This is an optimization exercise on Yosys and OpenROAD, whose aim is small area and a short achievable clock period, not a production implementation. Where RTL was checked, it was by simulation tests only, not by an equivalence proof against the original. The series may have gaps, and a smaller design here may also do less where the tests do not look. No functional check of the RTL was part of runs 1 to 10. Power and IR drop assume default switching activity.

===== flow/config.mk =====
export PLATFORM = sky130hd
export DESIGN_NAME = RGB_to_Gray
export DESIGN_NICKNAME = RGB_to_Gray
export VERILOG_FILES = /design/flow/design.v
export SDC_FILE = /design/flow/constraint.sdc
export NUM_CORES = 8
export LEC_CHECK = 0
export CAP_MARGIN = 20
export CORE_MARGIN = 2
export CORE_UTILIZATION = 40
export SLEW_MARGIN = 20
export SYNTH_HIERARCHICAL = 1
export SYNTH_MINIMUM_KEEP_SIZE = 0

===== flow/constraint.sdc =====
create_clock -name core_clock -period 16.0 [get_ports {CLK}]
set_input_delay 3.2000 -clock core_clock [delete_from_list [all_inputs] [get_ports {CLK}]]
set_output_delay 3.2000 -clock core_clock [all_outputs]
set_load 0.01 [all_outputs]

===== flow/design.v =====
module RGB_to_Gray(input CLK, input [7:0] R, input [7:0] G, input [7:0] B, input In_Valid, output reg [7:0] Gray, output reg Out_Valid);
    reg [7:0] r, g, b; reg v0;
    always @(posedge CLK) begin r <= R; g <= G; b <= B; v0 <= In_Valid; end
    wire w8 = ({r[7], r[6], r[5], r[4], r[3], r[2], r[1], r[0]} >= 8'd2);
    wire w9 = ({r[7], r[6], r[5], r[4], r[3], r[2], r[1], r[0]} >= 8'd4);
    wire w10 = ({r[7], r[6], r[5], r[4], r[3], r[2], r[1], r[0]} >= 8'd7);
    wire w11 = ({r[7], r[6], r[5], r[4], r[3], r[2], r[1], r[0]} >= 8'd14);
    wire w12 = ({r[7], r[6], r[5], r[4], r[3], r[2], r[1], r[0]} >= 8'd27);
    wire w13 = ({r[7], r[6], r[5], r[4], r[3], r[2], r[1], r[0]} >= 8'd54);
    wire w14 = ({r[7], r[6], r[5], r[4], r[3], r[2], r[1], r[0]} >= 8'd108);
    wire w15 = ({r[7], r[6], r[5], r[4], r[3], r[2], r[1], r[0]} >= 8'd215);
    wire w24 = ({g[7], g[6], g[5], g[4], g[3], g[2], g[1], g[0]} >= 8'd2);
    wire w25 = ({g[7], g[6], g[5], g[4], g[3], g[2], g[1], g[0]} >= 8'd4);
    wire w26 = ({g[7], g[6], g[5], g[4], g[3], g[2], g[1], g[0]} >= 8'd7);
    wire w27 = ({g[7], g[6], g[5], g[4], g[3], g[2], g[1], g[0]} >= 8'd14);
    wire w28 = ({g[7], g[6], g[5], g[4], g[3], g[2], g[1], g[0]} >= 8'd28);
    wire w29 = ({g[7], g[6], g[5], g[4], g[3], g[2], g[1], g[0]} >= 8'd55);
    wire w30 = ({g[7], g[6], g[5], g[4], g[3], g[2], g[1], g[0]} >= 8'd110);
    wire w31 = ({g[7], g[6], g[5], g[4], g[3], g[2], g[1], g[0]} >= 8'd219);
    wire w41 = ({b[7], b[6], b[5], b[4], b[3], b[2], b[1], b[0]} >= 8'd3);
    wire w42 = ({b[7], b[6], b[5], b[4], b[3], b[2], b[1], b[0]} >= 8'd5);
    wire w43 = ({b[7], b[6], b[5], b[4], b[3], b[2], b[1], b[0]} >= 8'd9);
    wire w44 = ({b[7], b[6], b[5], b[4], b[3], b[2], b[1], b[0]} >= 8'd18);
    wire w45 = ({b[7], b[6], b[5], b[4], b[3], b[2], b[1], b[0]} >= 8'd36);
    wire w46 = ({b[7], b[6], b[5], b[4], b[3], b[2], b[1], b[0]} >= 8'd71);
    wire w47 = ({b[7], b[6], b[5], b[4], b[3], b[2], b[1], b[0]} >= 8'd141);
    wire w48_0, w48_1; ha u48 (r[2], r[1], w48_0, w48_1);
    wire w49_0, w49_1; fa u49 (r[3], r[2], r[1], w49_0, w49_1);
    wire w50_0, w50_1; fa u50 (r[4], r[3], r[2], w50_0, w50_1);
    wire w51_0, w51_1; fa u51 (r[5], r[4], r[3], w51_0, w51_1);
    wire w52_0, w52_1; fa u52 (r[6], r[5], r[4], w52_0, w52_1);
    wire w53_0, w53_1; fa u53 (r[7], r[6], r[5], w53_0, w53_1);
    wire w54_0, w54_1; ha u54 (r[1], r[0], w54_0, w54_1);
    wire w55_0, w55_1; fa u55 (r[0], w48_0, w11, w55_0, w55_1);
    wire w56_0, w56_1; fa u56 (w48_1, w12, w49_0, w56_0, w56_1);
    wire w57_0, w57_1; fa u57 (w49_1, w13, w50_0, w57_0, w57_1);
    wire w58_0, w58_1; fa u58 (w50_1, w14, w51_0, w58_0, w58_1);
    wire w59_0, w59_1; fa u59 (w51_1, w15, w52_0, w59_0, w59_1);
    wire w60_0, w60_1; fa u60 (r[0], w52_1, w53_0, w60_0, w60_1);
    wire w61_0, w61_1; ha u61 (r[0], w9, w61_0, w61_1);
    wire w62_0, w62_1; ha u62 (w54_0, w10, w62_0, w62_1);
    wire w63_0, w63_1; ha u63 (w54_1, w55_0, w63_0, w63_1);
    wire w64_0, w64_1; ha u64 (w55_1, w56_0, w64_0, w64_1);
    wire w65_0, w65_1; ha u65 (w56_1, w57_0, w65_0, w65_1);
    wire w66_0, w66_1; ha u66 (w57_1, w58_0, w66_0, w66_1);
    wire w67_0, w67_1; ha u67 (w58_1, w59_0, w67_0, w67_1);
    wire w68_0, w68_1; ha u68 (w59_1, w60_0, w68_0, w68_1);
    wire w69; ao u69 (w62_1, w62_0, w61_1, w69);
    wire w71; ao u71 (w64_1, w64_0, w63_1, w71);
    wire w72; an2 u72 (w64_0, w63_0, w72);
    wire w73; ao u73 (w66_1, w66_0, w65_1, w73);
    wire w74; an2 u74 (w66_0, w65_0, w74);
    wire w75; ao u75 (w68_1, w68_0, w67_1, w75);
    wire w76; an2 u76 (w68_0, w67_0, w76);
    wire w77; ao u77 (w63_1, w63_0, w69, w77);
    wire w79; ao u79 (w71, w72, w69, w79);
    wire w81; ao u81 (w67_1, w67_0, w73, w81);
    wire w82; an2 u82 (w67_0, w74, w82);
    wire w83; ao u83 (w75, w76, w73, w83);
    wire w84; an2 u84 (w76, w74, w84);
    wire w85; ao u85 (w65_1, w65_0, w79, w85);
    wire w87; ao u87 (w73, w74, w79, w87);
    wire w89; ao u89 (w81, w82, w79, w89);
    wire w91; ao u91 (w83, w84, w79, w91);
    wire w93; xr u93 (w62_0, w61_1, w93);
    wire w94; xr u94 (w63_0, w69, w94);
    wire w95; xr u95 (w64_0, w77, w95);
    wire w96; xr u96 (w65_0, w79, w96);
    wire w97; xr u97 (w66_0, w85, w97);
    wire w98; xr u98 (w67_0, w87, w98);
    wire w99; xr u99 (w68_0, w89, w99);
    wire w100_0, w100_1; ha u100 (g[4], g[0], w100_0, w100_1);
    wire w101_0, w101_1; fa u101 (g[5], g[1], w31, w101_0, w101_1);
    wire w102_0, w102_1; fa u102 (g[6], g[2], g[0], w102_0, w102_1);
    wire w103_0, w103_1; ha u103 (g[0], w26, w103_0, w103_1);
    wire w104_0, w104_1; ha u104 (g[1], w27, w104_0, w104_1);
    wire w105_0, w105_1; ha u105 (g[2], w28, w105_0, w105_1);
    wire w106_0, w106_1; ha u106 (g[3], w29, w106_0, w106_1);
    wire w107_0, w107_1; ha u107 (w100_0, w30, w107_0, w107_1);
    wire w108_0, w108_1; ha u108 (w100_1, w101_0, w108_0, w108_1);
    wire w109_0, w109_1; ha u109 (w101_1, w102_0, w109_0, w109_1);
    wire w111; ao u111 (w105_1, w105_0, w104_1, w111);
    wire w112; an2 u112 (w105_0, w104_0, w112);
    wire w113; ao u113 (w107_1, w107_0, w106_1, w113);
    wire w114; an2 u114 (w107_0, w106_0, w114);
    wire w115; ao u115 (w109_1, w109_0, w108_1, w115);
    wire w116; an2 u116 (w109_0, w108_0, w116);
    wire w117; ao u117 (w104_1, w104_0, w103_1, w117);
    wire w119; ao u119 (w111, w112, w103_1, w119);
    wire w121; ao u121 (w108_1, w108_0, w113, w121);
    wire w122; an2 u122 (w108_0, w114, w122);
    wire w123; ao u123 (w115, w116, w113, w123);
    wire w124; an2 u124 (w116, w114, w124);
    wire w125; ao u125 (w106_1, w106_0, w119, w125);
    wire w127; ao u127 (w113, w114, w119, w127);
    wire w129; ao u129 (w121, w122, w119, w129);
    wire w131; ao u131 (w123, w124, w119, w131);
    wire w133; xr u133 (w104_0, w103_1, w133);
    wire w134; xr u134 (w105_0, w117, w134);
    wire w135; xr u135 (w106_0, w119, w135);
    wire w136; xr u136 (w107_0, w125, w136);
    wire w137; xr u137 (w108_0, w127, w137);
    wire w138; xr u138 (w109_0, w129, w138);
    wire w139 = ~w8;
    wire w140; an2 u140 (w61_0, w139, w140);
    wire w141 = ~w24;
    wire w142; an2 u142 (w25, w141, w142);
    wire w143 = ~w9;
    wire w144; an2 u144 (w93, w143, w144);
    wire w145 = ~w25;
    wire w146; an2 u146 (w103_0, w145, w146);
    wire w147 = ~w10;
    wire w148; an2 u148 (w94, w147, w148);
    wire w149 = ~w26;
    wire w150; an2 u150 (w133, w149, w150);
    wire w151 = ~w11;
    wire w152; an2 u152 (w95, w151, w152);
    wire w153 = ~w27;
    wire w154; an2 u154 (w134, w153, w154);
    wire w155 = ~w12;
    wire w156; an2 u156 (w96, w155, w156);
    wire w157 = ~w28;
    wire w158; an2 u158 (w135, w157, w158);
    wire w159 = ~w13;
    wire w160; an2 u160 (w97, w159, w160);
    wire w161 = ~w29;
    wire w162; an2 u162 (w136, w161, w162);
    wire w163 = ~w14;
    wire w164; an2 u164 (w98, w163, w164);
    wire w165 = ~w30;
    wire w166; an2 u166 (w137, w165, w166);
    wire w167 = ~w15;
    wire w168; an2 u168 (w99, w167, w168);
    wire w169 = ~w31;
    wire w170; an2 u170 (w138, w169, w170);
    wire w171_0, w171_1; ha u171 (r[7], r[6], w171_0, w171_1);
    wire w172_0, w172_1; fa u172 (r[7], r[2], r[0], w172_0, w172_1);
    wire w173_0, w173_1; fa u173 (g[7], g[3], g[1], w173_0, w173_1);
    wire w174_0, w174_1; fa u174 (r[3], r[1], r[0], w174_0, w174_1);
    wire w175_0, w175_1; fa u175 (r[4], r[2], r[1], w175_0, w175_1);
    wire w176_0, w176_1; fa u176 (r[5], r[3], r[2], w176_0, w176_1);
    wire w177_0, w177_1; ha u177 (r[0], g[6], w177_0, w177_1);
    wire w178_0, w178_1; fa u178 (r[6], r[4], r[3], w178_0, w178_1);
    wire w179_0, w179_1; fa u179 (r[1], g[7], g[5], w179_0, w179_1);
    wire w180_0, w180_1; fa u180 (r[7], r[5], r[4], w180_0, w180_1);
    wire w181_0, w181_1; ha u181 (r[2], g[6], w181_0, w181_1);
    wire w182_0, w182_1; fa u182 (r[6], r[5], r[3], w182_0, w182_1);
    wire w183_0, w183_1; ha u183 (g[7], g[6], w183_0, w183_1);
    wire w184_0, w184_1; fa u184 (r[7], r[6], r[4], w184_0, w184_1);
    wire w185_0, w185_1; ha u185 (r[0], g[7], w185_0, w185_1);
    wire w186_0, w186_1; ha u186 (r[7], r[5], w186_0, w186_1);
    wire w187_0, w187_1; ha u187 (r[5], r[2], w187_0, w187_1);
    wire w188_0, w188_1; fa u188 (r[6], r[3], r[2], w188_0, w188_1);
    wire w189_0, w189_1; fa u189 (r[7], r[4], r[3], w189_0, w189_1);
    wire w190_0, w190_1; fa u190 (r[5], r[4], r[1], w190_0, w190_1);
    wire w191_0, w191_1; fa u191 (r[6], r[5], r[2], w191_0, w191_1);
    wire w192_0, w192_1; ha u192 (r[7], r[6], w192_0, w192_1);
    wire w193_0, w193_1; fa u193 (r[1], w171_0, w53_1, w193_0, w193_1);
    wire w194_0, w194_1; fa u194 (g[0], w171_1, w102_1, w194_0, w194_1);
    wire w195_0, w195_1; ha u195 (w172_0, w173_0, w195_0, w195_1);
    wire w196_0, w196_1; fa u196 (g[4], g[2], g[1], w196_0, w196_1);
    wire w197_0, w197_1; fa u197 (w172_1, w173_1, w174_0, w197_0, w197_1);
    wire w198_0, w198_1; fa u198 (g[5], g[3], g[2], w198_0, w198_1);
    wire w199_0, w199_1; fa u199 (g[0], w174_1, w175_0, w199_0, w199_1);
    wire w200_0, w200_1; fa u200 (g[4], g[3], g[1], w200_0, w200_1);
    wire w201_0, w201_1; fa u201 (w177_0, w175_1, w176_0, w201_0, w201_1);
    wire w202_0, w202_1; fa u202 (g[4], g[2], w177_1, w202_0, w202_1);
    wire w203_0, w203_1; fa u203 (w176_1, w178_0, w179_0, w203_0, w203_1);
    wire w204_0, w204_1; fa u204 (g[5], g[3], w181_0, w204_0, w204_1);
    wire w205_0, w205_1; fa u205 (w178_1, w179_1, w180_0, w205_0, w205_1);
    wire w206_0, w206_1; fa u206 (g[4], g[0], w181_1, w206_0, w206_1);
    wire w207_0, w207_1; fa u207 (w183_0, w180_1, w182_0, w207_0, w207_1);
    wire w208_0, w208_1; fa u208 (g[5], g[1], w183_1, w208_0, w208_1);
    wire w209_0, w209_1; fa u209 (w185_0, w182_1, w184_0, w209_0, w209_1);
    wire w210_0, w210_1; fa u210 (r[1], g[6], g[2], w210_0, w210_1);
    wire w211_0, w211_1; fa u211 (w185_1, w186_0, w184_1, w211_0, w211_1);
    wire w212_0, w212_1; fa u212 (r[6], r[2], g[7], w212_0, w212_1);
    wire w213_0, w213_1; fa u213 (g[3], g[0], w186_1, w213_0, w213_1);
    wire w214_0, w214_1; fa u214 (r[7], r[3], r[0], w214_0, w214_1);
    wire w215_0, w215_1; fa u215 (g[4], g[1], g[0], w215_0, w215_1);
    wire w216_0, w216_1; fa u216 (r[4], r[1], r[0], w216_0, w216_1);
    wire w217_0, w217_1; fa u217 (g[5], g[2], g[1], w217_0, w217_1);
    wire w218_0, w218_1; fa u218 (r[1], g[6], g[3], w218_0, w218_1);
    wire w219_0, w219_1; fa u219 (g[2], g[0], w187_0, w219_0, w219_1);
    wire w220_0, w220_1; fa u220 (g[7], g[4], g[3], w220_0, w220_1);
    wire w221_0, w221_1; fa u221 (g[1], w187_1, w188_0, w221_0, w221_1);
    wire w222_0, w222_1; fa u222 (r[0], g[5], g[4], w222_0, w222_1);
    wire w223_0, w223_1; fa u223 (g[2], w188_1, w189_0, w223_0, w223_1);
    wire w224_0, w224_1; fa u224 (g[6], g[5], g[3], w224_0, w224_1);
    wire w225_0, w225_1; fa u225 (g[0], w189_1, w190_0, w225_0, w225_1);
    wire w226_0, w226_1; fa u226 (g[7], g[6], g[4], w226_0, w226_1);
    wire w227_0, w227_1; fa u227 (g[1], w190_1, w191_0, w227_0, w227_1);
    wire w228_0, w228_1; fa u228 (r[3], g[7], g[5], w228_0, w228_1);
    wire w229_0, w229_1; fa u229 (g[2], w192_0, w191_1, w229_0, w229_1);
    wire w230_0, w230_1; fa u230 (r[7], r[4], g[6], w230_0, w230_1);
    wire w231_0, w231_1; ha u231 (g[3], w192_1, w231_0, w231_1);
    wire w232_0, w232_1; ha u232 (r[5], g[7], w232_0, w232_1);
    wire w233_0, w233_1; ha u233 (w193_0, w60_1, w233_0, w233_1);
    wire w234_0, w234_1; fa u234 (w193_1, w195_0, w194_0, w234_0, w234_1);
    wire w235_0, w235_1; fa u235 (w196_0, w195_1, w194_1, w235_0, w235_1);
    wire w236_0, w236_1; fa u236 (w196_1, w198_0, w197_1, w236_0, w236_1);
    wire w237_0, w237_1; fa u237 (w198_1, w200_0, w199_1, w237_0, w237_1);
    wire w238_0, w238_1; fa u238 (w200_1, w202_0, w201_1, w238_0, w238_1);
    wire w239_0, w239_1; fa u239 (w202_1, w204_0, w203_1, w239_0, w239_1);
    wire w240_0, w240_1; fa u240 (w204_1, w206_0, w205_1, w240_0, w240_1);
    wire w241_0, w241_1; fa u241 (w206_1, w208_0, w207_1, w241_0, w241_1);
    wire w242_0, w242_1; fa u242 (w210_0, w208_1, w209_1, w242_0, w242_1);
    wire w243_0, w243_1; fa u243 (w210_1, w212_0, w213_0, w243_0, w243_1);
    wire w244_0, w244_1; fa u244 (w212_1, w214_0, w215_0, w244_0, w244_1);
    wire w245_0, w245_1; fa u245 (w214_1, w215_1, w216_0, w245_0, w245_1);
    wire w246_0, w246_1; fa u246 (w216_1, w217_1, w218_0, w246_0, w246_1);
    wire w247_0, w247_1; fa u247 (w218_1, w220_0, w219_1, w247_0, w247_1);
    wire w248_0, w248_1; fa u248 (w220_1, w222_0, w221_1, w248_0, w248_1);
    wire w249_0, w249_1; fa u249 (w222_1, w224_0, w223_1, w249_0, w249_1);
    wire w250_0, w250_1; fa u250 (w224_1, w226_0, w225_1, w250_0, w250_1);
    wire w251_0, w251_1; fa u251 (w226_1, w228_0, w227_1, w251_0, w251_1);
    wire w252_0, w252_1; fa u252 (w228_1, w230_0, w231_0, w252_0, w252_1);
    wire w253_0, w253_1; fa u253 (g[4], w232_0, w230_1, w253_0, w253_1);
    wire w254_0, w254_1; ha u254 (r[6], g[5], w254_0, w254_1);
    wire w255_0, w255_1; ha u255 (p233_0_1, p91_0_1, w255_0, w255_1);
    wire w256_0, w256_1; fa u256 (w233_1, w234_0, w131, w256_0, w256_1);
    wire w257_0, w257_1; fa u257 (w197_0, w234_1, w235_0, w257_0, w257_1);
    wire w258_0, w258_1; fa u258 (w199_0, w235_1, w236_0, w258_0, w258_1);
    wire w259_0, w259_1; fa u259 (w201_0, w236_1, w237_0, w259_0, w259_1);
    wire w260_0, w260_1; fa u260 (w203_0, w237_1, w238_0, w260_0, w260_1);
    wire w261_0, w261_1; fa u261 (w205_0, w238_1, w239_0, w261_0, w261_1);
    wire w262_0, w262_1; fa u262 (w207_0, w239_1, w240_0, w262_0, w262_1);
    wire w263_0, w263_1; fa u263 (w209_0, w240_1, w241_0, w263_0, w263_1);
    wire w264_0, w264_1; fa u264 (w211_0, w241_1, w242_0, w264_0, w264_1);
    wire w265_0, w265_1; fa u265 (w211_1, w243_0, w242_1, w265_0, w265_1);
    wire w266_0, w266_1; fa u266 (w213_1, w244_0, w243_1, w266_0, w266_1);
    wire w267_0, w267_1; fa u267 (w217_0, w244_1, w245_0, w267_0, w267_1);
    wire w268_0, w268_1; fa u268 (w219_0, w245_1, w246_0, w268_0, w268_1);
    wire w269_0, w269_1; fa u269 (w246_1, w221_0, w247_0, w269_0, w269_1);
    wire w270_0, w270_1; fa u270 (w223_0, w247_1, w248_0, w270_0, w270_1);
    wire w271_0, w271_1; fa u271 (w225_0, w248_1, w249_0, w271_0, w271_1);
    wire w272_0, w272_1; fa u272 (w227_0, w249_1, w250_0, w272_0, w272_1);
    wire w273_0, w273_1; fa u273 (w229_0, w250_1, w251_0, w273_0, w273_1);
    wire w274_0, w274_1; fa u274 (w229_1, w252_0, w251_1, w274_0, w274_1);
    wire w275_0, w275_1; fa u275 (w231_1, w253_0, w252_1, w275_0, w275_1);
    wire w276_0, w276_1; fa u276 (w232_1, w254_0, w253_1, w276_0, w276_1);
    wire w277_0, w277_1; fa u277 (r[7], g[6], w254_1, w277_0, w277_1);
    wire w278_0, w278_1; ha u278 (w262_1, w263_0, w278_0, w278_1);
    wire w279_0, w279_1; ha u279 (w263_1, w264_0, w279_0, w279_1);
    wire w280_0, w280_1; ha u280 (w264_1, w265_0, w280_0, w280_1);
    wire w281_0, w281_1; ha u281 (w265_1, w266_0, w281_0, w281_1);
    wire w282_0, w282_1; ha u282 (w266_1, w267_0, w282_0, w282_1);
    wire w283_0, w283_1; ha u283 (w267_1, w268_0, w283_0, w283_1);
    wire w284_0, w284_1; ha u284 (w268_1, w269_0, w284_0, w284_1);
    wire w285_0, w285_1; ha u285 (w269_1, w270_0, w285_0, w285_1);
    wire w286_0, w286_1; ha u286 (w270_1, w271_0, w286_0, w286_1);
    wire w287_0, w287_1; ha u287 (w271_1, w272_0, w287_0, w287_1);
    wire w288_0, w288_1; ha u288 (w272_1, w273_0, w288_0, w288_1);
    wire w289_0, w289_1; ha u289 (w273_1, w274_0, w289_0, w289_1);
    wire w290_0, w290_1; ha u290 (w274_1, w275_0, w290_0, w290_1);
    wire w291_0, w291_1; ha u291 (w275_1, w276_0, w291_0, w291_1);
    wire w292_0, w292_1; ha u292 (w276_1, w277_0, w292_0, w292_1);
    wire w293_0, w293_1; ha u293 (p277_1_1, p23_0_1, w293_0, w293_1);
    wire w294; ao u294 (w279_1, w279_0, w278_1, w294);
    wire w296; ao u296 (w281_1, w281_0, w280_1, w296);
    wire w297; an2 u297 (w281_0, w280_0, w297);
    wire w298; ao u298 (w283_1, w283_0, w282_1, w298);
    wire w299; an2 u299 (w283_0, w282_0, w299);
    wire w300; ao u300 (w285_1, w285_0, w284_1, w300);
    wire w301; an2 u301 (w285_0, w284_0, w301);
    wire w302; ao u302 (w287_1, w287_0, w286_1, w302);
    wire w303; an2 u303 (w287_0, w286_0, w303);
    wire w304; ao u304 (w289_1, w289_0, w288_1, w304);
    wire w305; an2 u305 (w289_0, w288_0, w305);
    wire w306; ao u306 (w291_1, w291_0, w290_1, w306);
    wire w307; an2 u307 (w291_0, w290_0, w307);
    wire w308; ao u308 (w293_1, w293_0, p292_1_1, w308);
    wire w309; an2 u309 (w293_0, p292_0_1, w309);
    wire w312; ao u312 (w296, w297, w294, w312);
    wire w316; ao u316 (w300, w301, w298, w316);
    wire w317; an2 u317 (w301, w299, w317);
    wire w318; ao u318 (w288_1, w288_0, w302, w318);
    wire w319; an2 u319 (p288_0_1, p303_0_1, w319);
    wire w320; ao u320 (p304_0_1, p305_0_1, p302_0_1, w320);
    wire w321; an2 u321 (p305_0_1, p303_0_1, w321);
    wire w322; ao u322 (p292_1_1, p292_0_1, p306_0_1, w322);
    wire w323; an2 u323 (p292_0_1, p307_0_1, w323);
    wire w324; ao u324 (w308, w309, p306_0_1, w324);
    wire w325; an2 u325 (w309, p307_0_1, w325);
    wire w332; ao u332 (p316_0_1, p317_0_1, p312_0_1, w332);
    wire w334; ao u334 (p290_1_1, p290_0_1, w320, w334);
    wire w335; an2 u335 (p290_0_1, w321, w335);
    wire w336; ao u336 (p306_0_1, p307_0_1, w320, w336);
    wire w337; an2 u337 (p307_0_1, w321, w337);
    wire w338; ao u338 (w322, w323, w320, w338);
    wire w339; an2 u339 (w323, w321, w339);
    wire w340; ao u340 (w324, w325, w320, w340);
    wire w341; an2 u341 (w325, w321, w341);
    wire w342; ao u342 (p286_1_1, p286_0_1, w332, w342);
    wire w344; ao u344 (p302_0_1, p303_0_1, w332, w344);
    wire w346; ao u346 (p318_0_1, w319, w332, w346);
    wire w348; ao u348 (w320, w321, w332, w348);
    wire w350; ao u350 (w334, w335, w332, w350);
    wire w352; ao u352 (w336, w337, w332, w352);
    wire w354; ao u354 (w338, w339, w332, w354);
    wire w356; ao u356 (w340, w341, w332, w356);
    wire w358 = |{p270_1_1, p271_1_1, p272_1_1, p273_1_1, p274_1_1, p275_1_1, p276_1_1, p277_1_1, p271_0_1, p272_0_1, p273_0_1, p274_0_1, p275_0_1, p276_0_1, p277_0_1, p23_0_1, w332};
    wire w359 = |{p271_1_1, p272_1_1, p273_1_1, p274_1_1, p275_1_1, p276_1_1, p277_1_1, p272_0_1, p273_0_1, p274_0_1, p275_0_1, p276_0_1, p277_0_1, p23_0_1, w342};
    wire w360 = |{p272_1_1, p273_1_1, p274_1_1, p275_1_1, p276_1_1, p277_1_1, p273_0_1, p274_0_1, p275_0_1, p276_0_1, p277_0_1, p23_0_1, w344};
    wire w361 = |{p273_1_1, p274_1_1, p275_1_1, p276_1_1, p277_1_1, p274_0_1, p275_0_1, p276_0_1, p277_0_1, p23_0_1, w346};
    wire w362 = |{p274_1_1, p275_1_1, p276_1_1, p277_1_1, p275_0_1, p276_0_1, p277_0_1, p23_0_1, w348};
    wire w363 = |{p275_1_1, p276_1_1, p277_1_1, p276_0_1, p277_0_1, p23_0_1, w350};
    wire w364 = |{p276_1_1, p277_1_1, p277_0_1, p23_0_1, w352};
    wire w365 = |{p277_1_1, p23_0_1, w354};
    wire w366 = |{w356};
    wire w367 = ~b[0];
    wire w368 = ~b[1];
    wire w369 = ~b[2];
    wire w370 = ~b[3];
    wire w371 = ~b[4];
    wire w372 = ~p37_0_1;
    wire w373 = ~p38_0_1;
    wire w374 = ~p39_0_1;
    wire w375_0, w375_1; fa u375 (b[6], b[4], b[2], w375_0, w375_1);
    wire w376_0, w376_1; ha u376 (b[7], b[5], w376_0, w376_1);
    wire w377_0, w377_1; ha u377 (b[6], b[4], w377_0, w377_1);
    wire w378_0, w378_1; ha u378 (b[7], b[5], w378_0, w378_1);
    wire w379_0, w379_1; ha u379 (b[4], b[2], w379_0, w379_1);
    wire w380_0, w380_1; fa u380 (b[5], b[3], b[1], w380_0, w380_1);
    wire w381_0, w381_1; fa u381 (w367, w47, w375_0, w381_0, w381_1);
    wire w382_0, w382_1; fa u382 (b[3], w368, w376_0, w382_0, w382_1);
    wire w383_0, w383_1; fa u383 (b[0], w369, w376_1, w383_0, w383_1);
    wire w384_0, w384_1; fa u384 (b[1], w370, w377_1, w384_0, w384_1);
    wire w385_0, w385_1; fa u385 (b[6], b[2], w371, w385_0, w385_1);
    wire w386_0, w386_1; ha u386 (b[2], b[0], w386_0, w386_1);
    wire w387_0, w387_1; fa u387 (b[3], b[1], w44, w387_0, w387_1);
    wire w388_0, w388_1; fa u388 (b[0], w379_0, w45, w388_0, w388_1);
    wire w389_0, w389_1; fa u389 (w379_1, w46, w380_0, w389_0, w389_1);
    wire w390; xn u390 (w380_1, w381_0, w390);
    wire w391; or2 u391 (w380_1, w381_0, w391);
    wire w392_0, w392_1; fa u392 (w375_1, w382_0, w381_1, w392_0, w392_1);
    wire w393_0, w393_1; fa u393 (w377_0, w382_1, w383_0, w393_0, w393_1);
    wire w394_0, w394_1; fa u394 (w378_0, w383_1, w384_0, w394_0, w394_1);
    wire w395_0, w395_1; fa u395 (w378_1, w385_0, w384_1, w395_0, w395_1);
    wire w396_0, w396_1; ha u396 (b[0], w41, w396_0, w396_1);
    wire w397_0, w397_1; ha u397 (b[1], w42, w397_0, w397_1);
    wire w398_0, w398_1; ha u398 (w386_0, w43, w398_0, w398_1);
    wire w399_0, w399_1; ha u399 (w386_1, w387_0, w399_0, w399_1);
    wire w400_0, w400_1; ha u400 (w387_1, w388_0, w400_0, w400_1);
    wire w401_0, w401_1; ha u401 (w388_1, w389_0, w401_0, w401_1);
    wire w402_0, w402_1; ha u402 (w389_1, w390, w402_0, w402_1);
    wire w403_0, w403_1; ha u403 (w391, w392_0, w403_0, w403_1);
    wire w404_0, w404_1; ha u404 (w392_1, w393_0, w404_0, w404_1);
    wire w405_0, w405_1; ha u405 (w393_1, w394_0, w405_0, w405_1);
    wire w406_0, w406_1; ha u406 (w394_1, w395_0, w406_0, w406_1);
    wire w407; ao u407 (w397_1, w397_0, w396_1, w407);
    wire w409; ao u409 (w399_1, w399_0, w398_1, w409);
    wire w410; an2 u410 (w399_0, w398_0, w410);
    wire w411; ao u411 (w401_1, w401_0, w400_1, w411);
    wire w412; an2 u412 (w401_0, w400_0, w412);
    wire w413; ao u413 (w403_1, w403_0, w402_1, w413);
    wire w414; an2 u414 (w403_0, w402_0, w414);
    wire w415; ao u415 (w405_1, w405_0, w404_1, w415);
    wire w416; an2 u416 (w405_0, w404_0, w416);
    wire w417; ao u417 (w398_1, w398_0, w407, w417);
    wire w419; ao u419 (w409, w410, w407, w419);
    wire w421; ao u421 (w402_1, w402_0, w411, w421);
    wire w422; an2 u422 (w402_0, w412, w422);
    wire w423; ao u423 (w413, w414, w411, w423);
    wire w424; an2 u424 (w414, w412, w424);
    wire w425; ao u425 (w406_1, w406_0, w415, w425);
    wire w426; an2 u426 (w406_0, w416, w426);
    wire w427; ao u427 (w400_1, w400_0, w419, w427);
    wire w429; ao u429 (w411, w412, w419, w429);
    wire w431; ao u431 (w421, w422, w419, w431);
    wire w433; ao u433 (w423, w424, w419, w433);
    wire w435; ao u435 (w404_1, w404_0, w433, w435);
    wire w437; ao u437 (w415, w416, w433, w437);
    wire w439; ao u439 (w425, w426, w433, w439);
    wire w442; xr u442 (w398_0, w407, w442);
    wire w443; xr u443 (w399_0, w417, w443);
    wire w444; xr u444 (w400_0, w419, w444);
    wire w445; xr u445 (w401_0, w427, w445);
    wire w446; xr u446 (w402_0, w429, w446);
    wire w447; xr u447 (w403_0, w431, w447);
    wire w448; xr u448 (w404_0, w433, w448);
    wire w449; xr u449 (w405_0, w435, w449);
    wire w450; xr u450 (w406_0, w437, w450);
    wire w451 = ~w42;
    wire w452; an2 u452 (w442, w451, w452);
    wire w453; an2 u453 (p452_0_1, w358, w453);
    wire w454 = ~w453;
    wire w455 = ~w43;
    wire w456; an2 u456 (w443, w455, w456);
    wire w457; an2 u457 (p456_0_1, w359, w457);
    wire w458 = ~w457;
    wire w459 = ~w44;
    wire w460; an2 u460 (w444, w459, w460);
    wire w461; an2 u461 (p460_0_1, w360, w461);
    wire w462 = ~w461;
    wire w463 = ~w45;
    wire w464; an2 u464 (w445, w463, w464);
    wire w465; an2 u465 (p464_0_1, w361, w465);
    wire w466 = ~w465;
    wire w467 = ~w46;
    wire w468; an2 u468 (w446, w467, w468);
    wire w469; an2 u469 (p468_0_1, w362, w469);
    wire w470 = ~w469;
    wire w471 = ~w47;
    wire w472; an2 u472 (w447, w471, w472);
    wire w473; an2 u473 (p472_0_1, w363, w473);
    wire w474 = ~w473;
    wire w475; an2 u475 (p448_0_1, w364, w475);
    wire w476 = ~w475;
    wire w477; an2 u477 (p449_0_1, w365, w477);
    wire w478 = ~w477;
    wire w479; an2 u479 (p450_0_1, w366, w479);
    wire w480 = ~w479;
    wire w481_0, w481_1; fa u481 (p39_0_1, p35_0_1, w372, w481_0, w481_1);
    wire w482_0, w482_1; ha u482 (p367_0_1, p385_1_1, w482_0, w482_1);
    wire w483_0, w483_1; ha u483 (p36_0_1, w373, w483_0, w483_1);
    wire w484_0, w484_1; ha u484 (p39_0_1, p37_0_1, w484_0, w484_1);
    wire w485_0, w485_1; ha u485 (p38_0_1, p33_0_1, w485_0, w485_1);
    wire w486_0, w486_1; ha u486 (p39_0_1, p34_0_1, w486_0, w486_1);
    wire w487_0, w487_1; fa u487 (w481_0, w482_0, p395_1_1, w487_0, w487_1);
    wire w488_0, w488_1; fa u488 (p368_0_1, w483_0, w481_1, w488_0, w488_1);
    wire w489_0, w489_1; ha u489 (w482_1, p257_0_1, w489_0, w489_1);
    wire w490_0, w490_1; fa u490 (p37_0_1, w374, p369_0_1, w490_0, w490_1);
    wire w491_0, w491_1; fa u491 (w483_1, p257_1_1, p258_0_1, w491_0, w491_1);
    wire w492_0, w492_1; fa u492 (p38_0_1, p370_0_1, p258_1_1, w492_0, w492_1);
    wire w493 = ~p259_0_1;
    wire w494_0, w494_1; fa u494 (p39_0_1, p371_0_1, p367_0_1, w494_0, w494_1);
    wire w495_0, w495_1; ha u495 (w259_1, w260_0, w495_0, w495_1);
    wire w496_0, w496_1; fa u496 (w372, p368_0_1, p260_1_1, w496_0, w496_1);
    wire w497_0, w497_1; fa u497 (p32_0_1, w373, p369_0_1, w497_0, w497_1);
    wire w498_0, w498_1; fa u498 (p33_0_1, w374, p370_0_1, w498_0, w498_1);
    wire w499_0, w499_1; fa u499 (p34_0_1, p32_0_1, p371_0_1, w499_0, w499_1);
    wire w500_0, w500_1; ha u500 (w263_1, w264_0, w500_0, w500_1);
    wire w501_0, w501_1; fa u501 (p35_0_1, p33_0_1, w372, w501_0, w501_1);
    wire w502; xn u502 (p264_1_1, p265_0_1, w502);
    wire w503; or2 u503 (p264_1_1, p265_0_1, w503);
    wire w504_0, w504_1; fa u504 (p36_0_1, p34_0_1, w373, w504_0, w504_1);
    wire w505_0, w505_1; fa u505 (w367, w266_0, w265_1, w505_0, w505_1);
    wire w506_0, w506_1; fa u506 (p37_0_1, p35_0_1, w374, w506_0, w506_1);
    wire w507_0, w507_1; fa u507 (w368, w267_0, w266_1, w507_0, w507_1);
    wire w508_0, w508_1; fa u508 (p38_0_1, p36_0_1, p369_0_1, w508_0, w508_1);
    wire w509; xn u509 (w267_1, w268_0, w509);
    wire w510; or2 u510 (w267_1, w268_0, w510);
    wire w511_0, w511_1; fa u511 (p32_0_1, p370_0_1, w484_0, w511_0, w511_1);
    wire w512; xn u512 (p268_1_1, p269_0_1, w512);
    wire w513; or2 u513 (p268_1_1, p269_0_1, w513);
    wire w514_0, w514_1; fa u514 (p371_0_1, w484_1, w485_0, w514_0, w514_1);
    wire w515; xn u515 (w269_1, w270_0, w515);
    wire w516; or2 u516 (w269_1, w270_0, w516);
    wire w517_0, w517_1; fa u517 (w372, w485_1, w486_0, w517_0, w517_1);
    wire w518; xn u518 (p270_1_1, p271_0_1, w518);
    wire w519; or2 u519 (p270_1_1, p271_0_1, w519);
    wire w520_0, w520_1; fa u520 (p35_0_1, w373, w486_1, w520_0, w520_1);
    wire w521; xn u521 (p271_1_1, p272_0_1, w521);
    wire w522; or2 u522 (p271_1_1, p272_0_1, w522);
    wire w523_0, w523_1; fa u523 (p36_0_1, w374, p272_1_1, w523_0, w523_1);
    wire w524 = ~p273_0_1;
    wire w525_0, w525_1; ha u525 (p37_0_1, p273_1_1, w525_0, w525_1);
    wire w526_0, w526_1; ha u526 (p38_0_1, p275_0_1, w526_0, w526_1);
    wire w527_0, w527_1; ha u527 (p39_0_1, p276_0_1, w527_0, w527_1);
    wire w528_0, w528_1; ha u528 (p140_0_1, p452_0_1, w528_0, w528_1);
    wire w529_0, w529_1; fa u529 (w142, w144, w456, w529_0, w529_1);
    wire w530_0, w530_1; fa u530 (w146, w148, w460, w530_0, w530_1);
    wire w531_0, w531_1; fa u531 (w150, w152, w464, w531_0, w531_1);
    wire w532_0, w532_1; fa u532 (p154_0_1, p156_0_1, p468_0_1, w532_0, w532_1);
    wire w533_0, w533_1; fa u533 (w158, w160, w472, w533_0, w533_1);
    wire w534_0, w534_1; fa u534 (p162_0_1, p164_0_1, p448_0_1, w534_0, w534_1);
    wire w535_0, w535_1; fa u535 (p166_0_1, p168_0_1, p449_0_1, w535_0, w535_1);
    wire w536_0, w536_1; fa u536 (p170_0_1, w255_0, p450_0_1, w536_0, w536_1);
    wire w537_0, w537_1; fa u537 (w487_0, w255_1, p256_0_1, w537_0, w537_1);
    wire w538_0, w538_1; fa u538 (w488_0, w487_1, w489_0, w538_0, w538_1);
    wire w539_0, w539_1; fa u539 (w490_0, w488_1, w489_1, w539_0, w539_1);
    wire w540_0, w540_1; fa u540 (w490_1, w493, w491_1, w540_0, w540_1);
    wire w541_0, w541_1; fa u541 (w494_0, p259_0_1, w492_1, w541_0, w541_1);
    wire w542_0, w542_1; fa u542 (w494_1, p261_0_1, p495_1_1, w542_0, w542_1);
    wire w543_0, w543_1; fa u543 (w497_0, p261_1_1, p262_0_1, w543_0, w543_1);
    wire w544_0, w544_1; fa u544 (w497_1, w498_0, p262_1_1, w544_0, w544_1);
    wire w545_0, w545_1; fa u545 (w498_1, w499_0, p500_0_1, w545_0, w545_1);
    wire w546_0, w546_1; fa u546 (w499_1, w501_0, w502, w546_0, w546_1);
    wire w547_0, w547_1; fa u547 (w501_1, w504_0, w503, w547_0, w547_1);
    wire w548_0, w548_1; fa u548 (w504_1, w506_0, p507_0_1, w548_0, w548_1);
    wire w549_0, w549_1; fa u549 (w506_1, w508_0, p509_0_1, w549_0, w549_1);
    wire w550_0, w550_1; fa u550 (w508_1, w511_0, p510_0_1, w550_0, w550_1);
    wire w551_0, w551_1; fa u551 (w511_1, w514_0, w513, w551_0, w551_1);
    wire w552_0, w552_1; fa u552 (w514_1, w517_0, p516_0_1, w552_0, w552_1);
    wire w553_0, w553_1; fa u553 (w517_1, w520_0, w519, w553_0, w553_1);
    wire w554_0, w554_1; fa u554 (w520_1, w524, w522, w554_0, w554_1);
    wire w555_0, w555_1; fa u555 (p274_0_1, p273_0_1, w525_0, w555_0, w555_1);
    wire w556_0, w556_1; fa u556 (p274_1_1, w526_0, w525_1, w556_0, w556_1);
    wire w557_0, w557_1; fa u557 (p275_1_1, w527_0, w526_1, w557_0, w557_1);
    wire w558_0, w558_1; fa u558 (p277_0_1, p276_1_1, w527_1, w558_0, w558_1);
    wire w559_0, w559_1; ha u559 (p23_0_1, p277_1_1, w559_0, w559_1);
    wire w560_0, w560_1; ha u560 (w528_0, w454, w560_0, w560_1);
    wire w561_0, w561_1; fa u561 (w528_1, p529_0_1, w458, w561_0, w561_1);
    wire w562_0, w562_1; fa u562 (p529_1_1, p530_0_1, w462, w562_0, w562_1);
    wire w563_0, w563_1; fa u563 (p530_1_1, p531_0_1, w466, w563_0, w563_1);
    wire w564_0, w564_1; fa u564 (p531_1_1, w532_0, w470, w564_0, w564_1);
    wire w565_0, w565_1; fa u565 (w532_1, p533_0_1, w474, w565_0, w565_1);
    wire w566_0, w566_1; fa u566 (p533_1_1, w534_0, w476, w566_0, w566_1);
    wire w567_0, w567_1; fa u567 (w534_1, w535_0, w478, w567_0, w567_1);
    wire w568_0, w568_1; fa u568 (w535_1, w536_0, w480, w568_0, w568_1);
    wire w569_0, w569_1; fa u569 (p439_0_1, w537_0, w536_1, w569_0, w569_1);
    wire w570_0, w570_1; fa u570 (p256_1_1, w538_0, w537_1, w570_0, w570_1);
    wire w571_0, w571_1; fa u571 (w491_0, w538_1, w539_0, w571_0, w571_1);
    wire w572_0, w572_1; fa u572 (w492_0, w539_1, w540_0, w572_0, w572_1);
    wire w573_0, w573_1; fa u573 (p495_0_1, w540_1, w541_0, w573_0, w573_1);
    wire w574_0, w574_1; fa u574 (w496_0, w541_1, w542_0, w574_0, w574_1);
    wire w575_0, w575_1; fa u575 (w496_1, w543_0, w542_1, w575_0, w575_1);
    wire w576_0, w576_1; fa u576 (p263_0_1, w543_1, w544_0, w576_0, w576_1);
    wire w577; xn u577 (w544_1, w545_0, w577);
    wire w578; or2 u578 (w544_1, w545_0, w578);
    wire w579_0, w579_1; fa u579 (p500_1_1, w546_0, w545_1, w579_0, w579_1);
    wire w580_0, w580_1; fa u580 (p505_0_1, w546_1, w547_0, w580_0, w580_1);
    wire w581_0, w581_1; fa u581 (p505_1_1, w547_1, w548_0, w581_0, w581_1);
    wire w582_0, w582_1; fa u582 (p507_1_1, w549_0, w548_1, w582_0, w582_1);
    wire w583_0, w583_1; fa u583 (w512, w549_1, w550_0, w583_0, w583_1);
    wire w584_0, w584_1; fa u584 (w550_1, p515_0_1, w551_0, w584_0, w584_1);
    wire w585_0, w585_1; fa u585 (w518, w551_1, w552_0, w585_0, w585_1);
    wire w586_0, w586_1; fa u586 (w521, w552_1, w553_0, w586_0, w586_1);
    wire w587_0, w587_1; fa u587 (w523_0, w553_1, w554_0, w587_0, w587_1);
    wire w588_0, w588_1; fa u588 (w523_1, w554_1, w555_0, w588_0, w588_1);
    wire w589; xn u589 (w555_1, w556_0, w589);
    wire w590; or2 u590 (w555_1, w556_0, w590);
    wire w591; xn u591 (w557_0, w556_1, w591);
    wire w592; or2 u592 (w557_0, w556_1, w592);
    wire w593; xn u593 (w558_0, w557_1, w593);
    wire w594; or2 u594 (w558_0, w557_1, w594);
    wire w595; xn u595 (w559_0, w558_1, w595);
    wire w596; or2 u596 (w559_0, w558_1, w596);
    wire w597 = ~w559_1;
    wire w599_0, w599_1; ha u599 (w560_1, w561_0, w599_0, w599_1);
    wire w600_0, w600_1; ha u600 (w561_1, w562_0, w600_0, w600_1);
    wire w601_0, w601_1; ha u601 (w562_1, w563_0, w601_0, w601_1);
    wire w602_0, w602_1; ha u602 (w563_1, w564_0, w602_0, w602_1);
    wire w603_0, w603_1; ha u603 (w564_1, w565_0, w603_0, w603_1);
    wire w604_0, w604_1; ha u604 (w565_1, w566_0, w604_0, w604_1);
    wire w605_0, w605_1; ha u605 (w566_1, w567_0, w605_0, w605_1);
    wire w606_0, w606_1; ha u606 (w567_1, w568_0, w606_0, w606_1);
    wire w607_0, w607_1; ha u607 (w568_1, w569_0, w607_0, w607_1);
    wire w608_0, w608_1; ha u608 (w569_1, w570_0, w608_0, w608_1);
    wire w609_0, w609_1; ha u609 (w570_1, w571_0, w609_0, w609_1);
    wire w610_0, w610_1; ha u610 (w571_1, w572_0, w610_0, w610_1);
    wire w611_0, w611_1; ha u611 (w572_1, w573_0, w611_0, w611_1);
    wire w612_0, w612_1; ha u612 (w573_1, w574_0, w612_0, w612_1);
    wire w613_0, w613_1; ha u613 (w574_1, w575_0, w613_0, w613_1);
    wire w614_0, w614_1; ha u614 (w575_1, w576_0, w614_0, w614_1);
    wire w615_0, w615_1; ha u615 (w576_1, w577, w615_0, w615_1);
    wire w616_0, w616_1; ha u616 (w578, w579_0, w616_0, w616_1);
    wire w617_0, w617_1; ha u617 (w579_1, w580_0, w617_0, w617_1);
    wire w618_0, w618_1; ha u618 (w580_1, w581_0, w618_0, w618_1);
    wire w619_0, w619_1; ha u619 (w581_1, w582_0, w619_0, w619_1);
    wire w620_0, w620_1; ha u620 (w582_1, w583_0, w620_0, w620_1);
    wire w621_0, w621_1; ha u621 (w583_1, w584_0, w621_0, w621_1);
    wire w622_0, w622_1; ha u622 (w584_1, w585_0, w622_0, w622_1);
    wire w623_0, w623_1; ha u623 (w585_1, w586_0, w623_0, w623_1);
    wire w624_0, w624_1; ha u624 (w586_1, w587_0, w624_0, w624_1);
    wire w625_0, w625_1; ha u625 (w587_1, w588_0, w625_0, w625_1);
    wire w626_0, w626_1; ha u626 (w588_1, w589, w626_0, w626_1);
    wire w627_0, w627_1; ha u627 (w590, w591, w627_0, w627_1);
    wire w628_0, w628_1; ha u628 (w592, w593, w628_0, w628_1);
    wire w629_0, w629_1; ha u629 (w594, w595, w629_0, w629_1);
    wire w630_0, w630_1; ha u630 (w596, w597, w630_0, w630_1);
    wire w631; ao u631 (w599_1, w599_0, w560_0, w631);
    wire w633; ao u633 (w601_1, w601_0, w600_1, w633);
    wire w634; an2 u634 (w601_0, w600_0, w634);
    wire w635; ao u635 (w603_1, w603_0, w602_1, w635);
    wire w636; an2 u636 (w603_0, w602_0, w636);
    wire w637; ao u637 (w605_1, w605_0, w604_1, w637);
    wire w638; an2 u638 (w605_0, w604_0, w638);
    wire w639; ao u639 (w607_1, w607_0, w606_1, w639);
    wire w640; an2 u640 (w607_0, w606_0, w640);
    wire w641; ao u641 (w609_1, w609_0, w608_1, w641);
    wire w642; an2 u642 (w609_0, w608_0, w642);
    wire w643; ao u643 (w611_1, w611_0, w610_1, w643);
    wire w644; an2 u644 (w611_0, w610_0, w644);
    wire w645; ao u645 (w613_1, w613_0, w612_1, w645);
    wire w646; an2 u646 (w613_0, w612_0, w646);
    wire w647; ao u647 (w615_1, w615_0, w614_1, w647);
    wire w648; an2 u648 (w615_0, w614_0, w648);
    wire w649; ao u649 (w617_1, w617_0, w616_1, w649);
    wire w650; an2 u650 (w617_0, w616_0, w650);
    wire w651; ao u651 (w619_1, w619_0, w618_1, w651);
    wire w652; an2 u652 (w619_0, w618_0, w652);
    wire w653; ao u653 (w621_1, w621_0, w620_1, w653);
    wire w654; an2 u654 (w621_0, w620_0, w654);
    wire w655; ao u655 (w623_1, w623_0, w622_1, w655);
    wire w656; an2 u656 (w623_0, w622_0, w656);
    wire w657; ao u657 (w625_1, w625_0, w624_1, w657);
    wire w658; an2 u658 (w625_0, w624_0, w658);
    wire w659; ao u659 (w627_1, w627_0, w626_1, w659);
    wire w660; an2 u660 (w627_0, w626_0, w660);
    wire w661; ao u661 (w629_1, w629_0, w628_1, w661);
    wire w662; an2 u662 (w629_0, w628_0, w662);
    wire w665; ao u665 (w633, w634, w631, w665);
    wire w669; ao u669 (w637, w638, w635, w669);
    wire w670; an2 u670 (w638, w636, w670);
    wire w673; ao u673 (w641, w642, w639, w673);
    wire w674; an2 u674 (w642, w640, w674);
    wire w677; ao u677 (w645, w646, w643, w677);
    wire w678; an2 u678 (w646, w644, w678);
    wire w681; ao u681 (w649, w650, w647, w681);
    wire w682; an2 u682 (w650, w648, w682);
    wire w685; ao u685 (w653, w654, w651, w685);
    wire w686; an2 u686 (w654, w652, w686);
    wire w687; ao u687 (w624_1, w624_0, w655, w687);
    wire w688; an2 u688 (w624_0, w656, w688);
    wire w689; ao u689 (w657, w658, w655, w689);
    wire w690; an2 u690 (w658, w656, w690);
    wire w691; ao u691 (w628_1, w628_0, w659, w691);
    wire w692; an2 u692 (w628_0, w660, w692);
    wire w693; ao u693 (w661, w662, w659, w693);
    wire w694; an2 u694 (w662, w660, w694);
    wire w701; ao u701 (w669, w670, w665, w701);
    wire w709; ao u709 (w677, w678, w673, w709);
    wire w710; an2 u710 (w678, w674, w710);
    wire w717; ao u717 (w685, w686, w681, w717);
    wire w718; an2 u718 (w686, w682, w718);
    wire w719; ao u719 (w626_1, w626_0, w689, w719);
    wire w720; an2 u720 (w626_0, w690, w720);
    wire w721; ao u721 (w659, w660, w689, w721);
    wire w722; an2 u722 (w660, w690, w722);
    wire w723; ao u723 (w691, w692, w689, w723);
    wire w724; an2 u724 (w692, w690, w724);
    wire w725; ao u725 (w693, w694, w689, w725);
    wire w726; an2 u726 (w694, w690, w726);
    wire w741; ao u741 (w709, w710, w701, w741);
    wire w743; ao u743 (w622_1, w622_0, w717, w743);
    wire w744; an2 u744 (w622_0, w718, w744);
    wire w745; ao u745 (w655, w656, w717, w745);
    wire w746; an2 u746 (w656, w718, w746);
    wire w747; ao u747 (w687, w688, w717, w747);
    wire w748; an2 u748 (w688, w718, w748);
    wire w749; ao u749 (w689, w690, w717, w749);
    wire w750; an2 u750 (w690, w718, w750);
    wire w751; ao u751 (w719, w720, w717, w751);
    wire w752; an2 u752 (w720, w718, w752);
    wire w753; ao u753 (w721, w722, w717, w753);
    wire w754; an2 u754 (w722, w718, w754);
    wire w755; ao u755 (w723, w724, w717, w755);
    wire w756; an2 u756 (w724, w718, w756);
    wire w757; ao u757 (w725, w726, w717, w757);
    wire w758; an2 u758 (w726, w718, w758);
    wire w775; ao u775 (w743, w744, w741, w775);
    wire w777; ao u777 (w745, w746, w741, w777);
    wire w779; ao u779 (w747, w748, w741, w779);
    wire w781; ao u781 (w749, w750, w741, w781);
    wire w783; ao u783 (w751, w752, w741, w783);
    wire w785; ao u785 (w753, w754, w741, w785);
    wire w787; ao u787 (w755, w756, w741, w787);
    wire w789; ao u789 (w757, w758, w741, w789);
    wire w817; xr u817 (w623_0, w775, w817);
    wire w818; xr u818 (w624_0, w777, w818);
    wire w819; xr u819 (w625_0, w779, w819);
    wire w820; xr u820 (w626_0, w781, w820);
    wire w821; xr u821 (w627_0, w783, w821);
    wire w822; xr u822 (w628_0, w785, w822);
    wire w823; xr u823 (w629_0, w787, w823);
    wire w824; xr u824 (w630_0, w789, w824);
    reg p23_0_1;
    reg p32_0_1;
    reg p33_0_1;
    reg p34_0_1;
    reg p35_0_1;
    reg p36_0_1;
    reg p37_0_1;
    reg p38_0_1;
    reg p39_0_1;
    reg p233_0_1;
    reg p91_0_1;
    reg p262_1_1;
    reg p263_0_1;
    reg p264_1_1;
    reg p265_0_1;
    reg p268_1_1;
    reg p269_0_1;
    reg p270_1_1;
    reg p271_0_1;
    reg p271_1_1;
    reg p272_0_1;
    reg p272_1_1;
    reg p273_0_1;
    reg p273_1_1;
    reg p274_0_1;
    reg p274_1_1;
    reg p275_0_1;
    reg p275_1_1;
    reg p276_0_1;
    reg p276_1_1;
    reg p277_0_1;
    reg p277_1_1;
    reg p286_1_1;
    reg p286_0_1;
    reg p288_0_1;
    reg p290_1_1;
    reg p290_0_1;
    reg p292_1_1;
    reg p292_0_1;
    reg p302_0_1;
    reg p303_0_1;
    reg p304_0_1;
    reg p305_0_1;
    reg p306_0_1;
    reg p307_0_1;
    reg p316_0_1;
    reg p317_0_1;
    reg p312_0_1;
    reg p318_0_1;
    reg p367_0_1;
    reg p368_0_1;
    reg p369_0_1;
    reg p370_0_1;
    reg p371_0_1;
    reg p452_0_1;
    reg p456_0_1;
    reg p460_0_1;
    reg p464_0_1;
    reg p468_0_1;
    reg p472_0_1;
    reg p448_0_1;
    reg p449_0_1;
    reg p450_0_1;
    reg p385_1_1;
    reg p395_1_1;
    reg p257_0_1;
    reg p257_1_1;
    reg p258_0_1;
    reg p258_1_1;
    reg p259_0_1;
    reg p260_1_1;
    reg p140_0_1;
    reg p154_0_1;
    reg p156_0_1;
    reg p162_0_1;
    reg p164_0_1;
    reg p166_0_1;
    reg p168_0_1;
    reg p170_0_1;
    reg p256_0_1;
    reg p261_0_1;
    reg p495_1_1;
    reg p261_1_1;
    reg p262_0_1;
    reg p500_0_1;
    reg p507_0_1;
    reg p509_0_1;
    reg p510_0_1;
    reg p516_0_1;
    reg p529_0_1;
    reg p529_1_1;
    reg p530_0_1;
    reg p530_1_1;
    reg p531_0_1;
    reg p531_1_1;
    reg p533_0_1;
    reg p533_1_1;
    reg p439_0_1;
    reg p256_1_1;
    reg p495_0_1;
    reg p500_1_1;
    reg p505_0_1;
    reg p505_1_1;
    reg p507_1_1;
    reg p515_0_1;
    always @(posedge CLK) begin
        p23_0_1 <= g[7];
        p32_0_1 <= b[0];
        p33_0_1 <= b[1];
        p34_0_1 <= b[2];
        p35_0_1 <= b[3];
        p36_0_1 <= b[4];
        p37_0_1 <= b[5];
        p38_0_1 <= b[6];
        p39_0_1 <= b[7];
        p233_0_1 <= w233_0;
        p91_0_1 <= w91;
        p262_1_1 <= w262_1;
        p263_0_1 <= w263_0;
        p264_1_1 <= w264_1;
        p265_0_1 <= w265_0;
        p268_1_1 <= w268_1;
        p269_0_1 <= w269_0;
        p270_1_1 <= w270_1;
        p271_0_1 <= w271_0;
        p271_1_1 <= w271_1;
        p272_0_1 <= w272_0;
        p272_1_1 <= w272_1;
        p273_0_1 <= w273_0;
        p273_1_1 <= w273_1;
        p274_0_1 <= w274_0;
        p274_1_1 <= w274_1;
        p275_0_1 <= w275_0;
        p275_1_1 <= w275_1;
        p276_0_1 <= w276_0;
        p276_1_1 <= w276_1;
        p277_0_1 <= w277_0;
        p277_1_1 <= w277_1;
        p286_1_1 <= w286_1;
        p286_0_1 <= w286_0;
        p288_0_1 <= w288_0;
        p290_1_1 <= w290_1;
        p290_0_1 <= w290_0;
        p292_1_1 <= w292_1;
        p292_0_1 <= w292_0;
        p302_0_1 <= w302;
        p303_0_1 <= w303;
        p304_0_1 <= w304;
        p305_0_1 <= w305;
        p306_0_1 <= w306;
        p307_0_1 <= w307;
        p316_0_1 <= w316;
        p317_0_1 <= w317;
        p312_0_1 <= w312;
        p318_0_1 <= w318;
        p367_0_1 <= w367;
        p368_0_1 <= w368;
        p369_0_1 <= w369;
        p370_0_1 <= w370;
        p371_0_1 <= w371;
        p452_0_1 <= w452;
        p456_0_1 <= w456;
        p460_0_1 <= w460;
        p464_0_1 <= w464;
        p468_0_1 <= w468;
        p472_0_1 <= w472;
        p448_0_1 <= w448;
        p449_0_1 <= w449;
        p450_0_1 <= w450;
        p385_1_1 <= w385_1;
        p395_1_1 <= w395_1;
        p257_0_1 <= w257_0;
        p257_1_1 <= w257_1;
        p258_0_1 <= w258_0;
        p258_1_1 <= w258_1;
        p259_0_1 <= w259_0;
        p260_1_1 <= w260_1;
        p140_0_1 <= w140;
        p154_0_1 <= w154;
        p156_0_1 <= w156;
        p162_0_1 <= w162;
        p164_0_1 <= w164;
        p166_0_1 <= w166;
        p168_0_1 <= w168;
        p170_0_1 <= w170;
        p256_0_1 <= w256_0;
        p261_0_1 <= w261_0;
        p495_1_1 <= w495_1;
        p261_1_1 <= w261_1;
        p262_0_1 <= w262_0;
        p500_0_1 <= w500_0;
        p507_0_1 <= w507_0;
        p509_0_1 <= w509;
        p510_0_1 <= w510;
        p516_0_1 <= w516;
        p529_0_1 <= w529_0;
        p529_1_1 <= w529_1;
        p530_0_1 <= w530_0;
        p530_1_1 <= w530_1;
        p531_0_1 <= w531_0;
        p531_1_1 <= w531_1;
        p533_0_1 <= w533_0;
        p533_1_1 <= w533_1;
        p439_0_1 <= w439;
        p256_1_1 <= w256_1;
        p495_0_1 <= w495_0;
        p500_1_1 <= w500_1;
        p505_0_1 <= w505_0;
        p505_1_1 <= w505_1;
        p507_1_1 <= w507_1;
        p515_0_1 <= w515;
    end
    reg v1; always @(posedge CLK) v1 <= v0;
    always @(posedge CLK) begin Gray <= {w824, w823, w822, w821, w820, w819, w818, w817}; Out_Valid <= v1; end
endmodule
module fa(input a, input b, input c, output s, output co);
    assign s = a ^ b ^ c;
    assign co = (a & b) | (a & c) | (b & c);
endmodule
module ha(input a, input b, output s, output co);
    assign s = a ^ b;
    assign co = a & b;
endmodule
module xr(input a, input b, output y);
    assign y = a ^ b;
endmodule
module xn(input a, input b, output y);
    assign y = ~(a ^ b);
endmodule
module ao(input g1, input p1, input g0, output y);
    assign y = g1 | (p1 & g0);
endmodule
module an2(input a, input b, output y);
    assign y = a & b;
endmodule
module or2(input a, input b, output y);
    assign y = a | b;
endmodule

===== flow/run.sh =====
#!/bin/bash
# synth_recipe.tcl (not shown) runs the flow's synth.tcl, then flattens the netlist and writes it again
# the make line also repeats each setting of config.mk as NAME=value (left out here)
make -C /OpenROAD-flow-scripts/flow DESIGN_CONFIG=/design/flow/config.mk WORK_HOME=/design/flow/orfs CLKGATE_MAP_FILE= SYNTH_SCRIPT=/design/flow/synth_recipe.tcl finish

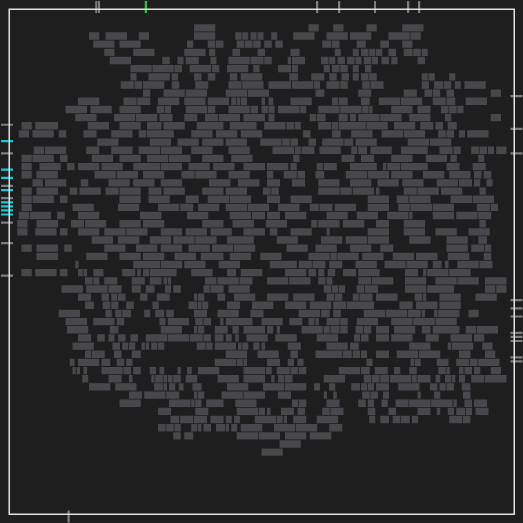
**Above:** run 1 (ports around the boundary).
(3 px per um) Pins as bars across the die edge, other pins in grey.
Out_Valid: drawn in green, pins 1, direction output, edge top. R: drawn in cyan, pins 8, direction input, edge left.
All pins by edge: 15 left, 11 right, 8 top, 1 bottom.

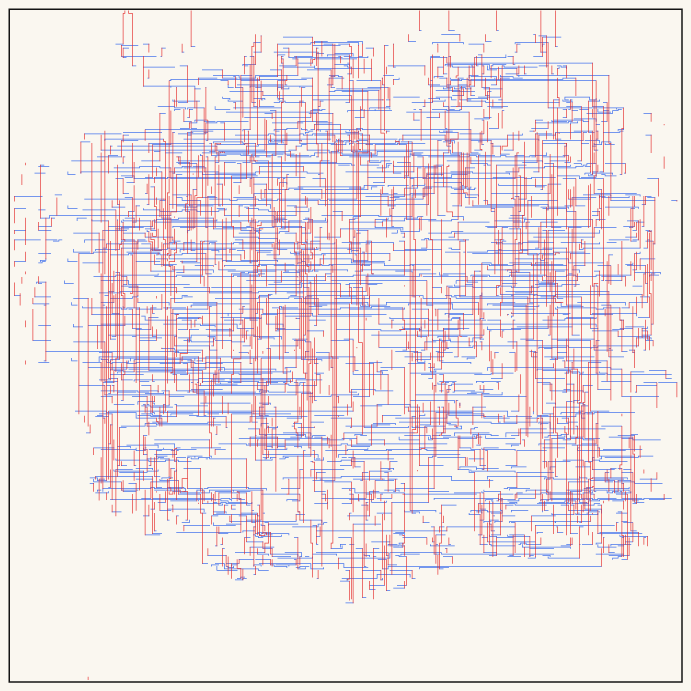
**Above:** run 1 (signal wires by layer).
(4 px per um) Only two layers are drawn.
metal 2: drawn in red, wire length 9410 um. metal 1: drawn in blue, wire length 11300 um.

==> reports/metrics.yaml, run 1 <==
critical_path:
  cp.depth: 1
  path_class: "flip-flop to primary output"
  cp_top_family: "buffers and inverters"
  rrSetupSlack_ns: 11.73
  cp-start-kind: "flip-flop"
  worst_setup_path_end_kind: "primary output"
  regToRegStartpoint: "p37_0_1$_DFF_P_"
  cp.arrival_ns: 1.28
  endpoint: "Gray[3]"
  worstPathMaxFanout: 1
  cp_cell_sequence: "clkdlybuf4s50_1"
  ff2ff_path_depth: 12
  cpMaxStageDelayCell: "clkdlybuf4s50_1"
  worstReg2RegEnd: "Gray[2]$_DFF_P_"
cts:
  ctsHtreeMaxLevel: 4
  cts_tree: "done"
  path_clk_slew_ns: 0.06
  cts_setup_buffers: 0
  clock_latency_ns: 0.43
  clkSinkCount: 140
  clockBufferDepth: 2
pwr:
  clock_power_mw: 0.378
  p_int_mw: 1.46
  seqPwrFrac_pct: 22.4
  p_clk_share_pct: 15.3
  switching_power_mw: 1.01
  power_frac_comb_pct: 62.2
hold_path:
  hold-path-cell-count: 0
  min_delay_worst_endpoint: "v1$_DFF_P_"
  hp-class: "flip-flop to flip-flop"
yosys:
  ys.flop_type: "dfxtp_1"
  yosysSeqAreaShare_pct: 26.1
  syn_nets: 1165
  yosysTopAreaCellShare_pct: 36.9
  synth_most_common_cell: "fa_1"
  synth_area_um2: 10700
  synth_top_family_by_area: "adder cells"
  yosys-top-cells-area: "fa_1, dfxtp_1, ha_1"
  synth_cell_type_count: 36
  synth_edf_count: 0
  syn_inst: 831
  synthXorXnorAreaFrac_pct: 3.43
  ys_seq_elements: 140
  avgSynthCellArea_um2: 12.9
  synth_compound_area_share_pct: 9.82
  synth_common_cells: "fa_1, dfxtp_1, a21o_1, ha_1, and2_1"
final_layout:
  seq_share_pct: 23.1
  drive_above_1_share_pct: 6.18
  nFlopsAndLatches: 140
  layout_common_cells: "fa_1, dfxtp_1, a21o_1, ha_1, and2_1"
  fin_cells: 1241
  multi_input_area_um2: 7800
  multi_input_area_share_pct: 64.3
  final_area_um2: 12100
  largest_class: "multi-input gates"
  inv_count: 33
  fin_util_pct: 46.3
  buffers: 44
detailed_routing:
  route.met2.wl_mm: 9.41
  viasPerCell: 4.91
  drcViolationCount: 0
  vias: 6094
  first_pass_iters: 4
  drtIter0Drc: 312
  antenna_left: 0
  routed.top_layer: "met4"
  met1_length_mm: 11.3
sta:
  hold_slack_ns: 0.328
  fin_ws_ns: 11.52
  worst_pin_slew_ns: 0.959
  fmax_mhz: 223
  setup_tns_ns: 0
  rsz0062_at_grt: "no"
  fin_crit_sh_pct: 28.0
  relSlewSlack_pct: 36.0
  timing_hold_violations_final: 0
grt:
  grt_pass1_wl_mm: 36.7
  use_met2_pct: 24.8
  grt_use_met1_pct: 26.2
  antenna_found_initial: 0
  grt_max_degree: 18
  grt_pass1_vias: 6561
floorplanning:
  die_y_um: 168
  fp-row-count: 59
  taps: 335
  start_util_pct: 41.0
status:
  status: "complete, no violations"
placement:
  dpl_cell_area_um2: 11600
  gp_congestion: 0.825
  detailed_place_hpwl_mm: 17.8
  portBuffers: 34
  post-place-ws_ns: 11.72
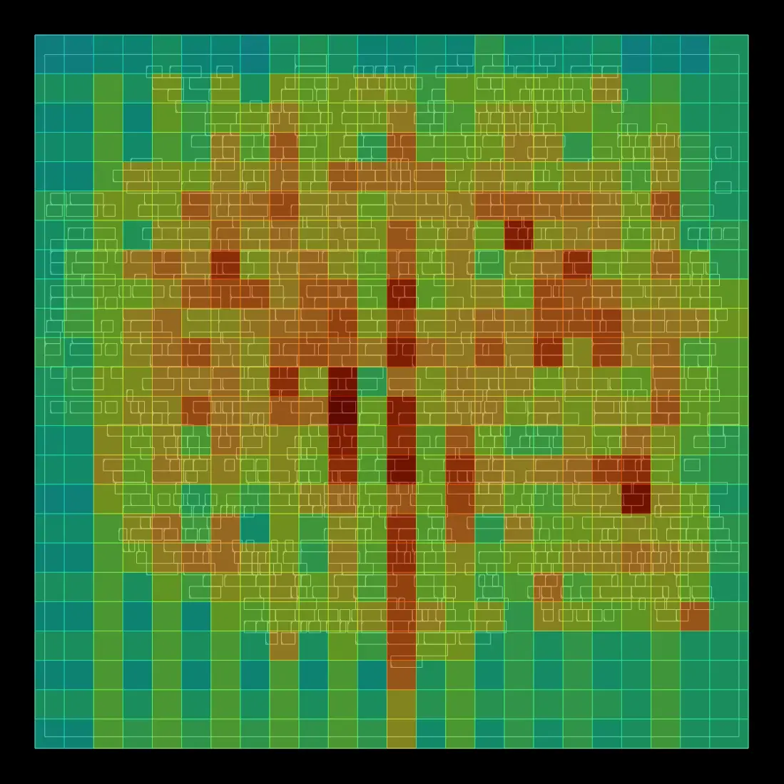
**Above:** run 1 (track usage over the die).
post-DR wirelength/cell: 17.9 um
GR peak layer: met1
M3 GR Usage: 3.81%
gr usage total: 17.2%

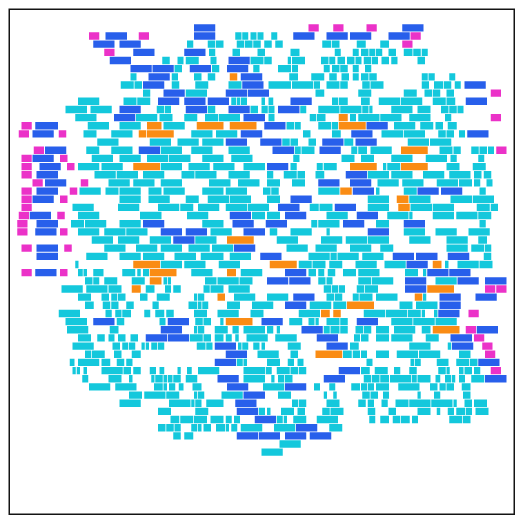
**Above:** run 1 (cells coloured by class).
(3 px per um)
remaining buffers and delay cells: drawn in magenta, cells 44, share of their area 3.5%. sequential cells: drawn in blue, cells 140, share of their area 24%. combinational and other logic: drawn in cyan, cells 690, share of their area 68%. clock drivers and dummy loads: drawn in orange, cells 32, share of their area 4.8%.

==> inputs of run 2 (changes only) <==
==> flow/flow/run.sh (new file) <==
#!/bin/bash
# Standard ORFS layout (standard synthesis unchanged); timing repair is asked to
# reach a setup slack of 11.8 ns at the design's own clock period and constraints.
set -euo pipefail
export SETUP_SLACK_MARGIN=11.8
bash standard.sh synth > synth.log 2>&1
bash standard.sh > layout.log 2>&1
==> flow/standard.sh (new file) <==
#!/bin/bash
# synth_recipe.tcl (not shown) runs the flow's synth.tcl, then flattens the netlist and writes it again
# the make line also repeats each setting of config.mk as NAME=value (left out here)
make -C /OpenROAD-flow-scripts/flow DESIGN_CONFIG=/design/flow/config.mk WORK_HOME=/design/flow/orfs CLKGATE_MAP_FILE= SYNTH_SCRIPT=/design/flow/synth_recipe.tcl "${@:-finish}"
removed: flow/run.sh
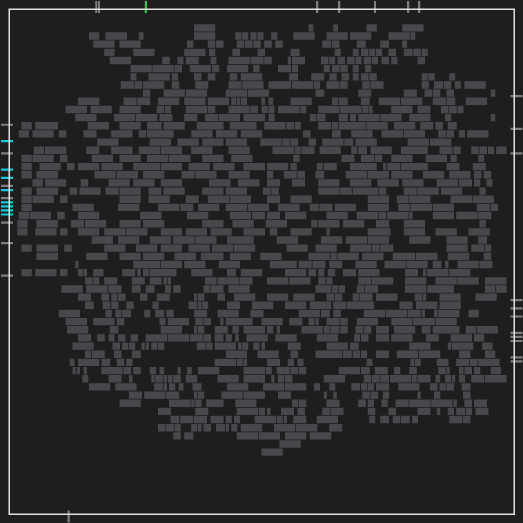
**Above:** run 2 (ports around the boundary).
(3 px per um) Pins as bars across the die edge, other pins in grey.
Out_Valid: drawn in green, pins 1, direction output, edge top. R: drawn in cyan, pins 8, direction input, edge left.

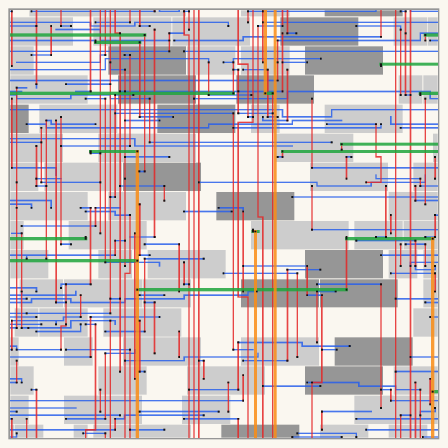
**Above:** run 2 (a small window of the routed layout).
Region (64, 64) to (104, 104) um. Cells in grey, sequential cells in the stronger grey; small squares are vias.
metal 4: drawn in orange. metal 3: drawn in green. metal 1: drawn in blue. metal 2: drawn in red.
57 logic cells have their middle in the window. Most frequent: fa_1 (22), dfxtp_1 (13), ha_1 (7). Sequential cells in the window: 13.

==> run 2 against run 1 <==
Net effect:
- synthesized cell count unchanged
- critical path type unchanged
- highest routed layer unchanged
- total power up 0.19%
- still clean on timing, DRC and antenna
- register-to-register slack better by 0.26 ns
- global-route usage unchanged
- sequential share of layout area about the same
- via count down 0.38%
- routed wire length about the same
- die area unchanged
- critical path depth unchanged
- cell count up 0.24%
==> reports/metrics.yaml, run 2 <==
cts:
  path_clk_slew_ns: 0.06
status:
  status: "complete, no violations"
hold_path:
  min_delay_worst_endpoint: "v1$_DFF_P_"
detailed_routing:
  drcViolationCount: 0
  drtIter0Drc: 359
  met1_length_mm: 11.3
  first_pass_iters: 4
  viasPerCell: 4.88
  vias: 6071
critical_path:
  ff2ff_path_depth: 12
  cp_cell_sequence: "clkdlybuf4s15_1"
  worstPathMaxFanout: 1
  regToRegStartpoint: "p37_0_1$_DFF_P_"
  path_class: "flip-flop to primary output"
  rrSetupSlack_ns: 11.99
  cpMaxStageDelayCell: "dfxtp_1"
  worstReg2RegEnd: "Gray[2]$_DFF_P_"
floorplanning:
  die_y_um: 168
  start_util_pct: 41.0
  fp-row-count: 59
final_layout:
  drive_above_1_share_pct: 7.81
  largest_class: "multi-input gates"
  seq_share_pct: 23.2
  inv_count: 33
  nFlopsAndLatches: 140
yosys:
  yosys-top-cells-area: "fa_1, dfxtp_1, ha_1"
  syn_inst: 831
  yosysSeqAreaShare_pct: 26.1
  ys_seq_elements: 140
grt:
  grt_use_met1_pct: 26.2
  grtUsageTotal_pct: 17.2
  use_met3_pct: 3.81
sta:
  fin_crit_sh_pct: 26.0
  fmax_mhz: 240
  timing_hold_violations_final: 0
  setup_tns_ns: 0
placement:
  portBuffers: 34
  post-place-ws_ns: 11.72
pwr:
  p_int_mw: 1.46
  seqPwrFrac_pct: 22.4
  switching_power_mw: 1.01
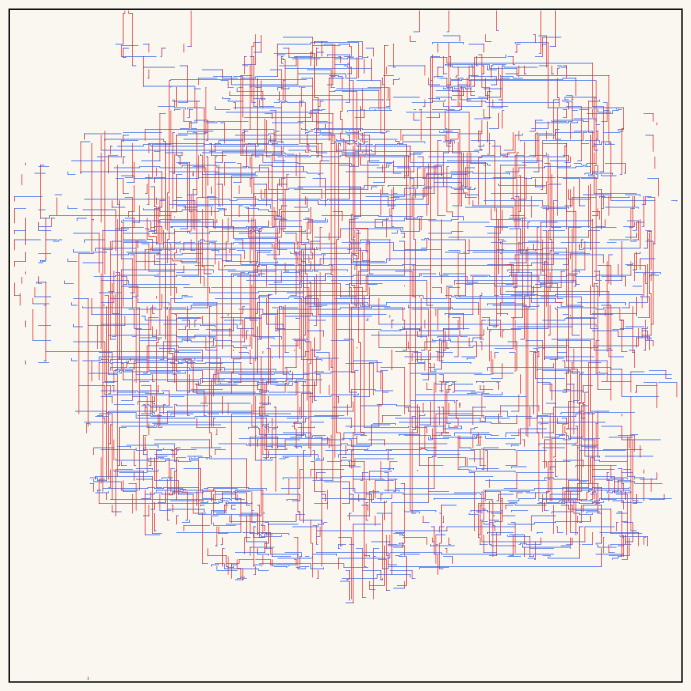
**Above:** run 2 (signal wires by layer).
(4 px per um) Only two layers are drawn.
metal 2: drawn in red, wire length 9540 um. metal 1: drawn in blue, wire length 11300 um.

==> inputs of run 3 (changes only) <==
==> flow/flow/run.sh (replaced) <==
#!/bin/bash
# Standard ORFS layout (standard synthesis unchanged); timing repair is asked to
# reach a setup slack of 11.9 ns at the design's own clock period and constraints.
set -euo pipefail
export SETUP_SLACK_MARGIN=11.9
export BUFFER_PORTS_ARGS="-buffer_cell sky130_fd_sc_hd__buf_2"
bash standard.sh synth > synth.log 2>&1
bash standard.sh > layout.log 2>&1
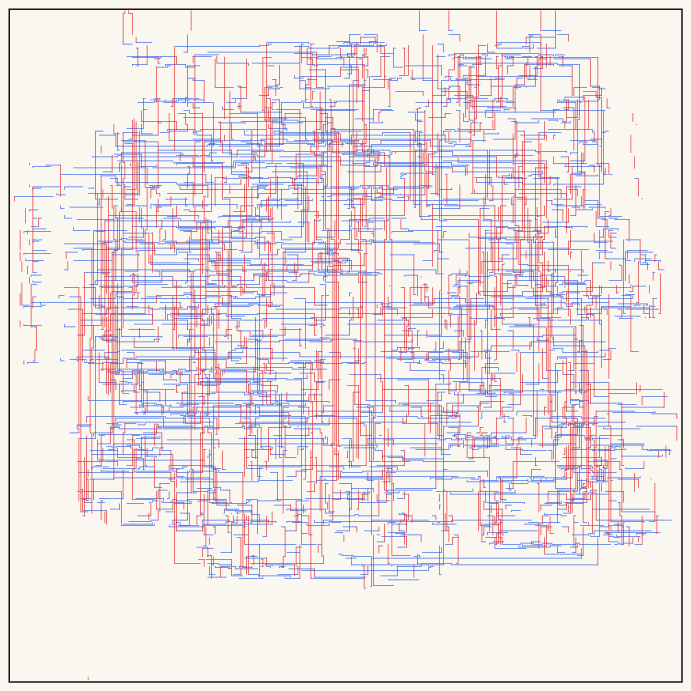
**Above:** run 3 (signal wires by layer).
(4 px per um) Only two layers are drawn.
metal 1: drawn in blue, wire length 11200 um. metal 2: drawn in red, wire length 9390 um.

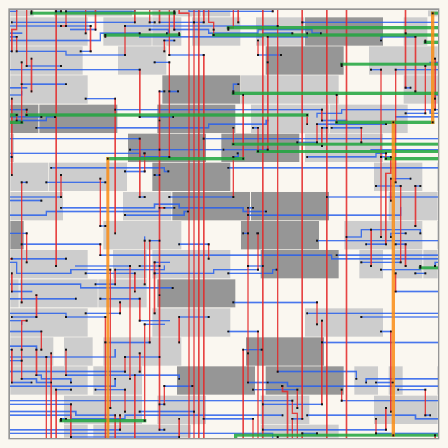
**Above:** run 3 (a small window of the routed layout).
Region (64, 64) to (104, 104) um. Cells in grey, sequential cells in the stronger grey; small squares are vias.
metal 1: drawn in blue. metal 3: drawn in green. metal 2: drawn in red. metal 4: drawn in orange.
61 logic cells have their middle in the window. Most frequent: fa_1 (20), dfxtp_1 (16), ha_1 (11). Sequential cells in the window: 16.

==> run 3 against run 2 <==
Net effect:
- sequential share of layout area grew 0.28 points
- flip-flop and latch count is the same
- synthesized area is the same
- non-clock buffer count shrank 4
- synthesized cell count is the same
- clock skew shrank 0.00078 ns
- register-to-register slack gained 0.07 ns
- die area is the same
- largest cell class unchanged
==> reports/metrics.yaml, run 3 <==
floorplanning:
  dieArea_um2: 28200
  start_util_pct: 41.0
  die_y_um: 168
  taps: 335
  fp-row-count: 59
final_layout:
  fin_util_pct: 45.8
  seq_share_pct: 23.4
  multi_input_area_um2: 7810
  fin_cells: 1240
  drive_above_1_share_pct: 10.6
  buffers: 43
  inv_count: 33
  multi_input_area_share_pct: 65.1
  nFlopsAndLatches: 140
  final_area_um2: 12000
  num-fill-cells: 2358
sta:
  fin_ws_ns: 11.94
  setup_tns_ns: 0
  worst_pin_slew_ns: 1.11
  timing_hold_violations_final: 0
  rsz0062_at_grt: "no"
  slew_viol_final: 0
  relSlewSlack_pct: 26.1
  fmax_mhz: 246
  hold_slack_ns: 0.328
  fin_crit_sh_pct: 25.4
hold_path:
  hp-class: "flip-flop to flip-flop"
  min_delay_worst_endpoint: "Out_Valid$_DFF_P_"
  hold-path-cell-count: 0
detailed_routing:
  drtIter0Drc: 340
  wire_per_inst_um: 17.9
  met1_length_mm: 11.2
  antenna_left: 0
  drcViolationCount: 0
  first_pass_iters: 8
  viasPerCell: 4.99
  route.met2.wl_mm: 9.39
  routed.top_layer: "met4"
  vias: 6189
yosys:
  ys.flop_type: "dfxtp_1"
  avgSynthCellArea_um2: 12.9
  ys_seq_elements: 140
  yosysSeqAreaShare_pct: 26.1
  synthXorXnorAreaFrac_pct: 3.43
  synthMuxAreaShare_pct: 0
  synth_edf_count: 0
  synth_top_family_by_area: "adder cells"
  yosysTopAreaCellShare_pct: 36.9
  synth_cell_type_count: 36
  syn_nets: 1165
  synth_most_common_cell: "fa_1"
  yosys-top-cells-area: "fa_1, dfxtp_1, ha_1"
  synth_common_cells: "fa_1, dfxtp_1, a21o_1, ha_1, and2_1"
  synth_compound_area_share_pct: 9.82
critical_path:
  rrSetupSlack_ns: 12.06
  ff2ff_path_depth: 12
  worstPathMaxFanout: 1
  worst_setup_path_end_kind: "primary output"
  path_class: "flip-flop to primary output"
  worstReg2RegEnd: "Gray[3]$_DFF_P_"
  cp.arrival_ns: 0.86
  regToRegStartpoint: "p37_0_1$_DFF_P_"
  cp-start-kind: "flip-flop"
  endpoint: "Gray[4]"
  cp.depth: 1
  cp_cell_sequence: "buf_2"
  cpMaxStageDelayCell: "dfxtp_1"
grt:
  grt_use_met1_pct: 25.2
  grtUsageTotal_pct: 17.1
  use_met3_pct: 4.61
  antenna_found_initial: 0
  grt_pass1_vias: 6623
  grt_pass1_wl_mm: 36.5
  grt_max_degree: 18
  top_usage_layer: "met1"
  use_met2_pct: 24.8
cts:
  cts_setup_buffers: 0
  path_clk_slew_ns: 0.06
  ctsHtreeMaxLevel: 4
  cts_tree: "done"
  clockBufferDepth: 2
  clock_latency_ns: 0.43
  clkSinkCount: 140
placement:
  post-place-ws_ns: 11.71
  dpl_cell_area_um2: 11400
  portBuffers: 34
  detailed_place_hpwl_mm: 17.8
pwr:
  p_leak_nw: 5.59
  power.group.top: "combinational cells"
  clock_power_mw: 0.391
  p_clk_share_pct: 15.8
  switching_power_mw: 1.01
  power_frac_comb_pct: 61.7
  seqPwrFrac_pct: 22.5
  p_int_mw: 1.47
status:
  status: "complete, no violations"
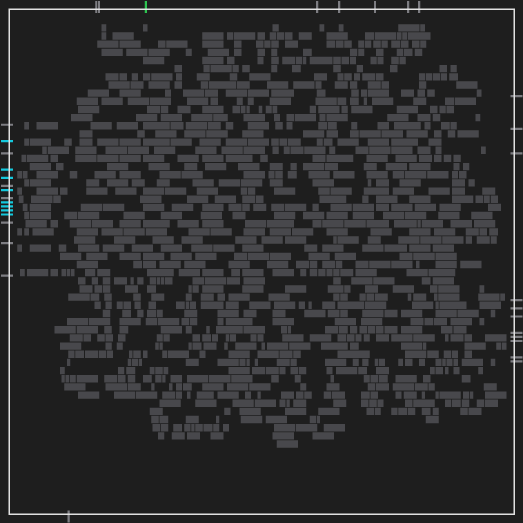
**Above:** run 3 (ports around the boundary).
(3 px per um) Pins as bars across the die edge, other pins in grey.
Out_Valid: drawn in green, pins 1, direction output, edge top. R: drawn in cyan, pins 8, direction input, edge left.

==> inputs of run 4 (changes only) <==
--- a/flow/flow/run.sh
+++ b/flow/flow/run.sh
@@ -5,3 +5,3 @@
 export SETUP_SLACK_MARGIN=11.9
-export BUFFER_PORTS_ARGS="-buffer_cell sky130_fd_sc_hd__buf_2"
+export BUFFER_PORTS_ARGS="-buffer_cell sky130_fd_sc_hd__buf_4"
 bash standard.sh synth > synth.log 2>&1
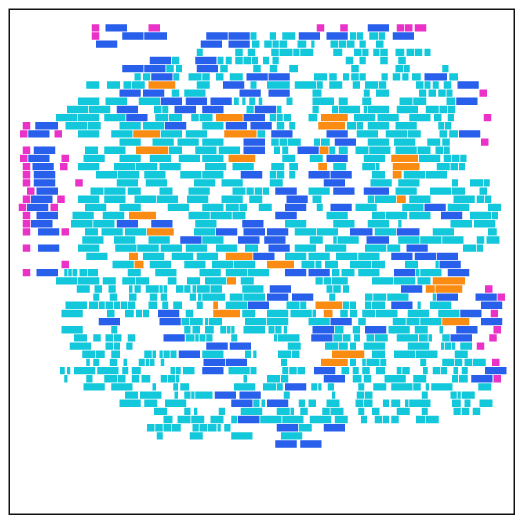
**Above:** run 4 (cells coloured by class).
(3 px per um)
remaining buffers and delay cells: drawn in magenta, cells 42, share of their area 2.8%. combinational and other logic: drawn in cyan, cells 690, share of their area 68%. sequential cells: drawn in blue, cells 140, share of their area 24%. clock drivers and dummy loads: drawn in orange, cells 31, share of their area 5.4%.

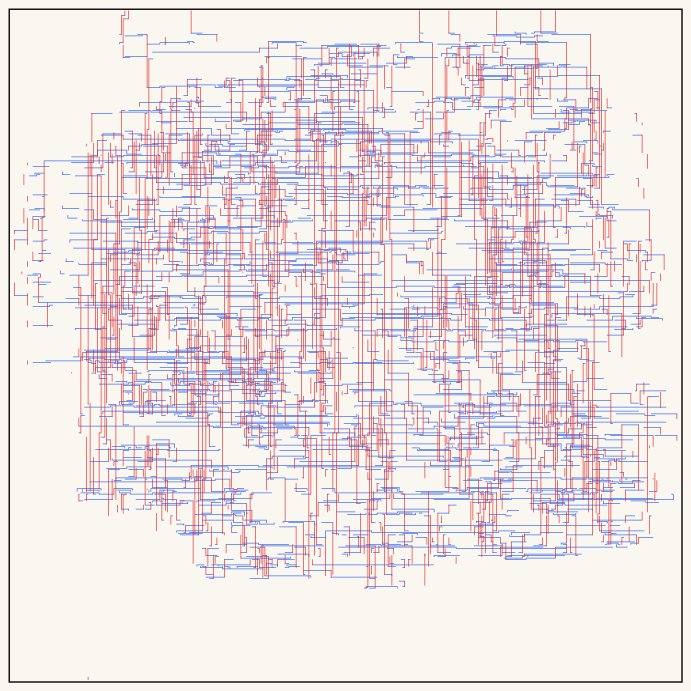
**Above:** run 4 (signal wires by layer).
(4 px per um) Only two layers are drawn.
metal 1: drawn in blue, wire length 11200 um. metal 2: drawn in red, wire length 9630 um.

==> run 4 against run 3 <==
Net effect:
- count of clock-buffer cells in the layout shrank 1
- maximum frequency is essentially flat
- synthesized area is the same
- cell count shrank 0.16%
- critical path type unchanged
- largest cell class unchanged
- highest routed layer unchanged
==> reports/metrics.yaml, run 4 <==
cts:
  clock_latency_ns: 0.43
  cts_setup_buffers: 0
  ctsHtreeMaxLevel: 4
  clkSinkCount: 140
  path_clk_slew_ns: 0.06
  cts_buffers: 17
  cts_tree: "done"
yosys:
  yosysSeqAreaShare_pct: 26.1
  avgSynthCellArea_um2: 12.9
  ys.flop_type: "dfxtp_1"
  yosys-top-cells-area: "fa_1, dfxtp_1, ha_1"
  synthXorXnorAreaFrac_pct: 3.43
  synth_area_um2: 10700
  synth_top_family_by_area: "adder cells"
  syn_nets: 1165
  synth_edf_count: 0
  ys_seq_elements: 140
  syn_inst: 831
  synth_compound_area_share_pct: 9.82
  synthMuxAreaShare_pct: 0
  synth_cell_type_count: 36
  synth_common_cells: "fa_1, dfxtp_1, a21o_1, ha_1, and2_1"
  yosysTopAreaCellShare_pct: 36.9
critical_path:
  cp_cell_sequence: "buf_4"
  path_class: "flip-flop to primary output"
  cp-start-kind: "flip-flop"
  regToRegStartpoint: "p37_0_1$_DFF_P_"
  endpoint: "Gray[4]"
  worstReg2RegEnd: "Gray[6]$_DFF_P_"
  worstPathMaxFanout: 1
  cp_top_family: "flip-flops"
  cp.depth: 1
  ff2ff_path_depth: 12
  worst_setup_path_end_kind: "primary output"
final_layout:
  fin_util_pct: 46.2
  fin_cells: 1238
  drive_above_1_share_pct: 10.5
  layout_common_cells: "fa_1, dfxtp_1, a21o_1, ha_1, and2_1"
  multi_input_area_share_pct: 64.4
  inv_count: 33
  buffers: 42
  num-fill-cells: 2371
  nFlopsAndLatches: 140
  largest_class: "multi-input gates"
  final_area_um2: 12100
  seq_share_pct: 23.2
sta:
  timing_hold_violations_final: 0
  fin_ws_ns: 11.94
  setup_tns_ns: 0
  fin_crit_sh_pct: 25.4
  fmax_mhz: 246
  hold_slack_ns: 0.327
  worst_pin_slew_ns: 1.02
  relSlewSlack_pct: 32.0
  rsz0062_at_grt: "no"
pwr:
  switching_power_mw: 1.01
  clock_power_mw: 0.428
  power.group.top: "combinational cells"
  p_leak_nw: 5.65
  p_int_mw: 1.52
  power_frac_comb_pct: 61.0
  fin_total_pwr_mw: 2.53
  p_clk_share_pct: 16.9
  seqPwrFrac_pct: 22.1
placement:
  portBuffers: 34
  gp_congestion: 0.831
  post-place-ws_ns: 11.69
  detailed_place_hpwl_mm: 17.9
grt:
  use_met3_pct: 5.17
  grt_pass1_wl_mm: 37.1
  top_usage_layer: "met1"
  use_met2_pct: 25.3
  antenna_found_initial: 0
  grt_pass1_vias: 6704
  grt_max_degree: 18
detailed_routing:
  first_pass_iters: 5
  viasPerCell: 4.95
  antenna_left: 0
  vias: 6134
  routed.top_layer: "met4"
  met1_length_mm: 11.2
  drtIter0Drc: 311
  drcViolationCount: 0
  route.met2.wl_mm: 9.63
hold_path:
  hold-path-cell-count: 0
  hp-class: "flip-flop to flip-flop"
  min_delay_worst_endpoint: "v1$_DFF_P_"
status:
  status: "complete, no violations"
floorplanning:
  start_util_pct: 41.0
  taps: 335
  fp-row-count: 59
  die_y_um: 168
  dieArea_um2: 28200
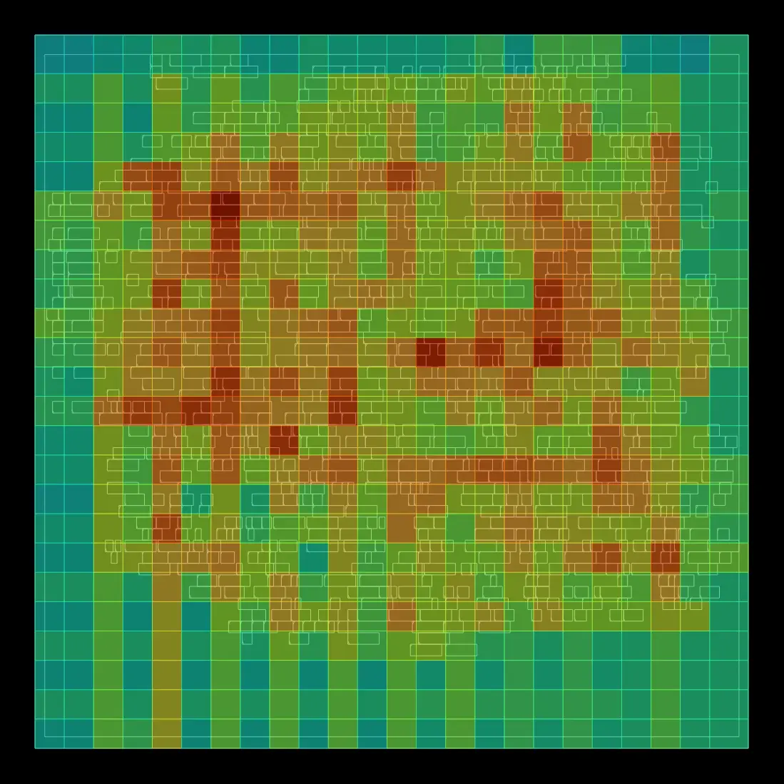
**Above:** run 4 (track usage over the die).
post-DR wirelength/cell: 18.1 um
grt met1 use: 25.8%
gr usage total: 17.5%

## Run 5: files that changed since run 4, shown whole
==> flow/design.v <==
module RGB_to_Gray(input CLK, input [7:0] R, input [7:0] G, input [7:0] B, input In_Valid, output reg [7:0] Gray, output reg Out_Valid);
    reg [7:0] r, g, b; reg v0;
    always @(posedge CLK) begin r <= R; g <= G; b <= B; v0 <= In_Valid; end
    wire w8 = ({r[7], r[6], r[5], r[4], r[3], r[2], r[1], r[0]} >= 8'd2);
    wire w9 = ({r[7], r[6], r[5], r[4], r[3], r[2], r[1], r[0]} >= 8'd4);
    wire w10 = ({r[7], r[6], r[5], r[4], r[3], r[2], r[1], r[0]} >= 8'd7);
    wire w11 = ({r[7], r[6], r[5], r[4], r[3], r[2], r[1], r[0]} >= 8'd14);
    wire w12 = ({r[7], r[6], r[5], r[4], r[3], r[2], r[1], r[0]} >= 8'd27);
    wire w13 = ({r[7], r[6], r[5], r[4], r[3], r[2], r[1], r[0]} >= 8'd54);
    wire w14 = ({r[7], r[6], r[5], r[4], r[3], r[2], r[1], r[0]} >= 8'd108);
    wire w15 = ({r[7], r[6], r[5], r[4], r[3], r[2], r[1], r[0]} >= 8'd215);
    wire w24 = ({g[7], g[6], g[5], g[4], g[3], g[2], g[1], g[0]} >= 8'd2);
    wire w25 = ({g[7], g[6], g[5], g[4], g[3], g[2], g[1], g[0]} >= 8'd4);
    wire w26 = ({g[7], g[6], g[5], g[4], g[3], g[2], g[1], g[0]} >= 8'd7);
    wire w27 = ({g[7], g[6], g[5], g[4], g[3], g[2], g[1], g[0]} >= 8'd14);
    wire w28 = ({g[7], g[6], g[5], g[4], g[3], g[2], g[1], g[0]} >= 8'd28);
    wire w29 = ({g[7], g[6], g[5], g[4], g[3], g[2], g[1], g[0]} >= 8'd55);
    wire w30 = ({g[7], g[6], g[5], g[4], g[3], g[2], g[1], g[0]} >= 8'd110);
    wire w31 = ({g[7], g[6], g[5], g[4], g[3], g[2], g[1], g[0]} >= 8'd219);
    wire w41 = ({b[7], b[6], b[5], b[4], b[3], b[2], b[1], b[0]} >= 8'd3);
    wire w42 = ({b[7], b[6], b[5], b[4], b[3], b[2], b[1], b[0]} >= 8'd5);
    wire w43 = ({b[7], b[6], b[5], b[4], b[3], b[2], b[1], b[0]} >= 8'd9);
    wire w44 = ({b[7], b[6], b[5], b[4], b[3], b[2], b[1], b[0]} >= 8'd18);
    wire w45 = ({b[7], b[6], b[5], b[4], b[3], b[2], b[1], b[0]} >= 8'd36);
    wire w46 = ({b[7], b[6], b[5], b[4], b[3], b[2], b[1], b[0]} >= 8'd71);
    wire w47 = ({b[7], b[6], b[5], b[4], b[3], b[2], b[1], b[0]} >= 8'd141);
    wire w48_0, w48_1; ha u48 (r[2], r[1], w48_0, w48_1);
    wire w49_0, w49_1; fa u49 (r[3], r[2], r[1], w49_0, w49_1);
    wire w50_0, w50_1; fa u50 (r[4], r[3], r[2], w50_0, w50_1);
    wire w51_0, w51_1; fa u51 (r[5], r[4], r[3], w51_0, w51_1);
    wire w52_0, w52_1; fa u52 (r[6], r[5], r[4], w52_0, w52_1);
    wire w53_0, w53_1; fa u53 (r[7], r[6], r[5], w53_0, w53_1);
    wire w54_0, w54_1; ha u54 (r[1], r[0], w54_0, w54_1);
    wire w55_0, w55_1; fa u55 (r[0], w48_0, w11, w55_0, w55_1);
    wire w56_0, w56_1; fa u56 (w48_1, w12, w49_0, w56_0, w56_1);
    wire w57_0, w57_1; fa u57 (w49_1, w13, w50_0, w57_0, w57_1);
    wire w58_0, w58_1; fa u58 (w50_1, w14, w51_0, w58_0, w58_1);
    wire w59_0, w59_1; fa u59 (w51_1, w15, w52_0, w59_0, w59_1);
    wire w60_0, w60_1; fa u60 (r[0], w52_1, w53_0, w60_0, w60_1);
    wire w61_0, w61_1; ha u61 (r[0], w9, w61_0, w61_1);
    wire w62_0, w62_1; ha u62 (w54_0, w10, w62_0, w62_1);
    wire w63_0, w63_1; ha u63 (w54_1, w55_0, w63_0, w63_1);
    wire w64_0, w64_1; ha u64 (w55_1, w56_0, w64_0, w64_1);
    wire w65_0, w65_1; ha u65 (w56_1, w57_0, w65_0, w65_1);
    wire w66_0, w66_1; ha u66 (w57_1, w58_0, w66_0, w66_1);
    wire w67_0, w67_1; ha u67 (w58_1, w59_0, w67_0, w67_1);
    wire w68_0, w68_1; ha u68 (w59_1, w60_0, w68_0, w68_1);
    wire w69 = w62_1 | (w62_0 & w61_1);
    wire w70 = w63_1 | (w63_0 & w69);
    wire w71 = w64_1 | (w64_0 & w70);
    wire w72 = w65_1 | (w65_0 & w71);
    wire w73 = w66_1 | (w66_0 & w72);
    wire w74 = w67_1 | (w67_0 & w73);
    wire w75 = w68_1 | (w68_0 & w74);
    wire w76; xr u76 (w62_0, w61_1, w76);
    wire w77; xr u77 (w63_0, w69, w77);
    wire w78; xr u78 (w64_0, w70, w78);
    wire w79; xr u79 (w65_0, w71, w79);
    wire w80; xr u80 (w66_0, w72, w80);
    wire w81; xr u81 (w67_0, w73, w81);
    wire w82; xr u82 (w68_0, w74, w82);
    wire w83_0, w83_1; ha u83 (g[4], g[0], w83_0, w83_1);
    wire w84_0, w84_1; fa u84 (g[5], g[1], w31, w84_0, w84_1);
    wire w85_0, w85_1; fa u85 (g[6], g[2], g[0], w85_0, w85_1);
    wire w86_0, w86_1; ha u86 (g[0], w26, w86_0, w86_1);
    wire w87_0, w87_1; ha u87 (g[1], w27, w87_0, w87_1);
    wire w88_0, w88_1; ha u88 (g[2], w28, w88_0, w88_1);
    wire w89_0, w89_1; ha u89 (g[3], w29, w89_0, w89_1);
    wire w90_0, w90_1; ha u90 (w83_0, w30, w90_0, w90_1);
    wire w91_0, w91_1; ha u91 (w83_1, w84_0, w91_0, w91_1);
    wire w92_0, w92_1; ha u92 (w84_1, w85_0, w92_0, w92_1);
    wire w93 = w87_1 | (w87_0 & w86_1);
    wire w94 = w88_1 | (w88_0 & w93);
    wire w95 = w89_1 | (w89_0 & w94);
    wire w96 = w90_1 | (w90_0 & w95);
    wire w97 = w91_1 | (w91_0 & w96);
    wire w98 = w92_1 | (w92_0 & w97);
    wire w99; xr u99 (w87_0, w86_1, w99);
    wire w100; xr u100 (w88_0, w93, w100);
    wire w101; xr u101 (w89_0, w94, w101);
    wire w102; xr u102 (w90_0, w95, w102);
    wire w103; xr u103 (w91_0, w96, w103);
    wire w104; xr u104 (w92_0, w97, w104);
    wire w105 = ~w8;
    wire w106 = w61_0 & w105;
    wire w107 = ~w24;
    wire w108 = w25 & w107;
    wire w109 = ~w9;
    wire w110 = w76 & w109;
    wire w111 = ~w25;
    wire w112 = w86_0 & w111;
    wire w113 = ~w10;
    wire w114 = w77 & w113;
    wire w115 = ~w26;
    wire w116 = w99 & w115;
    wire w117 = ~w11;
    wire w118 = w78 & w117;
    wire w119 = ~w27;
    wire w120 = w100 & w119;
    wire w121 = ~w12;
    wire w122 = w79 & w121;
    wire w123 = ~w28;
    wire w124 = w101 & w123;
    wire w125 = ~w13;
    wire w126 = w80 & w125;
    wire w127 = ~w29;
    wire w128 = w102 & w127;
    wire w129 = ~w14;
    wire w130 = w81 & w129;
    wire w131 = ~w30;
    wire w132 = w103 & w131;
    wire w133 = ~w15;
    wire w134 = w82 & w133;
    wire w135 = ~w31;
    wire w136 = w104 & w135;
    wire w137_0, w137_1; ha u137 (r[7], r[6], w137_0, w137_1);
    wire w138_0, w138_1; fa u138 (r[7], r[2], r[0], w138_0, w138_1);
    wire w139_0, w139_1; fa u139 (g[7], g[3], g[1], w139_0, w139_1);
    wire w140_0, w140_1; fa u140 (r[3], r[1], r[0], w140_0, w140_1);
    wire w141_0, w141_1; fa u141 (r[4], r[2], r[1], w141_0, w141_1);
    wire w142_0, w142_1; fa u142 (r[5], r[3], r[2], w142_0, w142_1);
    wire w143_0, w143_1; ha u143 (r[0], g[6], w143_0, w143_1);
    wire w144_0, w144_1; fa u144 (r[6], r[4], r[3], w144_0, w144_1);
    wire w145_0, w145_1; fa u145 (r[1], g[7], g[5], w145_0, w145_1);
    wire w146_0, w146_1; fa u146 (r[7], r[5], r[4], w146_0, w146_1);
    wire w147_0, w147_1; ha u147 (r[2], g[6], w147_0, w147_1);
    wire w148_0, w148_1; fa u148 (r[6], r[5], r[3], w148_0, w148_1);
    wire w149_0, w149_1; ha u149 (g[7], g[6], w149_0, w149_1);
    wire w150_0, w150_1; fa u150 (r[7], r[6], r[4], w150_0, w150_1);
    wire w151_0, w151_1; ha u151 (r[0], g[7], w151_0, w151_1);
    wire w152_0, w152_1; ha u152 (r[7], r[5], w152_0, w152_1);
    wire w153_0, w153_1; ha u153 (r[5], r[2], w153_0, w153_1);
    wire w154_0, w154_1; fa u154 (r[6], r[3], r[2], w154_0, w154_1);
    wire w155_0, w155_1; fa u155 (r[7], r[4], r[3], w155_0, w155_1);
    wire w156_0, w156_1; fa u156 (r[5], r[4], r[1], w156_0, w156_1);
    wire w157_0, w157_1; fa u157 (r[6], r[5], r[2], w157_0, w157_1);
    wire w158_0, w158_1; ha u158 (r[7], r[6], w158_0, w158_1);
    wire w159_0, w159_1; fa u159 (r[1], w137_0, w53_1, w159_0, w159_1);
    wire w160_0, w160_1; fa u160 (g[0], w137_1, w85_1, w160_0, w160_1);
    wire w161_0, w161_1; ha u161 (w138_0, w139_0, w161_0, w161_1);
    wire w162_0, w162_1; fa u162 (g[4], g[2], g[1], w162_0, w162_1);
    wire w163_0, w163_1; fa u163 (w138_1, w139_1, w140_0, w163_0, w163_1);
    wire w164_0, w164_1; fa u164 (g[5], g[3], g[2], w164_0, w164_1);
    wire w165_0, w165_1; fa u165 (g[0], w140_1, w141_0, w165_0, w165_1);
    wire w166_0, w166_1; fa u166 (g[4], g[3], g[1], w166_0, w166_1);
    wire w167_0, w167_1; fa u167 (w143_0, w141_1, w142_0, w167_0, w167_1);
    wire w168_0, w168_1; fa u168 (g[4], g[2], w143_1, w168_0, w168_1);
    wire w169_0, w169_1; fa u169 (w142_1, w144_0, w145_0, w169_0, w169_1);
    wire w170_0, w170_1; fa u170 (g[5], g[3], w147_0, w170_0, w170_1);
    wire w171_0, w171_1; fa u171 (w144_1, w145_1, w146_0, w171_0, w171_1);
    wire w172_0, w172_1; fa u172 (g[4], g[0], w147_1, w172_0, w172_1);
    wire w173_0, w173_1; fa u173 (w149_0, w146_1, w148_0, w173_0, w173_1);
    wire w174_0, w174_1; fa u174 (g[5], g[1], w149_1, w174_0, w174_1);
    wire w175_0, w175_1; fa u175 (w151_0, w148_1, w150_0, w175_0, w175_1);
    wire w176_0, w176_1; fa u176 (r[1], g[6], g[2], w176_0, w176_1);
    wire w177_0, w177_1; fa u177 (w151_1, w152_0, w150_1, w177_0, w177_1);
    wire w178_0, w178_1; fa u178 (r[6], r[2], g[7], w178_0, w178_1);
    wire w179_0, w179_1; fa u179 (g[3], g[0], w152_1, w179_0, w179_1);
    wire w180_0, w180_1; fa u180 (r[7], r[3], r[0], w180_0, w180_1);
    wire w181_0, w181_1; fa u181 (g[4], g[1], g[0], w181_0, w181_1);
    wire w182_0, w182_1; fa u182 (r[4], r[1], r[0], w182_0, w182_1);
    wire w183_0, w183_1; fa u183 (g[5], g[2], g[1], w183_0, w183_1);
    wire w184_0, w184_1; fa u184 (r[1], g[6], g[3], w184_0, w184_1);
    wire w185_0, w185_1; fa u185 (g[2], g[0], w153_0, w185_0, w185_1);
    wire w186_0, w186_1; fa u186 (g[7], g[4], g[3], w186_0, w186_1);
    wire w187_0, w187_1; fa u187 (g[1], w153_1, w154_0, w187_0, w187_1);
    wire w188_0, w188_1; fa u188 (r[0], g[5], g[4], w188_0, w188_1);
    wire w189_0, w189_1; fa u189 (g[2], w154_1, w155_0, w189_0, w189_1);
    wire w190_0, w190_1; fa u190 (g[6], g[5], g[3], w190_0, w190_1);
    wire w191_0, w191_1; fa u191 (g[0], w155_1, w156_0, w191_0, w191_1);
    wire w192_0, w192_1; fa u192 (g[7], g[6], g[4], w192_0, w192_1);
    wire w193_0, w193_1; fa u193 (g[1], w156_1, w157_0, w193_0, w193_1);
    wire w194_0, w194_1; fa u194 (r[3], g[7], g[5], w194_0, w194_1);
    wire w195_0, w195_1; fa u195 (g[2], w158_0, w157_1, w195_0, w195_1);
    wire w196_0, w196_1; fa u196 (r[7], r[4], g[6], w196_0, w196_1);
    wire w197_0, w197_1; ha u197 (g[3], w158_1, w197_0, w197_1);
    wire w198_0, w198_1; ha u198 (r[5], g[7], w198_0, w198_1);
    wire w199_0, w199_1; ha u199 (w159_0, w60_1, w199_0, w199_1);
    wire w200_0, w200_1; fa u200 (w159_1, w161_0, w160_0, w200_0, w200_1);
    wire w201_0, w201_1; fa u201 (w162_0, w161_1, w160_1, w201_0, w201_1);
    wire w202_0, w202_1; fa u202 (w162_1, w164_0, w163_1, w202_0, w202_1);
    wire w203_0, w203_1; fa u203 (w164_1, w166_0, w165_1, w203_0, w203_1);
    wire w204_0, w204_1; fa u204 (w166_1, w168_0, w167_1, w204_0, w204_1);
    wire w205_0, w205_1; fa u205 (w168_1, w170_0, w169_1, w205_0, w205_1);
    wire w206_0, w206_1; fa u206 (w170_1, w172_0, w171_1, w206_0, w206_1);
    wire w207_0, w207_1; fa u207 (w172_1, w174_0, w173_1, w207_0, w207_1);
    wire w208_0, w208_1; fa u208 (w176_0, w174_1, w175_1, w208_0, w208_1);
    wire w209_0, w209_1; fa u209 (w176_1, w178_0, w179_0, w209_0, w209_1);
    wire w210_0, w210_1; fa u210 (w178_1, w180_0, w181_0, w210_0, w210_1);
    wire w211_0, w211_1; fa u211 (w180_1, w181_1, w182_0, w211_0, w211_1);
    wire w212_0, w212_1; fa u212 (w182_1, w183_1, w184_0, w212_0, w212_1);
    wire w213_0, w213_1; fa u213 (w184_1, w186_0, w185_1, w213_0, w213_1);
    wire w214_0, w214_1; fa u214 (w186_1, w188_0, w187_1, w214_0, w214_1);
    wire w215_0, w215_1; fa u215 (w188_1, w190_0, w189_1, w215_0, w215_1);
    wire w216_0, w216_1; fa u216 (w190_1, w192_0, w191_1, w216_0, w216_1);
    wire w217_0, w217_1; fa u217 (w192_1, w194_0, w193_1, w217_0, w217_1);
    wire w218_0, w218_1; fa u218 (w194_1, w196_0, w197_0, w218_0, w218_1);
    wire w219_0, w219_1; fa u219 (g[4], w198_0, w196_1, w219_0, w219_1);
    wire w220_0, w220_1; ha u220 (r[6], g[5], w220_0, w220_1);
    wire w221_0, w221_1; ha u221 (w199_0, w136, w221_0, w221_1);
    wire w222_0, w222_1; fa u222 (w199_1, w200_0, w98, w222_0, w222_1);
    wire w223_0, w223_1; fa u223 (w163_0, w200_1, w201_0, w223_0, w223_1);
    wire w224_0, w224_1; fa u224 (w165_0, w201_1, w202_0, w224_0, w224_1);
    wire w225_0, w225_1; fa u225 (w167_0, w202_1, w203_0, w225_0, w225_1);
    wire w226_0, w226_1; fa u226 (w169_0, w203_1, w204_0, w226_0, w226_1);
    wire w227_0, w227_1; fa u227 (w171_0, w204_1, w205_0, w227_0, w227_1);
    wire w228_0, w228_1; fa u228 (w173_0, w205_1, w206_0, w228_0, w228_1);
    wire w229_0, w229_1; fa u229 (w175_0, w206_1, w207_0, w229_0, w229_1);
    wire w230_0, w230_1; fa u230 (w177_0, w207_1, w208_0, w230_0, w230_1);
    wire w231_0, w231_1; fa u231 (w177_1, w209_0, w208_1, w231_0, w231_1);
    wire w232_0, w232_1; fa u232 (w179_1, w210_0, w209_1, w232_0, w232_1);
    wire w233_0, w233_1; fa u233 (w183_0, w210_1, w211_0, w233_0, w233_1);
    wire w234_0, w234_1; fa u234 (w185_0, w211_1, w212_0, w234_0, w234_1);
    wire w235_0, w235_1; fa u235 (w212_1, w187_0, w213_0, w235_0, w235_1);
    wire w236_0, w236_1; fa u236 (w189_0, w213_1, w214_0, w236_0, w236_1);
    wire w237_0, w237_1; fa u237 (w191_0, w214_1, w215_0, w237_0, w237_1);
    wire w238_0, w238_1; fa u238 (w193_0, w215_1, w216_0, w238_0, w238_1);
    wire w239_0, w239_1; fa u239 (w195_0, w216_1, w217_0, w239_0, w239_1);
    wire w240_0, w240_1; fa u240 (w195_1, w218_0, w217_1, w240_0, w240_1);
    wire w241_0, w241_1; fa u241 (w197_1, w219_0, w218_1, w241_0, w241_1);
    wire w242_0, w242_1; fa u242 (w198_1, w220_0, w219_1, w242_0, w242_1);
    wire w243_0, w243_1; fa u243 (r[7], g[6], w220_1, w243_0, w243_1);
    wire w245 = w231_1 & w232_0;
    wire w246 = w232_1 | w233_0;
    wire w247 = w232_1 & w233_0;
    wire w248 = w233_1 | w234_0;
    wire w249 = w233_1 & w234_0;
    wire w250 = w234_1 | w235_0;
    wire w251 = w234_1 & w235_0;
    wire w252 = w235_1 | w236_0;
    wire w253 = w235_1 & w236_0;
    wire w254 = w236_1 | w237_0;
    wire w255 = w236_1 & w237_0;
    wire w256 = w237_1 | w238_0;
    wire w257 = w237_1 & w238_0;
    wire w258 = w238_1 | w239_0;
    wire w259 = w238_1 & w239_0;
    wire w260 = w239_1 | w240_0;
    wire w261 = w239_1 & w240_0;
    wire w262 = w240_1 | w241_0;
    wire w263 = w240_1 & w241_0;
    wire w264 = w241_1 | w242_0;
    wire w265 = w241_1 & w242_0;
    wire w266 = w242_1 | w243_0;
    wire w267 = w242_1 & w243_0;
    wire w268 = w243_1 | g[7];
    wire w269 = w243_1 & g[7];
    wire w270 = w247 | (w246 & w245);
    wire w272 = w251 | (w250 & w249);
    wire w273 = w250 & w248;
    wire w274 = w255 | (w254 & w253);
    wire w275 = w254 & w252;
    wire w276 = w259 | (w258 & w257);
    wire w277 = w258 & w256;
    wire w278 = w263 | (w262 & w261);
    wire w279 = w262 & w260;
    wire w280 = w267 | (w266 & w265);
    wire w281 = w266 & w264;
    wire w284 = w272 | (w273 & w270);
    wire w286 = w257 | (w256 & w274);
    wire w287 = w256 & w275;
    wire w288 = w276 | (w277 & w274);
    wire w289 = w277 & w275;
    wire w290 = w265 | (w264 & w278);
    wire w291 = w264 & w279;
    wire w292 = w280 | (w281 & w278);
    wire w293 = w281 & w279;
    wire w294 = w253 | (w252 & w284);
    wire w296 = w274 | (w275 & w284);
    wire w298 = w286 | (w287 & w284);
    wire w300 = w288 | (w289 & w284);
    wire w302 = w269 | (w268 & w292);
    wire w303 = w268 & w293;
    wire w304 = w261 | (w260 & w300);
    wire w306 = w278 | (w279 & w300);
    wire w308 = w290 | (w291 & w300);
    wire w310 = w292 | (w293 & w300);
    wire w312 = w302 | (w303 & w300);
    wire w314 = |{w236_1, w237_1, w238_1, w239_1, w240_1, w241_1, w242_1, w243_1, w237_0, w238_0, w239_0, w240_0, w241_0, w242_0, w243_0, g[7], w294};
    wire w315 = |{w237_1, w238_1, w239_1, w240_1, w241_1, w242_1, w243_1, w238_0, w239_0, w240_0, w241_0, w242_0, w243_0, g[7], w296};
    wire w316 = |{w238_1, w239_1, w240_1, w241_1, w242_1, w243_1, w239_0, w240_0, w241_0, w242_0, w243_0, g[7], w298};
    wire w317 = |{w239_1, w240_1, w241_1, w242_1, w243_1, w240_0, w241_0, w242_0, w243_0, g[7], w300};
    wire w318 = |{w240_1, w241_1, w242_1, w243_1, w241_0, w242_0, w243_0, g[7], w304};
    wire w319 = |{w241_1, w242_1, w243_1, w242_0, w243_0, g[7], w306};
    wire w320 = |{w242_1, w243_1, w243_0, g[7], w308};
    wire w321 = |{w243_1, g[7], w310};
    wire w322 = |{p312_0_1};
    wire w323 = ~b[0];
    wire w324 = ~b[1];
    wire w325 = ~b[2];
    wire w326 = ~b[3];
    wire w327 = ~b[4];
    wire w328 = ~b[5];
    wire w329 = ~b[6];
    wire w330 = ~b[7];
    wire w331_0, w331_1; fa u331 (b[6], b[4], b[2], w331_0, w331_1);
    wire w332_0, w332_1; ha u332 (b[7], b[5], w332_0, w332_1);
    wire w333_0, w333_1; ha u333 (b[6], b[4], w333_0, w333_1);
    wire w334_0, w334_1; ha u334 (b[7], b[5], w334_0, w334_1);
    wire w335_0, w335_1; ha u335 (b[4], b[2], w335_0, w335_1);
    wire w336_0, w336_1; fa u336 (b[5], b[3], b[1], w336_0, w336_1);
    wire w337_0, w337_1; fa u337 (w323, w47, w331_0, w337_0, w337_1);
    wire w338_0, w338_1; fa u338 (b[3], w324, w332_0, w338_0, w338_1);
    wire w339_0, w339_1; fa u339 (b[0], w325, w332_1, w339_0, w339_1);
    wire w340_0, w340_1; fa u340 (b[1], w326, w333_1, w340_0, w340_1);
    wire w341_0, w341_1; fa u341 (b[6], b[2], w327, w341_0, w341_1);
    wire w342_0, w342_1; ha u342 (b[2], b[0], w342_0, w342_1);
    wire w343_0, w343_1; fa u343 (b[3], b[1], w44, w343_0, w343_1);
    wire w344_0, w344_1; fa u344 (b[0], w335_0, w45, w344_0, w344_1);
    wire w345_0, w345_1; fa u345 (w335_1, w46, w336_0, w345_0, w345_1);
    wire w346; xn u346 (w336_1, w337_0, w346);
    wire w347 = w336_1 | w337_0;
    wire w348_0, w348_1; fa u348 (w331_1, w338_0, w337_1, w348_0, w348_1);
    wire w349_0, w349_1; fa u349 (w333_0, w338_1, w339_0, w349_0, w349_1);
    wire w350_0, w350_1; fa u350 (w334_0, w339_1, w340_0, w350_0, w350_1);
    wire w351_0, w351_1; fa u351 (w334_1, w341_0, w340_1, w351_0, w351_1);
    wire w352_0, w352_1; ha u352 (b[0], w41, w352_0, w352_1);
    wire w353_0, w353_1; ha u353 (b[1], w42, w353_0, w353_1);
    wire w354_0, w354_1; ha u354 (w342_0, w43, w354_0, w354_1);
    wire w355_0, w355_1; ha u355 (w342_1, w343_0, w355_0, w355_1);
    wire w356_0, w356_1; ha u356 (w343_1, w344_0, w356_0, w356_1);
    wire w357_0, w357_1; ha u357 (w344_1, w345_0, w357_0, w357_1);
    wire w358_0, w358_1; ha u358 (w345_1, w346, w358_0, w358_1);
    wire w359_0, w359_1; ha u359 (w347, w348_0, w359_0, w359_1);
    wire w360_0, w360_1; ha u360 (w348_1, w349_0, w360_0, w360_1);
    wire w361_0, w361_1; ha u361 (w349_1, w350_0, w361_0, w361_1);
    wire w362_0, w362_1; ha u362 (w350_1, w351_0, w362_0, w362_1);
    wire w363 = w353_1 | (w353_0 & w352_1);
    wire w364 = w354_1 | (w354_0 & w363);
    wire w365 = w355_1 | (w355_0 & w364);
    wire w366 = w356_1 | (w356_0 & w365);
    wire w367 = w357_1 | (w357_0 & w366);
    wire w368 = w358_1 | (w358_0 & w367);
    wire w369 = w359_1 | (w359_0 & w368);
    wire w370 = w360_1 | (w360_0 & w369);
    wire w371 = w361_1 | (w361_0 & w370);
    wire w372 = w362_1 | (w362_0 & w371);
    wire w374; xr u374 (w354_0, w363, w374);
    wire w375; xr u375 (w355_0, w364, w375);
    wire w376; xr u376 (w356_0, w365, w376);
    wire w377; xr u377 (w357_0, w366, w377);
    wire w378; xr u378 (w358_0, w367, w378);
    wire w379; xr u379 (w359_0, w368, w379);
    wire w380; xr u380 (w360_0, w369, w380);
    wire w381; xr u381 (w361_0, w370, w381);
    wire w382; xr u382 (w362_0, w371, w382);
    wire w383 = ~w42;
    wire w384 = w374 & w383;
    wire w385 = p384_0_1 & p314_0_1;
    wire w386 = ~w385;
    wire w387 = ~w43;
    wire w388 = w375 & w387;
    wire w389 = w388 & w315;
    wire w390 = ~p389_0_1;
    wire w391 = ~w44;
    wire w392 = w376 & w391;
    wire w393 = w392 & w316;
    wire w394 = ~w393;
    wire w395 = ~w45;
    wire w396 = w377 & w395;
    wire w397 = w396 & w317;
    wire w398 = ~w397;
    wire w399 = ~w46;
    wire w400 = w378 & w399;
    wire w401 = p400_0_1 & p318_0_1;
    wire w402 = ~w401;
    wire w403 = ~w47;
    wire w404 = w379 & w403;
    wire w405 = p404_0_1 & p319_0_1;
    wire w406 = ~w405;
    wire w407 = p380_0_1 & p320_0_1;
    wire w408 = ~w407;
    wire w409 = p381_0_1 & p321_0_1;
    wire w410 = ~w409;
    wire w411 = p382_0_1 & w322;
    wire w412 = ~w411;
    wire w413_0, w413_1; fa u413 (b[7], b[3], w328, w413_0, w413_1);
    wire w414_0, w414_1; ha u414 (w323, w341_1, w414_0, w414_1);
    wire w415_0, w415_1; ha u415 (b[4], w329, w415_0, w415_1);
    wire w416_0, w416_1; ha u416 (b[7], b[5], w416_0, w416_1);
    wire w417_0, w417_1; ha u417 (b[6], b[1], w417_0, w417_1);
    wire w418_0, w418_1; ha u418 (b[7], b[2], w418_0, w418_1);
    wire w419_0, w419_1; fa u419 (w413_0, w414_0, w351_1, w419_0, w419_1);
    wire w420_0, w420_1; fa u420 (w324, w415_0, w413_1, w420_0, w420_1);
    wire w421_0, w421_1; ha u421 (w414_1, w223_0, w421_0, w421_1);
    wire w422_0, w422_1; fa u422 (b[5], w330, w325, w422_0, w422_1);
    wire w423_0, w423_1; fa u423 (w415_1, w223_1, w224_0, w423_0, w423_1);
    wire w424_0, w424_1; fa u424 (b[6], w326, w224_1, w424_0, w424_1);
    wire w425 = ~w225_0;
    wire w426_0, w426_1; fa u426 (b[7], w327, w323, w426_0, w426_1);
    wire w427_0, w427_1; ha u427 (w225_1, w226_0, w427_0, w427_1);
    wire w428_0, w428_1; fa u428 (w328, w324, w226_1, w428_0, w428_1);
    wire w429_0, w429_1; fa u429 (b[0], w329, w325, w429_0, w429_1);
    wire w430_0, w430_1; fa u430 (b[1], w330, w326, w430_0, w430_1);
    wire w431_0, w431_1; fa u431 (b[2], b[0], w327, w431_0, w431_1);
    wire w432_0, w432_1; ha u432 (w229_1, w230_0, w432_0, w432_1);
    wire w433_0, w433_1; fa u433 (b[3], b[1], w328, w433_0, w433_1);
    wire w434; xn u434 (w230_1, w231_0, w434);
    wire w435 = w230_1 | w231_0;
    wire w436_0, w436_1; fa u436 (b[4], b[2], w329, w436_0, w436_1);
    wire w437_0, w437_1; fa u437 (w323, w232_0, w231_1, w437_0, w437_1);
    wire w438_0, w438_1; fa u438 (b[5], b[3], w330, w438_0, w438_1);
    wire w439_0, w439_1; fa u439 (w324, w233_0, w232_1, w439_0, w439_1);
    wire w440_0, w440_1; fa u440 (b[6], b[4], w325, w440_0, w440_1);
    wire w441; xn u441 (w233_1, w234_0, w441);
    wire w442 = w233_1 | w234_0;
    wire w443_0, w443_1; fa u443 (b[0], w326, w416_0, w443_0, w443_1);
    wire w444; xn u444 (w234_1, w235_0, w444);
    wire w445 = w234_1 | w235_0;
    wire w446_0, w446_1; fa u446 (w327, w416_1, w417_0, w446_0, w446_1);
    wire w447; xn u447 (w235_1, w236_0, w447);
    wire w448 = w235_1 | w236_0;
    wire w449_0, w449_1; fa u449 (w328, w417_1, w418_0, w449_0, w449_1);
    wire w450; xn u450 (w236_1, w237_0, w450);
    wire w451 = w236_1 | w237_0;
    wire w452_0, w452_1; fa u452 (b[3], w329, w418_1, w452_0, w452_1);
    wire w453; xn u453 (w237_1, w238_0, w453);
    wire w454 = w237_1 | w238_0;
    wire w455_0, w455_1; fa u455 (b[4], w330, w238_1, w455_0, w455_1);
    wire w456 = ~w239_0;
    wire w457_0, w457_1; ha u457 (b[5], w239_1, w457_0, w457_1);
    wire w458_0, w458_1; ha u458 (b[6], w241_0, w458_0, w458_1);
    wire w459_0, w459_1; ha u459 (b[7], w242_0, w459_0, w459_1);
    wire w460_0, w460_1; ha u460 (p106_0_1, p384_0_1, w460_0, w460_1);
    wire w461_0, w461_1; fa u461 (w108, w110, w388, w461_0, w461_1);
    wire w462_0, w462_1; fa u462 (w112, w114, w392, w462_0, w462_1);
    wire w463_0, w463_1; fa u463 (w116, w118, w396, w463_0, w463_1);
    wire w464_0, w464_1; fa u464 (w120, w122, w400, w464_0, w464_1);
    wire w465_0, w465_1; fa u465 (w124, w126, w404, w465_0, w465_1);
    wire w466_0, w466_1; fa u466 (w128, w130, w380, w466_0, w466_1);
    wire w467_0, w467_1; fa u467 (w132, w134, w381, w467_0, w467_1);
    wire w468_0, w468_1; fa u468 (p221_0_1, p75_0_1, p382_0_1, w468_0, w468_1);
    wire w469_0, w469_1; fa u469 (w419_0, w221_1, w222_0, w469_0, w469_1);
    wire w470_0, w470_1; fa u470 (w420_0, w419_1, w421_0, w470_0, w470_1);
    wire w471_0, w471_1; fa u471 (w422_0, w420_1, w421_1, w471_0, w471_1);
    wire w472_0, w472_1; fa u472 (w422_1, w425, w423_1, w472_0, w472_1);
    wire w473_0, w473_1; fa u473 (w426_0, w225_0, w424_1, w473_0, w473_1);
    wire w474_0, w474_1; fa u474 (w426_1, w227_0, w427_1, w474_0, w474_1);
    wire w475_0, w475_1; fa u475 (w429_0, w227_1, w228_0, w475_0, w475_1);
    wire w476_0, w476_1; fa u476 (w429_1, w430_0, w228_1, w476_0, w476_1);
    wire w477_0, w477_1; fa u477 (w430_1, w431_0, w432_0, w477_0, w477_1);
    wire w478_0, w478_1; fa u478 (w431_1, w433_0, w434, w478_0, w478_1);
    wire w479_0, w479_1; fa u479 (w433_1, w436_0, w435, w479_0, w479_1);
    wire w480_0, w480_1; fa u480 (w436_1, w438_0, w439_0, w480_0, w480_1);
    wire w481_0, w481_1; fa u481 (w438_1, w440_0, w441, w481_0, w481_1);
    wire w482_0, w482_1; fa u482 (w440_1, w443_0, w442, w482_0, w482_1);
    wire w483_0, w483_1; fa u483 (w443_1, w446_0, w445, w483_0, w483_1);
    wire w484_0, w484_1; fa u484 (w446_1, w449_0, w448, w484_0, w484_1);
    wire w485_0, w485_1; fa u485 (w449_1, w452_0, w451, w485_0, w485_1);
    wire w486_0, w486_1; fa u486 (w452_1, w456, w454, w486_0, w486_1);
    wire w487_0, w487_1; fa u487 (w240_0, w239_0, w457_0, w487_0, w487_1);
    wire w488_0, w488_1; fa u488 (w240_1, w458_0, w457_1, w488_0, w488_1);
    wire w489_0, w489_1; fa u489 (w241_1, w459_0, w458_1, w489_0, w489_1);
    wire w490_0, w490_1; fa u490 (w243_0, w242_1, w459_1, w490_0, w490_1);
    wire w491_0, w491_1; ha u491 (g[7], w243_1, w491_0, w491_1);
    wire w492_0, w492_1; ha u492 (w460_0, w386, w492_0, w492_1);
    wire w493_0, w493_1; fa u493 (w460_1, p461_0_1, w390, w493_0, w493_1);
    wire w494_0, w494_1; fa u494 (p461_1_1, p462_0_1, p394_0_1, w494_0, w494_1);
    wire w495_0, w495_1; fa u495 (p462_1_1, p463_0_1, p398_0_1, w495_0, w495_1);
    wire w496_0, w496_1; fa u496 (p463_1_1, p464_0_1, w402, w496_0, w496_1);
    wire w497_0, w497_1; fa u497 (p464_1_1, p465_0_1, w406, w497_0, w497_1);
    wire w498_0, w498_1; fa u498 (p465_1_1, p466_0_1, w408, w498_0, w498_1);
    wire w499_0, w499_1; fa u499 (p466_1_1, p467_0_1, w410, w499_0, w499_1);
    wire w500_0, w500_1; fa u500 (p467_1_1, w468_0, w412, w500_0, w500_1);
    wire w501_0, w501_1; fa u501 (p372_0_1, p469_0_1, w468_1, w501_0, w501_1);
    wire w502_0, w502_1; fa u502 (w222_1, w470_0, w469_1, w502_0, w502_1);
    wire w503_0, w503_1; fa u503 (w423_0, w470_1, w471_0, w503_0, w503_1);
    wire w504_0, w504_1; fa u504 (w424_0, w471_1, w472_0, w504_0, w504_1);
    wire w505_0, w505_1; fa u505 (w427_0, w472_1, w473_0, w505_0, w505_1);
    wire w506_0, w506_1; fa u506 (w428_0, w473_1, w474_0, w506_0, w506_1);
    wire w507_0, w507_1; fa u507 (w428_1, w475_0, w474_1, w507_0, w507_1);
    wire w508_0, w508_1; fa u508 (w229_0, w475_1, w476_0, w508_0, w508_1);
    wire w509; xn u509 (w476_1, w477_0, w509);
    wire w510 = w476_1 | w477_0;
    wire w511_0, w511_1; fa u511 (w432_1, w478_0, w477_1, w511_0, w511_1);
    wire w512_0, w512_1; fa u512 (w437_0, w478_1, w479_0, w512_0, w512_1);
    wire w513_0, w513_1; fa u513 (w437_1, w479_1, w480_0, w513_0, w513_1);
    wire w514_0, w514_1; fa u514 (w439_1, w481_0, w480_1, w514_0, w514_1);
    wire w515_0, w515_1; fa u515 (w444, w481_1, w482_0, w515_0, w515_1);
    wire w516_0, w516_1; fa u516 (w482_1, w447, w483_0, w516_0, w516_1);
    wire w517_0, w517_1; fa u517 (w450, w483_1, w484_0, w517_0, w517_1);
    wire w518_0, w518_1; fa u518 (w453, w484_1, w485_0, w518_0, w518_1);
    wire w519_0, w519_1; fa u519 (w455_0, w485_1, w486_0, w519_0, w519_1);
    wire w520_0, w520_1; fa u520 (w455_1, w486_1, w487_0, w520_0, w520_1);
    wire w521; xn u521 (w487_1, w488_0, w521);
    wire w522 = w487_1 | w488_0;
    wire w523; xn u523 (w489_0, w488_1, w523);
    wire w524 = w489_0 | w488_1;
    wire w525; xn u525 (w490_0, w489_1, w525);
    wire w526 = w490_0 | w489_1;
    wire w527; xn u527 (w491_0, w490_1, w527);
    wire w528 = w491_0 | w490_1;
    wire w529 = ~w491_1;
    wire w530 = w492_1 | w493_0;
    wire w531 = w492_1 & w493_0;
    wire w532 = w493_1 | w494_0;
    wire w533 = w493_1 & w494_0;
    wire w534 = w494_1 | w495_0;
    wire w535 = w494_1 & w495_0;
    wire w536 = w495_1 | w496_0;
    wire w537 = w495_1 & w496_0;
    wire w538 = w496_1 | w497_0;
    wire w539 = w496_1 & w497_0;
    wire w540 = w497_1 | w498_0;
    wire w541 = w497_1 & w498_0;
    wire w542 = w498_1 | w499_0;
    wire w543 = w498_1 & w499_0;
    wire w544 = w499_1 | w500_0;
    wire w545 = w499_1 & w500_0;
    wire w546 = w500_1 | w501_0;
    wire w547 = w500_1 & w501_0;
    wire w548 = w501_1 | p502_0_1;
    wire w549 = w501_1 & p502_0_1;
    wire w550 = p502_1_1 | p503_0_1;
    wire w551 = p502_1_1 & p503_0_1;
    wire w552 = p503_1_1 | p504_0_1;
    wire w553 = p503_1_1 & p504_0_1;
    wire w554 = w504_1 | w505_0;
    wire w555 = w504_1 & w505_0;
    wire w556 = w505_1 | w506_0;
    wire w557 = w505_1 & w506_0;
    wire w558 = w506_1 | w507_0;
    wire w559 = w506_1 & w507_0;
    wire w560 = w507_1 | w508_0;
    wire w561 = w507_1 & w508_0;
    wire w562 = w508_1 | w509;
    wire w563 = w508_1 & w509;
    wire w564 = w510 | w511_0;
    wire w565 = w510 & w511_0;
    wire w566 = w511_1 | w512_0;
    wire w567 = w511_1 & w512_0;
    wire w568 = w512_1 | w513_0;
    wire w569 = w512_1 & w513_0;
    wire w570 = w513_1 | w514_0;
    wire w571 = w513_1 & w514_0;
    wire w572 = w514_1 | w515_0;
    wire w573 = w514_1 & w515_0;
    wire w574 = w515_1 | w516_0;
    wire w575 = w515_1 & w516_0;
    wire w576 = w516_1 | w517_0;
    wire w577 = w516_1 & w517_0;
    wire w578_0, w578_1; ha u578 (w517_1, w518_0, w578_0, w578_1);
    wire w579_0, w579_1; ha u579 (w518_1, w519_0, w579_0, w579_1);
    wire w580_0, w580_1; ha u580 (w519_1, w520_0, w580_0, w580_1);
    wire w581_0, w581_1; ha u581 (w520_1, w521, w581_0, w581_1);
    wire w582_0, w582_1; ha u582 (w522, w523, w582_0, w582_1);
    wire w583_0, w583_1; ha u583 (w524, w525, w583_0, w583_1);
    wire w584_0, w584_1; ha u584 (w526, w527, w584_0, w584_1);
    wire w585_0, w585_1; ha u585 (w528, w529, w585_0, w585_1);
    wire w586 = w577 | (w576 & w575);
    wire w587 = w576 & w574;
    wire w588 = w573 | (w572 & w571);
    wire w589 = w572 & w570;
    wire w590 = w586 | (w587 & w588);
    wire w591 = w587 & w589;
    wire w592 = w569 | (w568 & w567);
    wire w593 = w568 & w566;
    wire w594 = w592 | (w593 & w565);
    wire w595 = w593 & w564;
    wire w596 = p590_0_1 | (p591_0_1 & p594_0_1);
    wire w597 = p591_0_1 & p595_0_1;
    wire w598 = w563 | (w562 & w561);
    wire w599 = w562 & w560;
    wire w600 = w598 | (w599 & w559);
    wire w601 = w599 & w558;
    wire w602 = w557 | (w556 & w555);
    wire w603 = w556 & w554;
    wire w604 = p602_0_1 | (p603_0_1 & w553);
    wire w605 = p603_0_1 & w552;
    wire w606 = p600_0_1 | (p601_0_1 & w604);
    wire w607 = p601_0_1 & w605;
    wire w608 = w596 | (w597 & w606);
    wire w609 = w597 & w607;
    wire w610 = w551 | (w550 & w549);
    wire w611 = w550 & w548;
    wire w612 = w610 | (w611 & w547);
    wire w613 = w611 & w546;
    wire w614 = w545 | (w544 & w543);
    wire w615 = w544 & w542;
    wire w616 = w614 | (w615 & w541);
    wire w617 = w615 & w540;
    wire w618 = w612 | (w613 & w616);
    wire w619 = w613 & w617;
    wire w620 = w539 | (w538 & w537);
    wire w621 = w538 & w536;
    wire w622 = w620 | (w621 & w535);
    wire w623 = w621 & w534;
    wire w624 = w533 | (w532 & w531);
    wire w625 = w532 & w530;
    wire w626 = w624 | (w625 & w492_0);
    wire w627 = w622 | (w623 & w626);
    wire w629 = w618 | (w619 & w627);
    wire w631 = w608 | (w609 & w629);
    wire w633 = p578_1_1 | (p578_0_1 & w631);
    wire w634 = p579_1_1 | (p579_0_1 & w633);
    wire w636 = w581_1 | (w581_0 & w580_1);
    wire w637 = p581_0_1 & p580_0_1;
    wire w638 = w583_1 | (w583_0 & w582_1);
    wire w639 = p583_0_1 & p582_0_1;
    wire w642 = p580_1_1 | (p580_0_1 & w634);
    wire w644 = p636_0_1 | (w637 & w634);
    wire w646 = p584_1_1 | (p584_0_1 & p638_0_1);
    wire w647 = p584_0_1 & w639;
    wire w650 = p582_1_1 | (p582_0_1 & w644);
    wire w652 = p638_0_1 | (w639 & w644);
    wire w654 = w646 | (w647 & w644);
    wire w658; xr u658 (p578_0_1, w631, w658);
    wire w659; xr u659 (p579_0_1, w633, w659);
    wire w660; xr u660 (p580_0_1, w634, w660);
    wire w661; xr u661 (p581_0_1, w642, w661);
    wire w662; xr u662 (p582_0_1, w644, w662);
    wire w663; xr u663 (p583_0_1, w650, w663);
    wire w664; xr u664 (p584_0_1, w652, w664);
    wire w665; xr u665 (p585_0_1, w654, w665);
    reg p312_0_1;
    reg p384_0_1;
    reg p314_0_1;
    reg p389_0_1;
    reg p400_0_1;
    reg p318_0_1;
    reg p404_0_1;
    reg p319_0_1;
    reg p380_0_1;
    reg p320_0_1;
    reg p381_0_1;
    reg p321_0_1;
    reg p382_0_1;
    reg p106_0_1;
    reg p221_0_1;
    reg p75_0_1;
    reg p461_0_1;
    reg p461_1_1;
    reg p462_0_1;
    reg p394_0_1;
    reg p462_1_1;
    reg p463_0_1;
    reg p398_0_1;
    reg p463_1_1;
    reg p464_0_1;
    reg p464_1_1;
    reg p465_0_1;
    reg p465_1_1;
    reg p466_0_1;
    reg p466_1_1;
    reg p467_0_1;
    reg p467_1_1;
    reg p372_0_1;
    reg p469_0_1;
    reg p502_0_1;
    reg p502_1_1;
    reg p503_0_1;
    reg p503_1_1;
    reg p504_0_1;
    reg p590_0_1;
    reg p591_0_1;
    reg p594_0_1;
    reg p595_0_1;
    reg p602_0_1;
    reg p603_0_1;
    reg p600_0_1;
    reg p601_0_1;
    reg p578_1_1;
    reg p578_0_1;
    reg p579_1_1;
    reg p579_0_1;
    reg p581_0_1;
    reg p580_1_1;
    reg p580_0_1;
    reg p583_0_1;
    reg p582_1_1;
    reg p582_0_1;
    reg p636_0_1;
    reg p584_1_1;
    reg p584_0_1;
    reg p638_0_1;
    reg p585_0_1;
    always @(posedge CLK) begin
        p312_0_1 <= w312;
        p384_0_1 <= w384;
        p314_0_1 <= w314;
        p389_0_1 <= w389;
        p400_0_1 <= w400;
        p318_0_1 <= w318;
        p404_0_1 <= w404;
        p319_0_1 <= w319;
        p380_0_1 <= w380;
        p320_0_1 <= w320;
        p381_0_1 <= w381;
        p321_0_1 <= w321;
        p382_0_1 <= w382;
        p106_0_1 <= w106;
        p221_0_1 <= w221_0;
        p75_0_1 <= w75;
        p461_0_1 <= w461_0;
        p461_1_1 <= w461_1;
        p462_0_1 <= w462_0;
        p394_0_1 <= w394;
        p462_1_1 <= w462_1;
        p463_0_1 <= w463_0;
        p398_0_1 <= w398;
        p463_1_1 <= w463_1;
        p464_0_1 <= w464_0;
        p464_1_1 <= w464_1;
        p465_0_1 <= w465_0;
        p465_1_1 <= w465_1;
        p466_0_1 <= w466_0;
        p466_1_1 <= w466_1;
        p467_0_1 <= w467_0;
        p467_1_1 <= w467_1;
        p372_0_1 <= w372;
        p469_0_1 <= w469_0;
        p502_0_1 <= w502_0;
        p502_1_1 <= w502_1;
        p503_0_1 <= w503_0;
        p503_1_1 <= w503_1;
        p504_0_1 <= w504_0;
        p590_0_1 <= w590;
        p591_0_1 <= w591;
        p594_0_1 <= w594;
        p595_0_1 <= w595;
        p602_0_1 <= w602;
        p603_0_1 <= w603;
        p600_0_1 <= w600;
        p601_0_1 <= w601;
        p578_1_1 <= w578_1;
        p578_0_1 <= w578_0;
        p579_1_1 <= w579_1;
        p579_0_1 <= w579_0;
        p581_0_1 <= w581_0;
        p580_1_1 <= w580_1;
        p580_0_1 <= w580_0;
        p583_0_1 <= w583_0;
        p582_1_1 <= w582_1;
        p582_0_1 <= w582_0;
        p636_0_1 <= w636;
        p584_1_1 <= w584_1;
        p584_0_1 <= w584_0;
        p638_0_1 <= w638;
        p585_0_1 <= w585_0;
    end
    reg v1; always @(posedge CLK) v1 <= v0;
    always @(posedge CLK) begin Gray <= {w665, w664, w663, w662, w661, w660, w659, w658}; Out_Valid <= v1; end
endmodule
module fa(input a, input b, input c, output s, output co);
    assign s = a ^ b ^ c;
    assign co = (a & b) | (a & c) | (b & c);
endmodule
module ha(input a, input b, output s, output co);
    assign s = a ^ b;
    assign co = a & b;
endmodule
module xr(input a, input b, output y);
    assign y = a ^ b;
endmodule
module xn(input a, input b, output y);
    assign y = ~(a ^ b);
endmodule
module ao(input g1, input p1, input g0, output y);
    assign y = g1 | (p1 & g0);
endmodule
module an2(input a, input b, output y);
    assign y = a & b;
endmodule
module or2(input a, input b, output y);
    assign y = a | b;
endmodule
==> flow/flow/run.sh <==
#!/bin/bash
# Standard ORFS layout with the standard synthesis unchanged. Port buffers are
# sky130_fd_sc_hd__buf_2, and timing repair is asked to reach a setup slack of
# 11.95 ns at the design's own clock period and constraints.
set -euo pipefail
export SETUP_SLACK_MARGIN=11.95
export BUFFER_PORTS_ARGS="-buffer_cell sky130_fd_sc_hd__buf_2"
bash standard.sh synth > synth.log 2>&1
bash standard.sh > layout.log 2>&1
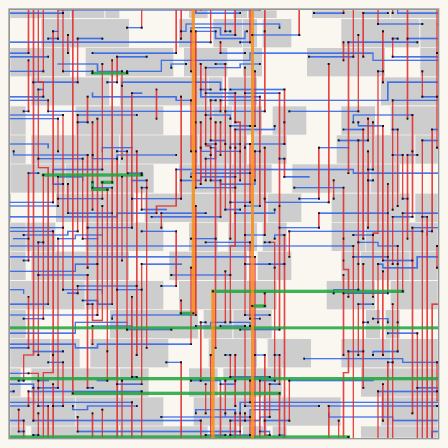
**Above:** run 5 (a small window of the routed layout).
Region (56, 56) to (96, 96) um. Cells in grey, sequential cells in the stronger grey; small squares are vias.
metal 4: drawn in orange. metal 1: drawn in blue. metal 2: drawn in red. metal 3: drawn in green.
Most frequent: fa_1 (24), buf_4 (12), fa_2 (11). Sequential cells in the window: 0. 82 logic cells have their middle in the window.

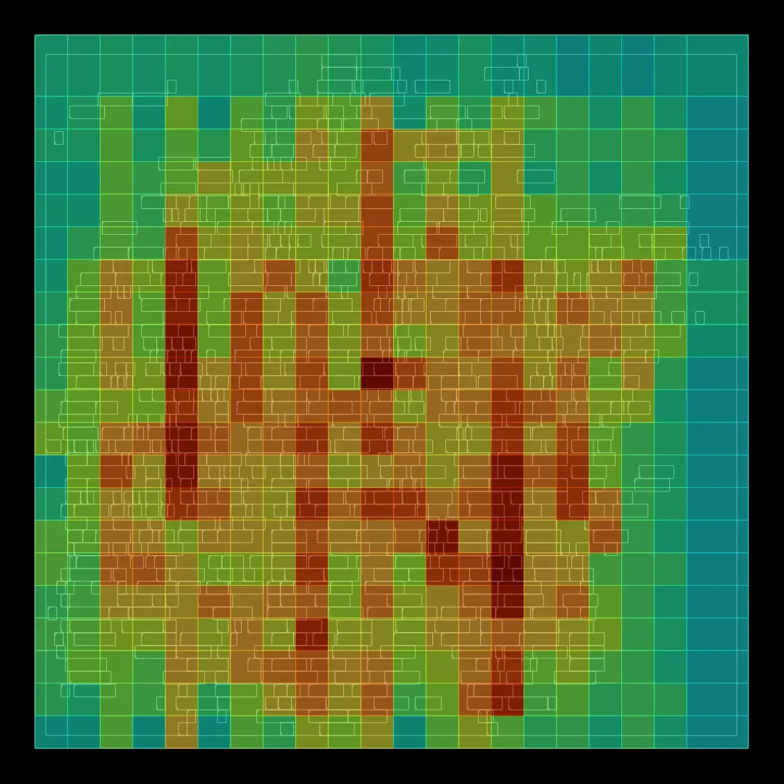
**Above:** run 5 (track usage over the die).
Final Core Density: 49.6%
grt met1 use: 27.6%
post-DR wirelength/cell: 20.1 um
M3 GR Usage: 3.89%
M2 GR Usage: 32.7%

==> run 5 against run 4 <==
Net effect:
- still clean on timing, DRC and antenna
- first-iteration DRC count decreased by 23%
- register-to-register slack got worse by 0.45 ns
- combinational power decreased by 6%
- count of clock-buffer cells in the layout decreased by 4
- total power decreased by 19%
- critical path depth increased by 12
- clock skew decreased by 0.0035 ns
- maximum frequency decreased by 6.7%
- global-route usage increased by 2.8 points
- die area decreased by 19%
- clock power decreased by 47%
- non-clock buffer count increased by 67
- critical endpoint is now p312_0_1$_DFF_P_
- largest power group unchanged
==> reports/metrics.yaml, run 5 <==
sta:
  fin_crit_sh_pct: 27.2
  worst_pin_slew_ns: 0.633
  slew_viol_final: 0
  relSlewSlack_pct: 57.4
  rsz0062_at_grt: "yes"
  timing_hold_violations_final: 0
  fin_ws_ns: 11.64
detailed_routing:
  viasPerCell: 5.27
  first_pass_iters: 5
  drcViolationCount: 0
  met1_length_mm: 9.32
  routed.top_layer: "met4"
  antenna_left: 0
  vias: 5599
grt:
  grt_max_degree: 19
  grt_pass1_vias: 6241
  grt_pass1_wl_mm: 34.1
  grtUsageTotal_pct: 20.3
  top_usage_layer: "met2"
yosys:
  synth_most_common_cell: "fa_1"
  synth_area_um2: 8640
  synth_cell_type_count: 50
  syn_inst: 663
  yosysTopAreaCellShare_pct: 45.9
  synth_edf_count: 0
  ys.flop_type: "dfxtp_1"
  yosysSeqAreaShare_pct: 22.5
  synth_compound_area_share_pct: 8.83
  syn_nets: 957
  synth_top_family_by_area: "adder cells"
  yosys-top-cells-area: "fa_1, dfxtp_1, ha_1"
final_layout:
  fin_cells: 1062
  nFlopsAndLatches: 97
  largest_class: "multi-input gates"
  final_area_um2: 10500
  drive_above_1_share_pct: 31.4
  multi_input_area_um2: 6940
  layout_common_cells: "fa_1, dfxtp_1, buf_4, ha_1, fa_2"
critical_path:
  cp_cell_sequence: "fa_1 -> fa_2 -> fa_1 -> fa_2 -> a211oi_2 -> o21ai_1 -> o21ai_1 -> a41o_2 -> a31oi_4 -> maj3_2 -> maj3_2 -> maj3_2 -> maj3_2"
  worst_setup_path_end_kind: "flip-flop"
  worstReg2RegEnd: "p312_0_1$_DFF_P_"
  endpoint: "p312_0_1$_DFF_P_"
  regToRegStartpoint: "r[3]$_DFF_P_"
  rrSetupSlack_ns: 11.64
  cpMaxStageDelayCell: "fa_1"
  cp_top_family: "adder cells"
  cp.arrival_ns: 4.59
  worstPathMaxFanout: 6
  path_class: "flip-flop to flip-flop"
  cp-start-kind: "flip-flop"
  ff2ff_path_depth: 13
pwr:
  switching_power_mw: 0.875
  seqPwrFrac_pct: 18.9
  p_int_mw: 1.18
  fin_total_pwr_mw: 2.05
  p_clk_share_pct: 10.9
  power_frac_comb_pct: 70.1
  clock_power_mw: 0.225
cts:
  ctsHtreeMaxLevel: 3
  path_clk_slew_ns: 0.07
  cts_tree: "done"
  clockBufferDepth: 2
  clock_latency_ns: 0.35
  cts_buffers: 9
  cts_setup_buffers: 37
placement:
  post-place-ws_ns: 11.42
  gp_congestion: 0.896
floorplanning:
  start_util_pct: 41.0
  fp-row-count: 53
  dieArea_um2: 22800
  taps: 275
hold_path:
  hold-path-cell-count: 0
  hp-class: "flip-flop to flip-flop"
status:
  status: "complete, no violations"
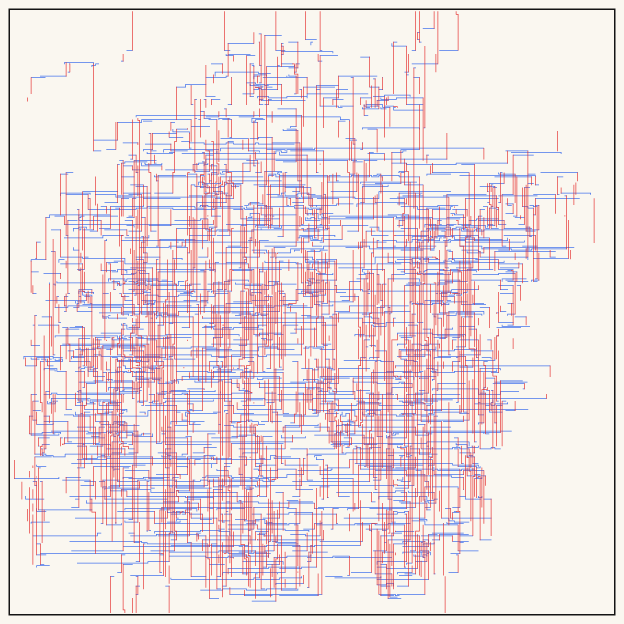
**Above:** run 5 (signal wires by layer).
(4 px per um) Only two layers are drawn.
metal 2: drawn in red, wire length 10600 um. metal 1: drawn in blue, wire length 9320 um.

==> inputs of run 6 (changes only) <==
--- a/flow/design.v
+++ b/flow/design.v
@@ -237,12 +237,12 @@
     wire w259 = w238_1 & w239_0;
-    wire w260 = w239_1 | w240_0;
-    wire w261 = w239_1 & w240_0;
-    wire w262 = w240_1 | w241_0;
-    wire w263 = w240_1 & w241_0;
-    wire w264 = w241_1 | w242_0;
-    wire w265 = w241_1 & w242_0;
-    wire w266 = w242_1 | w243_0;
-    wire w267 = w242_1 & w243_0;
-    wire w268 = w243_1 | g[7];
-    wire w269 = w243_1 & g[7];
+    wire w260 = p239_1_1 | p240_0_1;
+    wire w261 = p239_1_1 & p240_0_1;
+    wire w262 = p240_1_1 | p241_0_1;
+    wire w263 = p240_1_1 & p241_0_1;
+    wire w264 = p241_1_1 | p242_0_1;
+    wire w265 = p241_1_1 & p242_0_1;
+    wire w266 = p242_1_1 | p243_0_1;
+    wire w267 = p242_1_1 & p243_0_1;
+    wire w268 = p243_1_1 | p23_0_1;
+    wire w269 = p243_1_1 & p23_0_1;
     wire w270 = w247 | (w246 & w245);
@@ -273,7 +273,7 @@
     wire w303 = w268 & w293;
-    wire w304 = w261 | (w260 & w300);
-    wire w306 = w278 | (w279 & w300);
-    wire w308 = w290 | (w291 & w300);
-    wire w310 = w292 | (w293 & w300);
-    wire w312 = w302 | (w303 & w300);
+    wire w304 = w261 | (w260 & p300_0_1);
+    wire w306 = w278 | (w279 & p300_0_1);
+    wire w308 = w290 | (w291 & p300_0_1);
+    wire w310 = w292 | (w293 & p300_0_1);
+    wire w312 = w302 | (w303 & p300_0_1);
     wire w314 = |{w236_1, w237_1, w238_1, w239_1, w240_1, w241_1, w242_1, w243_1, w237_0, w238_0, w239_0, w240_0, w241_0, w242_0, w243_0, g[7], w294};
@@ -281,8 +281,8 @@
     wire w316 = |{w238_1, w239_1, w240_1, w241_1, w242_1, w243_1, w239_0, w240_0, w241_0, w242_0, w243_0, g[7], w298};
-    wire w317 = |{w239_1, w240_1, w241_1, w242_1, w243_1, w240_0, w241_0, w242_0, w243_0, g[7], w300};
-    wire w318 = |{w240_1, w241_1, w242_1, w243_1, w241_0, w242_0, w243_0, g[7], w304};
-    wire w319 = |{w241_1, w242_1, w243_1, w242_0, w243_0, g[7], w306};
-    wire w320 = |{w242_1, w243_1, w243_0, g[7], w308};
-    wire w321 = |{w243_1, g[7], w310};
-    wire w322 = |{p312_0_1};
+    wire w317 = |{p239_1_1, p240_1_1, p241_1_1, p242_1_1, p243_1_1, p240_0_1, p241_0_1, p242_0_1, p243_0_1, p23_0_1, p300_0_1};
+    wire w318 = |{p240_1_1, p241_1_1, p242_1_1, p243_1_1, p241_0_1, p242_0_1, p243_0_1, p23_0_1, w304};
+    wire w319 = |{p241_1_1, p242_1_1, p243_1_1, p242_0_1, p243_0_1, p23_0_1, w306};
+    wire w320 = |{p242_1_1, p243_1_1, p243_0_1, p23_0_1, w308};
+    wire w321 = |{p243_1_1, p23_0_1, w310};
+    wire w322 = |{w312};
     wire w323 = ~b[0];
@@ -353,6 +353,6 @@
     wire w389 = w388 & w315;
-    wire w390 = ~p389_0_1;
+    wire w390 = ~w389;
     wire w391 = ~w44;
     wire w392 = w376 & w391;
-    wire w393 = w392 & w316;
+    wire w393 = p392_0_1 & p316_0_1;
     wire w394 = ~w393;
@@ -360,3 +360,3 @@
     wire w396 = w377 & w395;
-    wire w397 = w396 & w317;
+    wire w397 = p396_0_1 & w317;
     wire w398 = ~w397;
@@ -364,3 +364,3 @@
     wire w400 = w378 & w399;
-    wire w401 = p400_0_1 & p318_0_1;
+    wire w401 = p400_0_1 & w318;
     wire w402 = ~w401;
@@ -368,7 +368,7 @@
     wire w404 = w379 & w403;
-    wire w405 = p404_0_1 & p319_0_1;
+    wire w405 = p404_0_1 & w319;
     wire w406 = ~w405;
-    wire w407 = p380_0_1 & p320_0_1;
+    wire w407 = p380_0_1 & w320;
     wire w408 = ~w407;
-    wire w409 = p381_0_1 & p321_0_1;
+    wire w409 = p381_0_1 & w321;
     wire w410 = ~w409;
@@ -421,4 +421,4 @@
     wire w457_0, w457_1; ha u457 (b[5], w239_1, w457_0, w457_1);
-    wire w458_0, w458_1; ha u458 (b[6], w241_0, w458_0, w458_1);
-    wire w459_0, w459_1; ha u459 (b[7], w242_0, w459_0, w459_1);
+    wire w458_0, w458_1; ha u458 (p38_0_1, p241_0_1, w458_0, w458_1);
+    wire w459_0, w459_1; ha u459 (p39_0_1, p242_0_1, w459_0, w459_1);
     wire w460_0, w460_1; ha u460 (p106_0_1, p384_0_1, w460_0, w460_1);
@@ -428,6 +428,6 @@
     wire w464_0, w464_1; fa u464 (w120, w122, w400, w464_0, w464_1);
-    wire w465_0, w465_1; fa u465 (w124, w126, w404, w465_0, w465_1);
+    wire w465_0, w465_1; fa u465 (p124_0_1, p126_0_1, p404_0_1, w465_0, w465_1);
     wire w466_0, w466_1; fa u466 (w128, w130, w380, w466_0, w466_1);
     wire w467_0, w467_1; fa u467 (w132, w134, w381, w467_0, w467_1);
-    wire w468_0, w468_1; fa u468 (p221_0_1, p75_0_1, p382_0_1, w468_0, w468_1);
+    wire w468_0, w468_1; fa u468 (w221_0, w75, w382, w468_0, w468_1);
     wire w469_0, w469_1; fa u469 (w419_0, w221_1, w222_0, w469_0, w469_1);
@@ -451,17 +451,17 @@
     wire w487_0, w487_1; fa u487 (w240_0, w239_0, w457_0, w487_0, w487_1);
-    wire w488_0, w488_1; fa u488 (w240_1, w458_0, w457_1, w488_0, w488_1);
-    wire w489_0, w489_1; fa u489 (w241_1, w459_0, w458_1, w489_0, w489_1);
-    wire w490_0, w490_1; fa u490 (w243_0, w242_1, w459_1, w490_0, w490_1);
-    wire w491_0, w491_1; ha u491 (g[7], w243_1, w491_0, w491_1);
+    wire w488_0, w488_1; fa u488 (p240_1_1, w458_0, p457_1_1, w488_0, w488_1);
+    wire w489_0, w489_1; fa u489 (p241_1_1, w459_0, w458_1, w489_0, w489_1);
+    wire w490_0, w490_1; fa u490 (p243_0_1, p242_1_1, w459_1, w490_0, w490_1);
+    wire w491_0, w491_1; ha u491 (p23_0_1, p243_1_1, w491_0, w491_1);
     wire w492_0, w492_1; ha u492 (w460_0, w386, w492_0, w492_1);
-    wire w493_0, w493_1; fa u493 (w460_1, p461_0_1, w390, w493_0, w493_1);
-    wire w494_0, w494_1; fa u494 (p461_1_1, p462_0_1, p394_0_1, w494_0, w494_1);
-    wire w495_0, w495_1; fa u495 (p462_1_1, p463_0_1, p398_0_1, w495_0, w495_1);
+    wire w493_0, w493_1; fa u493 (w460_1, p461_0_1, p390_0_1, w493_0, w493_1);
+    wire w494_0, w494_1; fa u494 (p461_1_1, p462_0_1, w394, w494_0, w494_1);
+    wire w495_0, w495_1; fa u495 (p462_1_1, p463_0_1, w398, w495_0, w495_1);
     wire w496_0, w496_1; fa u496 (p463_1_1, p464_0_1, w402, w496_0, w496_1);
-    wire w497_0, w497_1; fa u497 (p464_1_1, p465_0_1, w406, w497_0, w497_1);
-    wire w498_0, w498_1; fa u498 (p465_1_1, p466_0_1, w408, w498_0, w498_1);
+    wire w497_0, w497_1; fa u497 (p464_1_1, w465_0, w406, w497_0, w497_1);
+    wire w498_0, w498_1; fa u498 (w465_1, p466_0_1, w408, w498_0, w498_1);
     wire w499_0, w499_1; fa u499 (p466_1_1, p467_0_1, w410, w499_0, w499_1);
-    wire w500_0, w500_1; fa u500 (p467_1_1, w468_0, w412, w500_0, w500_1);
-    wire w501_0, w501_1; fa u501 (p372_0_1, p469_0_1, w468_1, w501_0, w501_1);
-    wire w502_0, w502_1; fa u502 (w222_1, w470_0, w469_1, w502_0, w502_1);
+    wire w500_0, w500_1; fa u500 (p467_1_1, p468_0_1, w412, w500_0, w500_1);
+    wire w501_0, w501_1; fa u501 (p372_0_1, p469_0_1, p468_1_1, w501_0, w501_1);
+    wire w502_0, w502_1; fa u502 (p222_1_1, p470_0_1, p469_1_1, w502_0, w502_1);
     wire w503_0, w503_1; fa u503 (w423_0, w470_1, w471_0, w503_0, w503_1);
@@ -484,4 +484,4 @@
     wire w520_0, w520_1; fa u520 (w455_1, w486_1, w487_0, w520_0, w520_1);
-    wire w521; xn u521 (w487_1, w488_0, w521);
-    wire w522 = w487_1 | w488_0;
+    wire w521; xn u521 (p487_1_1, w488_0, w521);
+    wire w522 = p487_1_1 | w488_0;
     wire w523; xn u523 (w489_0, w488_1, w523);
@@ -511,14 +511,14 @@
     wire w547 = w500_1 & w501_0;
-    wire w548 = w501_1 | p502_0_1;
-    wire w549 = w501_1 & p502_0_1;
-    wire w550 = p502_1_1 | p503_0_1;
-    wire w551 = p502_1_1 & p503_0_1;
+    wire w548 = w501_1 | w502_0;
+    wire w549 = w501_1 & w502_0;
+    wire w550 = w502_1 | p503_0_1;
+    wire w551 = w502_1 & p503_0_1;
     wire w552 = p503_1_1 | p504_0_1;
     wire w553 = p503_1_1 & p504_0_1;
-    wire w554 = w504_1 | w505_0;
-    wire w555 = w504_1 & w505_0;
-    wire w556 = w505_1 | w506_0;
-    wire w557 = w505_1 & w506_0;
-    wire w558 = w506_1 | w507_0;
-    wire w559 = w506_1 & w507_0;
+    wire w554 = p504_1_1 | p505_0_1;
+    wire w555 = p504_1_1 & p505_0_1;
+    wire w556 = p505_1_1 | p506_0_1;
+    wire w557 = p505_1_1 & p506_0_1;
+    wire w558 = p506_1_1 | p507_0_1;
+    wire w559 = p506_1_1 & p507_0_1;
     wire w560 = w507_1 | w508_0;
@@ -529,4 +529,4 @@
     wire w565 = w510 & w511_0;
-    wire w566 = w511_1 | w512_0;
-    wire w567 = w511_1 & w512_0;
+    wire w566 = p511_1_1 | p512_0_1;
+    wire w567 = p511_1_1 & p512_0_1;
     wire w568 = w512_1 | w513_0;
@@ -542,5 +542,5 @@
     wire w578_0, w578_1; ha u578 (w517_1, w518_0, w578_0, w578_1);
-    wire w579_0, w579_1; ha u579 (w518_1, w519_0, w579_0, w579_1);
-    wire w580_0, w580_1; ha u580 (w519_1, w520_0, w580_0, w580_1);
-    wire w581_0, w581_1; ha u581 (w520_1, w521, w581_0, w581_1);
+    wire w579_0, w579_1; ha u579 (p518_1_1, p519_0_1, w579_0, w579_1);
+    wire w580_0, w580_1; ha u580 (p519_1_1, p520_0_1, w580_0, w580_1);
+    wire w581_0, w581_1; ha u581 (p520_1_1, w521, w581_0, w581_1);
     wire w582_0, w582_1; ha u582 (w522, w523, w582_0, w582_1);
@@ -549,24 +549,24 @@
     wire w585_0, w585_1; ha u585 (w528, w529, w585_0, w585_1);
-    wire w586 = w577 | (w576 & w575);
-    wire w587 = w576 & w574;
+    wire w586 = p577_0_1 | (p576_0_1 & p575_0_1);
+    wire w587 = p576_0_1 & p574_0_1;
     wire w588 = w573 | (w572 & w571);
     wire w589 = w572 & w570;
-    wire w590 = w586 | (w587 & w588);
-    wire w591 = w587 & w589;
-    wire w592 = w569 | (w568 & w567);
-    wire w593 = w568 & w566;
-    wire w594 = w592 | (w593 & w565);
-    wire w595 = w593 & w564;
-    wire w596 = p590_0_1 | (p591_0_1 & p594_0_1);
-    wire w597 = p591_0_1 & p595_0_1;
+    wire w590 = w586 | (w587 & p588_0_1);
+    wire w591 = w587 & p589_0_1;
+    wire w592 = p569_0_1 | (p568_0_1 & w567);
+    wire w593 = p568_0_1 & w566;
+    wire w594 = w592 | (w593 & p565_0_1);
+    wire w595 = w593 & p564_0_1;
+    wire w596 = w590 | (w591 & w594);
+    wire w597 = w591 & w595;
     wire w598 = w563 | (w562 & w561);
     wire w599 = w562 & w560;
-    wire w600 = w598 | (w599 & w559);
-    wire w601 = w599 & w558;
+    wire w600 = p598_0_1 | (p599_0_1 & w559);
+    wire w601 = p599_0_1 & w558;
     wire w602 = w557 | (w556 & w555);
     wire w603 = w556 & w554;
-    wire w604 = p602_0_1 | (p603_0_1 & w553);
-    wire w605 = p603_0_1 & w552;
-    wire w606 = p600_0_1 | (p601_0_1 & w604);
-    wire w607 = p601_0_1 & w605;
+    wire w604 = w602 | (w603 & w553);
+    wire w605 = w603 & w552;
+    wire w606 = w600 | (w601 & w604);
+    wire w607 = w601 & w605;
     wire w608 = w596 | (w597 & w606);
@@ -594,6 +594,6 @@
     wire w633 = p578_1_1 | (p578_0_1 & w631);
-    wire w634 = p579_1_1 | (p579_0_1 & w633);
+    wire w634 = p579_1_1 | (p579_0_1 & p633_0_1);
     wire w636 = w581_1 | (w581_0 & w580_1);
     wire w637 = p581_0_1 & p580_0_1;
-    wire w638 = w583_1 | (w583_0 & w582_1);
+    wire w638 = p583_1_1 | (p583_0_1 & p582_1_1);
     wire w639 = p583_0_1 & p582_0_1;
@@ -601,9 +601,9 @@
     wire w644 = p636_0_1 | (w637 & w634);
-    wire w646 = p584_1_1 | (p584_0_1 & p638_0_1);
+    wire w646 = p584_1_1 | (p584_0_1 & w638);
     wire w647 = p584_0_1 & w639;
     wire w650 = p582_1_1 | (p582_0_1 & w644);
-    wire w652 = p638_0_1 | (w639 & w644);
+    wire w652 = w638 | (w639 & w644);
     wire w654 = w646 | (w647 & w644);
     wire w658; xr u658 (p578_0_1, w631, w658);
-    wire w659; xr u659 (p579_0_1, w633, w659);
+    wire w659; xr u659 (p579_0_1, p633_0_1, w659);
     wire w660; xr u660 (p580_0_1, w634, w660);
@@ -614,25 +614,35 @@
     wire w665; xr u665 (p585_0_1, w654, w665);
-    reg p312_0_1;
+    reg p23_0_1;
+    reg p38_0_1;
+    reg p39_0_1;
+    reg p239_1_1;
+    reg p240_0_1;
+    reg p240_1_1;
+    reg p241_0_1;
+    reg p241_1_1;
+    reg p242_0_1;
+    reg p242_1_1;
+    reg p243_0_1;
+    reg p243_1_1;
+    reg p300_0_1;
     reg p384_0_1;
     reg p314_0_1;
-    reg p389_0_1;
+    reg p392_0_1;
+    reg p316_0_1;
+    reg p396_0_1;
     reg p400_0_1;
-    reg p318_0_1;
     reg p404_0_1;
-    reg p319_0_1;
     reg p380_0_1;
-    reg p320_0_1;
     reg p381_0_1;
-    reg p321_0_1;
     reg p382_0_1;
     reg p106_0_1;
-    reg p221_0_1;
-    reg p75_0_1;
+    reg p124_0_1;
+    reg p126_0_1;
+    reg p457_1_1;
     reg p461_0_1;
+    reg p390_0_1;
     reg p461_1_1;
     reg p462_0_1;
-    reg p394_0_1;
     reg p462_1_1;
     reg p463_0_1;
-    reg p398_0_1;
     reg p463_1_1;
@@ -640,4 +650,2 @@
     reg p464_1_1;
-    reg p465_0_1;
-    reg p465_1_1;
     reg p466_0_1;
@@ -646,6 +654,10 @@
     reg p467_1_1;
+    reg p468_0_1;
     reg p372_0_1;
     reg p469_0_1;
-    reg p502_0_1;
-    reg p502_1_1;
+    reg p468_1_1;
+    reg p222_1_1;
+    reg p470_0_1;
+    reg p469_1_1;
+    reg p487_1_1;
     reg p503_0_1;
@@ -653,10 +665,27 @@
     reg p504_0_1;
-    reg p590_0_1;
-    reg p591_0_1;
-    reg p594_0_1;
-    reg p595_0_1;
-    reg p602_0_1;
-    reg p603_0_1;
-    reg p600_0_1;
-    reg p601_0_1;
+    reg p504_1_1;
+    reg p505_0_1;
+    reg p505_1_1;
+    reg p506_0_1;
+    reg p506_1_1;
+    reg p507_0_1;
+    reg p511_1_1;
+    reg p512_0_1;
+    reg p518_1_1;
+    reg p519_0_1;
+    reg p519_1_1;
+    reg p520_0_1;
+    reg p520_1_1;
+    reg p577_0_1;
+    reg p576_0_1;
+    reg p575_0_1;
+    reg p574_0_1;
+    reg p588_0_1;
+    reg p589_0_1;
+    reg p569_0_1;
+    reg p568_0_1;
+    reg p565_0_1;
+    reg p564_0_1;
+    reg p598_0_1;
+    reg p599_0_1;
     reg p578_1_1;
@@ -665,2 +694,3 @@
     reg p579_0_1;
+    reg p633_0_1;
     reg p581_0_1;
@@ -668,2 +698,3 @@
     reg p580_0_1;
+    reg p583_1_1;
     reg p583_0_1;
@@ -674,28 +705,38 @@
     reg p584_0_1;
-    reg p638_0_1;
     reg p585_0_1;
+    reg p658_0_1;
     always @(posedge CLK) begin
-        p312_0_1 <= w312;
+        p23_0_1 <= g[7];
+        p38_0_1 <= b[6];
+        p39_0_1 <= b[7];
+        p239_1_1 <= w239_1;
+        p240_0_1 <= w240_0;
+        p240_1_1 <= w240_1;
+        p241_0_1 <= w241_0;
+        p241_1_1 <= w241_1;
+        p242_0_1 <= w242_0;
+        p242_1_1 <= w242_1;
+        p243_0_1 <= w243_0;
+        p243_1_1 <= w243_1;
+        p300_0_1 <= w300;
         p384_0_1 <= w384;
         p314_0_1 <= w314;
-        p389_0_1 <= w389;
+        p392_0_1 <= w392;
+        p316_0_1 <= w316;
+        p396_0_1 <= w396;
         p400_0_1 <= w400;
-        p318_0_1 <= w318;
         p404_0_1 <= w404;
-        p319_0_1 <= w319;
         p380_0_1 <= w380;
-        p320_0_1 <= w320;
         p381_0_1 <= w381;
-        p321_0_1 <= w321;
         p382_0_1 <= w382;
         p106_0_1 <= w106;
-        p221_0_1 <= w221_0;
-        p75_0_1 <= w75;
+        p124_0_1 <= w124;
+        p126_0_1 <= w126;
+        p457_1_1 <= w457_1;
         p461_0_1 <= w461_0;
+        p390_0_1 <= w390;
         p461_1_1 <= w461_1;
         p462_0_1 <= w462_0;
-        p394_0_1 <= w394;
         p462_1_1 <= w462_1;
         p463_0_1 <= w463_0;
-        p398_0_1 <= w398;
         p463_1_1 <= w463_1;
@@ -703,4 +744,2 @@
         p464_1_1 <= w464_1;
-        p465_0_1 <= w465_0;
-        p465_1_1 <= w465_1;
         p466_0_1 <= w466_0;
@@ -709,6 +748,10 @@
         p467_1_1 <= w467_1;
+        p468_0_1 <= w468_0;
         p372_0_1 <= w372;
         p469_0_1 <= w469_0;
-        p502_0_1 <= w502_0;
-        p502_1_1 <= w502_1;
+        p468_1_1 <= w468_1;
+        p222_1_1 <= w222_1;
+        p470_0_1 <= w470_0;
+        p469_1_1 <= w469_1;
+        p487_1_1 <= w487_1;
         p503_0_1 <= w503_0;
@@ -716,10 +759,27 @@
         p504_0_1 <= w504_0;
-        p590_0_1 <= w590;
-        p591_0_1 <= w591;
-        p594_0_1 <= w594;
-        p595_0_1 <= w595;
-        p602_0_1 <= w602;
-        p603_0_1 <= w603;
-        p600_0_1 <= w600;
-        p601_0_1 <= w601;
+        p504_1_1 <= w504_1;
+        p505_0_1 <= w505_0;
+        p505_1_1 <= w505_1;
+        p506_0_1 <= w506_0;
+        p506_1_1 <= w506_1;
+        p507_0_1 <= w507_0;
+        p511_1_1 <= w511_1;
+        p512_0_1 <= w512_0;
+        p518_1_1 <= w518_1;
+        p519_0_1 <= w519_0;
+        p519_1_1 <= w519_1;
+        p520_0_1 <= w520_0;
+        p520_1_1 <= w520_1;
+        p577_0_1 <= w577;
+        p576_0_1 <= w576;
+        p575_0_1 <= w575;
+        p574_0_1 <= w574;
+        p588_0_1 <= w588;
+        p589_0_1 <= w589;
+        p569_0_1 <= w569;
+        p568_0_1 <= w568;
+        p565_0_1 <= w565;
+        p564_0_1 <= w564;
+        p598_0_1 <= w598;
+        p599_0_1 <= w599;
         p578_1_1 <= w578_1;
@@ -728,2 +788,3 @@
         p579_0_1 <= w579_0;
+        p633_0_1 <= w633;
         p581_0_1 <= w581_0;
@@ -731,2 +792,3 @@
         p580_0_1 <= w580_0;
+        p583_1_1 <= w583_1;
         p583_0_1 <= w583_0;
@@ -737,7 +799,8 @@
         p584_0_1 <= w584_0;
-        p638_0_1 <= w638;
         p585_0_1 <= w585_0;
+        p658_0_1 <= w658;
     end
     reg v1; always @(posedge CLK) v1 <= v0;
-    always @(posedge CLK) begin Gray <= {w665, w664, w663, w662, w661, w660, w659, w658}; Out_Valid <= v1; end
+    reg v2; always @(posedge CLK) v2 <= v1;
+    always @(posedge CLK) begin Gray <= {w665, w664, w663, w662, w661, w660, w659, p658_0_1}; Out_Valid <= v2; end
 endmodule
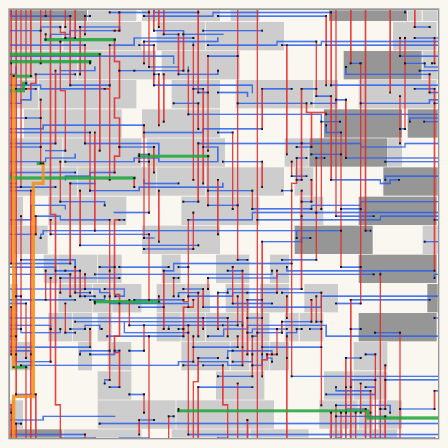
**Above:** run 6 (a small window of the routed layout).
Region (59, 59) to (99, 99) um. Cells in grey, sequential cells in the stronger grey; small squares are vias.
metal 3: drawn in green. metal 1: drawn in blue. metal 2: drawn in red. metal 4: drawn in orange.
81 logic cells have their middle in the window. Most frequent: fa_1 (19), dfxtp_1 (8), ha_1 (5). Sequential cells in the window: 8.

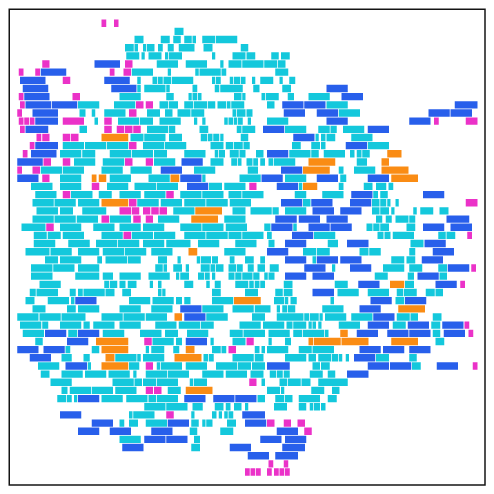
**Above:** run 6 (cells coloured by class).
(3 px per um)
sequential cells: drawn in blue, cells 129, share of their area 24%. remaining buffers and delay cells: drawn in magenta, cells 85, share of their area 5.4%. clock drivers and dummy loads: drawn in orange, cells 31, share of their area 5.3%. combinational and other logic: drawn in cyan, cells 595, share of their area 65%.

==> run 6 against run 5 <==
Net effect:
- setup slack better by 0.31 ns
- sequential share of layout area is 4.4 points higher
- clock power rose by 67%
- synthesized area is 9.9% higher
- critical endpoint is now Gray[7]
- combinational power is 22% lower
- still clean
- utilization fell by 1.8 points
==> reports/metrics.yaml, run 6 <==
yosys:
  synthXorXnorAreaFrac_pct: 3.87
  ys_seq_elements: 129
  synth_compound_area_share_pct: 9.58
  synth_top_family_by_area: "adder cells"
  synth_edf_count: 0
  synthMuxAreaShare_pct: 0
  avgSynthCellArea_um2: 13.1
  syn_nets: 1019
  yosys-top-cells-area: "fa_1, dfxtp_1, ha_1"
  synth_common_cells: "fa_1, dfxtp_1, ha_1, nor2_1"
  yosysTopAreaCellShare_pct: 41.7
floorplanning:
  fp-row-count: 56
  die_y_um: 158
  start_util_pct: 40.6
  dieArea_um2: 25000
  taps: 319
critical_path:
  cp.depth: 1
  worstPathMaxFanout: 1
  cpMaxStageDelayCell: "dfxtp_2"
  cp-start-kind: "flip-flop"
  worstReg2RegEnd: "p578_0_1$_DFF_P_"
  cp_top_family: "flip-flops"
sta:
  worst_pin_slew_ns: 0.964
  hold_slack_ns: 0.324
  fmax_mhz: 247
  slew_viol_final: 0
  setup_tns_ns: 0
  timing_hold_violations_final: 0
  relSlewSlack_pct: 35.6
  fin_ws_ns: 11.95
  fin_crit_sh_pct: 25.3
grt:
  use_met2_pct: 30.2
  grt_pass1_wl_mm: 34.2
  grt_pass1_vias: 6233
  grtUsageTotal_pct: 18.5
hold_path:
  hold-path-cell-count: 0
  hp-class: "flip-flop to flip-flop"
final_layout:
  largest_class: "multi-input gates"
  multi_input_area_share_pct: 61.6
  layout_common_cells: "fa_1, dfxtp_1, ha_1, buf_4, buf_2"
  buffers: 85
  num-fill-cells: 2125
  seq_share_pct: 23.6
detailed_routing:
  first_pass_iters: 5
  met1_length_mm: 9.63
  antenna_left: 0
  viasPerCell: 5.02
placement:
  gp_congestion: 0.832
pwr:
  switching_power_mw: 0.807
  p_leak_nw: 4.68
  clock_power_mw: 0.376
  p_clk_share_pct: 18.7
cts:
  clockBufferDepth: 2
  ctsHtreeMaxLevel: 4
  path_clk_slew_ns: 0.06
  clock_latency_ns: 0.43
status:
  status: "complete, no violations"
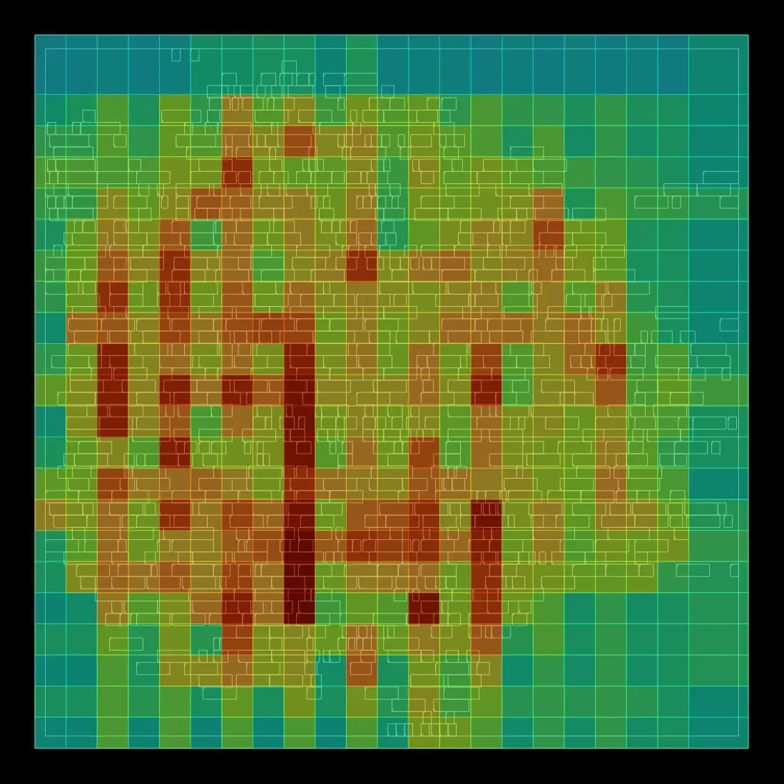
**Above:** run 6 (track usage over the die).
post-DR wirelength/cell: 18.3 um
M3 GR Usage: 3.28%
GR peak layer: met2
Final Core Density: 47.8%
grt met1 use: 24.8%

==> inputs of run 7 (changes only) <==
--- a/flow/design.v
+++ b/flow/design.v
@@ -237,12 +237,12 @@
     wire w259 = w238_1 & w239_0;
-    wire w260 = p239_1_1 | p240_0_1;
-    wire w261 = p239_1_1 & p240_0_1;
-    wire w262 = p240_1_1 | p241_0_1;
-    wire w263 = p240_1_1 & p241_0_1;
-    wire w264 = p241_1_1 | p242_0_1;
-    wire w265 = p241_1_1 & p242_0_1;
-    wire w266 = p242_1_1 | p243_0_1;
-    wire w267 = p242_1_1 & p243_0_1;
-    wire w268 = p243_1_1 | p23_0_1;
-    wire w269 = p243_1_1 & p23_0_1;
+    wire w260 = w239_1 | w240_0;
+    wire w261 = w239_1 & w240_0;
+    wire w262 = w240_1 | w241_0;
+    wire w263 = w240_1 & w241_0;
+    wire w264 = w241_1 | w242_0;
+    wire w265 = w241_1 & w242_0;
+    wire w266 = w242_1 | w243_0;
+    wire w267 = w242_1 & w243_0;
+    wire w268 = w243_1 | g[7];
+    wire w269 = w243_1 & g[7];
     wire w270 = w247 | (w246 & w245);
@@ -273,7 +273,7 @@
     wire w303 = w268 & w293;
-    wire w304 = w261 | (w260 & p300_0_1);
-    wire w306 = w278 | (w279 & p300_0_1);
-    wire w308 = w290 | (w291 & p300_0_1);
-    wire w310 = w292 | (w293 & p300_0_1);
-    wire w312 = w302 | (w303 & p300_0_1);
+    wire w304 = w261 | (w260 & w300);
+    wire w306 = w278 | (w279 & w300);
+    wire w308 = w290 | (w291 & w300);
+    wire w310 = w292 | (w293 & w300);
+    wire w312 = w302 | (w303 & w300);
     wire w314 = |{w236_1, w237_1, w238_1, w239_1, w240_1, w241_1, w242_1, w243_1, w237_0, w238_0, w239_0, w240_0, w241_0, w242_0, w243_0, g[7], w294};
@@ -282,7 +282,7 @@
     wire w317 = |{p239_1_1, p240_1_1, p241_1_1, p242_1_1, p243_1_1, p240_0_1, p241_0_1, p242_0_1, p243_0_1, p23_0_1, p300_0_1};
-    wire w318 = |{p240_1_1, p241_1_1, p242_1_1, p243_1_1, p241_0_1, p242_0_1, p243_0_1, p23_0_1, w304};
-    wire w319 = |{p241_1_1, p242_1_1, p243_1_1, p242_0_1, p243_0_1, p23_0_1, w306};
-    wire w320 = |{p242_1_1, p243_1_1, p243_0_1, p23_0_1, w308};
-    wire w321 = |{p243_1_1, p23_0_1, w310};
-    wire w322 = |{w312};
+    wire w318 = |{p240_1_1, p241_1_1, p242_1_1, p243_1_1, p241_0_1, p242_0_1, p243_0_1, p23_0_1, p304_0_1};
+    wire w319 = |{p241_1_1, p242_1_1, p243_1_1, p242_0_1, p243_0_1, p23_0_1, p306_0_1};
+    wire w320 = |{p242_1_1, p243_1_1, p243_0_1, p23_0_1, p308_0_1};
+    wire w321 = |{p243_1_1, p23_0_1, p310_0_1};
+    wire w322 = |{p312_0_1};
     wire w323 = ~b[0];
@@ -348,4 +348,4 @@
     wire w384 = w374 & w383;
-    wire w385 = p384_0_1 & p314_0_1;
-    wire w386 = ~w385;
+    wire w385 = w384 & w314;
+    wire w386 = ~p385_0_1;
     wire w387 = ~w43;
@@ -353,3 +353,3 @@
     wire w389 = w388 & w315;
-    wire w390 = ~w389;
+    wire w390 = ~p389_0_1;
     wire w391 = ~w44;
@@ -423,10 +423,10 @@
     wire w459_0, w459_1; ha u459 (p39_0_1, p242_0_1, w459_0, w459_1);
-    wire w460_0, w460_1; ha u460 (p106_0_1, p384_0_1, w460_0, w460_1);
+    wire w460_0, w460_1; ha u460 (w106, w384, w460_0, w460_1);
     wire w461_0, w461_1; fa u461 (w108, w110, w388, w461_0, w461_1);
-    wire w462_0, w462_1; fa u462 (w112, w114, w392, w462_0, w462_1);
+    wire w462_0, w462_1; fa u462 (p112_0_1, p114_0_1, p392_0_1, w462_0, w462_1);
     wire w463_0, w463_1; fa u463 (w116, w118, w396, w463_0, w463_1);
     wire w464_0, w464_1; fa u464 (w120, w122, w400, w464_0, w464_1);
-    wire w465_0, w465_1; fa u465 (p124_0_1, p126_0_1, p404_0_1, w465_0, w465_1);
+    wire w465_0, w465_1; fa u465 (w124, w126, w404, w465_0, w465_1);
     wire w466_0, w466_1; fa u466 (w128, w130, w380, w466_0, w466_1);
-    wire w467_0, w467_1; fa u467 (w132, w134, w381, w467_0, w467_1);
+    wire w467_0, w467_1; fa u467 (p132_0_1, p134_0_1, p381_0_1, w467_0, w467_1);
     wire w468_0, w468_1; fa u468 (w221_0, w75, w382, w468_0, w468_1);
@@ -455,11 +455,11 @@
     wire w491_0, w491_1; ha u491 (p23_0_1, p243_1_1, w491_0, w491_1);
-    wire w492_0, w492_1; ha u492 (w460_0, w386, w492_0, w492_1);
-    wire w493_0, w493_1; fa u493 (w460_1, p461_0_1, p390_0_1, w493_0, w493_1);
-    wire w494_0, w494_1; fa u494 (p461_1_1, p462_0_1, w394, w494_0, w494_1);
-    wire w495_0, w495_1; fa u495 (p462_1_1, p463_0_1, w398, w495_0, w495_1);
+    wire w492_0, w492_1; ha u492 (p460_0_1, w386, w492_0, w492_1);
+    wire w493_0, w493_1; fa u493 (p460_1_1, p461_0_1, w390, w493_0, w493_1);
+    wire w494_0, w494_1; fa u494 (p461_1_1, w462_0, w394, w494_0, w494_1);
+    wire w495_0, w495_1; fa u495 (w462_1, p463_0_1, w398, w495_0, w495_1);
     wire w496_0, w496_1; fa u496 (p463_1_1, p464_0_1, w402, w496_0, w496_1);
-    wire w497_0, w497_1; fa u497 (p464_1_1, w465_0, w406, w497_0, w497_1);
-    wire w498_0, w498_1; fa u498 (w465_1, p466_0_1, w408, w498_0, w498_1);
-    wire w499_0, w499_1; fa u499 (p466_1_1, p467_0_1, w410, w499_0, w499_1);
-    wire w500_0, w500_1; fa u500 (p467_1_1, p468_0_1, w412, w500_0, w500_1);
+    wire w497_0, w497_1; fa u497 (p464_1_1, p465_0_1, w406, w497_0, w497_1);
+    wire w498_0, w498_1; fa u498 (p465_1_1, p466_0_1, w408, w498_0, w498_1);
+    wire w499_0, w499_1; fa u499 (p466_1_1, w467_0, w410, w499_0, w499_1);
+    wire w500_0, w500_1; fa u500 (w467_1, p468_0_1, w412, w500_0, w500_1);
     wire w501_0, w501_1; fa u501 (p372_0_1, p469_0_1, p468_1_1, w501_0, w501_1);
@@ -467,3 +467,3 @@
     wire w503_0, w503_1; fa u503 (w423_0, w470_1, w471_0, w503_0, w503_1);
-    wire w504_0, w504_1; fa u504 (w424_0, w471_1, w472_0, w504_0, w504_1);
+    wire w504_0, w504_1; fa u504 (p424_0_1, p471_1_1, p472_0_1, w504_0, w504_1);
     wire w505_0, w505_1; fa u505 (w427_0, w472_1, w473_0, w505_0, w505_1);
@@ -515,6 +515,6 @@
     wire w551 = w502_1 & p503_0_1;
-    wire w552 = p503_1_1 | p504_0_1;
-    wire w553 = p503_1_1 & p504_0_1;
-    wire w554 = p504_1_1 | p505_0_1;
-    wire w555 = p504_1_1 & p505_0_1;
+    wire w552 = p503_1_1 | w504_0;
+    wire w553 = p503_1_1 & w504_0;
+    wire w554 = w504_1 | p505_0_1;
+    wire w555 = w504_1 & p505_0_1;
     wire w556 = p505_1_1 | p506_0_1;
@@ -527,4 +527,4 @@
     wire w563 = w508_1 & w509;
-    wire w564 = w510 | w511_0;
-    wire w565 = w510 & w511_0;
+    wire w564 = p510_0_1 | p511_0_1;
+    wire w565 = p510_0_1 & p511_0_1;
     wire w566 = p511_1_1 | p512_0_1;
@@ -533,4 +533,4 @@
     wire w569 = w512_1 & w513_0;
-    wire w570 = w513_1 | w514_0;
-    wire w571 = w513_1 & w514_0;
+    wire w570 = p513_1_1 | p514_0_1;
+    wire w571 = p513_1_1 & p514_0_1;
     wire w572 = w514_1 | w515_0;
@@ -541,3 +541,3 @@
     wire w577 = w516_1 & w517_0;
-    wire w578_0, w578_1; ha u578 (w517_1, w518_0, w578_0, w578_1);
+    wire w578_0, w578_1; ha u578 (p517_1_1, p518_0_1, w578_0, w578_1);
     wire w579_0, w579_1; ha u579 (p518_1_1, p519_0_1, w579_0, w579_1);
@@ -551,10 +551,10 @@
     wire w587 = p576_0_1 & p574_0_1;
-    wire w588 = w573 | (w572 & w571);
-    wire w589 = w572 & w570;
-    wire w590 = w586 | (w587 & p588_0_1);
-    wire w591 = w587 & p589_0_1;
+    wire w588 = p573_0_1 | (p572_0_1 & w571);
+    wire w589 = p572_0_1 & w570;
+    wire w590 = w586 | (w587 & w588);
+    wire w591 = w587 & w589;
     wire w592 = p569_0_1 | (p568_0_1 & w567);
     wire w593 = p568_0_1 & w566;
-    wire w594 = w592 | (w593 & p565_0_1);
-    wire w595 = w593 & p564_0_1;
+    wire w594 = w592 | (w593 & w565);
+    wire w595 = w593 & w564;
     wire w596 = w590 | (w591 & w594);
@@ -562,5 +562,5 @@
     wire w598 = w563 | (w562 & w561);
-    wire w599 = w562 & w560;
-    wire w600 = p598_0_1 | (p599_0_1 & w559);
-    wire w601 = p599_0_1 & w558;
+    wire w599 = p562_0_1 & p560_0_1;
+    wire w600 = p598_0_1 | (w599 & w559);
+    wire w601 = w599 & w558;
     wire w602 = w557 | (w556 & w555);
@@ -593,23 +593,35 @@
     wire w631 = w608 | (w609 & w629);
-    wire w633 = p578_1_1 | (p578_0_1 & w631);
-    wire w634 = p579_1_1 | (p579_0_1 & p633_0_1);
-    wire w636 = w581_1 | (w581_0 & w580_1);
-    wire w637 = p581_0_1 & p580_0_1;
-    wire w638 = p583_1_1 | (p583_0_1 & p582_1_1);
-    wire w639 = p583_0_1 & p582_0_1;
-    wire w642 = p580_1_1 | (p580_0_1 & w634);
-    wire w644 = p636_0_1 | (w637 & w634);
-    wire w646 = p584_1_1 | (p584_0_1 & w638);
-    wire w647 = p584_0_1 & w639;
-    wire w650 = p582_1_1 | (p582_0_1 & w644);
-    wire w652 = w638 | (w639 & w644);
-    wire w654 = w646 | (w647 & w644);
-    wire w658; xr u658 (p578_0_1, w631, w658);
-    wire w659; xr u659 (p579_0_1, p633_0_1, w659);
-    wire w660; xr u660 (p580_0_1, w634, w660);
-    wire w661; xr u661 (p581_0_1, w642, w661);
-    wire w662; xr u662 (p582_0_1, w644, w662);
-    wire w663; xr u663 (p583_0_1, w650, w663);
-    wire w664; xr u664 (p584_0_1, w652, w664);
-    wire w665; xr u665 (p585_0_1, w654, w665);
+    wire w633 = w579_1 | (w579_0 & w578_1);
+    wire w634 = w579_0 & w578_0;
+    wire w635 = w581_1 | (w581_0 & w580_1);
+    wire w636 = w581_0 & w580_0;
+    wire w637 = w583_1 | (w583_0 & w582_1);
+    wire w638 = w583_0 & w582_0;
+    wire w641 = w580_1 | (w580_0 & w633);
+    wire w642 = w580_0 & w634;
+    wire w643 = w635 | (w636 & w633);
+    wire w644 = w636 & w634;
+    wire w645 = w584_1 | (w584_0 & w637);
+    wire w646 = w584_0 & w638;
+    wire w649 = w582_1 | (w582_0 & w643);
+    wire w650 = w582_0 & w644;
+    wire w651 = w637 | (w638 & w643);
+    wire w652 = w638 & w644;
+    wire w653 = w645 | (w646 & w643);
+    wire w654 = w646 & w644;
+    wire w657 = w578_1 | (w578_0 & w631);
+    wire w658 = w633 | (w634 & w631);
+    wire w659 = w641 | (w642 & w631);
+    wire w660 = w643 | (w644 & w631);
+    wire w661 = w649 | (w650 & w631);
+    wire w662 = w651 | (w652 & w631);
+    wire w663 = w653 | (w654 & w631);
+    wire w665; xr u665 (w578_0, w631, w665);
+    wire w666; xr u666 (w579_0, w657, w666);
+    wire w667; xr u667 (w580_0, w658, w667);
+    wire w668; xr u668 (w581_0, w659, w668);
+    wire w669; xr u669 (w582_0, w660, w669);
+    wire w670; xr u670 (w583_0, w661, w670);
+    wire w671; xr u671 (w584_0, w662, w671);
+    wire w672; xr u672 (w585_0, w663, w672);
     reg p23_0_1;
@@ -627,4 +639,9 @@
     reg p300_0_1;
-    reg p384_0_1;
-    reg p314_0_1;
+    reg p304_0_1;
+    reg p306_0_1;
+    reg p308_0_1;
+    reg p310_0_1;
+    reg p312_0_1;
+    reg p385_0_1;
+    reg p389_0_1;
     reg p392_0_1;
@@ -637,11 +654,11 @@
     reg p382_0_1;
-    reg p106_0_1;
-    reg p124_0_1;
-    reg p126_0_1;
+    reg p112_0_1;
+    reg p114_0_1;
+    reg p132_0_1;
+    reg p134_0_1;
     reg p457_1_1;
+    reg p460_0_1;
+    reg p460_1_1;
     reg p461_0_1;
-    reg p390_0_1;
     reg p461_1_1;
-    reg p462_0_1;
-    reg p462_1_1;
     reg p463_0_1;
@@ -650,6 +667,6 @@
     reg p464_1_1;
+    reg p465_0_1;
+    reg p465_1_1;
     reg p466_0_1;
     reg p466_1_1;
-    reg p467_0_1;
-    reg p467_1_1;
     reg p468_0_1;
@@ -661,2 +678,5 @@
     reg p469_1_1;
+    reg p424_0_1;
+    reg p471_1_1;
+    reg p472_0_1;
     reg p487_1_1;
@@ -664,4 +684,2 @@
     reg p503_1_1;
-    reg p504_0_1;
-    reg p504_1_1;
     reg p505_0_1;
@@ -671,4 +689,10 @@
     reg p507_0_1;
+    reg p510_0_1;
+    reg p511_0_1;
     reg p511_1_1;
     reg p512_0_1;
+    reg p513_1_1;
+    reg p514_0_1;
+    reg p517_1_1;
+    reg p518_0_1;
     reg p518_1_1;
@@ -682,27 +706,9 @@
     reg p574_0_1;
-    reg p588_0_1;
-    reg p589_0_1;
+    reg p573_0_1;
+    reg p572_0_1;
     reg p569_0_1;
     reg p568_0_1;
-    reg p565_0_1;
-    reg p564_0_1;
+    reg p562_0_1;
+    reg p560_0_1;
     reg p598_0_1;
-    reg p599_0_1;
-    reg p578_1_1;
-    reg p578_0_1;
-    reg p579_1_1;
-    reg p579_0_1;
-    reg p633_0_1;
-    reg p581_0_1;
-    reg p580_1_1;
-    reg p580_0_1;
-    reg p583_1_1;
-    reg p583_0_1;
-    reg p582_1_1;
-    reg p582_0_1;
-    reg p636_0_1;
-    reg p584_1_1;
-    reg p584_0_1;
-    reg p585_0_1;
-    reg p658_0_1;
     always @(posedge CLK) begin
@@ -721,4 +727,9 @@
         p300_0_1 <= w300;
-        p384_0_1 <= w384;
-        p314_0_1 <= w314;
+        p304_0_1 <= w304;
+        p306_0_1 <= w306;
+        p308_0_1 <= w308;
+        p310_0_1 <= w310;
+        p312_0_1 <= w312;
+        p385_0_1 <= w385;
+        p389_0_1 <= w389;
         p392_0_1 <= w392;
@@ -731,11 +742,11 @@
         p382_0_1 <= w382;
-        p106_0_1 <= w106;
-        p124_0_1 <= w124;
-        p126_0_1 <= w126;
+        p112_0_1 <= w112;
+        p114_0_1 <= w114;
+        p132_0_1 <= w132;
+        p134_0_1 <= w134;
         p457_1_1 <= w457_1;
+        p460_0_1 <= w460_0;
+        p460_1_1 <= w460_1;
         p461_0_1 <= w461_0;
-        p390_0_1 <= w390;
         p461_1_1 <= w461_1;
-        p462_0_1 <= w462_0;
-        p462_1_1 <= w462_1;
         p463_0_1 <= w463_0;
@@ -744,6 +755,6 @@
         p464_1_1 <= w464_1;
+        p465_0_1 <= w465_0;
+        p465_1_1 <= w465_1;
         p466_0_1 <= w466_0;
         p466_1_1 <= w466_1;
-        p467_0_1 <= w467_0;
-        p467_1_1 <= w467_1;
         p468_0_1 <= w468_0;
@@ -755,2 +766,5 @@
         p469_1_1 <= w469_1;
+        p424_0_1 <= w424_0;
+        p471_1_1 <= w471_1;
+        p472_0_1 <= w472_0;
         p487_1_1 <= w487_1;
@@ -758,4 +772,2 @@
         p503_1_1 <= w503_1;
-        p504_0_1 <= w504_0;
-        p504_1_1 <= w504_1;
         p505_0_1 <= w505_0;
@@ -765,4 +777,10 @@
         p507_0_1 <= w507_0;
+        p510_0_1 <= w510;
+        p511_0_1 <= w511_0;
         p511_1_1 <= w511_1;
         p512_0_1 <= w512_0;
+        p513_1_1 <= w513_1;
+        p514_0_1 <= w514_0;
+        p517_1_1 <= w517_1;
+        p518_0_1 <= w518_0;
         p518_1_1 <= w518_1;
@@ -776,31 +794,12 @@
         p574_0_1 <= w574;
-        p588_0_1 <= w588;
-        p589_0_1 <= w589;
+        p573_0_1 <= w573;
+        p572_0_1 <= w572;
         p569_0_1 <= w569;
         p568_0_1 <= w568;
-        p565_0_1 <= w565;
-        p564_0_1 <= w564;
+        p562_0_1 <= w562;
+        p560_0_1 <= w560;
         p598_0_1 <= w598;
-        p599_0_1 <= w599;
-        p578_1_1 <= w578_1;
-        p578_0_1 <= w578_0;
-        p579_1_1 <= w579_1;
-        p579_0_1 <= w579_0;
-        p633_0_1 <= w633;
-        p581_0_1 <= w581_0;
-        p580_1_1 <= w580_1;
-        p580_0_1 <= w580_0;
-        p583_1_1 <= w583_1;
-        p583_0_1 <= w583_0;
-        p582_1_1 <= w582_1;
-        p582_0_1 <= w582_0;
-        p636_0_1 <= w636;
-        p584_1_1 <= w584_1;
-        p584_0_1 <= w584_0;
-        p585_0_1 <= w585_0;
-        p658_0_1 <= w658;
     end
     reg v1; always @(posedge CLK) v1 <= v0;
-    reg v2; always @(posedge CLK) v2 <= v1;
-    always @(posedge CLK) begin Gray <= {w665, w664, w663, w662, w661, w660, w659, p658_0_1}; Out_Valid <= v2; end
+    always @(posedge CLK) begin Gray <= {w672, w671, w670, w669, w668, w667, w666, w665}; Out_Valid <= v1; end
 endmodule
==> flow/flow/run.sh (replaced) <==
#!/bin/bash
set -euo pipefail
export SETUP_SLACK_MARGIN=11.95
export CTS_ARGS="-sink_clustering_enable -repair_clock_nets -dont_use_dummy_load -buf_list sky130_fd_sc_hd__clkbuf_8"
export BUFFER_PORTS_ARGS="-buffer_cell sky130_fd_sc_hd__buf_2"
bash standard.sh synth > synth.log 2>&1
bash standard.sh > layout.log 2>&1
--- a/flow/config.mk
+++ b/flow/config.mk
@@ -9,3 +9,5 @@
 export CORE_MARGIN = 2
-export CORE_UTILIZATION = 40
+export CORE_UTILIZATION = 60
+export CTS_BUF_LIST = sky130_fd_sc_hd__clkbuf_8
+export PLACE_DENSITY = 0.75
 export SLEW_MARGIN = 20
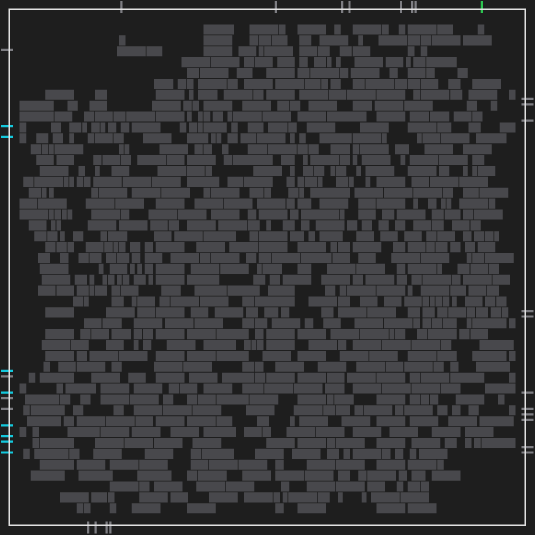
**Above:** run 7 (ports around the boundary).
(4 px per um) Pins as bars across the die edge, other pins in grey.
Out_Valid: drawn in green, pins 1, direction output, edge top. R: drawn in cyan, pins 8, direction input, edge left.

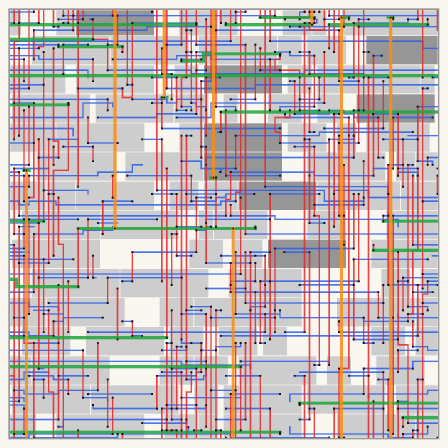
**Above:** run 7 (a small window of the routed layout).
Region (44, 44) to (84, 84) um. Cells in grey, sequential cells in the stronger grey; small squares are vias.
metal 2: drawn in red. metal 4: drawn in orange. metal 1: drawn in blue. metal 3: drawn in green.
Most frequent: fa_1 (27), dfxtp_1 (8), fa_2 (6). Sequential cells in the window: 8. 93 logic cells have their middle in the window.

==> run 7 against run 6 <==
Net effect:
- cell count is 14% lower
- clock power is 47% lower
- register-to-register slack worse by 0.24 ns
- die area is 34% lower
- first-iteration DRC count is 53% higher
- maximum frequency is 3.7% lower
- flip-flop and latch count is 7 lower
- combinational power is 14% higher
- global-route usage is 9.8 points higher
- largest power group unchanged
- highest routed layer unchanged
==> reports/metrics.yaml, run 7 <==
status:
  status: "complete, no violations"
floorplanning:
  start_util_pct: 61.3
sta:
  rsz0062_at_grt: "yes"
  fin_ws_ns: 11.80
  hold_slack_ns: 0.330
  fin_crit_sh_pct: 26.3
critical_path:
  cp_cell_sequence: "buf_4 -> fa_1 -> fa_1 -> fa_1 -> fa_2 -> inv_1 -> a2bb2o_1 -> o31ai_4 -> and3_4 -> o41ai_4 -> a41oi_2 -> o221ai_2 -> nand3_1"
  cp_top_family: "adder cells"
  cp.depth: 13
  cp-start-kind: "flip-flop"
  rrSetupSlack_ns: 11.80
  path_class: "flip-flop to flip-flop"
  endpoint: "p312_0_1$_DFF_P_"
  worstReg2RegEnd: "p312_0_1$_DFF_P_"
  ff2ff_path_depth: 13
placement:
  dpl_cell_area_um2: 9780
  gp_congestion: 0.916
  detailed_place_hpwl_mm: 16.3
detailed_routing:
  vias: 5962
  wire_per_inst_um: 21.6
  drtIter0Drc: 498
  first_pass_iters: 5
grt:
  use_met2_pct: 45.4
  antenna_found_initial: 0
  grt_use_met1_pct: 36.5
  grt_max_degree: 20
  grt_pass1_vias: 6607
  top_usage_layer: "met2"
final_layout:
  fin_cells: 994
  inv_count: 29
  fin_util_pct: 70.0
  nFlopsAndLatches: 122
  buffers: 76
  multi_input_area_share_pct: 66.0
  multi_input_area_um2: 7020
  final_area_um2: 10600
yosys:
  synth_top_family_by_area: "adder cells"
  synth_most_common_cell: "fa_1"
  ys.flop_type: "dfxtp_1"
  yosys-top-cells-area: "fa_1, dfxtp_1, ha_1"
  ys_seq_elements: 122
  syn_nets: 1009
  synth_compound_area_share_pct: 8.66
  yosysTopAreaCellShare_pct: 42.5
cts:
  clockBufferDepth: 2
  cts_setup_buffers: 21
  ctsHtreeMaxLevel: 4
  clkSinkCount: 122
hold_path:
  hold-path-cell-count: 0
  min_delay_worst_endpoint: "v1$_DFF_P_"
pwr:
  fin_total_pwr_mw: 1.97
  p_leak_nw: 4.49
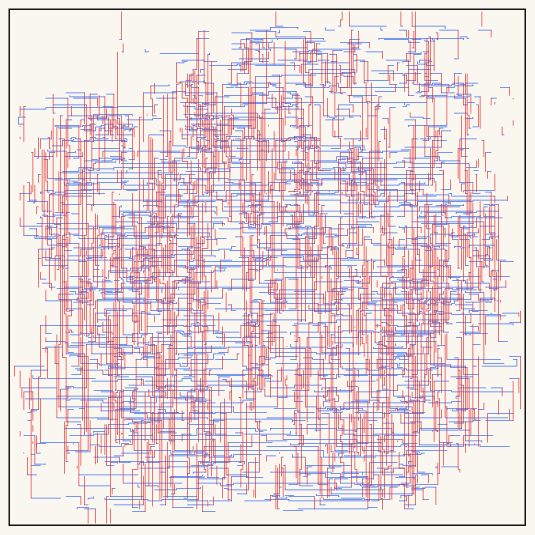
**Above:** run 7 (signal wires by layer).
(4 px per um) Only two layers are drawn.
metal 1: drawn in blue, wire length 8890 um. metal 2: drawn in red, wire length 10400 um.

==> inputs of run 8 (changes only) <==
--- a/flow/design.v
+++ b/flow/design.v
@@ -280,3 +280,3 @@
     wire w315 = |{w237_1, w238_1, w239_1, w240_1, w241_1, w242_1, w243_1, w238_0, w239_0, w240_0, w241_0, w242_0, w243_0, g[7], w296};
-    wire w316 = |{w238_1, w239_1, w240_1, w241_1, w242_1, w243_1, w239_0, w240_0, w241_0, w242_0, w243_0, g[7], w298};
+    wire w316 = |{p238_1_1, p239_1_1, p240_1_1, p241_1_1, p242_1_1, p243_1_1, p239_0_1, p240_0_1, p241_0_1, p242_0_1, p243_0_1, p23_0_1, p298_0_1};
     wire w317 = |{p239_1_1, p240_1_1, p241_1_1, p242_1_1, p243_1_1, p240_0_1, p241_0_1, p242_0_1, p243_0_1, p23_0_1, p300_0_1};
@@ -348,11 +348,11 @@
     wire w384 = w374 & w383;
-    wire w385 = w384 & w314;
-    wire w386 = ~p385_0_1;
+    wire w385 = p384_0_1 & p314_0_1;
+    wire w386 = ~w385;
     wire w387 = ~w43;
     wire w388 = w375 & w387;
-    wire w389 = w388 & w315;
-    wire w390 = ~p389_0_1;
+    wire w389 = p388_0_1 & p315_0_1;
+    wire w390 = ~w389;
     wire w391 = ~w44;
     wire w392 = w376 & w391;
-    wire w393 = p392_0_1 & p316_0_1;
+    wire w393 = p392_0_1 & w316;
     wire w394 = ~w393;
@@ -420,8 +420,8 @@
     wire w456 = ~w239_0;
-    wire w457_0, w457_1; ha u457 (b[5], w239_1, w457_0, w457_1);
+    wire w457_0, w457_1; ha u457 (p37_0_1, p239_1_1, w457_0, w457_1);
     wire w458_0, w458_1; ha u458 (p38_0_1, p241_0_1, w458_0, w458_1);
     wire w459_0, w459_1; ha u459 (p39_0_1, p242_0_1, w459_0, w459_1);
-    wire w460_0, w460_1; ha u460 (w106, w384, w460_0, w460_1);
+    wire w460_0, w460_1; ha u460 (p106_0_1, p384_0_1, w460_0, w460_1);
     wire w461_0, w461_1; fa u461 (w108, w110, w388, w461_0, w461_1);
-    wire w462_0, w462_1; fa u462 (p112_0_1, p114_0_1, p392_0_1, w462_0, w462_1);
+    wire w462_0, w462_1; fa u462 (w112, w114, w392, w462_0, w462_1);
     wire w463_0, w463_1; fa u463 (w116, w118, w396, w463_0, w463_1);
@@ -430,5 +430,5 @@
     wire w466_0, w466_1; fa u466 (w128, w130, w380, w466_0, w466_1);
-    wire w467_0, w467_1; fa u467 (p132_0_1, p134_0_1, p381_0_1, w467_0, w467_1);
-    wire w468_0, w468_1; fa u468 (w221_0, w75, w382, w468_0, w468_1);
-    wire w469_0, w469_1; fa u469 (w419_0, w221_1, w222_0, w469_0, w469_1);
+    wire w467_0, w467_1; fa u467 (w132, w134, w381, w467_0, w467_1);
+    wire w468_0, w468_1; fa u468 (p221_0_1, p75_0_1, p382_0_1, w468_0, w468_1);
+    wire w469_0, w469_1; fa u469 (p419_0_1, p221_1_1, p222_0_1, w469_0, w469_1);
     wire w470_0, w470_1; fa u470 (w420_0, w419_1, w421_0, w470_0, w470_1);
@@ -450,4 +450,4 @@
     wire w486_0, w486_1; fa u486 (w452_1, w456, w454, w486_0, w486_1);
-    wire w487_0, w487_1; fa u487 (w240_0, w239_0, w457_0, w487_0, w487_1);
-    wire w488_0, w488_1; fa u488 (p240_1_1, w458_0, p457_1_1, w488_0, w488_1);
+    wire w487_0, w487_1; fa u487 (p240_0_1, p239_0_1, w457_0, w487_0, w487_1);
+    wire w488_0, w488_1; fa u488 (p240_1_1, w458_0, w457_1, w488_0, w488_1);
     wire w489_0, w489_1; fa u489 (p241_1_1, w459_0, w458_1, w489_0, w489_1);
@@ -455,6 +455,6 @@
     wire w491_0, w491_1; ha u491 (p23_0_1, p243_1_1, w491_0, w491_1);
-    wire w492_0, w492_1; ha u492 (p460_0_1, w386, w492_0, w492_1);
-    wire w493_0, w493_1; fa u493 (p460_1_1, p461_0_1, w390, w493_0, w493_1);
-    wire w494_0, w494_1; fa u494 (p461_1_1, w462_0, w394, w494_0, w494_1);
-    wire w495_0, w495_1; fa u495 (w462_1, p463_0_1, w398, w495_0, w495_1);
+    wire w492_0, w492_1; ha u492 (w460_0, w386, w492_0, w492_1);
+    wire w493_0, w493_1; fa u493 (w460_1, p461_0_1, w390, w493_0, w493_1);
+    wire w494_0, w494_1; fa u494 (p461_1_1, p462_0_1, w394, w494_0, w494_1);
+    wire w495_0, w495_1; fa u495 (p462_1_1, p463_0_1, w398, w495_0, w495_1);
     wire w496_0, w496_1; fa u496 (p463_1_1, p464_0_1, w402, w496_0, w496_1);
@@ -462,10 +462,10 @@
     wire w498_0, w498_1; fa u498 (p465_1_1, p466_0_1, w408, w498_0, w498_1);
-    wire w499_0, w499_1; fa u499 (p466_1_1, w467_0, w410, w499_0, w499_1);
-    wire w500_0, w500_1; fa u500 (w467_1, p468_0_1, w412, w500_0, w500_1);
-    wire w501_0, w501_1; fa u501 (p372_0_1, p469_0_1, p468_1_1, w501_0, w501_1);
-    wire w502_0, w502_1; fa u502 (p222_1_1, p470_0_1, p469_1_1, w502_0, w502_1);
+    wire w499_0, w499_1; fa u499 (p466_1_1, p467_0_1, w410, w499_0, w499_1);
+    wire w500_0, w500_1; fa u500 (p467_1_1, w468_0, w412, w500_0, w500_1);
+    wire w501_0, w501_1; fa u501 (p372_0_1, w469_0, w468_1, w501_0, w501_1);
+    wire w502_0, w502_1; fa u502 (p222_1_1, p470_0_1, w469_1, w502_0, w502_1);
     wire w503_0, w503_1; fa u503 (w423_0, w470_1, w471_0, w503_0, w503_1);
     wire w504_0, w504_1; fa u504 (p424_0_1, p471_1_1, p472_0_1, w504_0, w504_1);
-    wire w505_0, w505_1; fa u505 (w427_0, w472_1, w473_0, w505_0, w505_1);
-    wire w506_0, w506_1; fa u506 (w428_0, w473_1, w474_0, w506_0, w506_1);
+    wire w505_0, w505_1; fa u505 (p427_0_1, p472_1_1, p473_0_1, w505_0, w505_1);
+    wire w506_0, w506_1; fa u506 (p428_0_1, p473_1_1, p474_0_1, w506_0, w506_1);
     wire w507_0, w507_1; fa u507 (w428_1, w475_0, w474_1, w507_0, w507_1);
@@ -483,5 +483,5 @@
     wire w519_0, w519_1; fa u519 (w455_0, w485_1, w486_0, w519_0, w519_1);
-    wire w520_0, w520_1; fa u520 (w455_1, w486_1, w487_0, w520_0, w520_1);
-    wire w521; xn u521 (p487_1_1, w488_0, w521);
-    wire w522 = p487_1_1 | w488_0;
+    wire w520_0, w520_1; fa u520 (p455_1_1, p486_1_1, w487_0, w520_0, w520_1);
+    wire w521; xn u521 (w487_1, w488_0, w521);
+    wire w522 = w487_1 | w488_0;
     wire w523; xn u523 (w489_0, w488_1, w523);
@@ -517,10 +517,10 @@
     wire w553 = p503_1_1 & w504_0;
-    wire w554 = w504_1 | p505_0_1;
-    wire w555 = w504_1 & p505_0_1;
-    wire w556 = p505_1_1 | p506_0_1;
-    wire w557 = p505_1_1 & p506_0_1;
-    wire w558 = p506_1_1 | p507_0_1;
-    wire w559 = p506_1_1 & p507_0_1;
-    wire w560 = w507_1 | w508_0;
-    wire w561 = w507_1 & w508_0;
+    wire w554 = w504_1 | w505_0;
+    wire w555 = w504_1 & w505_0;
+    wire w556 = w505_1 | w506_0;
+    wire w557 = w505_1 & w506_0;
+    wire w558 = w506_1 | p507_0_1;
+    wire w559 = w506_1 & p507_0_1;
+    wire w560 = p507_1_1 | p508_0_1;
+    wire w561 = p507_1_1 & p508_0_1;
     wire w562 = w508_1 | w509;
@@ -531,16 +531,16 @@
     wire w567 = p511_1_1 & p512_0_1;
-    wire w568 = w512_1 | w513_0;
-    wire w569 = w512_1 & w513_0;
+    wire w568 = p512_1_1 | p513_0_1;
+    wire w569 = p512_1_1 & p513_0_1;
     wire w570 = p513_1_1 | p514_0_1;
     wire w571 = p513_1_1 & p514_0_1;
-    wire w572 = w514_1 | w515_0;
-    wire w573 = w514_1 & w515_0;
-    wire w574 = w515_1 | w516_0;
-    wire w575 = w515_1 & w516_0;
-    wire w576 = w516_1 | w517_0;
-    wire w577 = w516_1 & w517_0;
+    wire w572 = p514_1_1 | p515_0_1;
+    wire w573 = p514_1_1 & p515_0_1;
+    wire w574 = p515_1_1 | p516_0_1;
+    wire w575 = p515_1_1 & p516_0_1;
+    wire w576 = p516_1_1 | p517_0_1;
+    wire w577 = p516_1_1 & p517_0_1;
     wire w578_0, w578_1; ha u578 (p517_1_1, p518_0_1, w578_0, w578_1);
     wire w579_0, w579_1; ha u579 (p518_1_1, p519_0_1, w579_0, w579_1);
-    wire w580_0, w580_1; ha u580 (p519_1_1, p520_0_1, w580_0, w580_1);
-    wire w581_0, w581_1; ha u581 (p520_1_1, w521, w581_0, w581_1);
+    wire w580_0, w580_1; ha u580 (p519_1_1, w520_0, w580_0, w580_1);
+    wire w581_0, w581_1; ha u581 (w520_1, w521, w581_0, w581_1);
     wire w582_0, w582_1; ha u582 (w522, w523, w582_0, w582_1);
@@ -549,10 +549,10 @@
     wire w585_0, w585_1; ha u585 (w528, w529, w585_0, w585_1);
-    wire w586 = p577_0_1 | (p576_0_1 & p575_0_1);
-    wire w587 = p576_0_1 & p574_0_1;
-    wire w588 = p573_0_1 | (p572_0_1 & w571);
-    wire w589 = p572_0_1 & w570;
+    wire w586 = w577 | (w576 & w575);
+    wire w587 = w576 & w574;
+    wire w588 = w573 | (w572 & w571);
+    wire w589 = w572 & w570;
     wire w590 = w586 | (w587 & w588);
     wire w591 = w587 & w589;
-    wire w592 = p569_0_1 | (p568_0_1 & w567);
-    wire w593 = p568_0_1 & w566;
+    wire w592 = w569 | (w568 & w567);
+    wire w593 = w568 & w566;
     wire w594 = w592 | (w593 & w565);
@@ -561,5 +561,5 @@
     wire w597 = w591 & w595;
-    wire w598 = w563 | (w562 & w561);
-    wire w599 = p562_0_1 & p560_0_1;
-    wire w600 = p598_0_1 | (w599 & w559);
+    wire w598 = p563_0_1 | (p562_0_1 & w561);
+    wire w599 = p562_0_1 & w560;
+    wire w600 = w598 | (w599 & w559);
     wire w601 = w599 & w558;
@@ -627,4 +627,7 @@
     reg p23_0_1;
+    reg p37_0_1;
     reg p38_0_1;
     reg p39_0_1;
+    reg p238_1_1;
+    reg p239_0_1;
     reg p239_1_1;
@@ -639,2 +642,3 @@
     reg p300_0_1;
+    reg p298_0_1;
     reg p304_0_1;
@@ -644,6 +648,7 @@
     reg p312_0_1;
-    reg p385_0_1;
-    reg p389_0_1;
+    reg p384_0_1;
+    reg p314_0_1;
+    reg p388_0_1;
+    reg p315_0_1;
     reg p392_0_1;
-    reg p316_0_1;
     reg p396_0_1;
@@ -654,11 +659,12 @@
     reg p382_0_1;
-    reg p112_0_1;
-    reg p114_0_1;
-    reg p132_0_1;
-    reg p134_0_1;
-    reg p457_1_1;
-    reg p460_0_1;
-    reg p460_1_1;
+    reg p106_0_1;
+    reg p221_0_1;
+    reg p75_0_1;
+    reg p419_0_1;
+    reg p221_1_1;
+    reg p222_0_1;
     reg p461_0_1;
     reg p461_1_1;
+    reg p462_0_1;
+    reg p462_1_1;
     reg p463_0_1;
@@ -671,9 +677,7 @@
     reg p466_1_1;
-    reg p468_0_1;
+    reg p467_0_1;
+    reg p467_1_1;
     reg p372_0_1;
-    reg p469_0_1;
-    reg p468_1_1;
     reg p222_1_1;
     reg p470_0_1;
-    reg p469_1_1;
     reg p424_0_1;
@@ -681,10 +685,15 @@
     reg p472_0_1;
-    reg p487_1_1;
+    reg p427_0_1;
+    reg p472_1_1;
+    reg p473_0_1;
+    reg p428_0_1;
+    reg p473_1_1;
+    reg p474_0_1;
+    reg p455_1_1;
+    reg p486_1_1;
     reg p503_0_1;
     reg p503_1_1;
-    reg p505_0_1;
-    reg p505_1_1;
-    reg p506_0_1;
-    reg p506_1_1;
     reg p507_0_1;
+    reg p507_1_1;
+    reg p508_0_1;
     reg p510_0_1;
@@ -693,4 +702,12 @@
     reg p512_0_1;
+    reg p512_1_1;
+    reg p513_0_1;
     reg p513_1_1;
     reg p514_0_1;
+    reg p514_1_1;
+    reg p515_0_1;
+    reg p515_1_1;
+    reg p516_0_1;
+    reg p516_1_1;
+    reg p517_0_1;
     reg p517_1_1;
@@ -700,19 +717,11 @@
     reg p519_1_1;
-    reg p520_0_1;
-    reg p520_1_1;
-    reg p577_0_1;
-    reg p576_0_1;
-    reg p575_0_1;
-    reg p574_0_1;
-    reg p573_0_1;
-    reg p572_0_1;
-    reg p569_0_1;
-    reg p568_0_1;
+    reg p563_0_1;
     reg p562_0_1;
-    reg p560_0_1;
-    reg p598_0_1;
     always @(posedge CLK) begin
         p23_0_1 <= g[7];
+        p37_0_1 <= b[5];
         p38_0_1 <= b[6];
         p39_0_1 <= b[7];
+        p238_1_1 <= w238_1;
+        p239_0_1 <= w239_0;
         p239_1_1 <= w239_1;
@@ -727,2 +736,3 @@
         p300_0_1 <= w300;
+        p298_0_1 <= w298;
         p304_0_1 <= w304;
@@ -732,6 +742,7 @@
         p312_0_1 <= w312;
-        p385_0_1 <= w385;
-        p389_0_1 <= w389;
+        p384_0_1 <= w384;
+        p314_0_1 <= w314;
+        p388_0_1 <= w388;
+        p315_0_1 <= w315;
         p392_0_1 <= w392;
-        p316_0_1 <= w316;
         p396_0_1 <= w396;
@@ -742,11 +753,12 @@
         p382_0_1 <= w382;
-        p112_0_1 <= w112;
-        p114_0_1 <= w114;
-        p132_0_1 <= w132;
-        p134_0_1 <= w134;
-        p457_1_1 <= w457_1;
-        p460_0_1 <= w460_0;
-        p460_1_1 <= w460_1;
+        p106_0_1 <= w106;
+        p221_0_1 <= w221_0;
+        p75_0_1 <= w75;
+        p419_0_1 <= w419_0;
+        p221_1_1 <= w221_1;
+        p222_0_1 <= w222_0;
         p461_0_1 <= w461_0;
         p461_1_1 <= w461_1;
+        p462_0_1 <= w462_0;
+        p462_1_1 <= w462_1;
         p463_0_1 <= w463_0;
@@ -759,9 +771,7 @@
         p466_1_1 <= w466_1;
-        p468_0_1 <= w468_0;
+        p467_0_1 <= w467_0;
+        p467_1_1 <= w467_1;
         p372_0_1 <= w372;
-        p469_0_1 <= w469_0;
-        p468_1_1 <= w468_1;
         p222_1_1 <= w222_1;
         p470_0_1 <= w470_0;
-        p469_1_1 <= w469_1;
         p424_0_1 <= w424_0;
@@ -769,10 +779,15 @@
         p472_0_1 <= w472_0;
-        p487_1_1 <= w487_1;
+        p427_0_1 <= w427_0;
+        p472_1_1 <= w472_1;
+        p473_0_1 <= w473_0;
+        p428_0_1 <= w428_0;
+        p473_1_1 <= w473_1;
+        p474_0_1 <= w474_0;
+        p455_1_1 <= w455_1;
+        p486_1_1 <= w486_1;
         p503_0_1 <= w503_0;
         p503_1_1 <= w503_1;
-        p505_0_1 <= w505_0;
-        p505_1_1 <= w505_1;
-        p506_0_1 <= w506_0;
-        p506_1_1 <= w506_1;
         p507_0_1 <= w507_0;
+        p507_1_1 <= w507_1;
+        p508_0_1 <= w508_0;
         p510_0_1 <= w510;
@@ -781,4 +796,12 @@
         p512_0_1 <= w512_0;
+        p512_1_1 <= w512_1;
+        p513_0_1 <= w513_0;
         p513_1_1 <= w513_1;
         p514_0_1 <= w514_0;
+        p514_1_1 <= w514_1;
+        p515_0_1 <= w515_0;
+        p515_1_1 <= w515_1;
+        p516_0_1 <= w516_0;
+        p516_1_1 <= w516_1;
+        p517_0_1 <= w517_0;
         p517_1_1 <= w517_1;
@@ -788,15 +811,4 @@
         p519_1_1 <= w519_1;
-        p520_0_1 <= w520_0;
-        p520_1_1 <= w520_1;
-        p577_0_1 <= w577;
-        p576_0_1 <= w576;
-        p575_0_1 <= w575;
-        p574_0_1 <= w574;
-        p573_0_1 <= w573;
-        p572_0_1 <= w572;
-        p569_0_1 <= w569;
-        p568_0_1 <= w568;
+        p563_0_1 <= w563;
         p562_0_1 <= w562;
-        p560_0_1 <= w560;
-        p598_0_1 <= w598;
     end
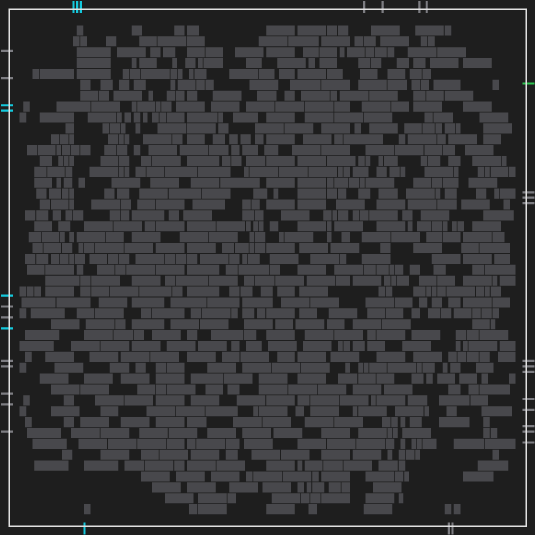
**Above:** run 8 (ports around the boundary).
(4 px per um) Pins as bars across the die edge, other pins in grey.
Out_Valid: drawn in green, pins 1, direction output, edge right. R: drawn in cyan, pins 8, direction input, edge 4 left, 3 top, 1 bottom.
All pins by edge: 13 left, 12 right, 7 top, 3 bottom.

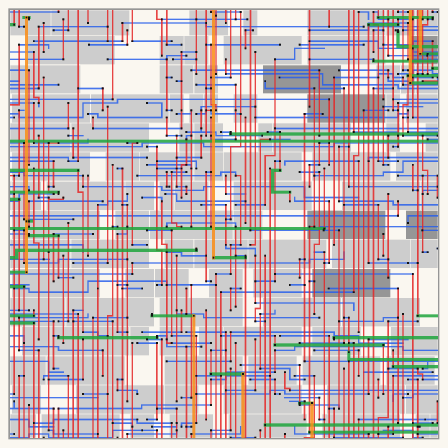
**Above:** run 8 (a small window of the routed layout).
Region (44, 44) to (84, 84) um. Cells in grey, sequential cells in the stronger grey; small squares are vias.
metal 3: drawn in green. metal 2: drawn in red. metal 1: drawn in blue. metal 4: drawn in orange.
97 logic cells have their middle in the window. Most frequent: fa_1 (33), buf_4 (8), nand2_1 (7). Sequential cells in the window: 4.

==> run 8 against run 7 <==
Net effect:
- setup slack worse by 0.17 ns
- first-iteration DRC count is 24% lower
- total power is 2.1% higher
- final area is 0.16% higher
- worst hold slack worse by 0.0028 ns
- cell count is 0.20% higher
- via count is 0.81% higher
- clock power is 3% higher
- routed wire length is 6.0% higher
- synthesized cell count is 1.4% lower
- largest power group unchanged
- critical path depth is 3 higher
==> reports/metrics.yaml, run 8 <==
critical_path:
  cp_top_family: "compound AO/OA/AOI/OAI gates"
  rrSetupSlack_ns: 11.62
  cp.depth: 16
  worstPathMaxFanout: 2
  regToRegStartpoint: "p23_0_1$_DFF_P_"
  cp.arrival_ns: 4.72
  path_class: "flip-flop to flip-flop"
  ff2ff_path_depth: 16
final_layout:
  layout_common_cells: "fa_1, dfxtp_1, ha_1, buf_4, nor2_1"
  drive_above_1_share_pct: 23.8
  nFlopsAndLatches: 128
  final_area_um2: 10700
  largest_class: "multi-input gates"
  buffers: 87
  fin_util_pct: 70.1
floorplanning:
  dieArea_um2: 16600
  fp-row-count: 45
  start_util_pct: 61.5
  taps: 188
  die_y_um: 129
cts:
  path_clk_slew_ns: 0.07
  cts_setup_buffers: 42
  clkSinkCount: 128
  clock_latency_ns: 0.47
  ctsHtreeMaxLevel: 4
  cts_tree: "done"
detailed_routing:
  viasPerCell: 6.03
  drtIter0Drc: 378
  wire_per_inst_um: 22.9
  antenna_left: 0
  vias: 6010
  drcViolationCount: 0
pwr:
  power.group.top: "combinational cells"
  power_frac_comb_pct: 63.7
  clock_power_mw: 0.204
  p_clk_share_pct: 10.1
  p_int_mw: 1.15
  seqPwrFrac_pct: 26.2
  switching_power_mw: 0.859
  fin_total_pwr_mw: 2.01
grt:
  grt_use_met1_pct: 38.5
  top_usage_layer: "met2"
  grt_max_degree: 18
  use_met2_pct: 48.4
  antenna_found_initial: 0
  grtUsageTotal_pct: 29.9
  use_met3_pct: 8.48
hold_path:
  hold-path-cell-count: 0
  hp-class: "flip-flop to flip-flop"
  min_delay_worst_endpoint: "Out_Valid$_DFF_P_"
status:
  status: "complete, no violations"
sta:
  worst_pin_slew_ns: 0.697
  rsz0062_at_grt: "yes"
  fmax_mhz: 229
  relSlewSlack_pct: 53.5
  fin_crit_sh_pct: 27.3
  hold_slack_ns: 0.327
  timing_hold_violations_final: 0
  setup_tns_ns: 0
  fin_ws_ns: 11.62
yosys:
  syn_inst: 705
  avgSynthCellArea_um2: 13.3
  ys_seq_elements: 128
  synthXorXnorAreaFrac_pct: 3.93
  yosysSeqAreaShare_pct: 27.4
  synth_compound_area_share_pct: 7.40
  synth_most_common_cell: "fa_1"
  ys.flop_type: "dfxtp_1"
  synth_cell_type_count: 54
  synthMuxAreaShare_pct: 0
placement:
  detailed_place_hpwl_mm: 16.8
  dpl_cell_area_um2: 9800
  gp_congestion: 0.887
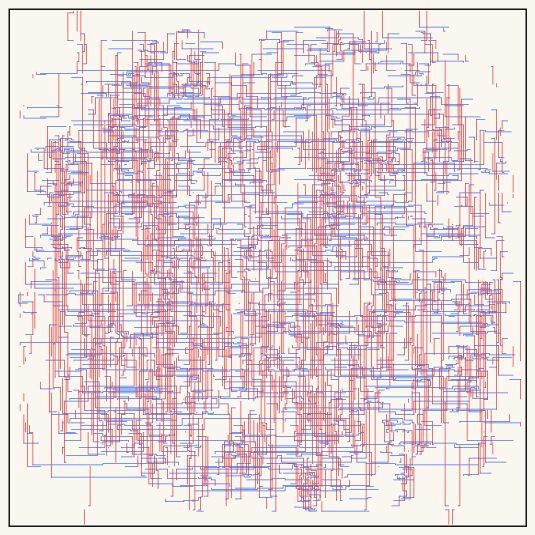
**Above:** run 8 (signal wires by layer).
(4 px per um) Only two layers are drawn.
metal 1: drawn in blue, wire length 9180 um. metal 2: drawn in red, wire length 11100 um.

==> inputs of run 9 (changes only) <==
--- a/flow/design.v
+++ b/flow/design.v
@@ -425,4 +425,4 @@
     wire w461_0, w461_1; fa u461 (w108, w110, w388, w461_0, w461_1);
-    wire w462_0, w462_1; fa u462 (w112, w114, w392, w462_0, w462_1);
-    wire w463_0, w463_1; fa u463 (w116, w118, w396, w463_0, w463_1);
+    wire w462_0, w462_1; fa u462 (p112_0_1, p114_0_1, p392_0_1, w462_0, w462_1);
+    wire w463_0, w463_1; fa u463 (p116_0_1, p118_0_1, p396_0_1, w463_0, w463_1);
     wire w464_0, w464_1; fa u464 (w120, w122, w400, w464_0, w464_1);
@@ -431,4 +431,4 @@
     wire w467_0, w467_1; fa u467 (w132, w134, w381, w467_0, w467_1);
-    wire w468_0, w468_1; fa u468 (p221_0_1, p75_0_1, p382_0_1, w468_0, w468_1);
-    wire w469_0, w469_1; fa u469 (p419_0_1, p221_1_1, p222_0_1, w469_0, w469_1);
+    wire w468_0, w468_1; fa u468 (w221_0, w75, w382, w468_0, w468_1);
+    wire w469_0, w469_1; fa u469 (w419_0, w221_1, w222_0, w469_0, w469_1);
     wire w470_0, w470_1; fa u470 (w420_0, w419_1, w421_0, w470_0, w470_1);
@@ -457,5 +457,5 @@
     wire w493_0, w493_1; fa u493 (w460_1, p461_0_1, w390, w493_0, w493_1);
-    wire w494_0, w494_1; fa u494 (p461_1_1, p462_0_1, w394, w494_0, w494_1);
-    wire w495_0, w495_1; fa u495 (p462_1_1, p463_0_1, w398, w495_0, w495_1);
-    wire w496_0, w496_1; fa u496 (p463_1_1, p464_0_1, w402, w496_0, w496_1);
+    wire w494_0, w494_1; fa u494 (p461_1_1, w462_0, w394, w494_0, w494_1);
+    wire w495_0, w495_1; fa u495 (w462_1, w463_0, w398, w495_0, w495_1);
+    wire w496_0, w496_1; fa u496 (w463_1, p464_0_1, w402, w496_0, w496_1);
     wire w497_0, w497_1; fa u497 (p464_1_1, p465_0_1, w406, w497_0, w497_1);
@@ -463,5 +463,5 @@
     wire w499_0, w499_1; fa u499 (p466_1_1, p467_0_1, w410, w499_0, w499_1);
-    wire w500_0, w500_1; fa u500 (p467_1_1, w468_0, w412, w500_0, w500_1);
-    wire w501_0, w501_1; fa u501 (p372_0_1, w469_0, w468_1, w501_0, w501_1);
-    wire w502_0, w502_1; fa u502 (p222_1_1, p470_0_1, w469_1, w502_0, w502_1);
+    wire w500_0, w500_1; fa u500 (p467_1_1, p468_0_1, w412, w500_0, w500_1);
+    wire w501_0, w501_1; fa u501 (p372_0_1, p469_0_1, p468_1_1, w501_0, w501_1);
+    wire w502_0, w502_1; fa u502 (p222_1_1, p470_0_1, p469_1_1, w502_0, w502_1);
     wire w503_0, w503_1; fa u503 (w423_0, w470_1, w471_0, w503_0, w503_1);
@@ -523,4 +523,4 @@
     wire w559 = w506_1 & p507_0_1;
-    wire w560 = p507_1_1 | p508_0_1;
-    wire w561 = p507_1_1 & p508_0_1;
+    wire w560 = w507_1 | w508_0;
+    wire w561 = w507_1 & w508_0;
     wire w562 = w508_1 | w509;
@@ -529,8 +529,8 @@
     wire w565 = p510_0_1 & p511_0_1;
-    wire w566 = p511_1_1 | p512_0_1;
-    wire w567 = p511_1_1 & p512_0_1;
+    wire w566 = w511_1 | w512_0;
+    wire w567 = w511_1 & w512_0;
     wire w568 = p512_1_1 | p513_0_1;
     wire w569 = p512_1_1 & p513_0_1;
-    wire w570 = p513_1_1 | p514_0_1;
-    wire w571 = p513_1_1 & p514_0_1;
+    wire w570 = w513_1 | w514_0;
+    wire w571 = w513_1 & w514_0;
     wire w572 = p514_1_1 | p515_0_1;
@@ -551,8 +551,8 @@
     wire w587 = w576 & w574;
-    wire w588 = w573 | (w572 & w571);
-    wire w589 = w572 & w570;
+    wire w588 = w573 | (w572 & p571_0_1);
+    wire w589 = w572 & p570_0_1;
     wire w590 = w586 | (w587 & w588);
     wire w591 = w587 & w589;
-    wire w592 = w569 | (w568 & w567);
-    wire w593 = w568 & w566;
+    wire w592 = w569 | (w568 & p567_0_1);
+    wire w593 = w568 & p566_0_1;
     wire w594 = w592 | (w593 & w565);
@@ -561,4 +561,4 @@
     wire w597 = w591 & w595;
-    wire w598 = p563_0_1 | (p562_0_1 & w561);
-    wire w599 = p562_0_1 & w560;
+    wire w598 = p563_0_1 | (p562_0_1 & p561_0_1);
+    wire w599 = p562_0_1 & p560_0_1;
     wire w600 = w598 | (w599 & w559);
@@ -660,13 +660,8 @@
     reg p106_0_1;
-    reg p221_0_1;
-    reg p75_0_1;
-    reg p419_0_1;
-    reg p221_1_1;
-    reg p222_0_1;
+    reg p112_0_1;
+    reg p114_0_1;
+    reg p116_0_1;
+    reg p118_0_1;
     reg p461_0_1;
     reg p461_1_1;
-    reg p462_0_1;
-    reg p462_1_1;
-    reg p463_0_1;
-    reg p463_1_1;
     reg p464_0_1;
@@ -679,5 +674,9 @@
     reg p467_1_1;
+    reg p468_0_1;
     reg p372_0_1;
+    reg p469_0_1;
+    reg p468_1_1;
     reg p222_1_1;
     reg p470_0_1;
+    reg p469_1_1;
     reg p424_0_1;
@@ -696,12 +695,6 @@
     reg p507_0_1;
-    reg p507_1_1;
-    reg p508_0_1;
     reg p510_0_1;
     reg p511_0_1;
-    reg p511_1_1;
-    reg p512_0_1;
     reg p512_1_1;
     reg p513_0_1;
-    reg p513_1_1;
-    reg p514_0_1;
     reg p514_1_1;
@@ -717,4 +710,10 @@
     reg p519_1_1;
+    reg p571_0_1;
+    reg p570_0_1;
+    reg p567_0_1;
+    reg p566_0_1;
     reg p563_0_1;
     reg p562_0_1;
+    reg p561_0_1;
+    reg p560_0_1;
     always @(posedge CLK) begin
@@ -754,13 +753,8 @@
         p106_0_1 <= w106;
-        p221_0_1 <= w221_0;
-        p75_0_1 <= w75;
-        p419_0_1 <= w419_0;
-        p221_1_1 <= w221_1;
-        p222_0_1 <= w222_0;
+        p112_0_1 <= w112;
+        p114_0_1 <= w114;
+        p116_0_1 <= w116;
+        p118_0_1 <= w118;
         p461_0_1 <= w461_0;
         p461_1_1 <= w461_1;
-        p462_0_1 <= w462_0;
-        p462_1_1 <= w462_1;
-        p463_0_1 <= w463_0;
-        p463_1_1 <= w463_1;
         p464_0_1 <= w464_0;
@@ -773,5 +767,9 @@
         p467_1_1 <= w467_1;
+        p468_0_1 <= w468_0;
         p372_0_1 <= w372;
+        p469_0_1 <= w469_0;
+        p468_1_1 <= w468_1;
         p222_1_1 <= w222_1;
         p470_0_1 <= w470_0;
+        p469_1_1 <= w469_1;
         p424_0_1 <= w424_0;
@@ -790,12 +788,6 @@
         p507_0_1 <= w507_0;
-        p507_1_1 <= w507_1;
-        p508_0_1 <= w508_0;
         p510_0_1 <= w510;
         p511_0_1 <= w511_0;
-        p511_1_1 <= w511_1;
-        p512_0_1 <= w512_0;
         p512_1_1 <= w512_1;
         p513_0_1 <= w513_0;
-        p513_1_1 <= w513_1;
-        p514_0_1 <= w514_0;
         p514_1_1 <= w514_1;
@@ -811,4 +803,10 @@
         p519_1_1 <= w519_1;
+        p571_0_1 <= w571;
+        p570_0_1 <= w570;
+        p567_0_1 <= w567;
+        p566_0_1 <= w566;
         p563_0_1 <= w563;
         p562_0_1 <= w562;
+        p561_0_1 <= w561;
+        p560_0_1 <= w560;
     end
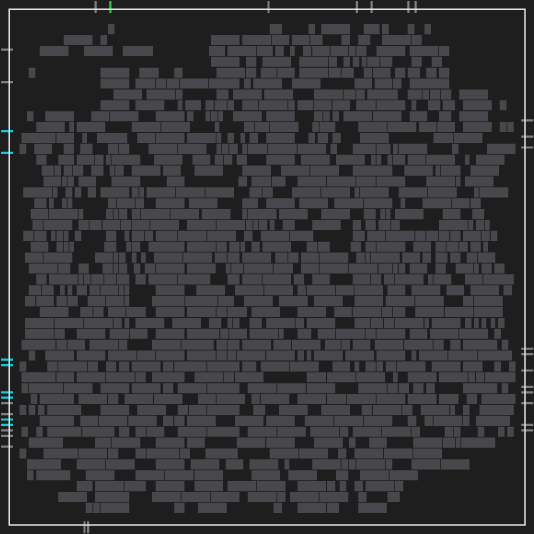
**Above:** run 9 (ports around the boundary).
(4 px per um) Pins as bars across the die edge, other pins in grey.
Out_Valid: drawn in green, pins 1, direction output, edge top. R: drawn in cyan, pins 8, direction input, edge left.

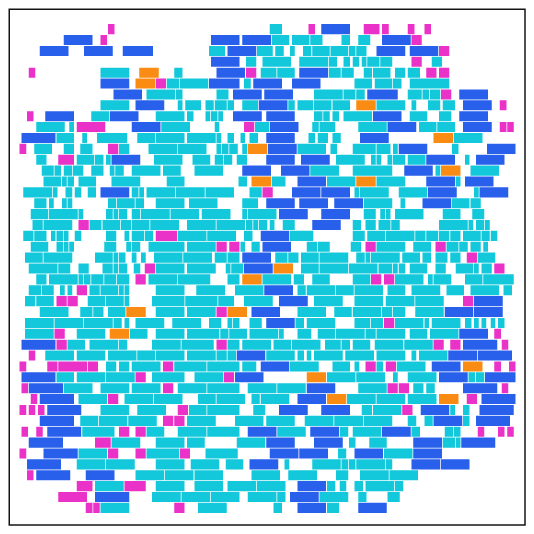
**Above:** run 9 (cells coloured by class).
(4 px per um)
combinational and other logic: drawn in cyan, cells 577, share of their area 66%. sequential cells: drawn in blue, cells 127, share of their area 25%. clock drivers: drawn in orange, cells 17, share of their area 2.2%. remaining buffers and delay cells: drawn in magenta, cells 97, share of their area 6.8%.

==> run 9 against run 8 <==
Net effect:
- first-iteration DRC count decreased by 6.3%
- synthesized area decreased by 0.51%
- routed wire length decreased by 5.3%
- total power decreased by 3.7%
- still clean on timing, DRC and antenna
- cell count increased by 1.0%
- register-to-register slack got worse by 0.16 ns
- count of clock-buffer cells in the layout unchanged
- clock power decreased by 3%
- critical path depth increased by 1
- sequential share of layout area decreased by 0.39 points
- highest routed layer unchanged
- die area decreased by 0.50%
==> reports/metrics.yaml, run 9 <==
yosys:
  synthMuxAreaShare_pct: 0
  syn_nets: 998
  synth_common_cells: "fa_1, dfxtp_1, ha_1, nor2_1, xor2_1"
  yosysTopAreaCellShare_pct: 42.6
  yosysSeqAreaShare_pct: 27.3
  synth_edf_count: 0
  synth_top_family_by_area: "adder cells"
  synth_area_um2: 9310
  synth_compound_area_share_pct: 7.94
  syn_inst: 704
  avgSynthCellArea_um2: 13.2
  synth_cell_type_count: 54
  yosys-top-cells-area: "fa_1, dfxtp_1, ha_1"
  synth_most_common_cell: "fa_1"
  synthXorXnorAreaFrac_pct: 3.95
  ys.flop_type: "dfxtp_1"
  ys_seq_elements: 127
sta:
  fin_crit_sh_pct: 28.3
  fin_ws_ns: 11.47
  setup_tns_ns: 0
  hold_slack_ns: 0.328
  worst_pin_slew_ns: 0.635
  timing_hold_violations_final: 0
  relSlewSlack_pct: 57.3
  rsz0062_at_grt: "yes"
  slew_viol_final: 0
  fmax_mhz: 221
critical_path:
  endpoint: "Gray[2]$_DFF_P_"
  cp.depth: 17
  cp.arrival_ns: 4.86
  cp_top_family: "simple AND/OR/NAND/NOR gates"
  regToRegStartpoint: "p23_0_1$_DFF_P_"
  rrSetupSlack_ns: 11.47
  path_class: "flip-flop to flip-flop"
  cp_cell_sequence: "or4_4 -> or3_4 -> or3_4 -> or3_4 -> o41ai_4 -> fa_1 -> nor2_1 -> o31a_1 -> a2111oi_1 -> o41ai_2 -> o211ai_2 -> buf_4 -> buf_4 -> buf_4 -> a21o_1 -> a21o_1 -> xor2_1"
  cpMaxStageDelayCell: "or4_4"
  worstPathMaxFanout: 2
  worstReg2RegEnd: "Gray[2]$_DFF_P_"
  cp-start-kind: "flip-flop"
  worst_setup_path_end_kind: "flip-flop"
  ff2ff_path_depth: 17
placement:
  post-place-ws_ns: 11.31
  portBuffers: 34
  gp_congestion: 0.930
  dpl_cell_area_um2: 9770
  detailed_place_hpwl_mm: 16.0
cts:
  path_clk_slew_ns: 0.07
  ctsRootBufferMaster: "clkbuf_8"
  clkSinkCount: 127
  cts_setup_buffers: 27
  cts_buffers: 17
  ctsHtreeMaxLevel: 4
  clockBufferDepth: 2
  cts_tree: "done"
  clock_latency_ns: 0.44
floorplanning:
  ios: 35
  die_y_um: 129
  fp-row-count: 45
final_layout:
  inv_count: 21
  drive_above_1_share_pct: 24.8
  final_area_um2: 10800
  num-fill-cells: 1039
  fin_cells: 1006
  buffers: 97
  nFlopsAndLatches: 127
  multi_input_area_um2: 6870
  seq_share_pct: 24.3
  multi_input_area_share_pct: 63.8
  area_growth_pct: 15.7
detailed_routing:
  drtIter0Drc: 354
  routed.top_layer: "met4"
  drcViolationCount: 0
  wire_per_inst_um: 21.4
  route.met2.wl_mm: 10.4
  antenna_left: 0
  dr_wl_met3_mm: 1.60
  first_pass_iters: 5
  vias: 5917
pwr:
  p_clk_share_pct: 10.2
  seqPwrFrac_pct: 26.2
  clock_power_mw: 0.198
  switching_power_mw: 0.803
  p_int_mw: 1.14
  power.group.top: "combinational cells"
  fin_total_pwr_mw: 1.94
  seq_power_mw: 0.508
grt:
  grt_pass1_vias: 6425
  use_met2_pct: 44.0
  antenna_found_initial: 1
  grt_use_met1_pct: 37.0
  grt_max_degree: 17
  grt_pass1_wl_mm: 33.8
  grtUsageTotal_pct: 27.9
  top_usage_layer: "met2"
status:
  status: "complete, no violations"
hold_path:
  hold-path-cell-count: 0
  min_delay_worst_endpoint: "v1$_DFF_P_"
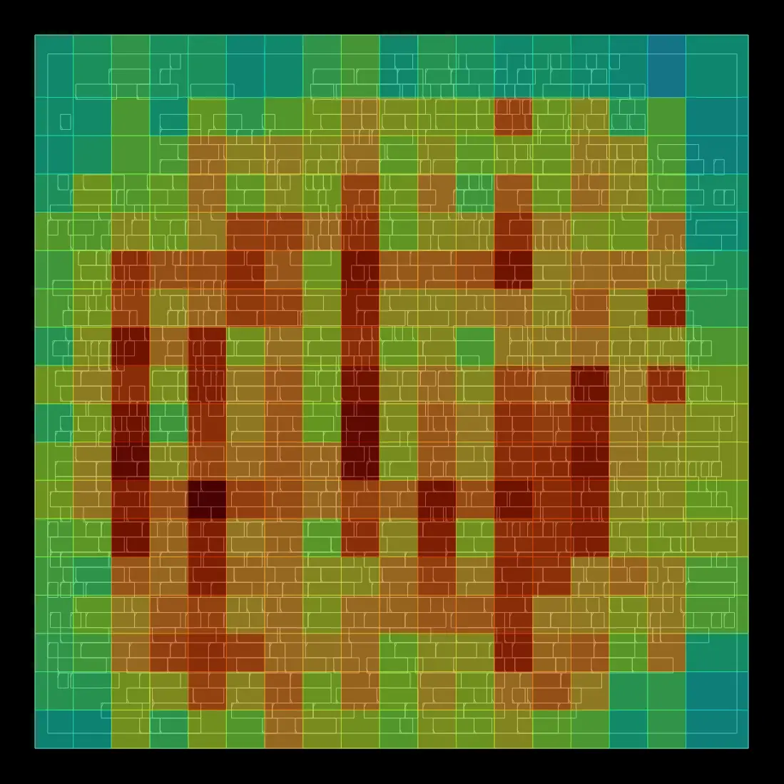
**Above:** run 9 (track usage over the die).
Final Core Density: 70.9%
M3 GR Usage: 8.61%

==> run 10: too many edits to list; what changed since run 9 <==
flow/design.v: 838 -> 741 lines; modules unchanged: 7
  RGB_to_Gray: edited, 815 -> 718 lines
==> flow/run.sh (new file) <==
#!/bin/bash
# synth_recipe.tcl (not shown) runs the flow's synth.tcl, then flattens the netlist and writes it again
# the make line also repeats each setting of config.mk as NAME=value (left out here)
make -C /OpenROAD-flow-scripts/flow DESIGN_CONFIG=/design/flow/config.mk WORK_HOME=/design/flow/orfs CLKGATE_MAP_FILE= SYNTH_SCRIPT=/design/flow/synth_recipe.tcl finish
--- a/flow/config.mk
+++ b/flow/config.mk
@@ -8,7 +8,5 @@
 export CAP_MARGIN = 20
 export CORE_MARGIN = 2
-export CORE_UTILIZATION = 60
-export CTS_BUF_LIST = sky130_fd_sc_hd__clkbuf_8
-export PLACE_DENSITY = 0.75
+export CORE_UTILIZATION = 40
 export SLEW_MARGIN = 20
 export SYNTH_HIERARCHICAL = 1
removed: flow/flow/run.sh
removed: flow/standard.sh
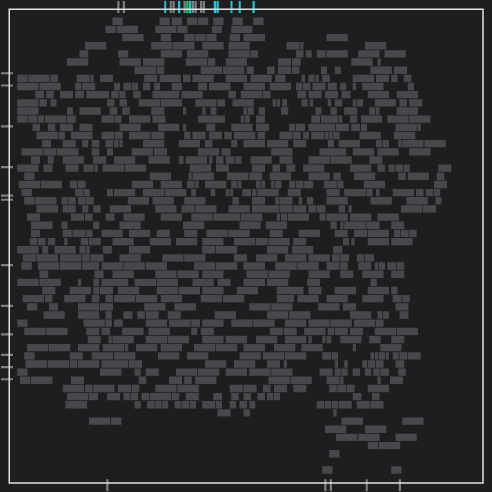
**Above:** run 10 (ports around the boundary).
(3 px per um) Pins as bars across the die edge, other pins in grey.
Out_Valid: drawn in green, pins 1, direction output, edge top. R: drawn in cyan, pins 8, direction input, edge top.

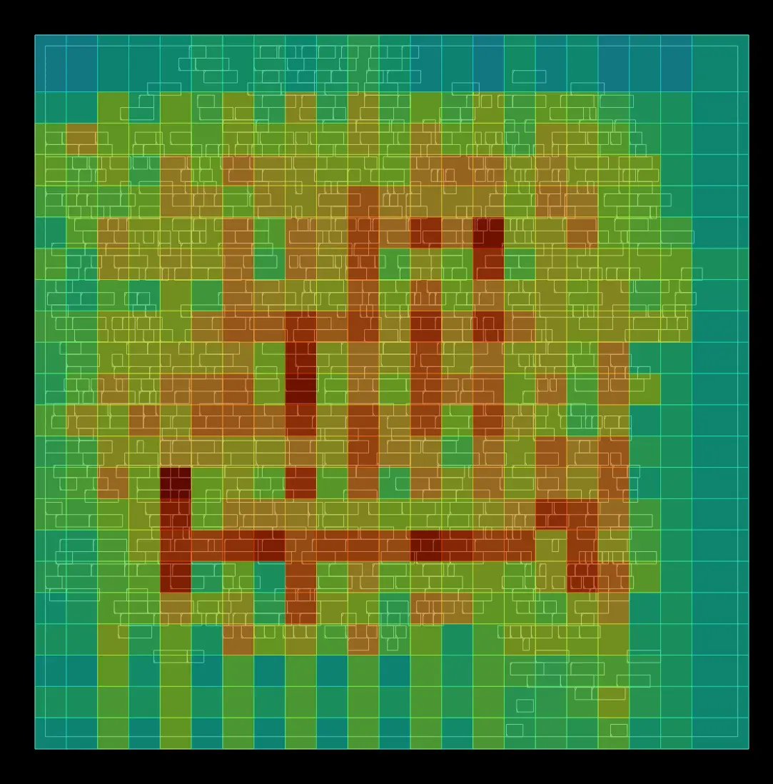
**Above:** run 10 (track usage over the die).
M3 GR Usage: 4.16%
gr usage total: 16.7%
M2 GR Usage: 28.1%
post-DR wirelength/cell: 16.8 um
grt met1 use: 22.2%

==> run 10 against run 9 <==
Net effect:
- final area down 2.1%
- routed wire length down 15%
- flip-flop and latch count down 24
- die area up 50%
- count of clock-buffer cells in the layout down 8
- register-to-register slack worse by 0.60 ns
==> reports/metrics.yaml, run 10 <==
detailed_routing:
  antenna_left: 0
  first_pass_iters: 4
  route.met2.wl_mm: 9.27
  drtIter0Drc: 200
critical_path:
  path_class: "flip-flop to flip-flop"
  cp.depth: 12
  cp-start-kind: "flip-flop"
  rrSetupSlack_ns: 10.86
  cp_top_family: "adder cells"
  cpMaxStageDelayCell: "dfxtp_1"
  worst_setup_path_end_kind: "flip-flop"
final_layout:
  final_area_um2: 10500
  num-fill-cells: 2169
  nFlopsAndLatches: 103
  multi_input_area_share_pct: 68.6
  buffers: 45
  inv_count: 31
  area_growth_pct: 12.0
  multi_input_area_um2: 7230
  layout_common_cells: "fa_1, ha_1, dfxtp_1, a21o_1, and2_1"
pwr:
  switching_power_mw: 0.773
  clock_power_mw: 0.222
  p_clk_share_pct: 11.9
  seqPwrFrac_pct: 19.3
  power_frac_comb_pct: 68.8
  power.group.top: "combinational cells"
cts:
  ctsHtreeMaxLevel: 3
  cts_tree: "done"
  cts_buffers: 9
  clockBufferDepth: 2
grt:
  top_usage_layer: "met2"
  antenna_found_initial: 1
sta:
  fin_crit_sh_pct: 32.1
  fmax_mhz: 195
  hold_slack_ns: 0.327
  rsz0062_at_grt: "no"
  timing_hold_violations_final: 0
  setup_tns_ns: 0
  slew_viol_final: 0
  fin_ws_ns: 10.86
yosys:
  synth_compound_area_share_pct: 7.81
  synth_edf_count: 0
  ys.flop_type: "dfxtp_1"
  synth_common_cells: "fa_1, ha_1, dfxtp_1, a21o_1, and2_1"
  synthXorXnorAreaFrac_pct: 3.91
  synth_most_common_cell: "fa_1"
  ys_seq_elements: 103
  yosys-top-cells-area: "fa_1, dfxtp_1, ha_1"
  synth_area_um2: 9420
  synth_cell_type_count: 36
  yosysSeqAreaShare_pct: 21.9
floorplanning:
  fp-row-count: 56
  start_util_pct: 40.5
  ios: 35
placement:
  gp_congestion: 0.777
  post-place-ws_ns: 10.85
  dpl_cell_area_um2: 10200
hold_path:
  min_delay_worst_endpoint: "p35_0_1$_DFF_P_"
  hold-path-cell-count: 0
status:
  status: "complete, no violations"
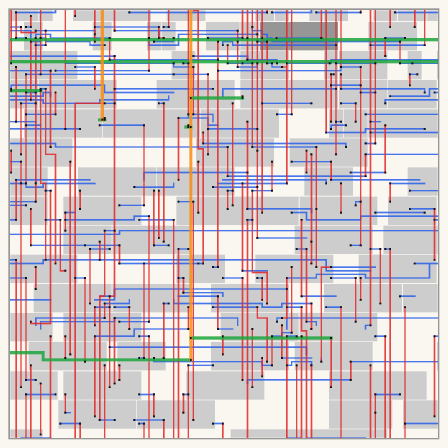
**Above:** run 10 (a small window of the routed layout).
Region (59, 59) to (99, 99) um. Cells in grey, sequential cells in the stronger grey; small squares are vias.
metal 1: drawn in blue. metal 2: drawn in red. metal 4: drawn in orange. metal 3: drawn in green.
65 logic cells have their middle in the window. Netlist names of flops here include p1_0_1 (1). Sequential cells in the window: 1. Most frequent: fa_1 (36), ha_1 (11), clkbuf_16 (3).

==> inputs of run 11 (changes only) <==
--- a/flow/design.v
+++ b/flow/design.v
@@ -20,5 +20,5 @@
     wire w41 = ({p39_0_1, p38_0_1, p37_0_1, p36_0_1, p35_0_1, p34_0_1, p33_0_1, p32_0_1} >= 8'd3);
-    wire w42 = ({p39_0_1, p38_0_1, p37_0_1, p36_0_1, p35_0_1, p34_0_1, p33_0_1, p32_0_1} >= 8'd5);
+    wire w42 = ({b[7], b[6], b[5], b[4], b[3], b[2], b[1], b[0]} >= 8'd5);
     wire w43 = ({p39_0_1, p38_0_1, p37_0_1, p36_0_1, p35_0_1, p34_0_1, p33_0_1, p32_0_1} >= 8'd9);
-    wire w44 = ({p39_0_1, p38_0_1, p37_0_1, p36_0_1, p35_0_1, p34_0_1, p33_0_1, p32_0_1} >= 8'd18);
+    wire w44 = ({b[7], b[6], b[5], b[4], b[3], b[2], b[1], b[0]} >= 8'd18);
     wire w45 = ({p39_0_1, p38_0_1, p37_0_1, p36_0_1, p35_0_1, p34_0_1, p33_0_1, p32_0_1} >= 8'd36);
@@ -295,3 +295,3 @@
     wire w329_0, w329_1; ha u329 (p34_0_1, p32_0_1, w329_0, w329_1);
-    wire w330_0, w330_1; fa u330 (p35_0_1, p33_0_1, w44, w330_0, w330_1);
+    wire w330_0, w330_1; fa u330 (p35_0_1, p33_0_1, p44_0_1, w330_0, w330_1);
     wire w331_0, w331_1; fa u331 (p32_0_1, w322_0, w45, w331_0, w331_1);
@@ -305,3 +305,3 @@
     wire w339_0, w339_1; ha u339 (p32_0_1, w41, w339_0, w339_1);
-    wire w340_0, w340_1; ha u340 (p33_0_1, w42, w340_0, w340_1);
+    wire w340_0, w340_1; ha u340 (p33_0_1, p42_0_1, w340_0, w340_1);
     wire w341_0, w341_1; ha u341 (w329_0, w43, w341_0, w341_1);
@@ -334,3 +334,3 @@
     wire w369; xr u369 (w349_0, w358, w369);
-    wire w370 = ~w42;
+    wire w370 = ~p42_0_1;
     wire w371; an2 u371 (w361, w370, w371);
@@ -342,3 +342,3 @@
     wire w377 = ~w376;
-    wire w378 = ~w44;
+    wire w378 = ~p44_0_1;
     wire w379; an2 u379 (w363, w378, w379);
@@ -349,3 +349,3 @@
     wire w384; an2 u384 (w383, w304, w384);
-    wire w385 = ~w384;
+    wire w385 = ~p384_0_1;
     wire w386 = ~w46;
@@ -353,3 +353,3 @@
     wire w388; an2 u388 (w387, w305, w388);
-    wire w389 = ~w388;
+    wire w389 = ~p388_0_1;
     wire w390 = ~w47;
@@ -361,3 +361,3 @@
     wire w396; an2 u396 (w368, w308, w396);
-    wire w397 = ~p396_0_1;
+    wire w397 = ~w396;
     wire w398; an2 u398 (w369, w309, w398);
@@ -446,7 +446,7 @@
     wire w481_0, w481_1; fa u481 (w448_1, w449_0, w381, w481_0, w481_1);
-    wire w482_0, w482_1; fa u482 (w449_1, w450_0, w385, w482_0, w482_1);
-    wire w483_0, w483_1; fa u483 (p450_1_1, p451_0_1, p389_0_1, w483_0, w483_1);
+    wire w482_0, w482_1; fa u482 (p449_1_1, p450_0_1, w385, w482_0, w482_1);
+    wire w483_0, w483_1; fa u483 (p450_1_1, p451_0_1, w389, w483_0, w483_1);
     wire w484_0, w484_1; fa u484 (p451_1_1, p452_0_1, w393, w484_0, w484_1);
     wire w485_0, w485_1; fa u485 (p452_1_1, p453_0_1, p395_0_1, w485_0, w485_1);
-    wire w486_0, w486_1; fa u486 (p453_1_1, p454_0_1, w397, w486_0, w486_1);
+    wire w486_0, w486_1; fa u486 (p453_1_1, p454_0_1, p397_0_1, w486_0, w486_1);
     wire w487_0, w487_1; fa u487 (p454_1_1, p455_0_1, p399_0_1, w487_0, w487_1);
@@ -481,6 +481,6 @@
     wire w516 = ~w478_1;
-    wire w518_0, w518_1; ha u518 (w479_1, w480_0, w518_0, w518_1);
+    wire w518_0, w518_1; ha u518 (p479_1_1, p480_0_1, w518_0, w518_1);
     wire w519_0, w519_1; ha u519 (p480_1_1, p481_0_1, w519_0, w519_1);
-    wire w520_0, w520_1; ha u520 (p481_1_1, p482_0_1, w520_0, w520_1);
-    wire w521_0, w521_1; ha u521 (p482_1_1, w483_0, w521_0, w521_1);
+    wire w520_0, w520_1; ha u520 (p481_1_1, w482_0, w520_0, w520_1);
+    wire w521_0, w521_1; ha u521 (w482_1, w483_0, w521_0, w521_1);
     wire w522_0, w522_1; ha u522 (w483_1, w484_0, w522_0, w522_1);
@@ -535,4 +535,4 @@
     wire w571; an2 u571 (w565, w569, w571);
-    wire w572; ao u572 (w560, w561, w570, w572);
-    wire w573; an2 u573 (w561, w571, w573);
+    wire w572; ao u572 (p560_0_1, p561_0_1, p570_0_1, w572);
+    wire w573; an2 u573 (p561_0_1, p571_0_1, w573);
     wire w574; ao u574 (w528_1, w528_0, w527_1, w574);
@@ -551,4 +551,4 @@
     wire w587; an2 u587 (w585, w520_0, w587);
-    wire w588; ao u588 (w519_1, w519_0, p518_1_1, w588);
-    wire w589; an2 u589 (w519_0, p518_0_1, w589);
+    wire w588; ao u588 (w519_1, w519_0, w518_1, w588);
+    wire w589; an2 u589 (w519_0, w518_0, w589);
     wire w590; ao u590 (w588, w589, p479_0_1, w590);
@@ -556,3 +556,3 @@
     wire w594; ao u594 (w582, w583, w592, w594);
-    wire w596; ao u596 (p572_0_1, p573_0_1, w594, w596);
+    wire w596; ao u596 (w572, w573, w594, w596);
     wire w598; ao u598 (p542_1_1, p542_0_1, w596, w598);
@@ -561,3 +561,3 @@
     wire w602; an2 u602 (p545_0_1, p544_0_1, w602);
-    wire w603; ao u603 (w547_1, w547_0, w546_1, w603);
+    wire w603; ao u603 (p547_1_1, p547_0_1, p546_1_1, w603);
     wire w604; an2 u604 (p547_0_1, p546_0_1, w604);
@@ -565,7 +565,7 @@
     wire w609; ao u609 (w601, w602, w599, w609);
-    wire w611; ao u611 (w548_1, w548_0, w603, w611);
+    wire w611; ao u611 (p548_1_1, p548_0_1, w603, w611);
     wire w612; an2 u612 (p548_0_1, w604, w612);
     wire w615; ao u615 (p546_1_1, p546_0_1, w609, w615);
-    wire w617; ao u617 (p603_0_1, w604, w609, w617);
-    wire w619; ao u619 (p611_0_1, w612, w609, w619);
+    wire w617; ao u617 (w603, w604, w609, w617);
+    wire w619; ao u619 (w611, w612, w609, w619);
     wire w623; xr u623 (p542_0_1, w596, w623);
@@ -602,7 +602,11 @@
     reg p39_0_1;
+    reg p44_0_1;
+    reg p42_0_1;
+    reg p384_0_1;
+    reg p388_0_1;
     reg p392_0_1;
-    reg p396_0_1;
+    reg p449_1_1;
+    reg p450_0_1;
     reg p450_1_1;
     reg p451_0_1;
-    reg p389_0_1;
     reg p451_1_1;
@@ -614,2 +618,3 @@
     reg p454_0_1;
+    reg p397_0_1;
     reg p454_1_1;
@@ -617,2 +622,4 @@
     reg p399_0_1;
+    reg p479_1_1;
+    reg p480_0_1;
     reg p480_1_1;
@@ -620,12 +627,10 @@
     reg p481_1_1;
-    reg p482_0_1;
-    reg p482_1_1;
     reg p488_0_1;
+    reg p560_0_1;
+    reg p561_0_1;
+    reg p570_0_1;
+    reg p571_0_1;
     reg p574_0_1;
     reg p575_0_1;
-    reg p518_1_1;
-    reg p518_0_1;
     reg p479_0_1;
-    reg p572_0_1;
-    reg p573_0_1;
     reg p542_1_1;
@@ -638,2 +643,3 @@
     reg p544_0_1;
+    reg p547_1_1;
     reg p547_0_1;
@@ -641,5 +647,4 @@
     reg p546_0_1;
+    reg p548_1_1;
     reg p548_0_1;
-    reg p603_0_1;
-    reg p611_0_1;
     reg p549_0_1;
@@ -670,7 +675,11 @@
         p39_0_1 <= b[7];
+        p44_0_1 <= w44;
+        p42_0_1 <= w42;
+        p384_0_1 <= w384;
+        p388_0_1 <= w388;
         p392_0_1 <= w392;
-        p396_0_1 <= w396;
+        p449_1_1 <= w449_1;
+        p450_0_1 <= w450_0;
         p450_1_1 <= w450_1;
         p451_0_1 <= w451_0;
-        p389_0_1 <= w389;
         p451_1_1 <= w451_1;
@@ -682,2 +691,3 @@
         p454_0_1 <= w454_0;
+        p397_0_1 <= w397;
         p454_1_1 <= w454_1;
@@ -685,2 +695,4 @@
         p399_0_1 <= w399;
+        p479_1_1 <= w479_1;
+        p480_0_1 <= w480_0;
         p480_1_1 <= w480_1;
@@ -688,12 +700,10 @@
         p481_1_1 <= w481_1;
-        p482_0_1 <= w482_0;
-        p482_1_1 <= w482_1;
         p488_0_1 <= w488_0;
+        p560_0_1 <= w560;
+        p561_0_1 <= w561;
+        p570_0_1 <= w570;
+        p571_0_1 <= w571;
         p574_0_1 <= w574;
         p575_0_1 <= w575;
-        p518_1_1 <= w518_1;
-        p518_0_1 <= w518_0;
         p479_0_1 <= w479_0;
-        p572_0_1 <= w572;
-        p573_0_1 <= w573;
         p542_1_1 <= w542_1;
@@ -706,2 +716,3 @@
         p544_0_1 <= w544_0;
+        p547_1_1 <= w547_1;
         p547_0_1 <= w547_0;
@@ -709,5 +720,4 @@
         p546_0_1 <= w546_0;
+        p548_1_1 <= w548_1;
         p548_0_1 <= w548_0;
-        p603_0_1 <= w603;
-        p611_0_1 <= w611;
         p549_0_1 <= w549_0;
==> flow/flow/run.sh (new file) <==
#!/bin/bash
# Standard ORFS layout, with timing repair asked to reach a larger setup slack
# at the design's own clock period and constraints.
set -euo pipefail
export SETUP_SLACK_MARGIN=${MARGIN:-11.6}
bash standard.sh synth > synth.log 2>&1
bash standard.sh > layout.log 2>&1
==> flow/standard.sh (new file) <==
#!/bin/bash
# synth_recipe.tcl (not shown) runs the flow's synth.tcl, then flattens the netlist and writes it again
# the make line also repeats each setting of config.mk as NAME=value (left out here)
make -C /OpenROAD-flow-scripts/flow DESIGN_CONFIG=/design/flow/config.mk WORK_HOME=/design/flow/orfs CLKGATE_MAP_FILE= SYNTH_SCRIPT=/design/flow/synth_recipe.tcl "${@:-finish}"
removed: flow/run.sh
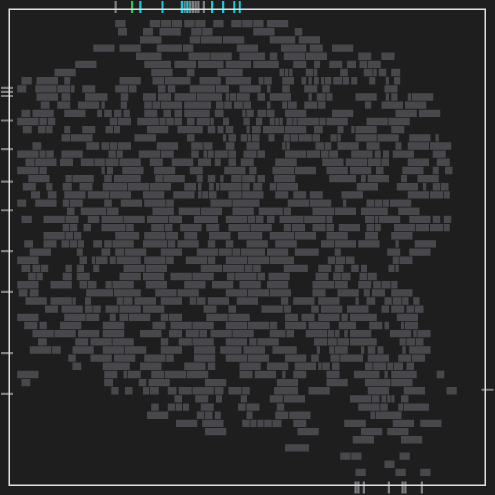
**Above:** run 11 (ports around the boundary).
(3 px per um) Pins as bars across the die edge, other pins in grey.
R: drawn in cyan, pins 8, direction input, edge top. Out_Valid: drawn in green, pins 1, direction output, edge top.
All pins by edge: 16 top, 11 left, 7 bottom, 1 right.

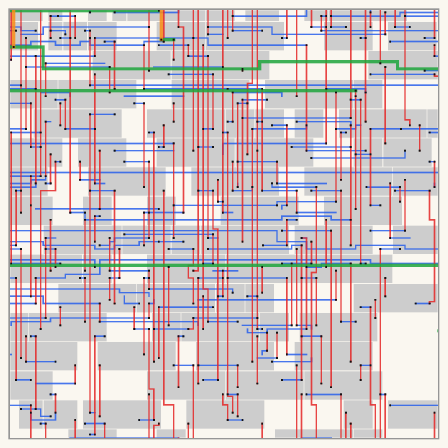
**Above:** run 11 (a small window of the routed layout).
Region (59, 59) to (99, 99) um. Cells in grey, sequential cells in the stronger grey; small squares are vias.
metal 3: drawn in green. metal 4: drawn in orange. metal 2: drawn in red. metal 1: drawn in blue.
Sequential cells in the window: 0. Most frequent: fa_1 (36), buf_4 (14), fa_2 (9). 72 logic cells have their middle in the window.

==> run 11 against run 10 <==
Net effect:
- worst hold slack got worse by 0.0033 ns
- first-iteration DRC count increased by 32%
- final area grew 7.1%
- utilization rose by 2.9 points
- die area is 0.99% higher
- synthesized cell count grew 0.70%
- non-clock buffer count increased by 54
- maximum frequency is 18% higher
- count of clock-buffer cells in the layout unchanged
- sequential share of layout area is 0.29 points higher
- synthesized area grew 1.0%
- combinational power increased by 5%
==> reports/metrics.yaml, run 11 <==
status:
  status: "complete, no violations"
detailed_routing:
  antenna_left: 0
  viasPerCell: 4.87
  dr_wl_met3_um: 895
  route.met2.wl_mm: 10.1
  wire_per_inst_um: 17.4
  drtIter0Drc: 263
cts:
  ctsRootBufferMaster: "clkbuf_16"
  cts_buffers: 9
  ctsHtreeMaxLevel: 3
  cts_tree: "done"
grt:
  grtUsageTotal_pct: 17.4
  antenna_found_initial: 2
  grt_use_met1_pct: 23.2
  grt_pass1_wl_mm: 32.2
yosys:
  yosysTopAreaCellShare_pct: 41.7
  synthMuxAreaShare_pct: 0
  avgSynthCellArea_um2: 13.2
  synth_most_common_cell: "fa_1"
  synth_area_um2: 9510
  ys.flop_type: "dfxtp_1"
  synth_compound_area_share_pct: 7.66
  syn_inst: 722
  synth_common_cells: "fa_1, dfxtp_1, ha_1, a21o_1, and2_1"
  yosys-top-cells-area: "fa_1, dfxtp_1, ha_1"
  syn_nets: 1053
  synth_cell_type_count: 37
  ys_seq_elements: 108
  yosysSeqAreaShare_pct: 22.7
critical_path:
  worst_setup_path_end_kind: "flip-flop"
  cpMaxStageDelayCell: "fa_1"
  ff2ff_path_depth: 12
  cp.depth: 12
  worstPathMaxFanout: 4
  endpoint: "p570_0_1$_DFF_P_"
  cp_cell_sequence: "buf_12 -> fa_2 -> fa_2 -> fa_1 -> fa_2 -> fa_2 -> fa_2 -> fa_1 -> ha_1 -> and2_4 -> a21o_1 -> a21o_1"
  rrSetupSlack_ns: 11.66
  cp_top_family: "adder cells"
  worstReg2RegEnd: "p570_0_1$_DFF_P_"
floorplanning:
  taps: 319
  dieArea_um2: 25000
  fp-row-count: 56
final_layout:
  final_area_um2: 11300
  fin_util_pct: 48.3
  drive_above_1_share_pct: 18.0
  fin_cells: 1156
  buffers: 99
  multi_input_area_share_pct: 65.0
  largest_class: "multi-input gates"
  multi_input_area_um2: 7350
pwr:
  seqPwrFrac_pct: 19.3
  fin_total_pwr_mw: 1.96
  clock_power_mw: 0.222
  power_frac_comb_pct: 69.3
  p_clk_share_pct: 11.3
  power.group.top: "combinational cells"
sta:
  setup_tns_ns: 0
  fin_crit_sh_pct: 27.1
  rsz0062_at_grt: "yes"
  fin_ws_ns: 11.66
  timing_hold_violations_final: 0
  worst_pin_slew_ns: 0.354
  fmax_mhz: 231
placement:
  detailed_place_hpwl_mm: 15.6
  post-place-ws_ns: 11.18
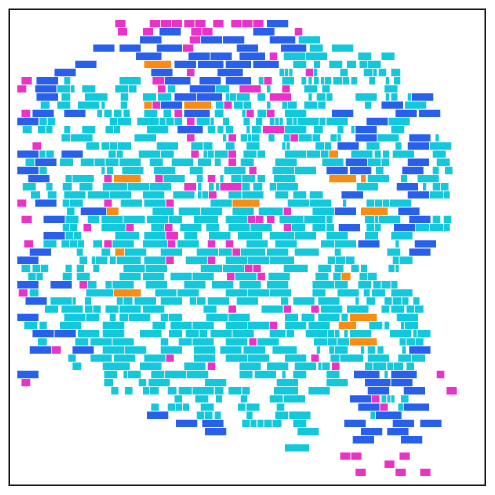
**Above:** run 11 (cells coloured by class).
(3 px per um)
remaining buffers and delay cells: drawn in magenta, cells 99, share of their area 8.1%. sequential cells: drawn in blue, cells 108, share of their area 21%. combinational and other logic: drawn in cyan, cells 614, share of their area 69%. clock drivers and dummy loads: drawn in orange, cells 16, share of their area 2.7%.

==> inputs of run 12 (changes only) <==
==> flow/run.sh (new file) <==
#!/bin/bash
# synth_recipe.tcl (not shown) runs the flow's synth.tcl, then flattens the netlist and writes it again
# the make line also repeats each setting of config.mk as NAME=value (left out here)
make -C /OpenROAD-flow-scripts/flow DESIGN_CONFIG=/design/flow/config.mk WORK_HOME=/design/flow/orfs CLKGATE_MAP_FILE= SYNTH_SCRIPT=/design/flow/synth_recipe.tcl finish
removed: flow/flow/run.sh
removed: flow/standard.sh
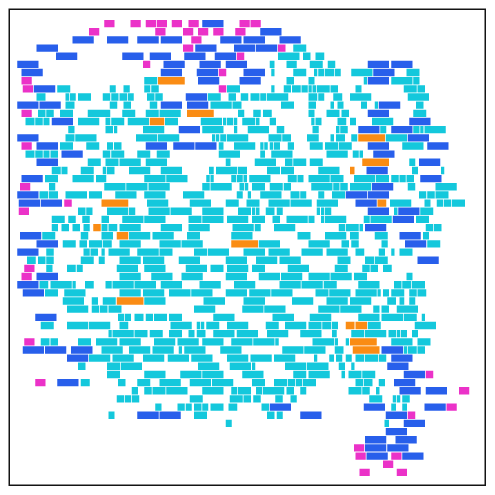
**Above:** run 12 (cells coloured by class).
(3 px per um)
sequential cells: drawn in blue, cells 108, share of their area 21%. clock drivers and dummy loads: drawn in orange, cells 16, share of their area 2.9%. combinational and other logic: drawn in cyan, cells 614, share of their area 72%. remaining buffers and delay cells: drawn in magenta, cells 42, share of their area 3.9%.

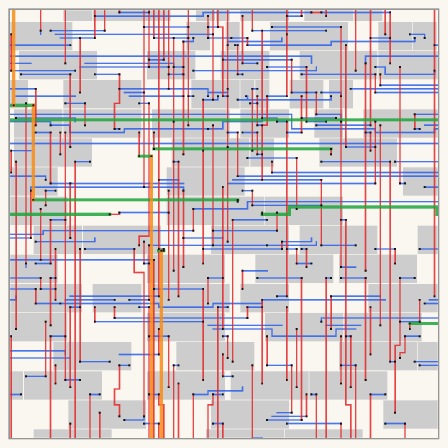
**Above:** run 12 (a small window of the routed layout).
Region (59, 59) to (99, 99) um. Cells in grey, sequential cells in the stronger grey; small squares are vias.
metal 2: drawn in red. metal 3: drawn in green. metal 1: drawn in blue. metal 4: drawn in orange.
Sequential cells in the window: 0. Most frequent: fa_1 (39), ha_1 (9), and2_1 (3). 60 logic cells have their middle in the window.

==> run 12 against run 11 <==
Net effect:
- critical path depth unchanged
- total power down 4.7%
- first-iteration DRC count down 17%
- synthesized cell count unchanged
- flip-flop and latch count unchanged
- count of clock-buffer cells in the layout up 1
- critical path type unchanged
- critical endpoint is now p481_0_1$_DFF_P_
- largest cell class unchanged
- highest routed layer unchanged
==> reports/metrics.yaml, run 12 <==
floorplanning:
  taps: 319
  die_y_um: 158
  ios: 35
  dieArea_um2: 25000
detailed_routing:
  met1_length_mm: 8.51
  first_pass_iters: 5
  vias: 5363
  drcViolationCount: 0
  dr_wl_met3_um: 752
sta:
  timing_hold_violations_final: 0
  fmax_mhz: 197
  fin_crit_sh_pct: 31.7
  worst_pin_slew_ns: 1.04
  relSlewSlack_pct: 30.4
  setup_tns_ns: 0
  rsz0062_at_grt: "no"
pwr:
  clock_power_mw: 0.225
  power.group.top: "combinational cells"
  seq_power_mw: 0.384
  p_leak_nw: 4.77
  fin_total_pwr_mw: 1.87
cts:
  cts_buffers: 9
  path_clk_slew_ns: 0.08
  clkSinkCount: 108
  clockBufferDepth: 2
  ctsRootBufferMaster: "clkbuf_16"
  cts_setup_buffers: 0
  cts_tree: "done"
critical_path:
  rrSetupSlack_ns: 10.93
  cp_cell_sequence: "fa_1 -> fa_1 -> fa_1 -> fa_1 -> ha_1 -> a21o_1 -> a21o_1 -> a21o_1 -> or4_1 -> and2_1 -> inv_1 -> fa_1"
  cp_top_family: "adder cells"
  regToRegStartpoint: "p3_0_1$_DFF_P_"
  endpoint: "p481_0_1$_DFF_P_"
  worstPathMaxFanout: 17
  cpMaxStageDelayCell: "dfxtp_1"
  cp.arrival_ns: 5.30
yosys:
  synth_common_cells: "fa_1, dfxtp_1, ha_1, a21o_1, and2_1"
  synth_area_um2: 9510
  syn_inst: 722
  synth_top_family_by_area: "adder cells"
  synthXorXnorAreaFrac_pct: 3.87
  syn_nets: 1053
  synth_edf_count: 0
  synthMuxAreaShare_pct: 0
placement:
  post-place-ws_ns: 10.92
  dpl_cell_area_um2: 10300
  gp_congestion: 0.792
hold_path:
  min_delay_worst_endpoint: "p21_0_1$_DFF_P_"
  hp-class: "flip-flop to flip-flop"
final_layout:
  multi_input_area_um2: 7230
  final_area_um2: 10600
  fin_util_pct: 45.3
  drive_above_1_share_pct: 4.74
  inv_count: 32
  multi_input_area_share_pct: 68.2
status:
  status: "complete, no violations"
grt:
  antenna_found_initial: 2
  grt_pass1_wl_mm: 31.9
  grt_pass1_vias: 6026
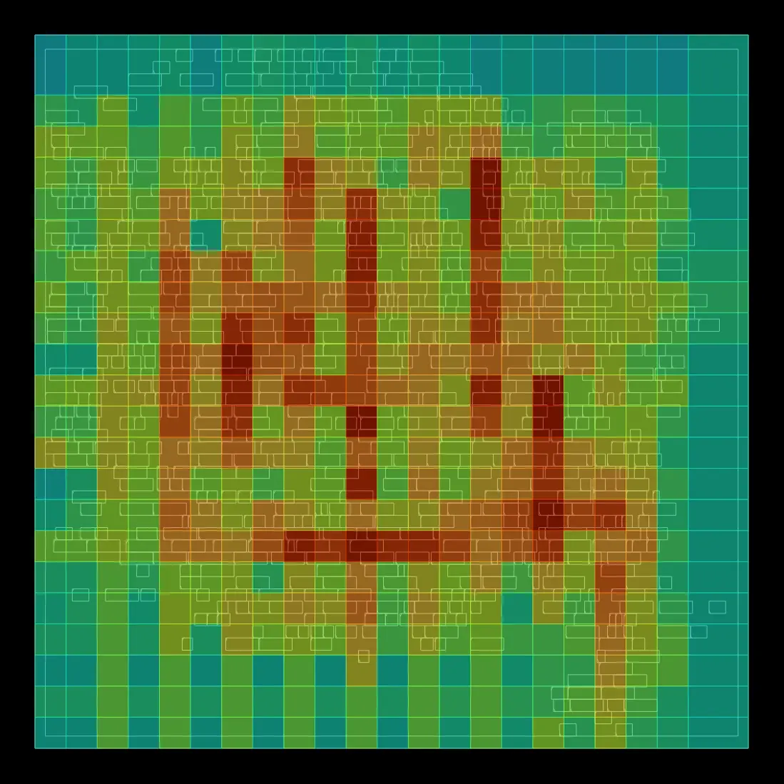
**Above:** run 12 (track usage over the die).
grt met1 use: 23.2%
M2 GR Usage: 27.6%
gr usage total: 17.1%
M3 GR Usage: 3.28%
post-DR wirelength/cell: 17.2 um


==> gallery <==
Ports around the boundary.
(3 px per um) Pins as bars across the die edge, other pins in grey.
panel A
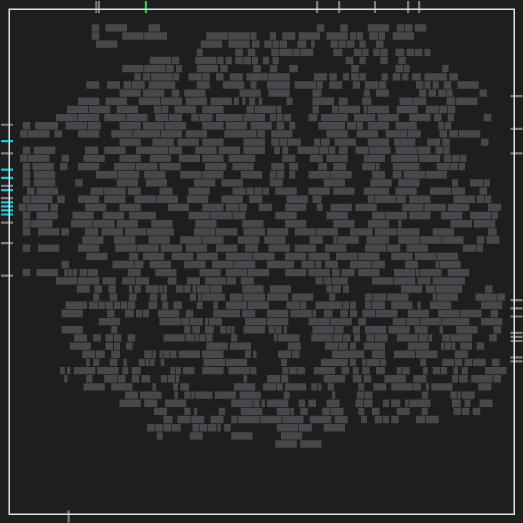
panel B
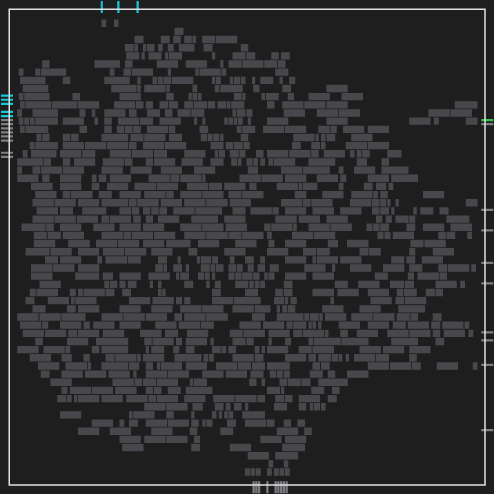
panel C
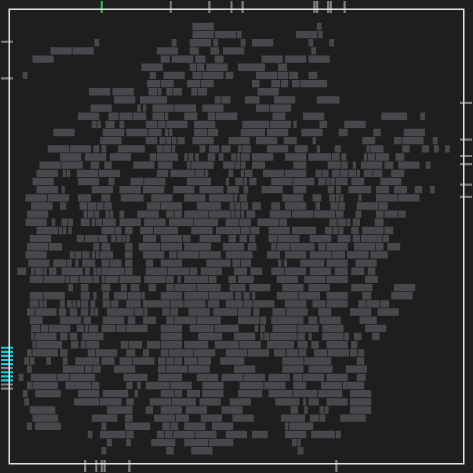
panel D
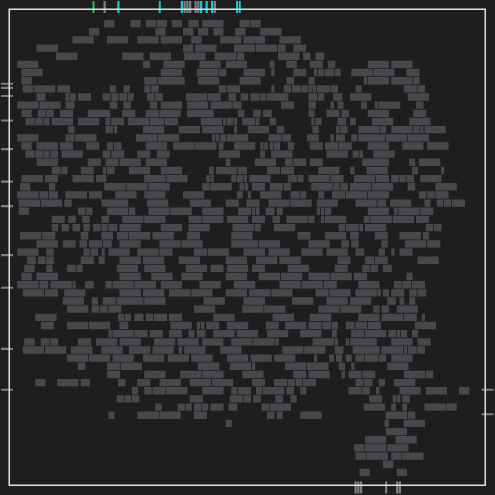
panel A: run 4
panel B: run 6
panel C: run 5
panel D: run 12

Key to panel C:
Out_Valid: drawn in green, pins 1, direction output, edge top. R: drawn in cyan, pins 8, direction input, edge left.
All pins by edge: 13 left, 10 top, 6 right, 6 bottom.

==> static timing again, ports no longer ideal <==
The results above use ideal ports. As a check the final layouts listed here were re-extracted and re-timed, cells and wires unchanged.
Step 1 assumes that a clkbuf_16 drives the clock port and a buf_2 every other input.
Step 2 moves the port delays by t, midway between the first and last clock arrival at a register: inputs arrive t later, outputs are due t later. That takes back most of the time a late clock gives input paths.
Three values: no drivers, after step 1, after step 2; two values: the first two.
run | shift t [ns] | setup WS [ns] | slew at the worst register clock pin (ns)
run 1 | 0.468 | 11.521 / 11.479 / 11.729 | 0.07 / 0.07
run 2 | 0.470 | 11.835 / 11.791 / 11.989 | 0.07 / 0.07
run 3 | 0.467 | 11.939 / 11.892 / 12.061 | 0.07 / 0.07
run 4 | 0.472 | 11.938 / 11.891 / 12.090 | 0.07 / 0.07
run 5 | 0.395 | 11.645 / 11.645 / 11.645 | 0.07 / 0.07
run 6 | 0.462 | 11.953 / 11.910 / 12.038 | 0.06 / 0.06
run 7 | 0.463 | 11.798 / 11.798 / 11.798 | 0.08 / 0.08
run 8 | 0.490 | 11.624 / 11.624 / 11.624 | 0.08 / 0.08
run 9 | 0.468 | 11.468 / 11.468 / 11.468 | 0.08 / 0.08
run 10 | 0.395 | 10.864 / 10.864 / 10.864 | 0.08 / 0.08
run 11 | 0.401 | 11.664 / 11.664 / 11.664 | 0.08 / 0.08
run 12 | 0.402 | 10.934 / 10.934 / 10.934 | 0.08 / 0.08
After both steps every run listed still meets setup and hold.
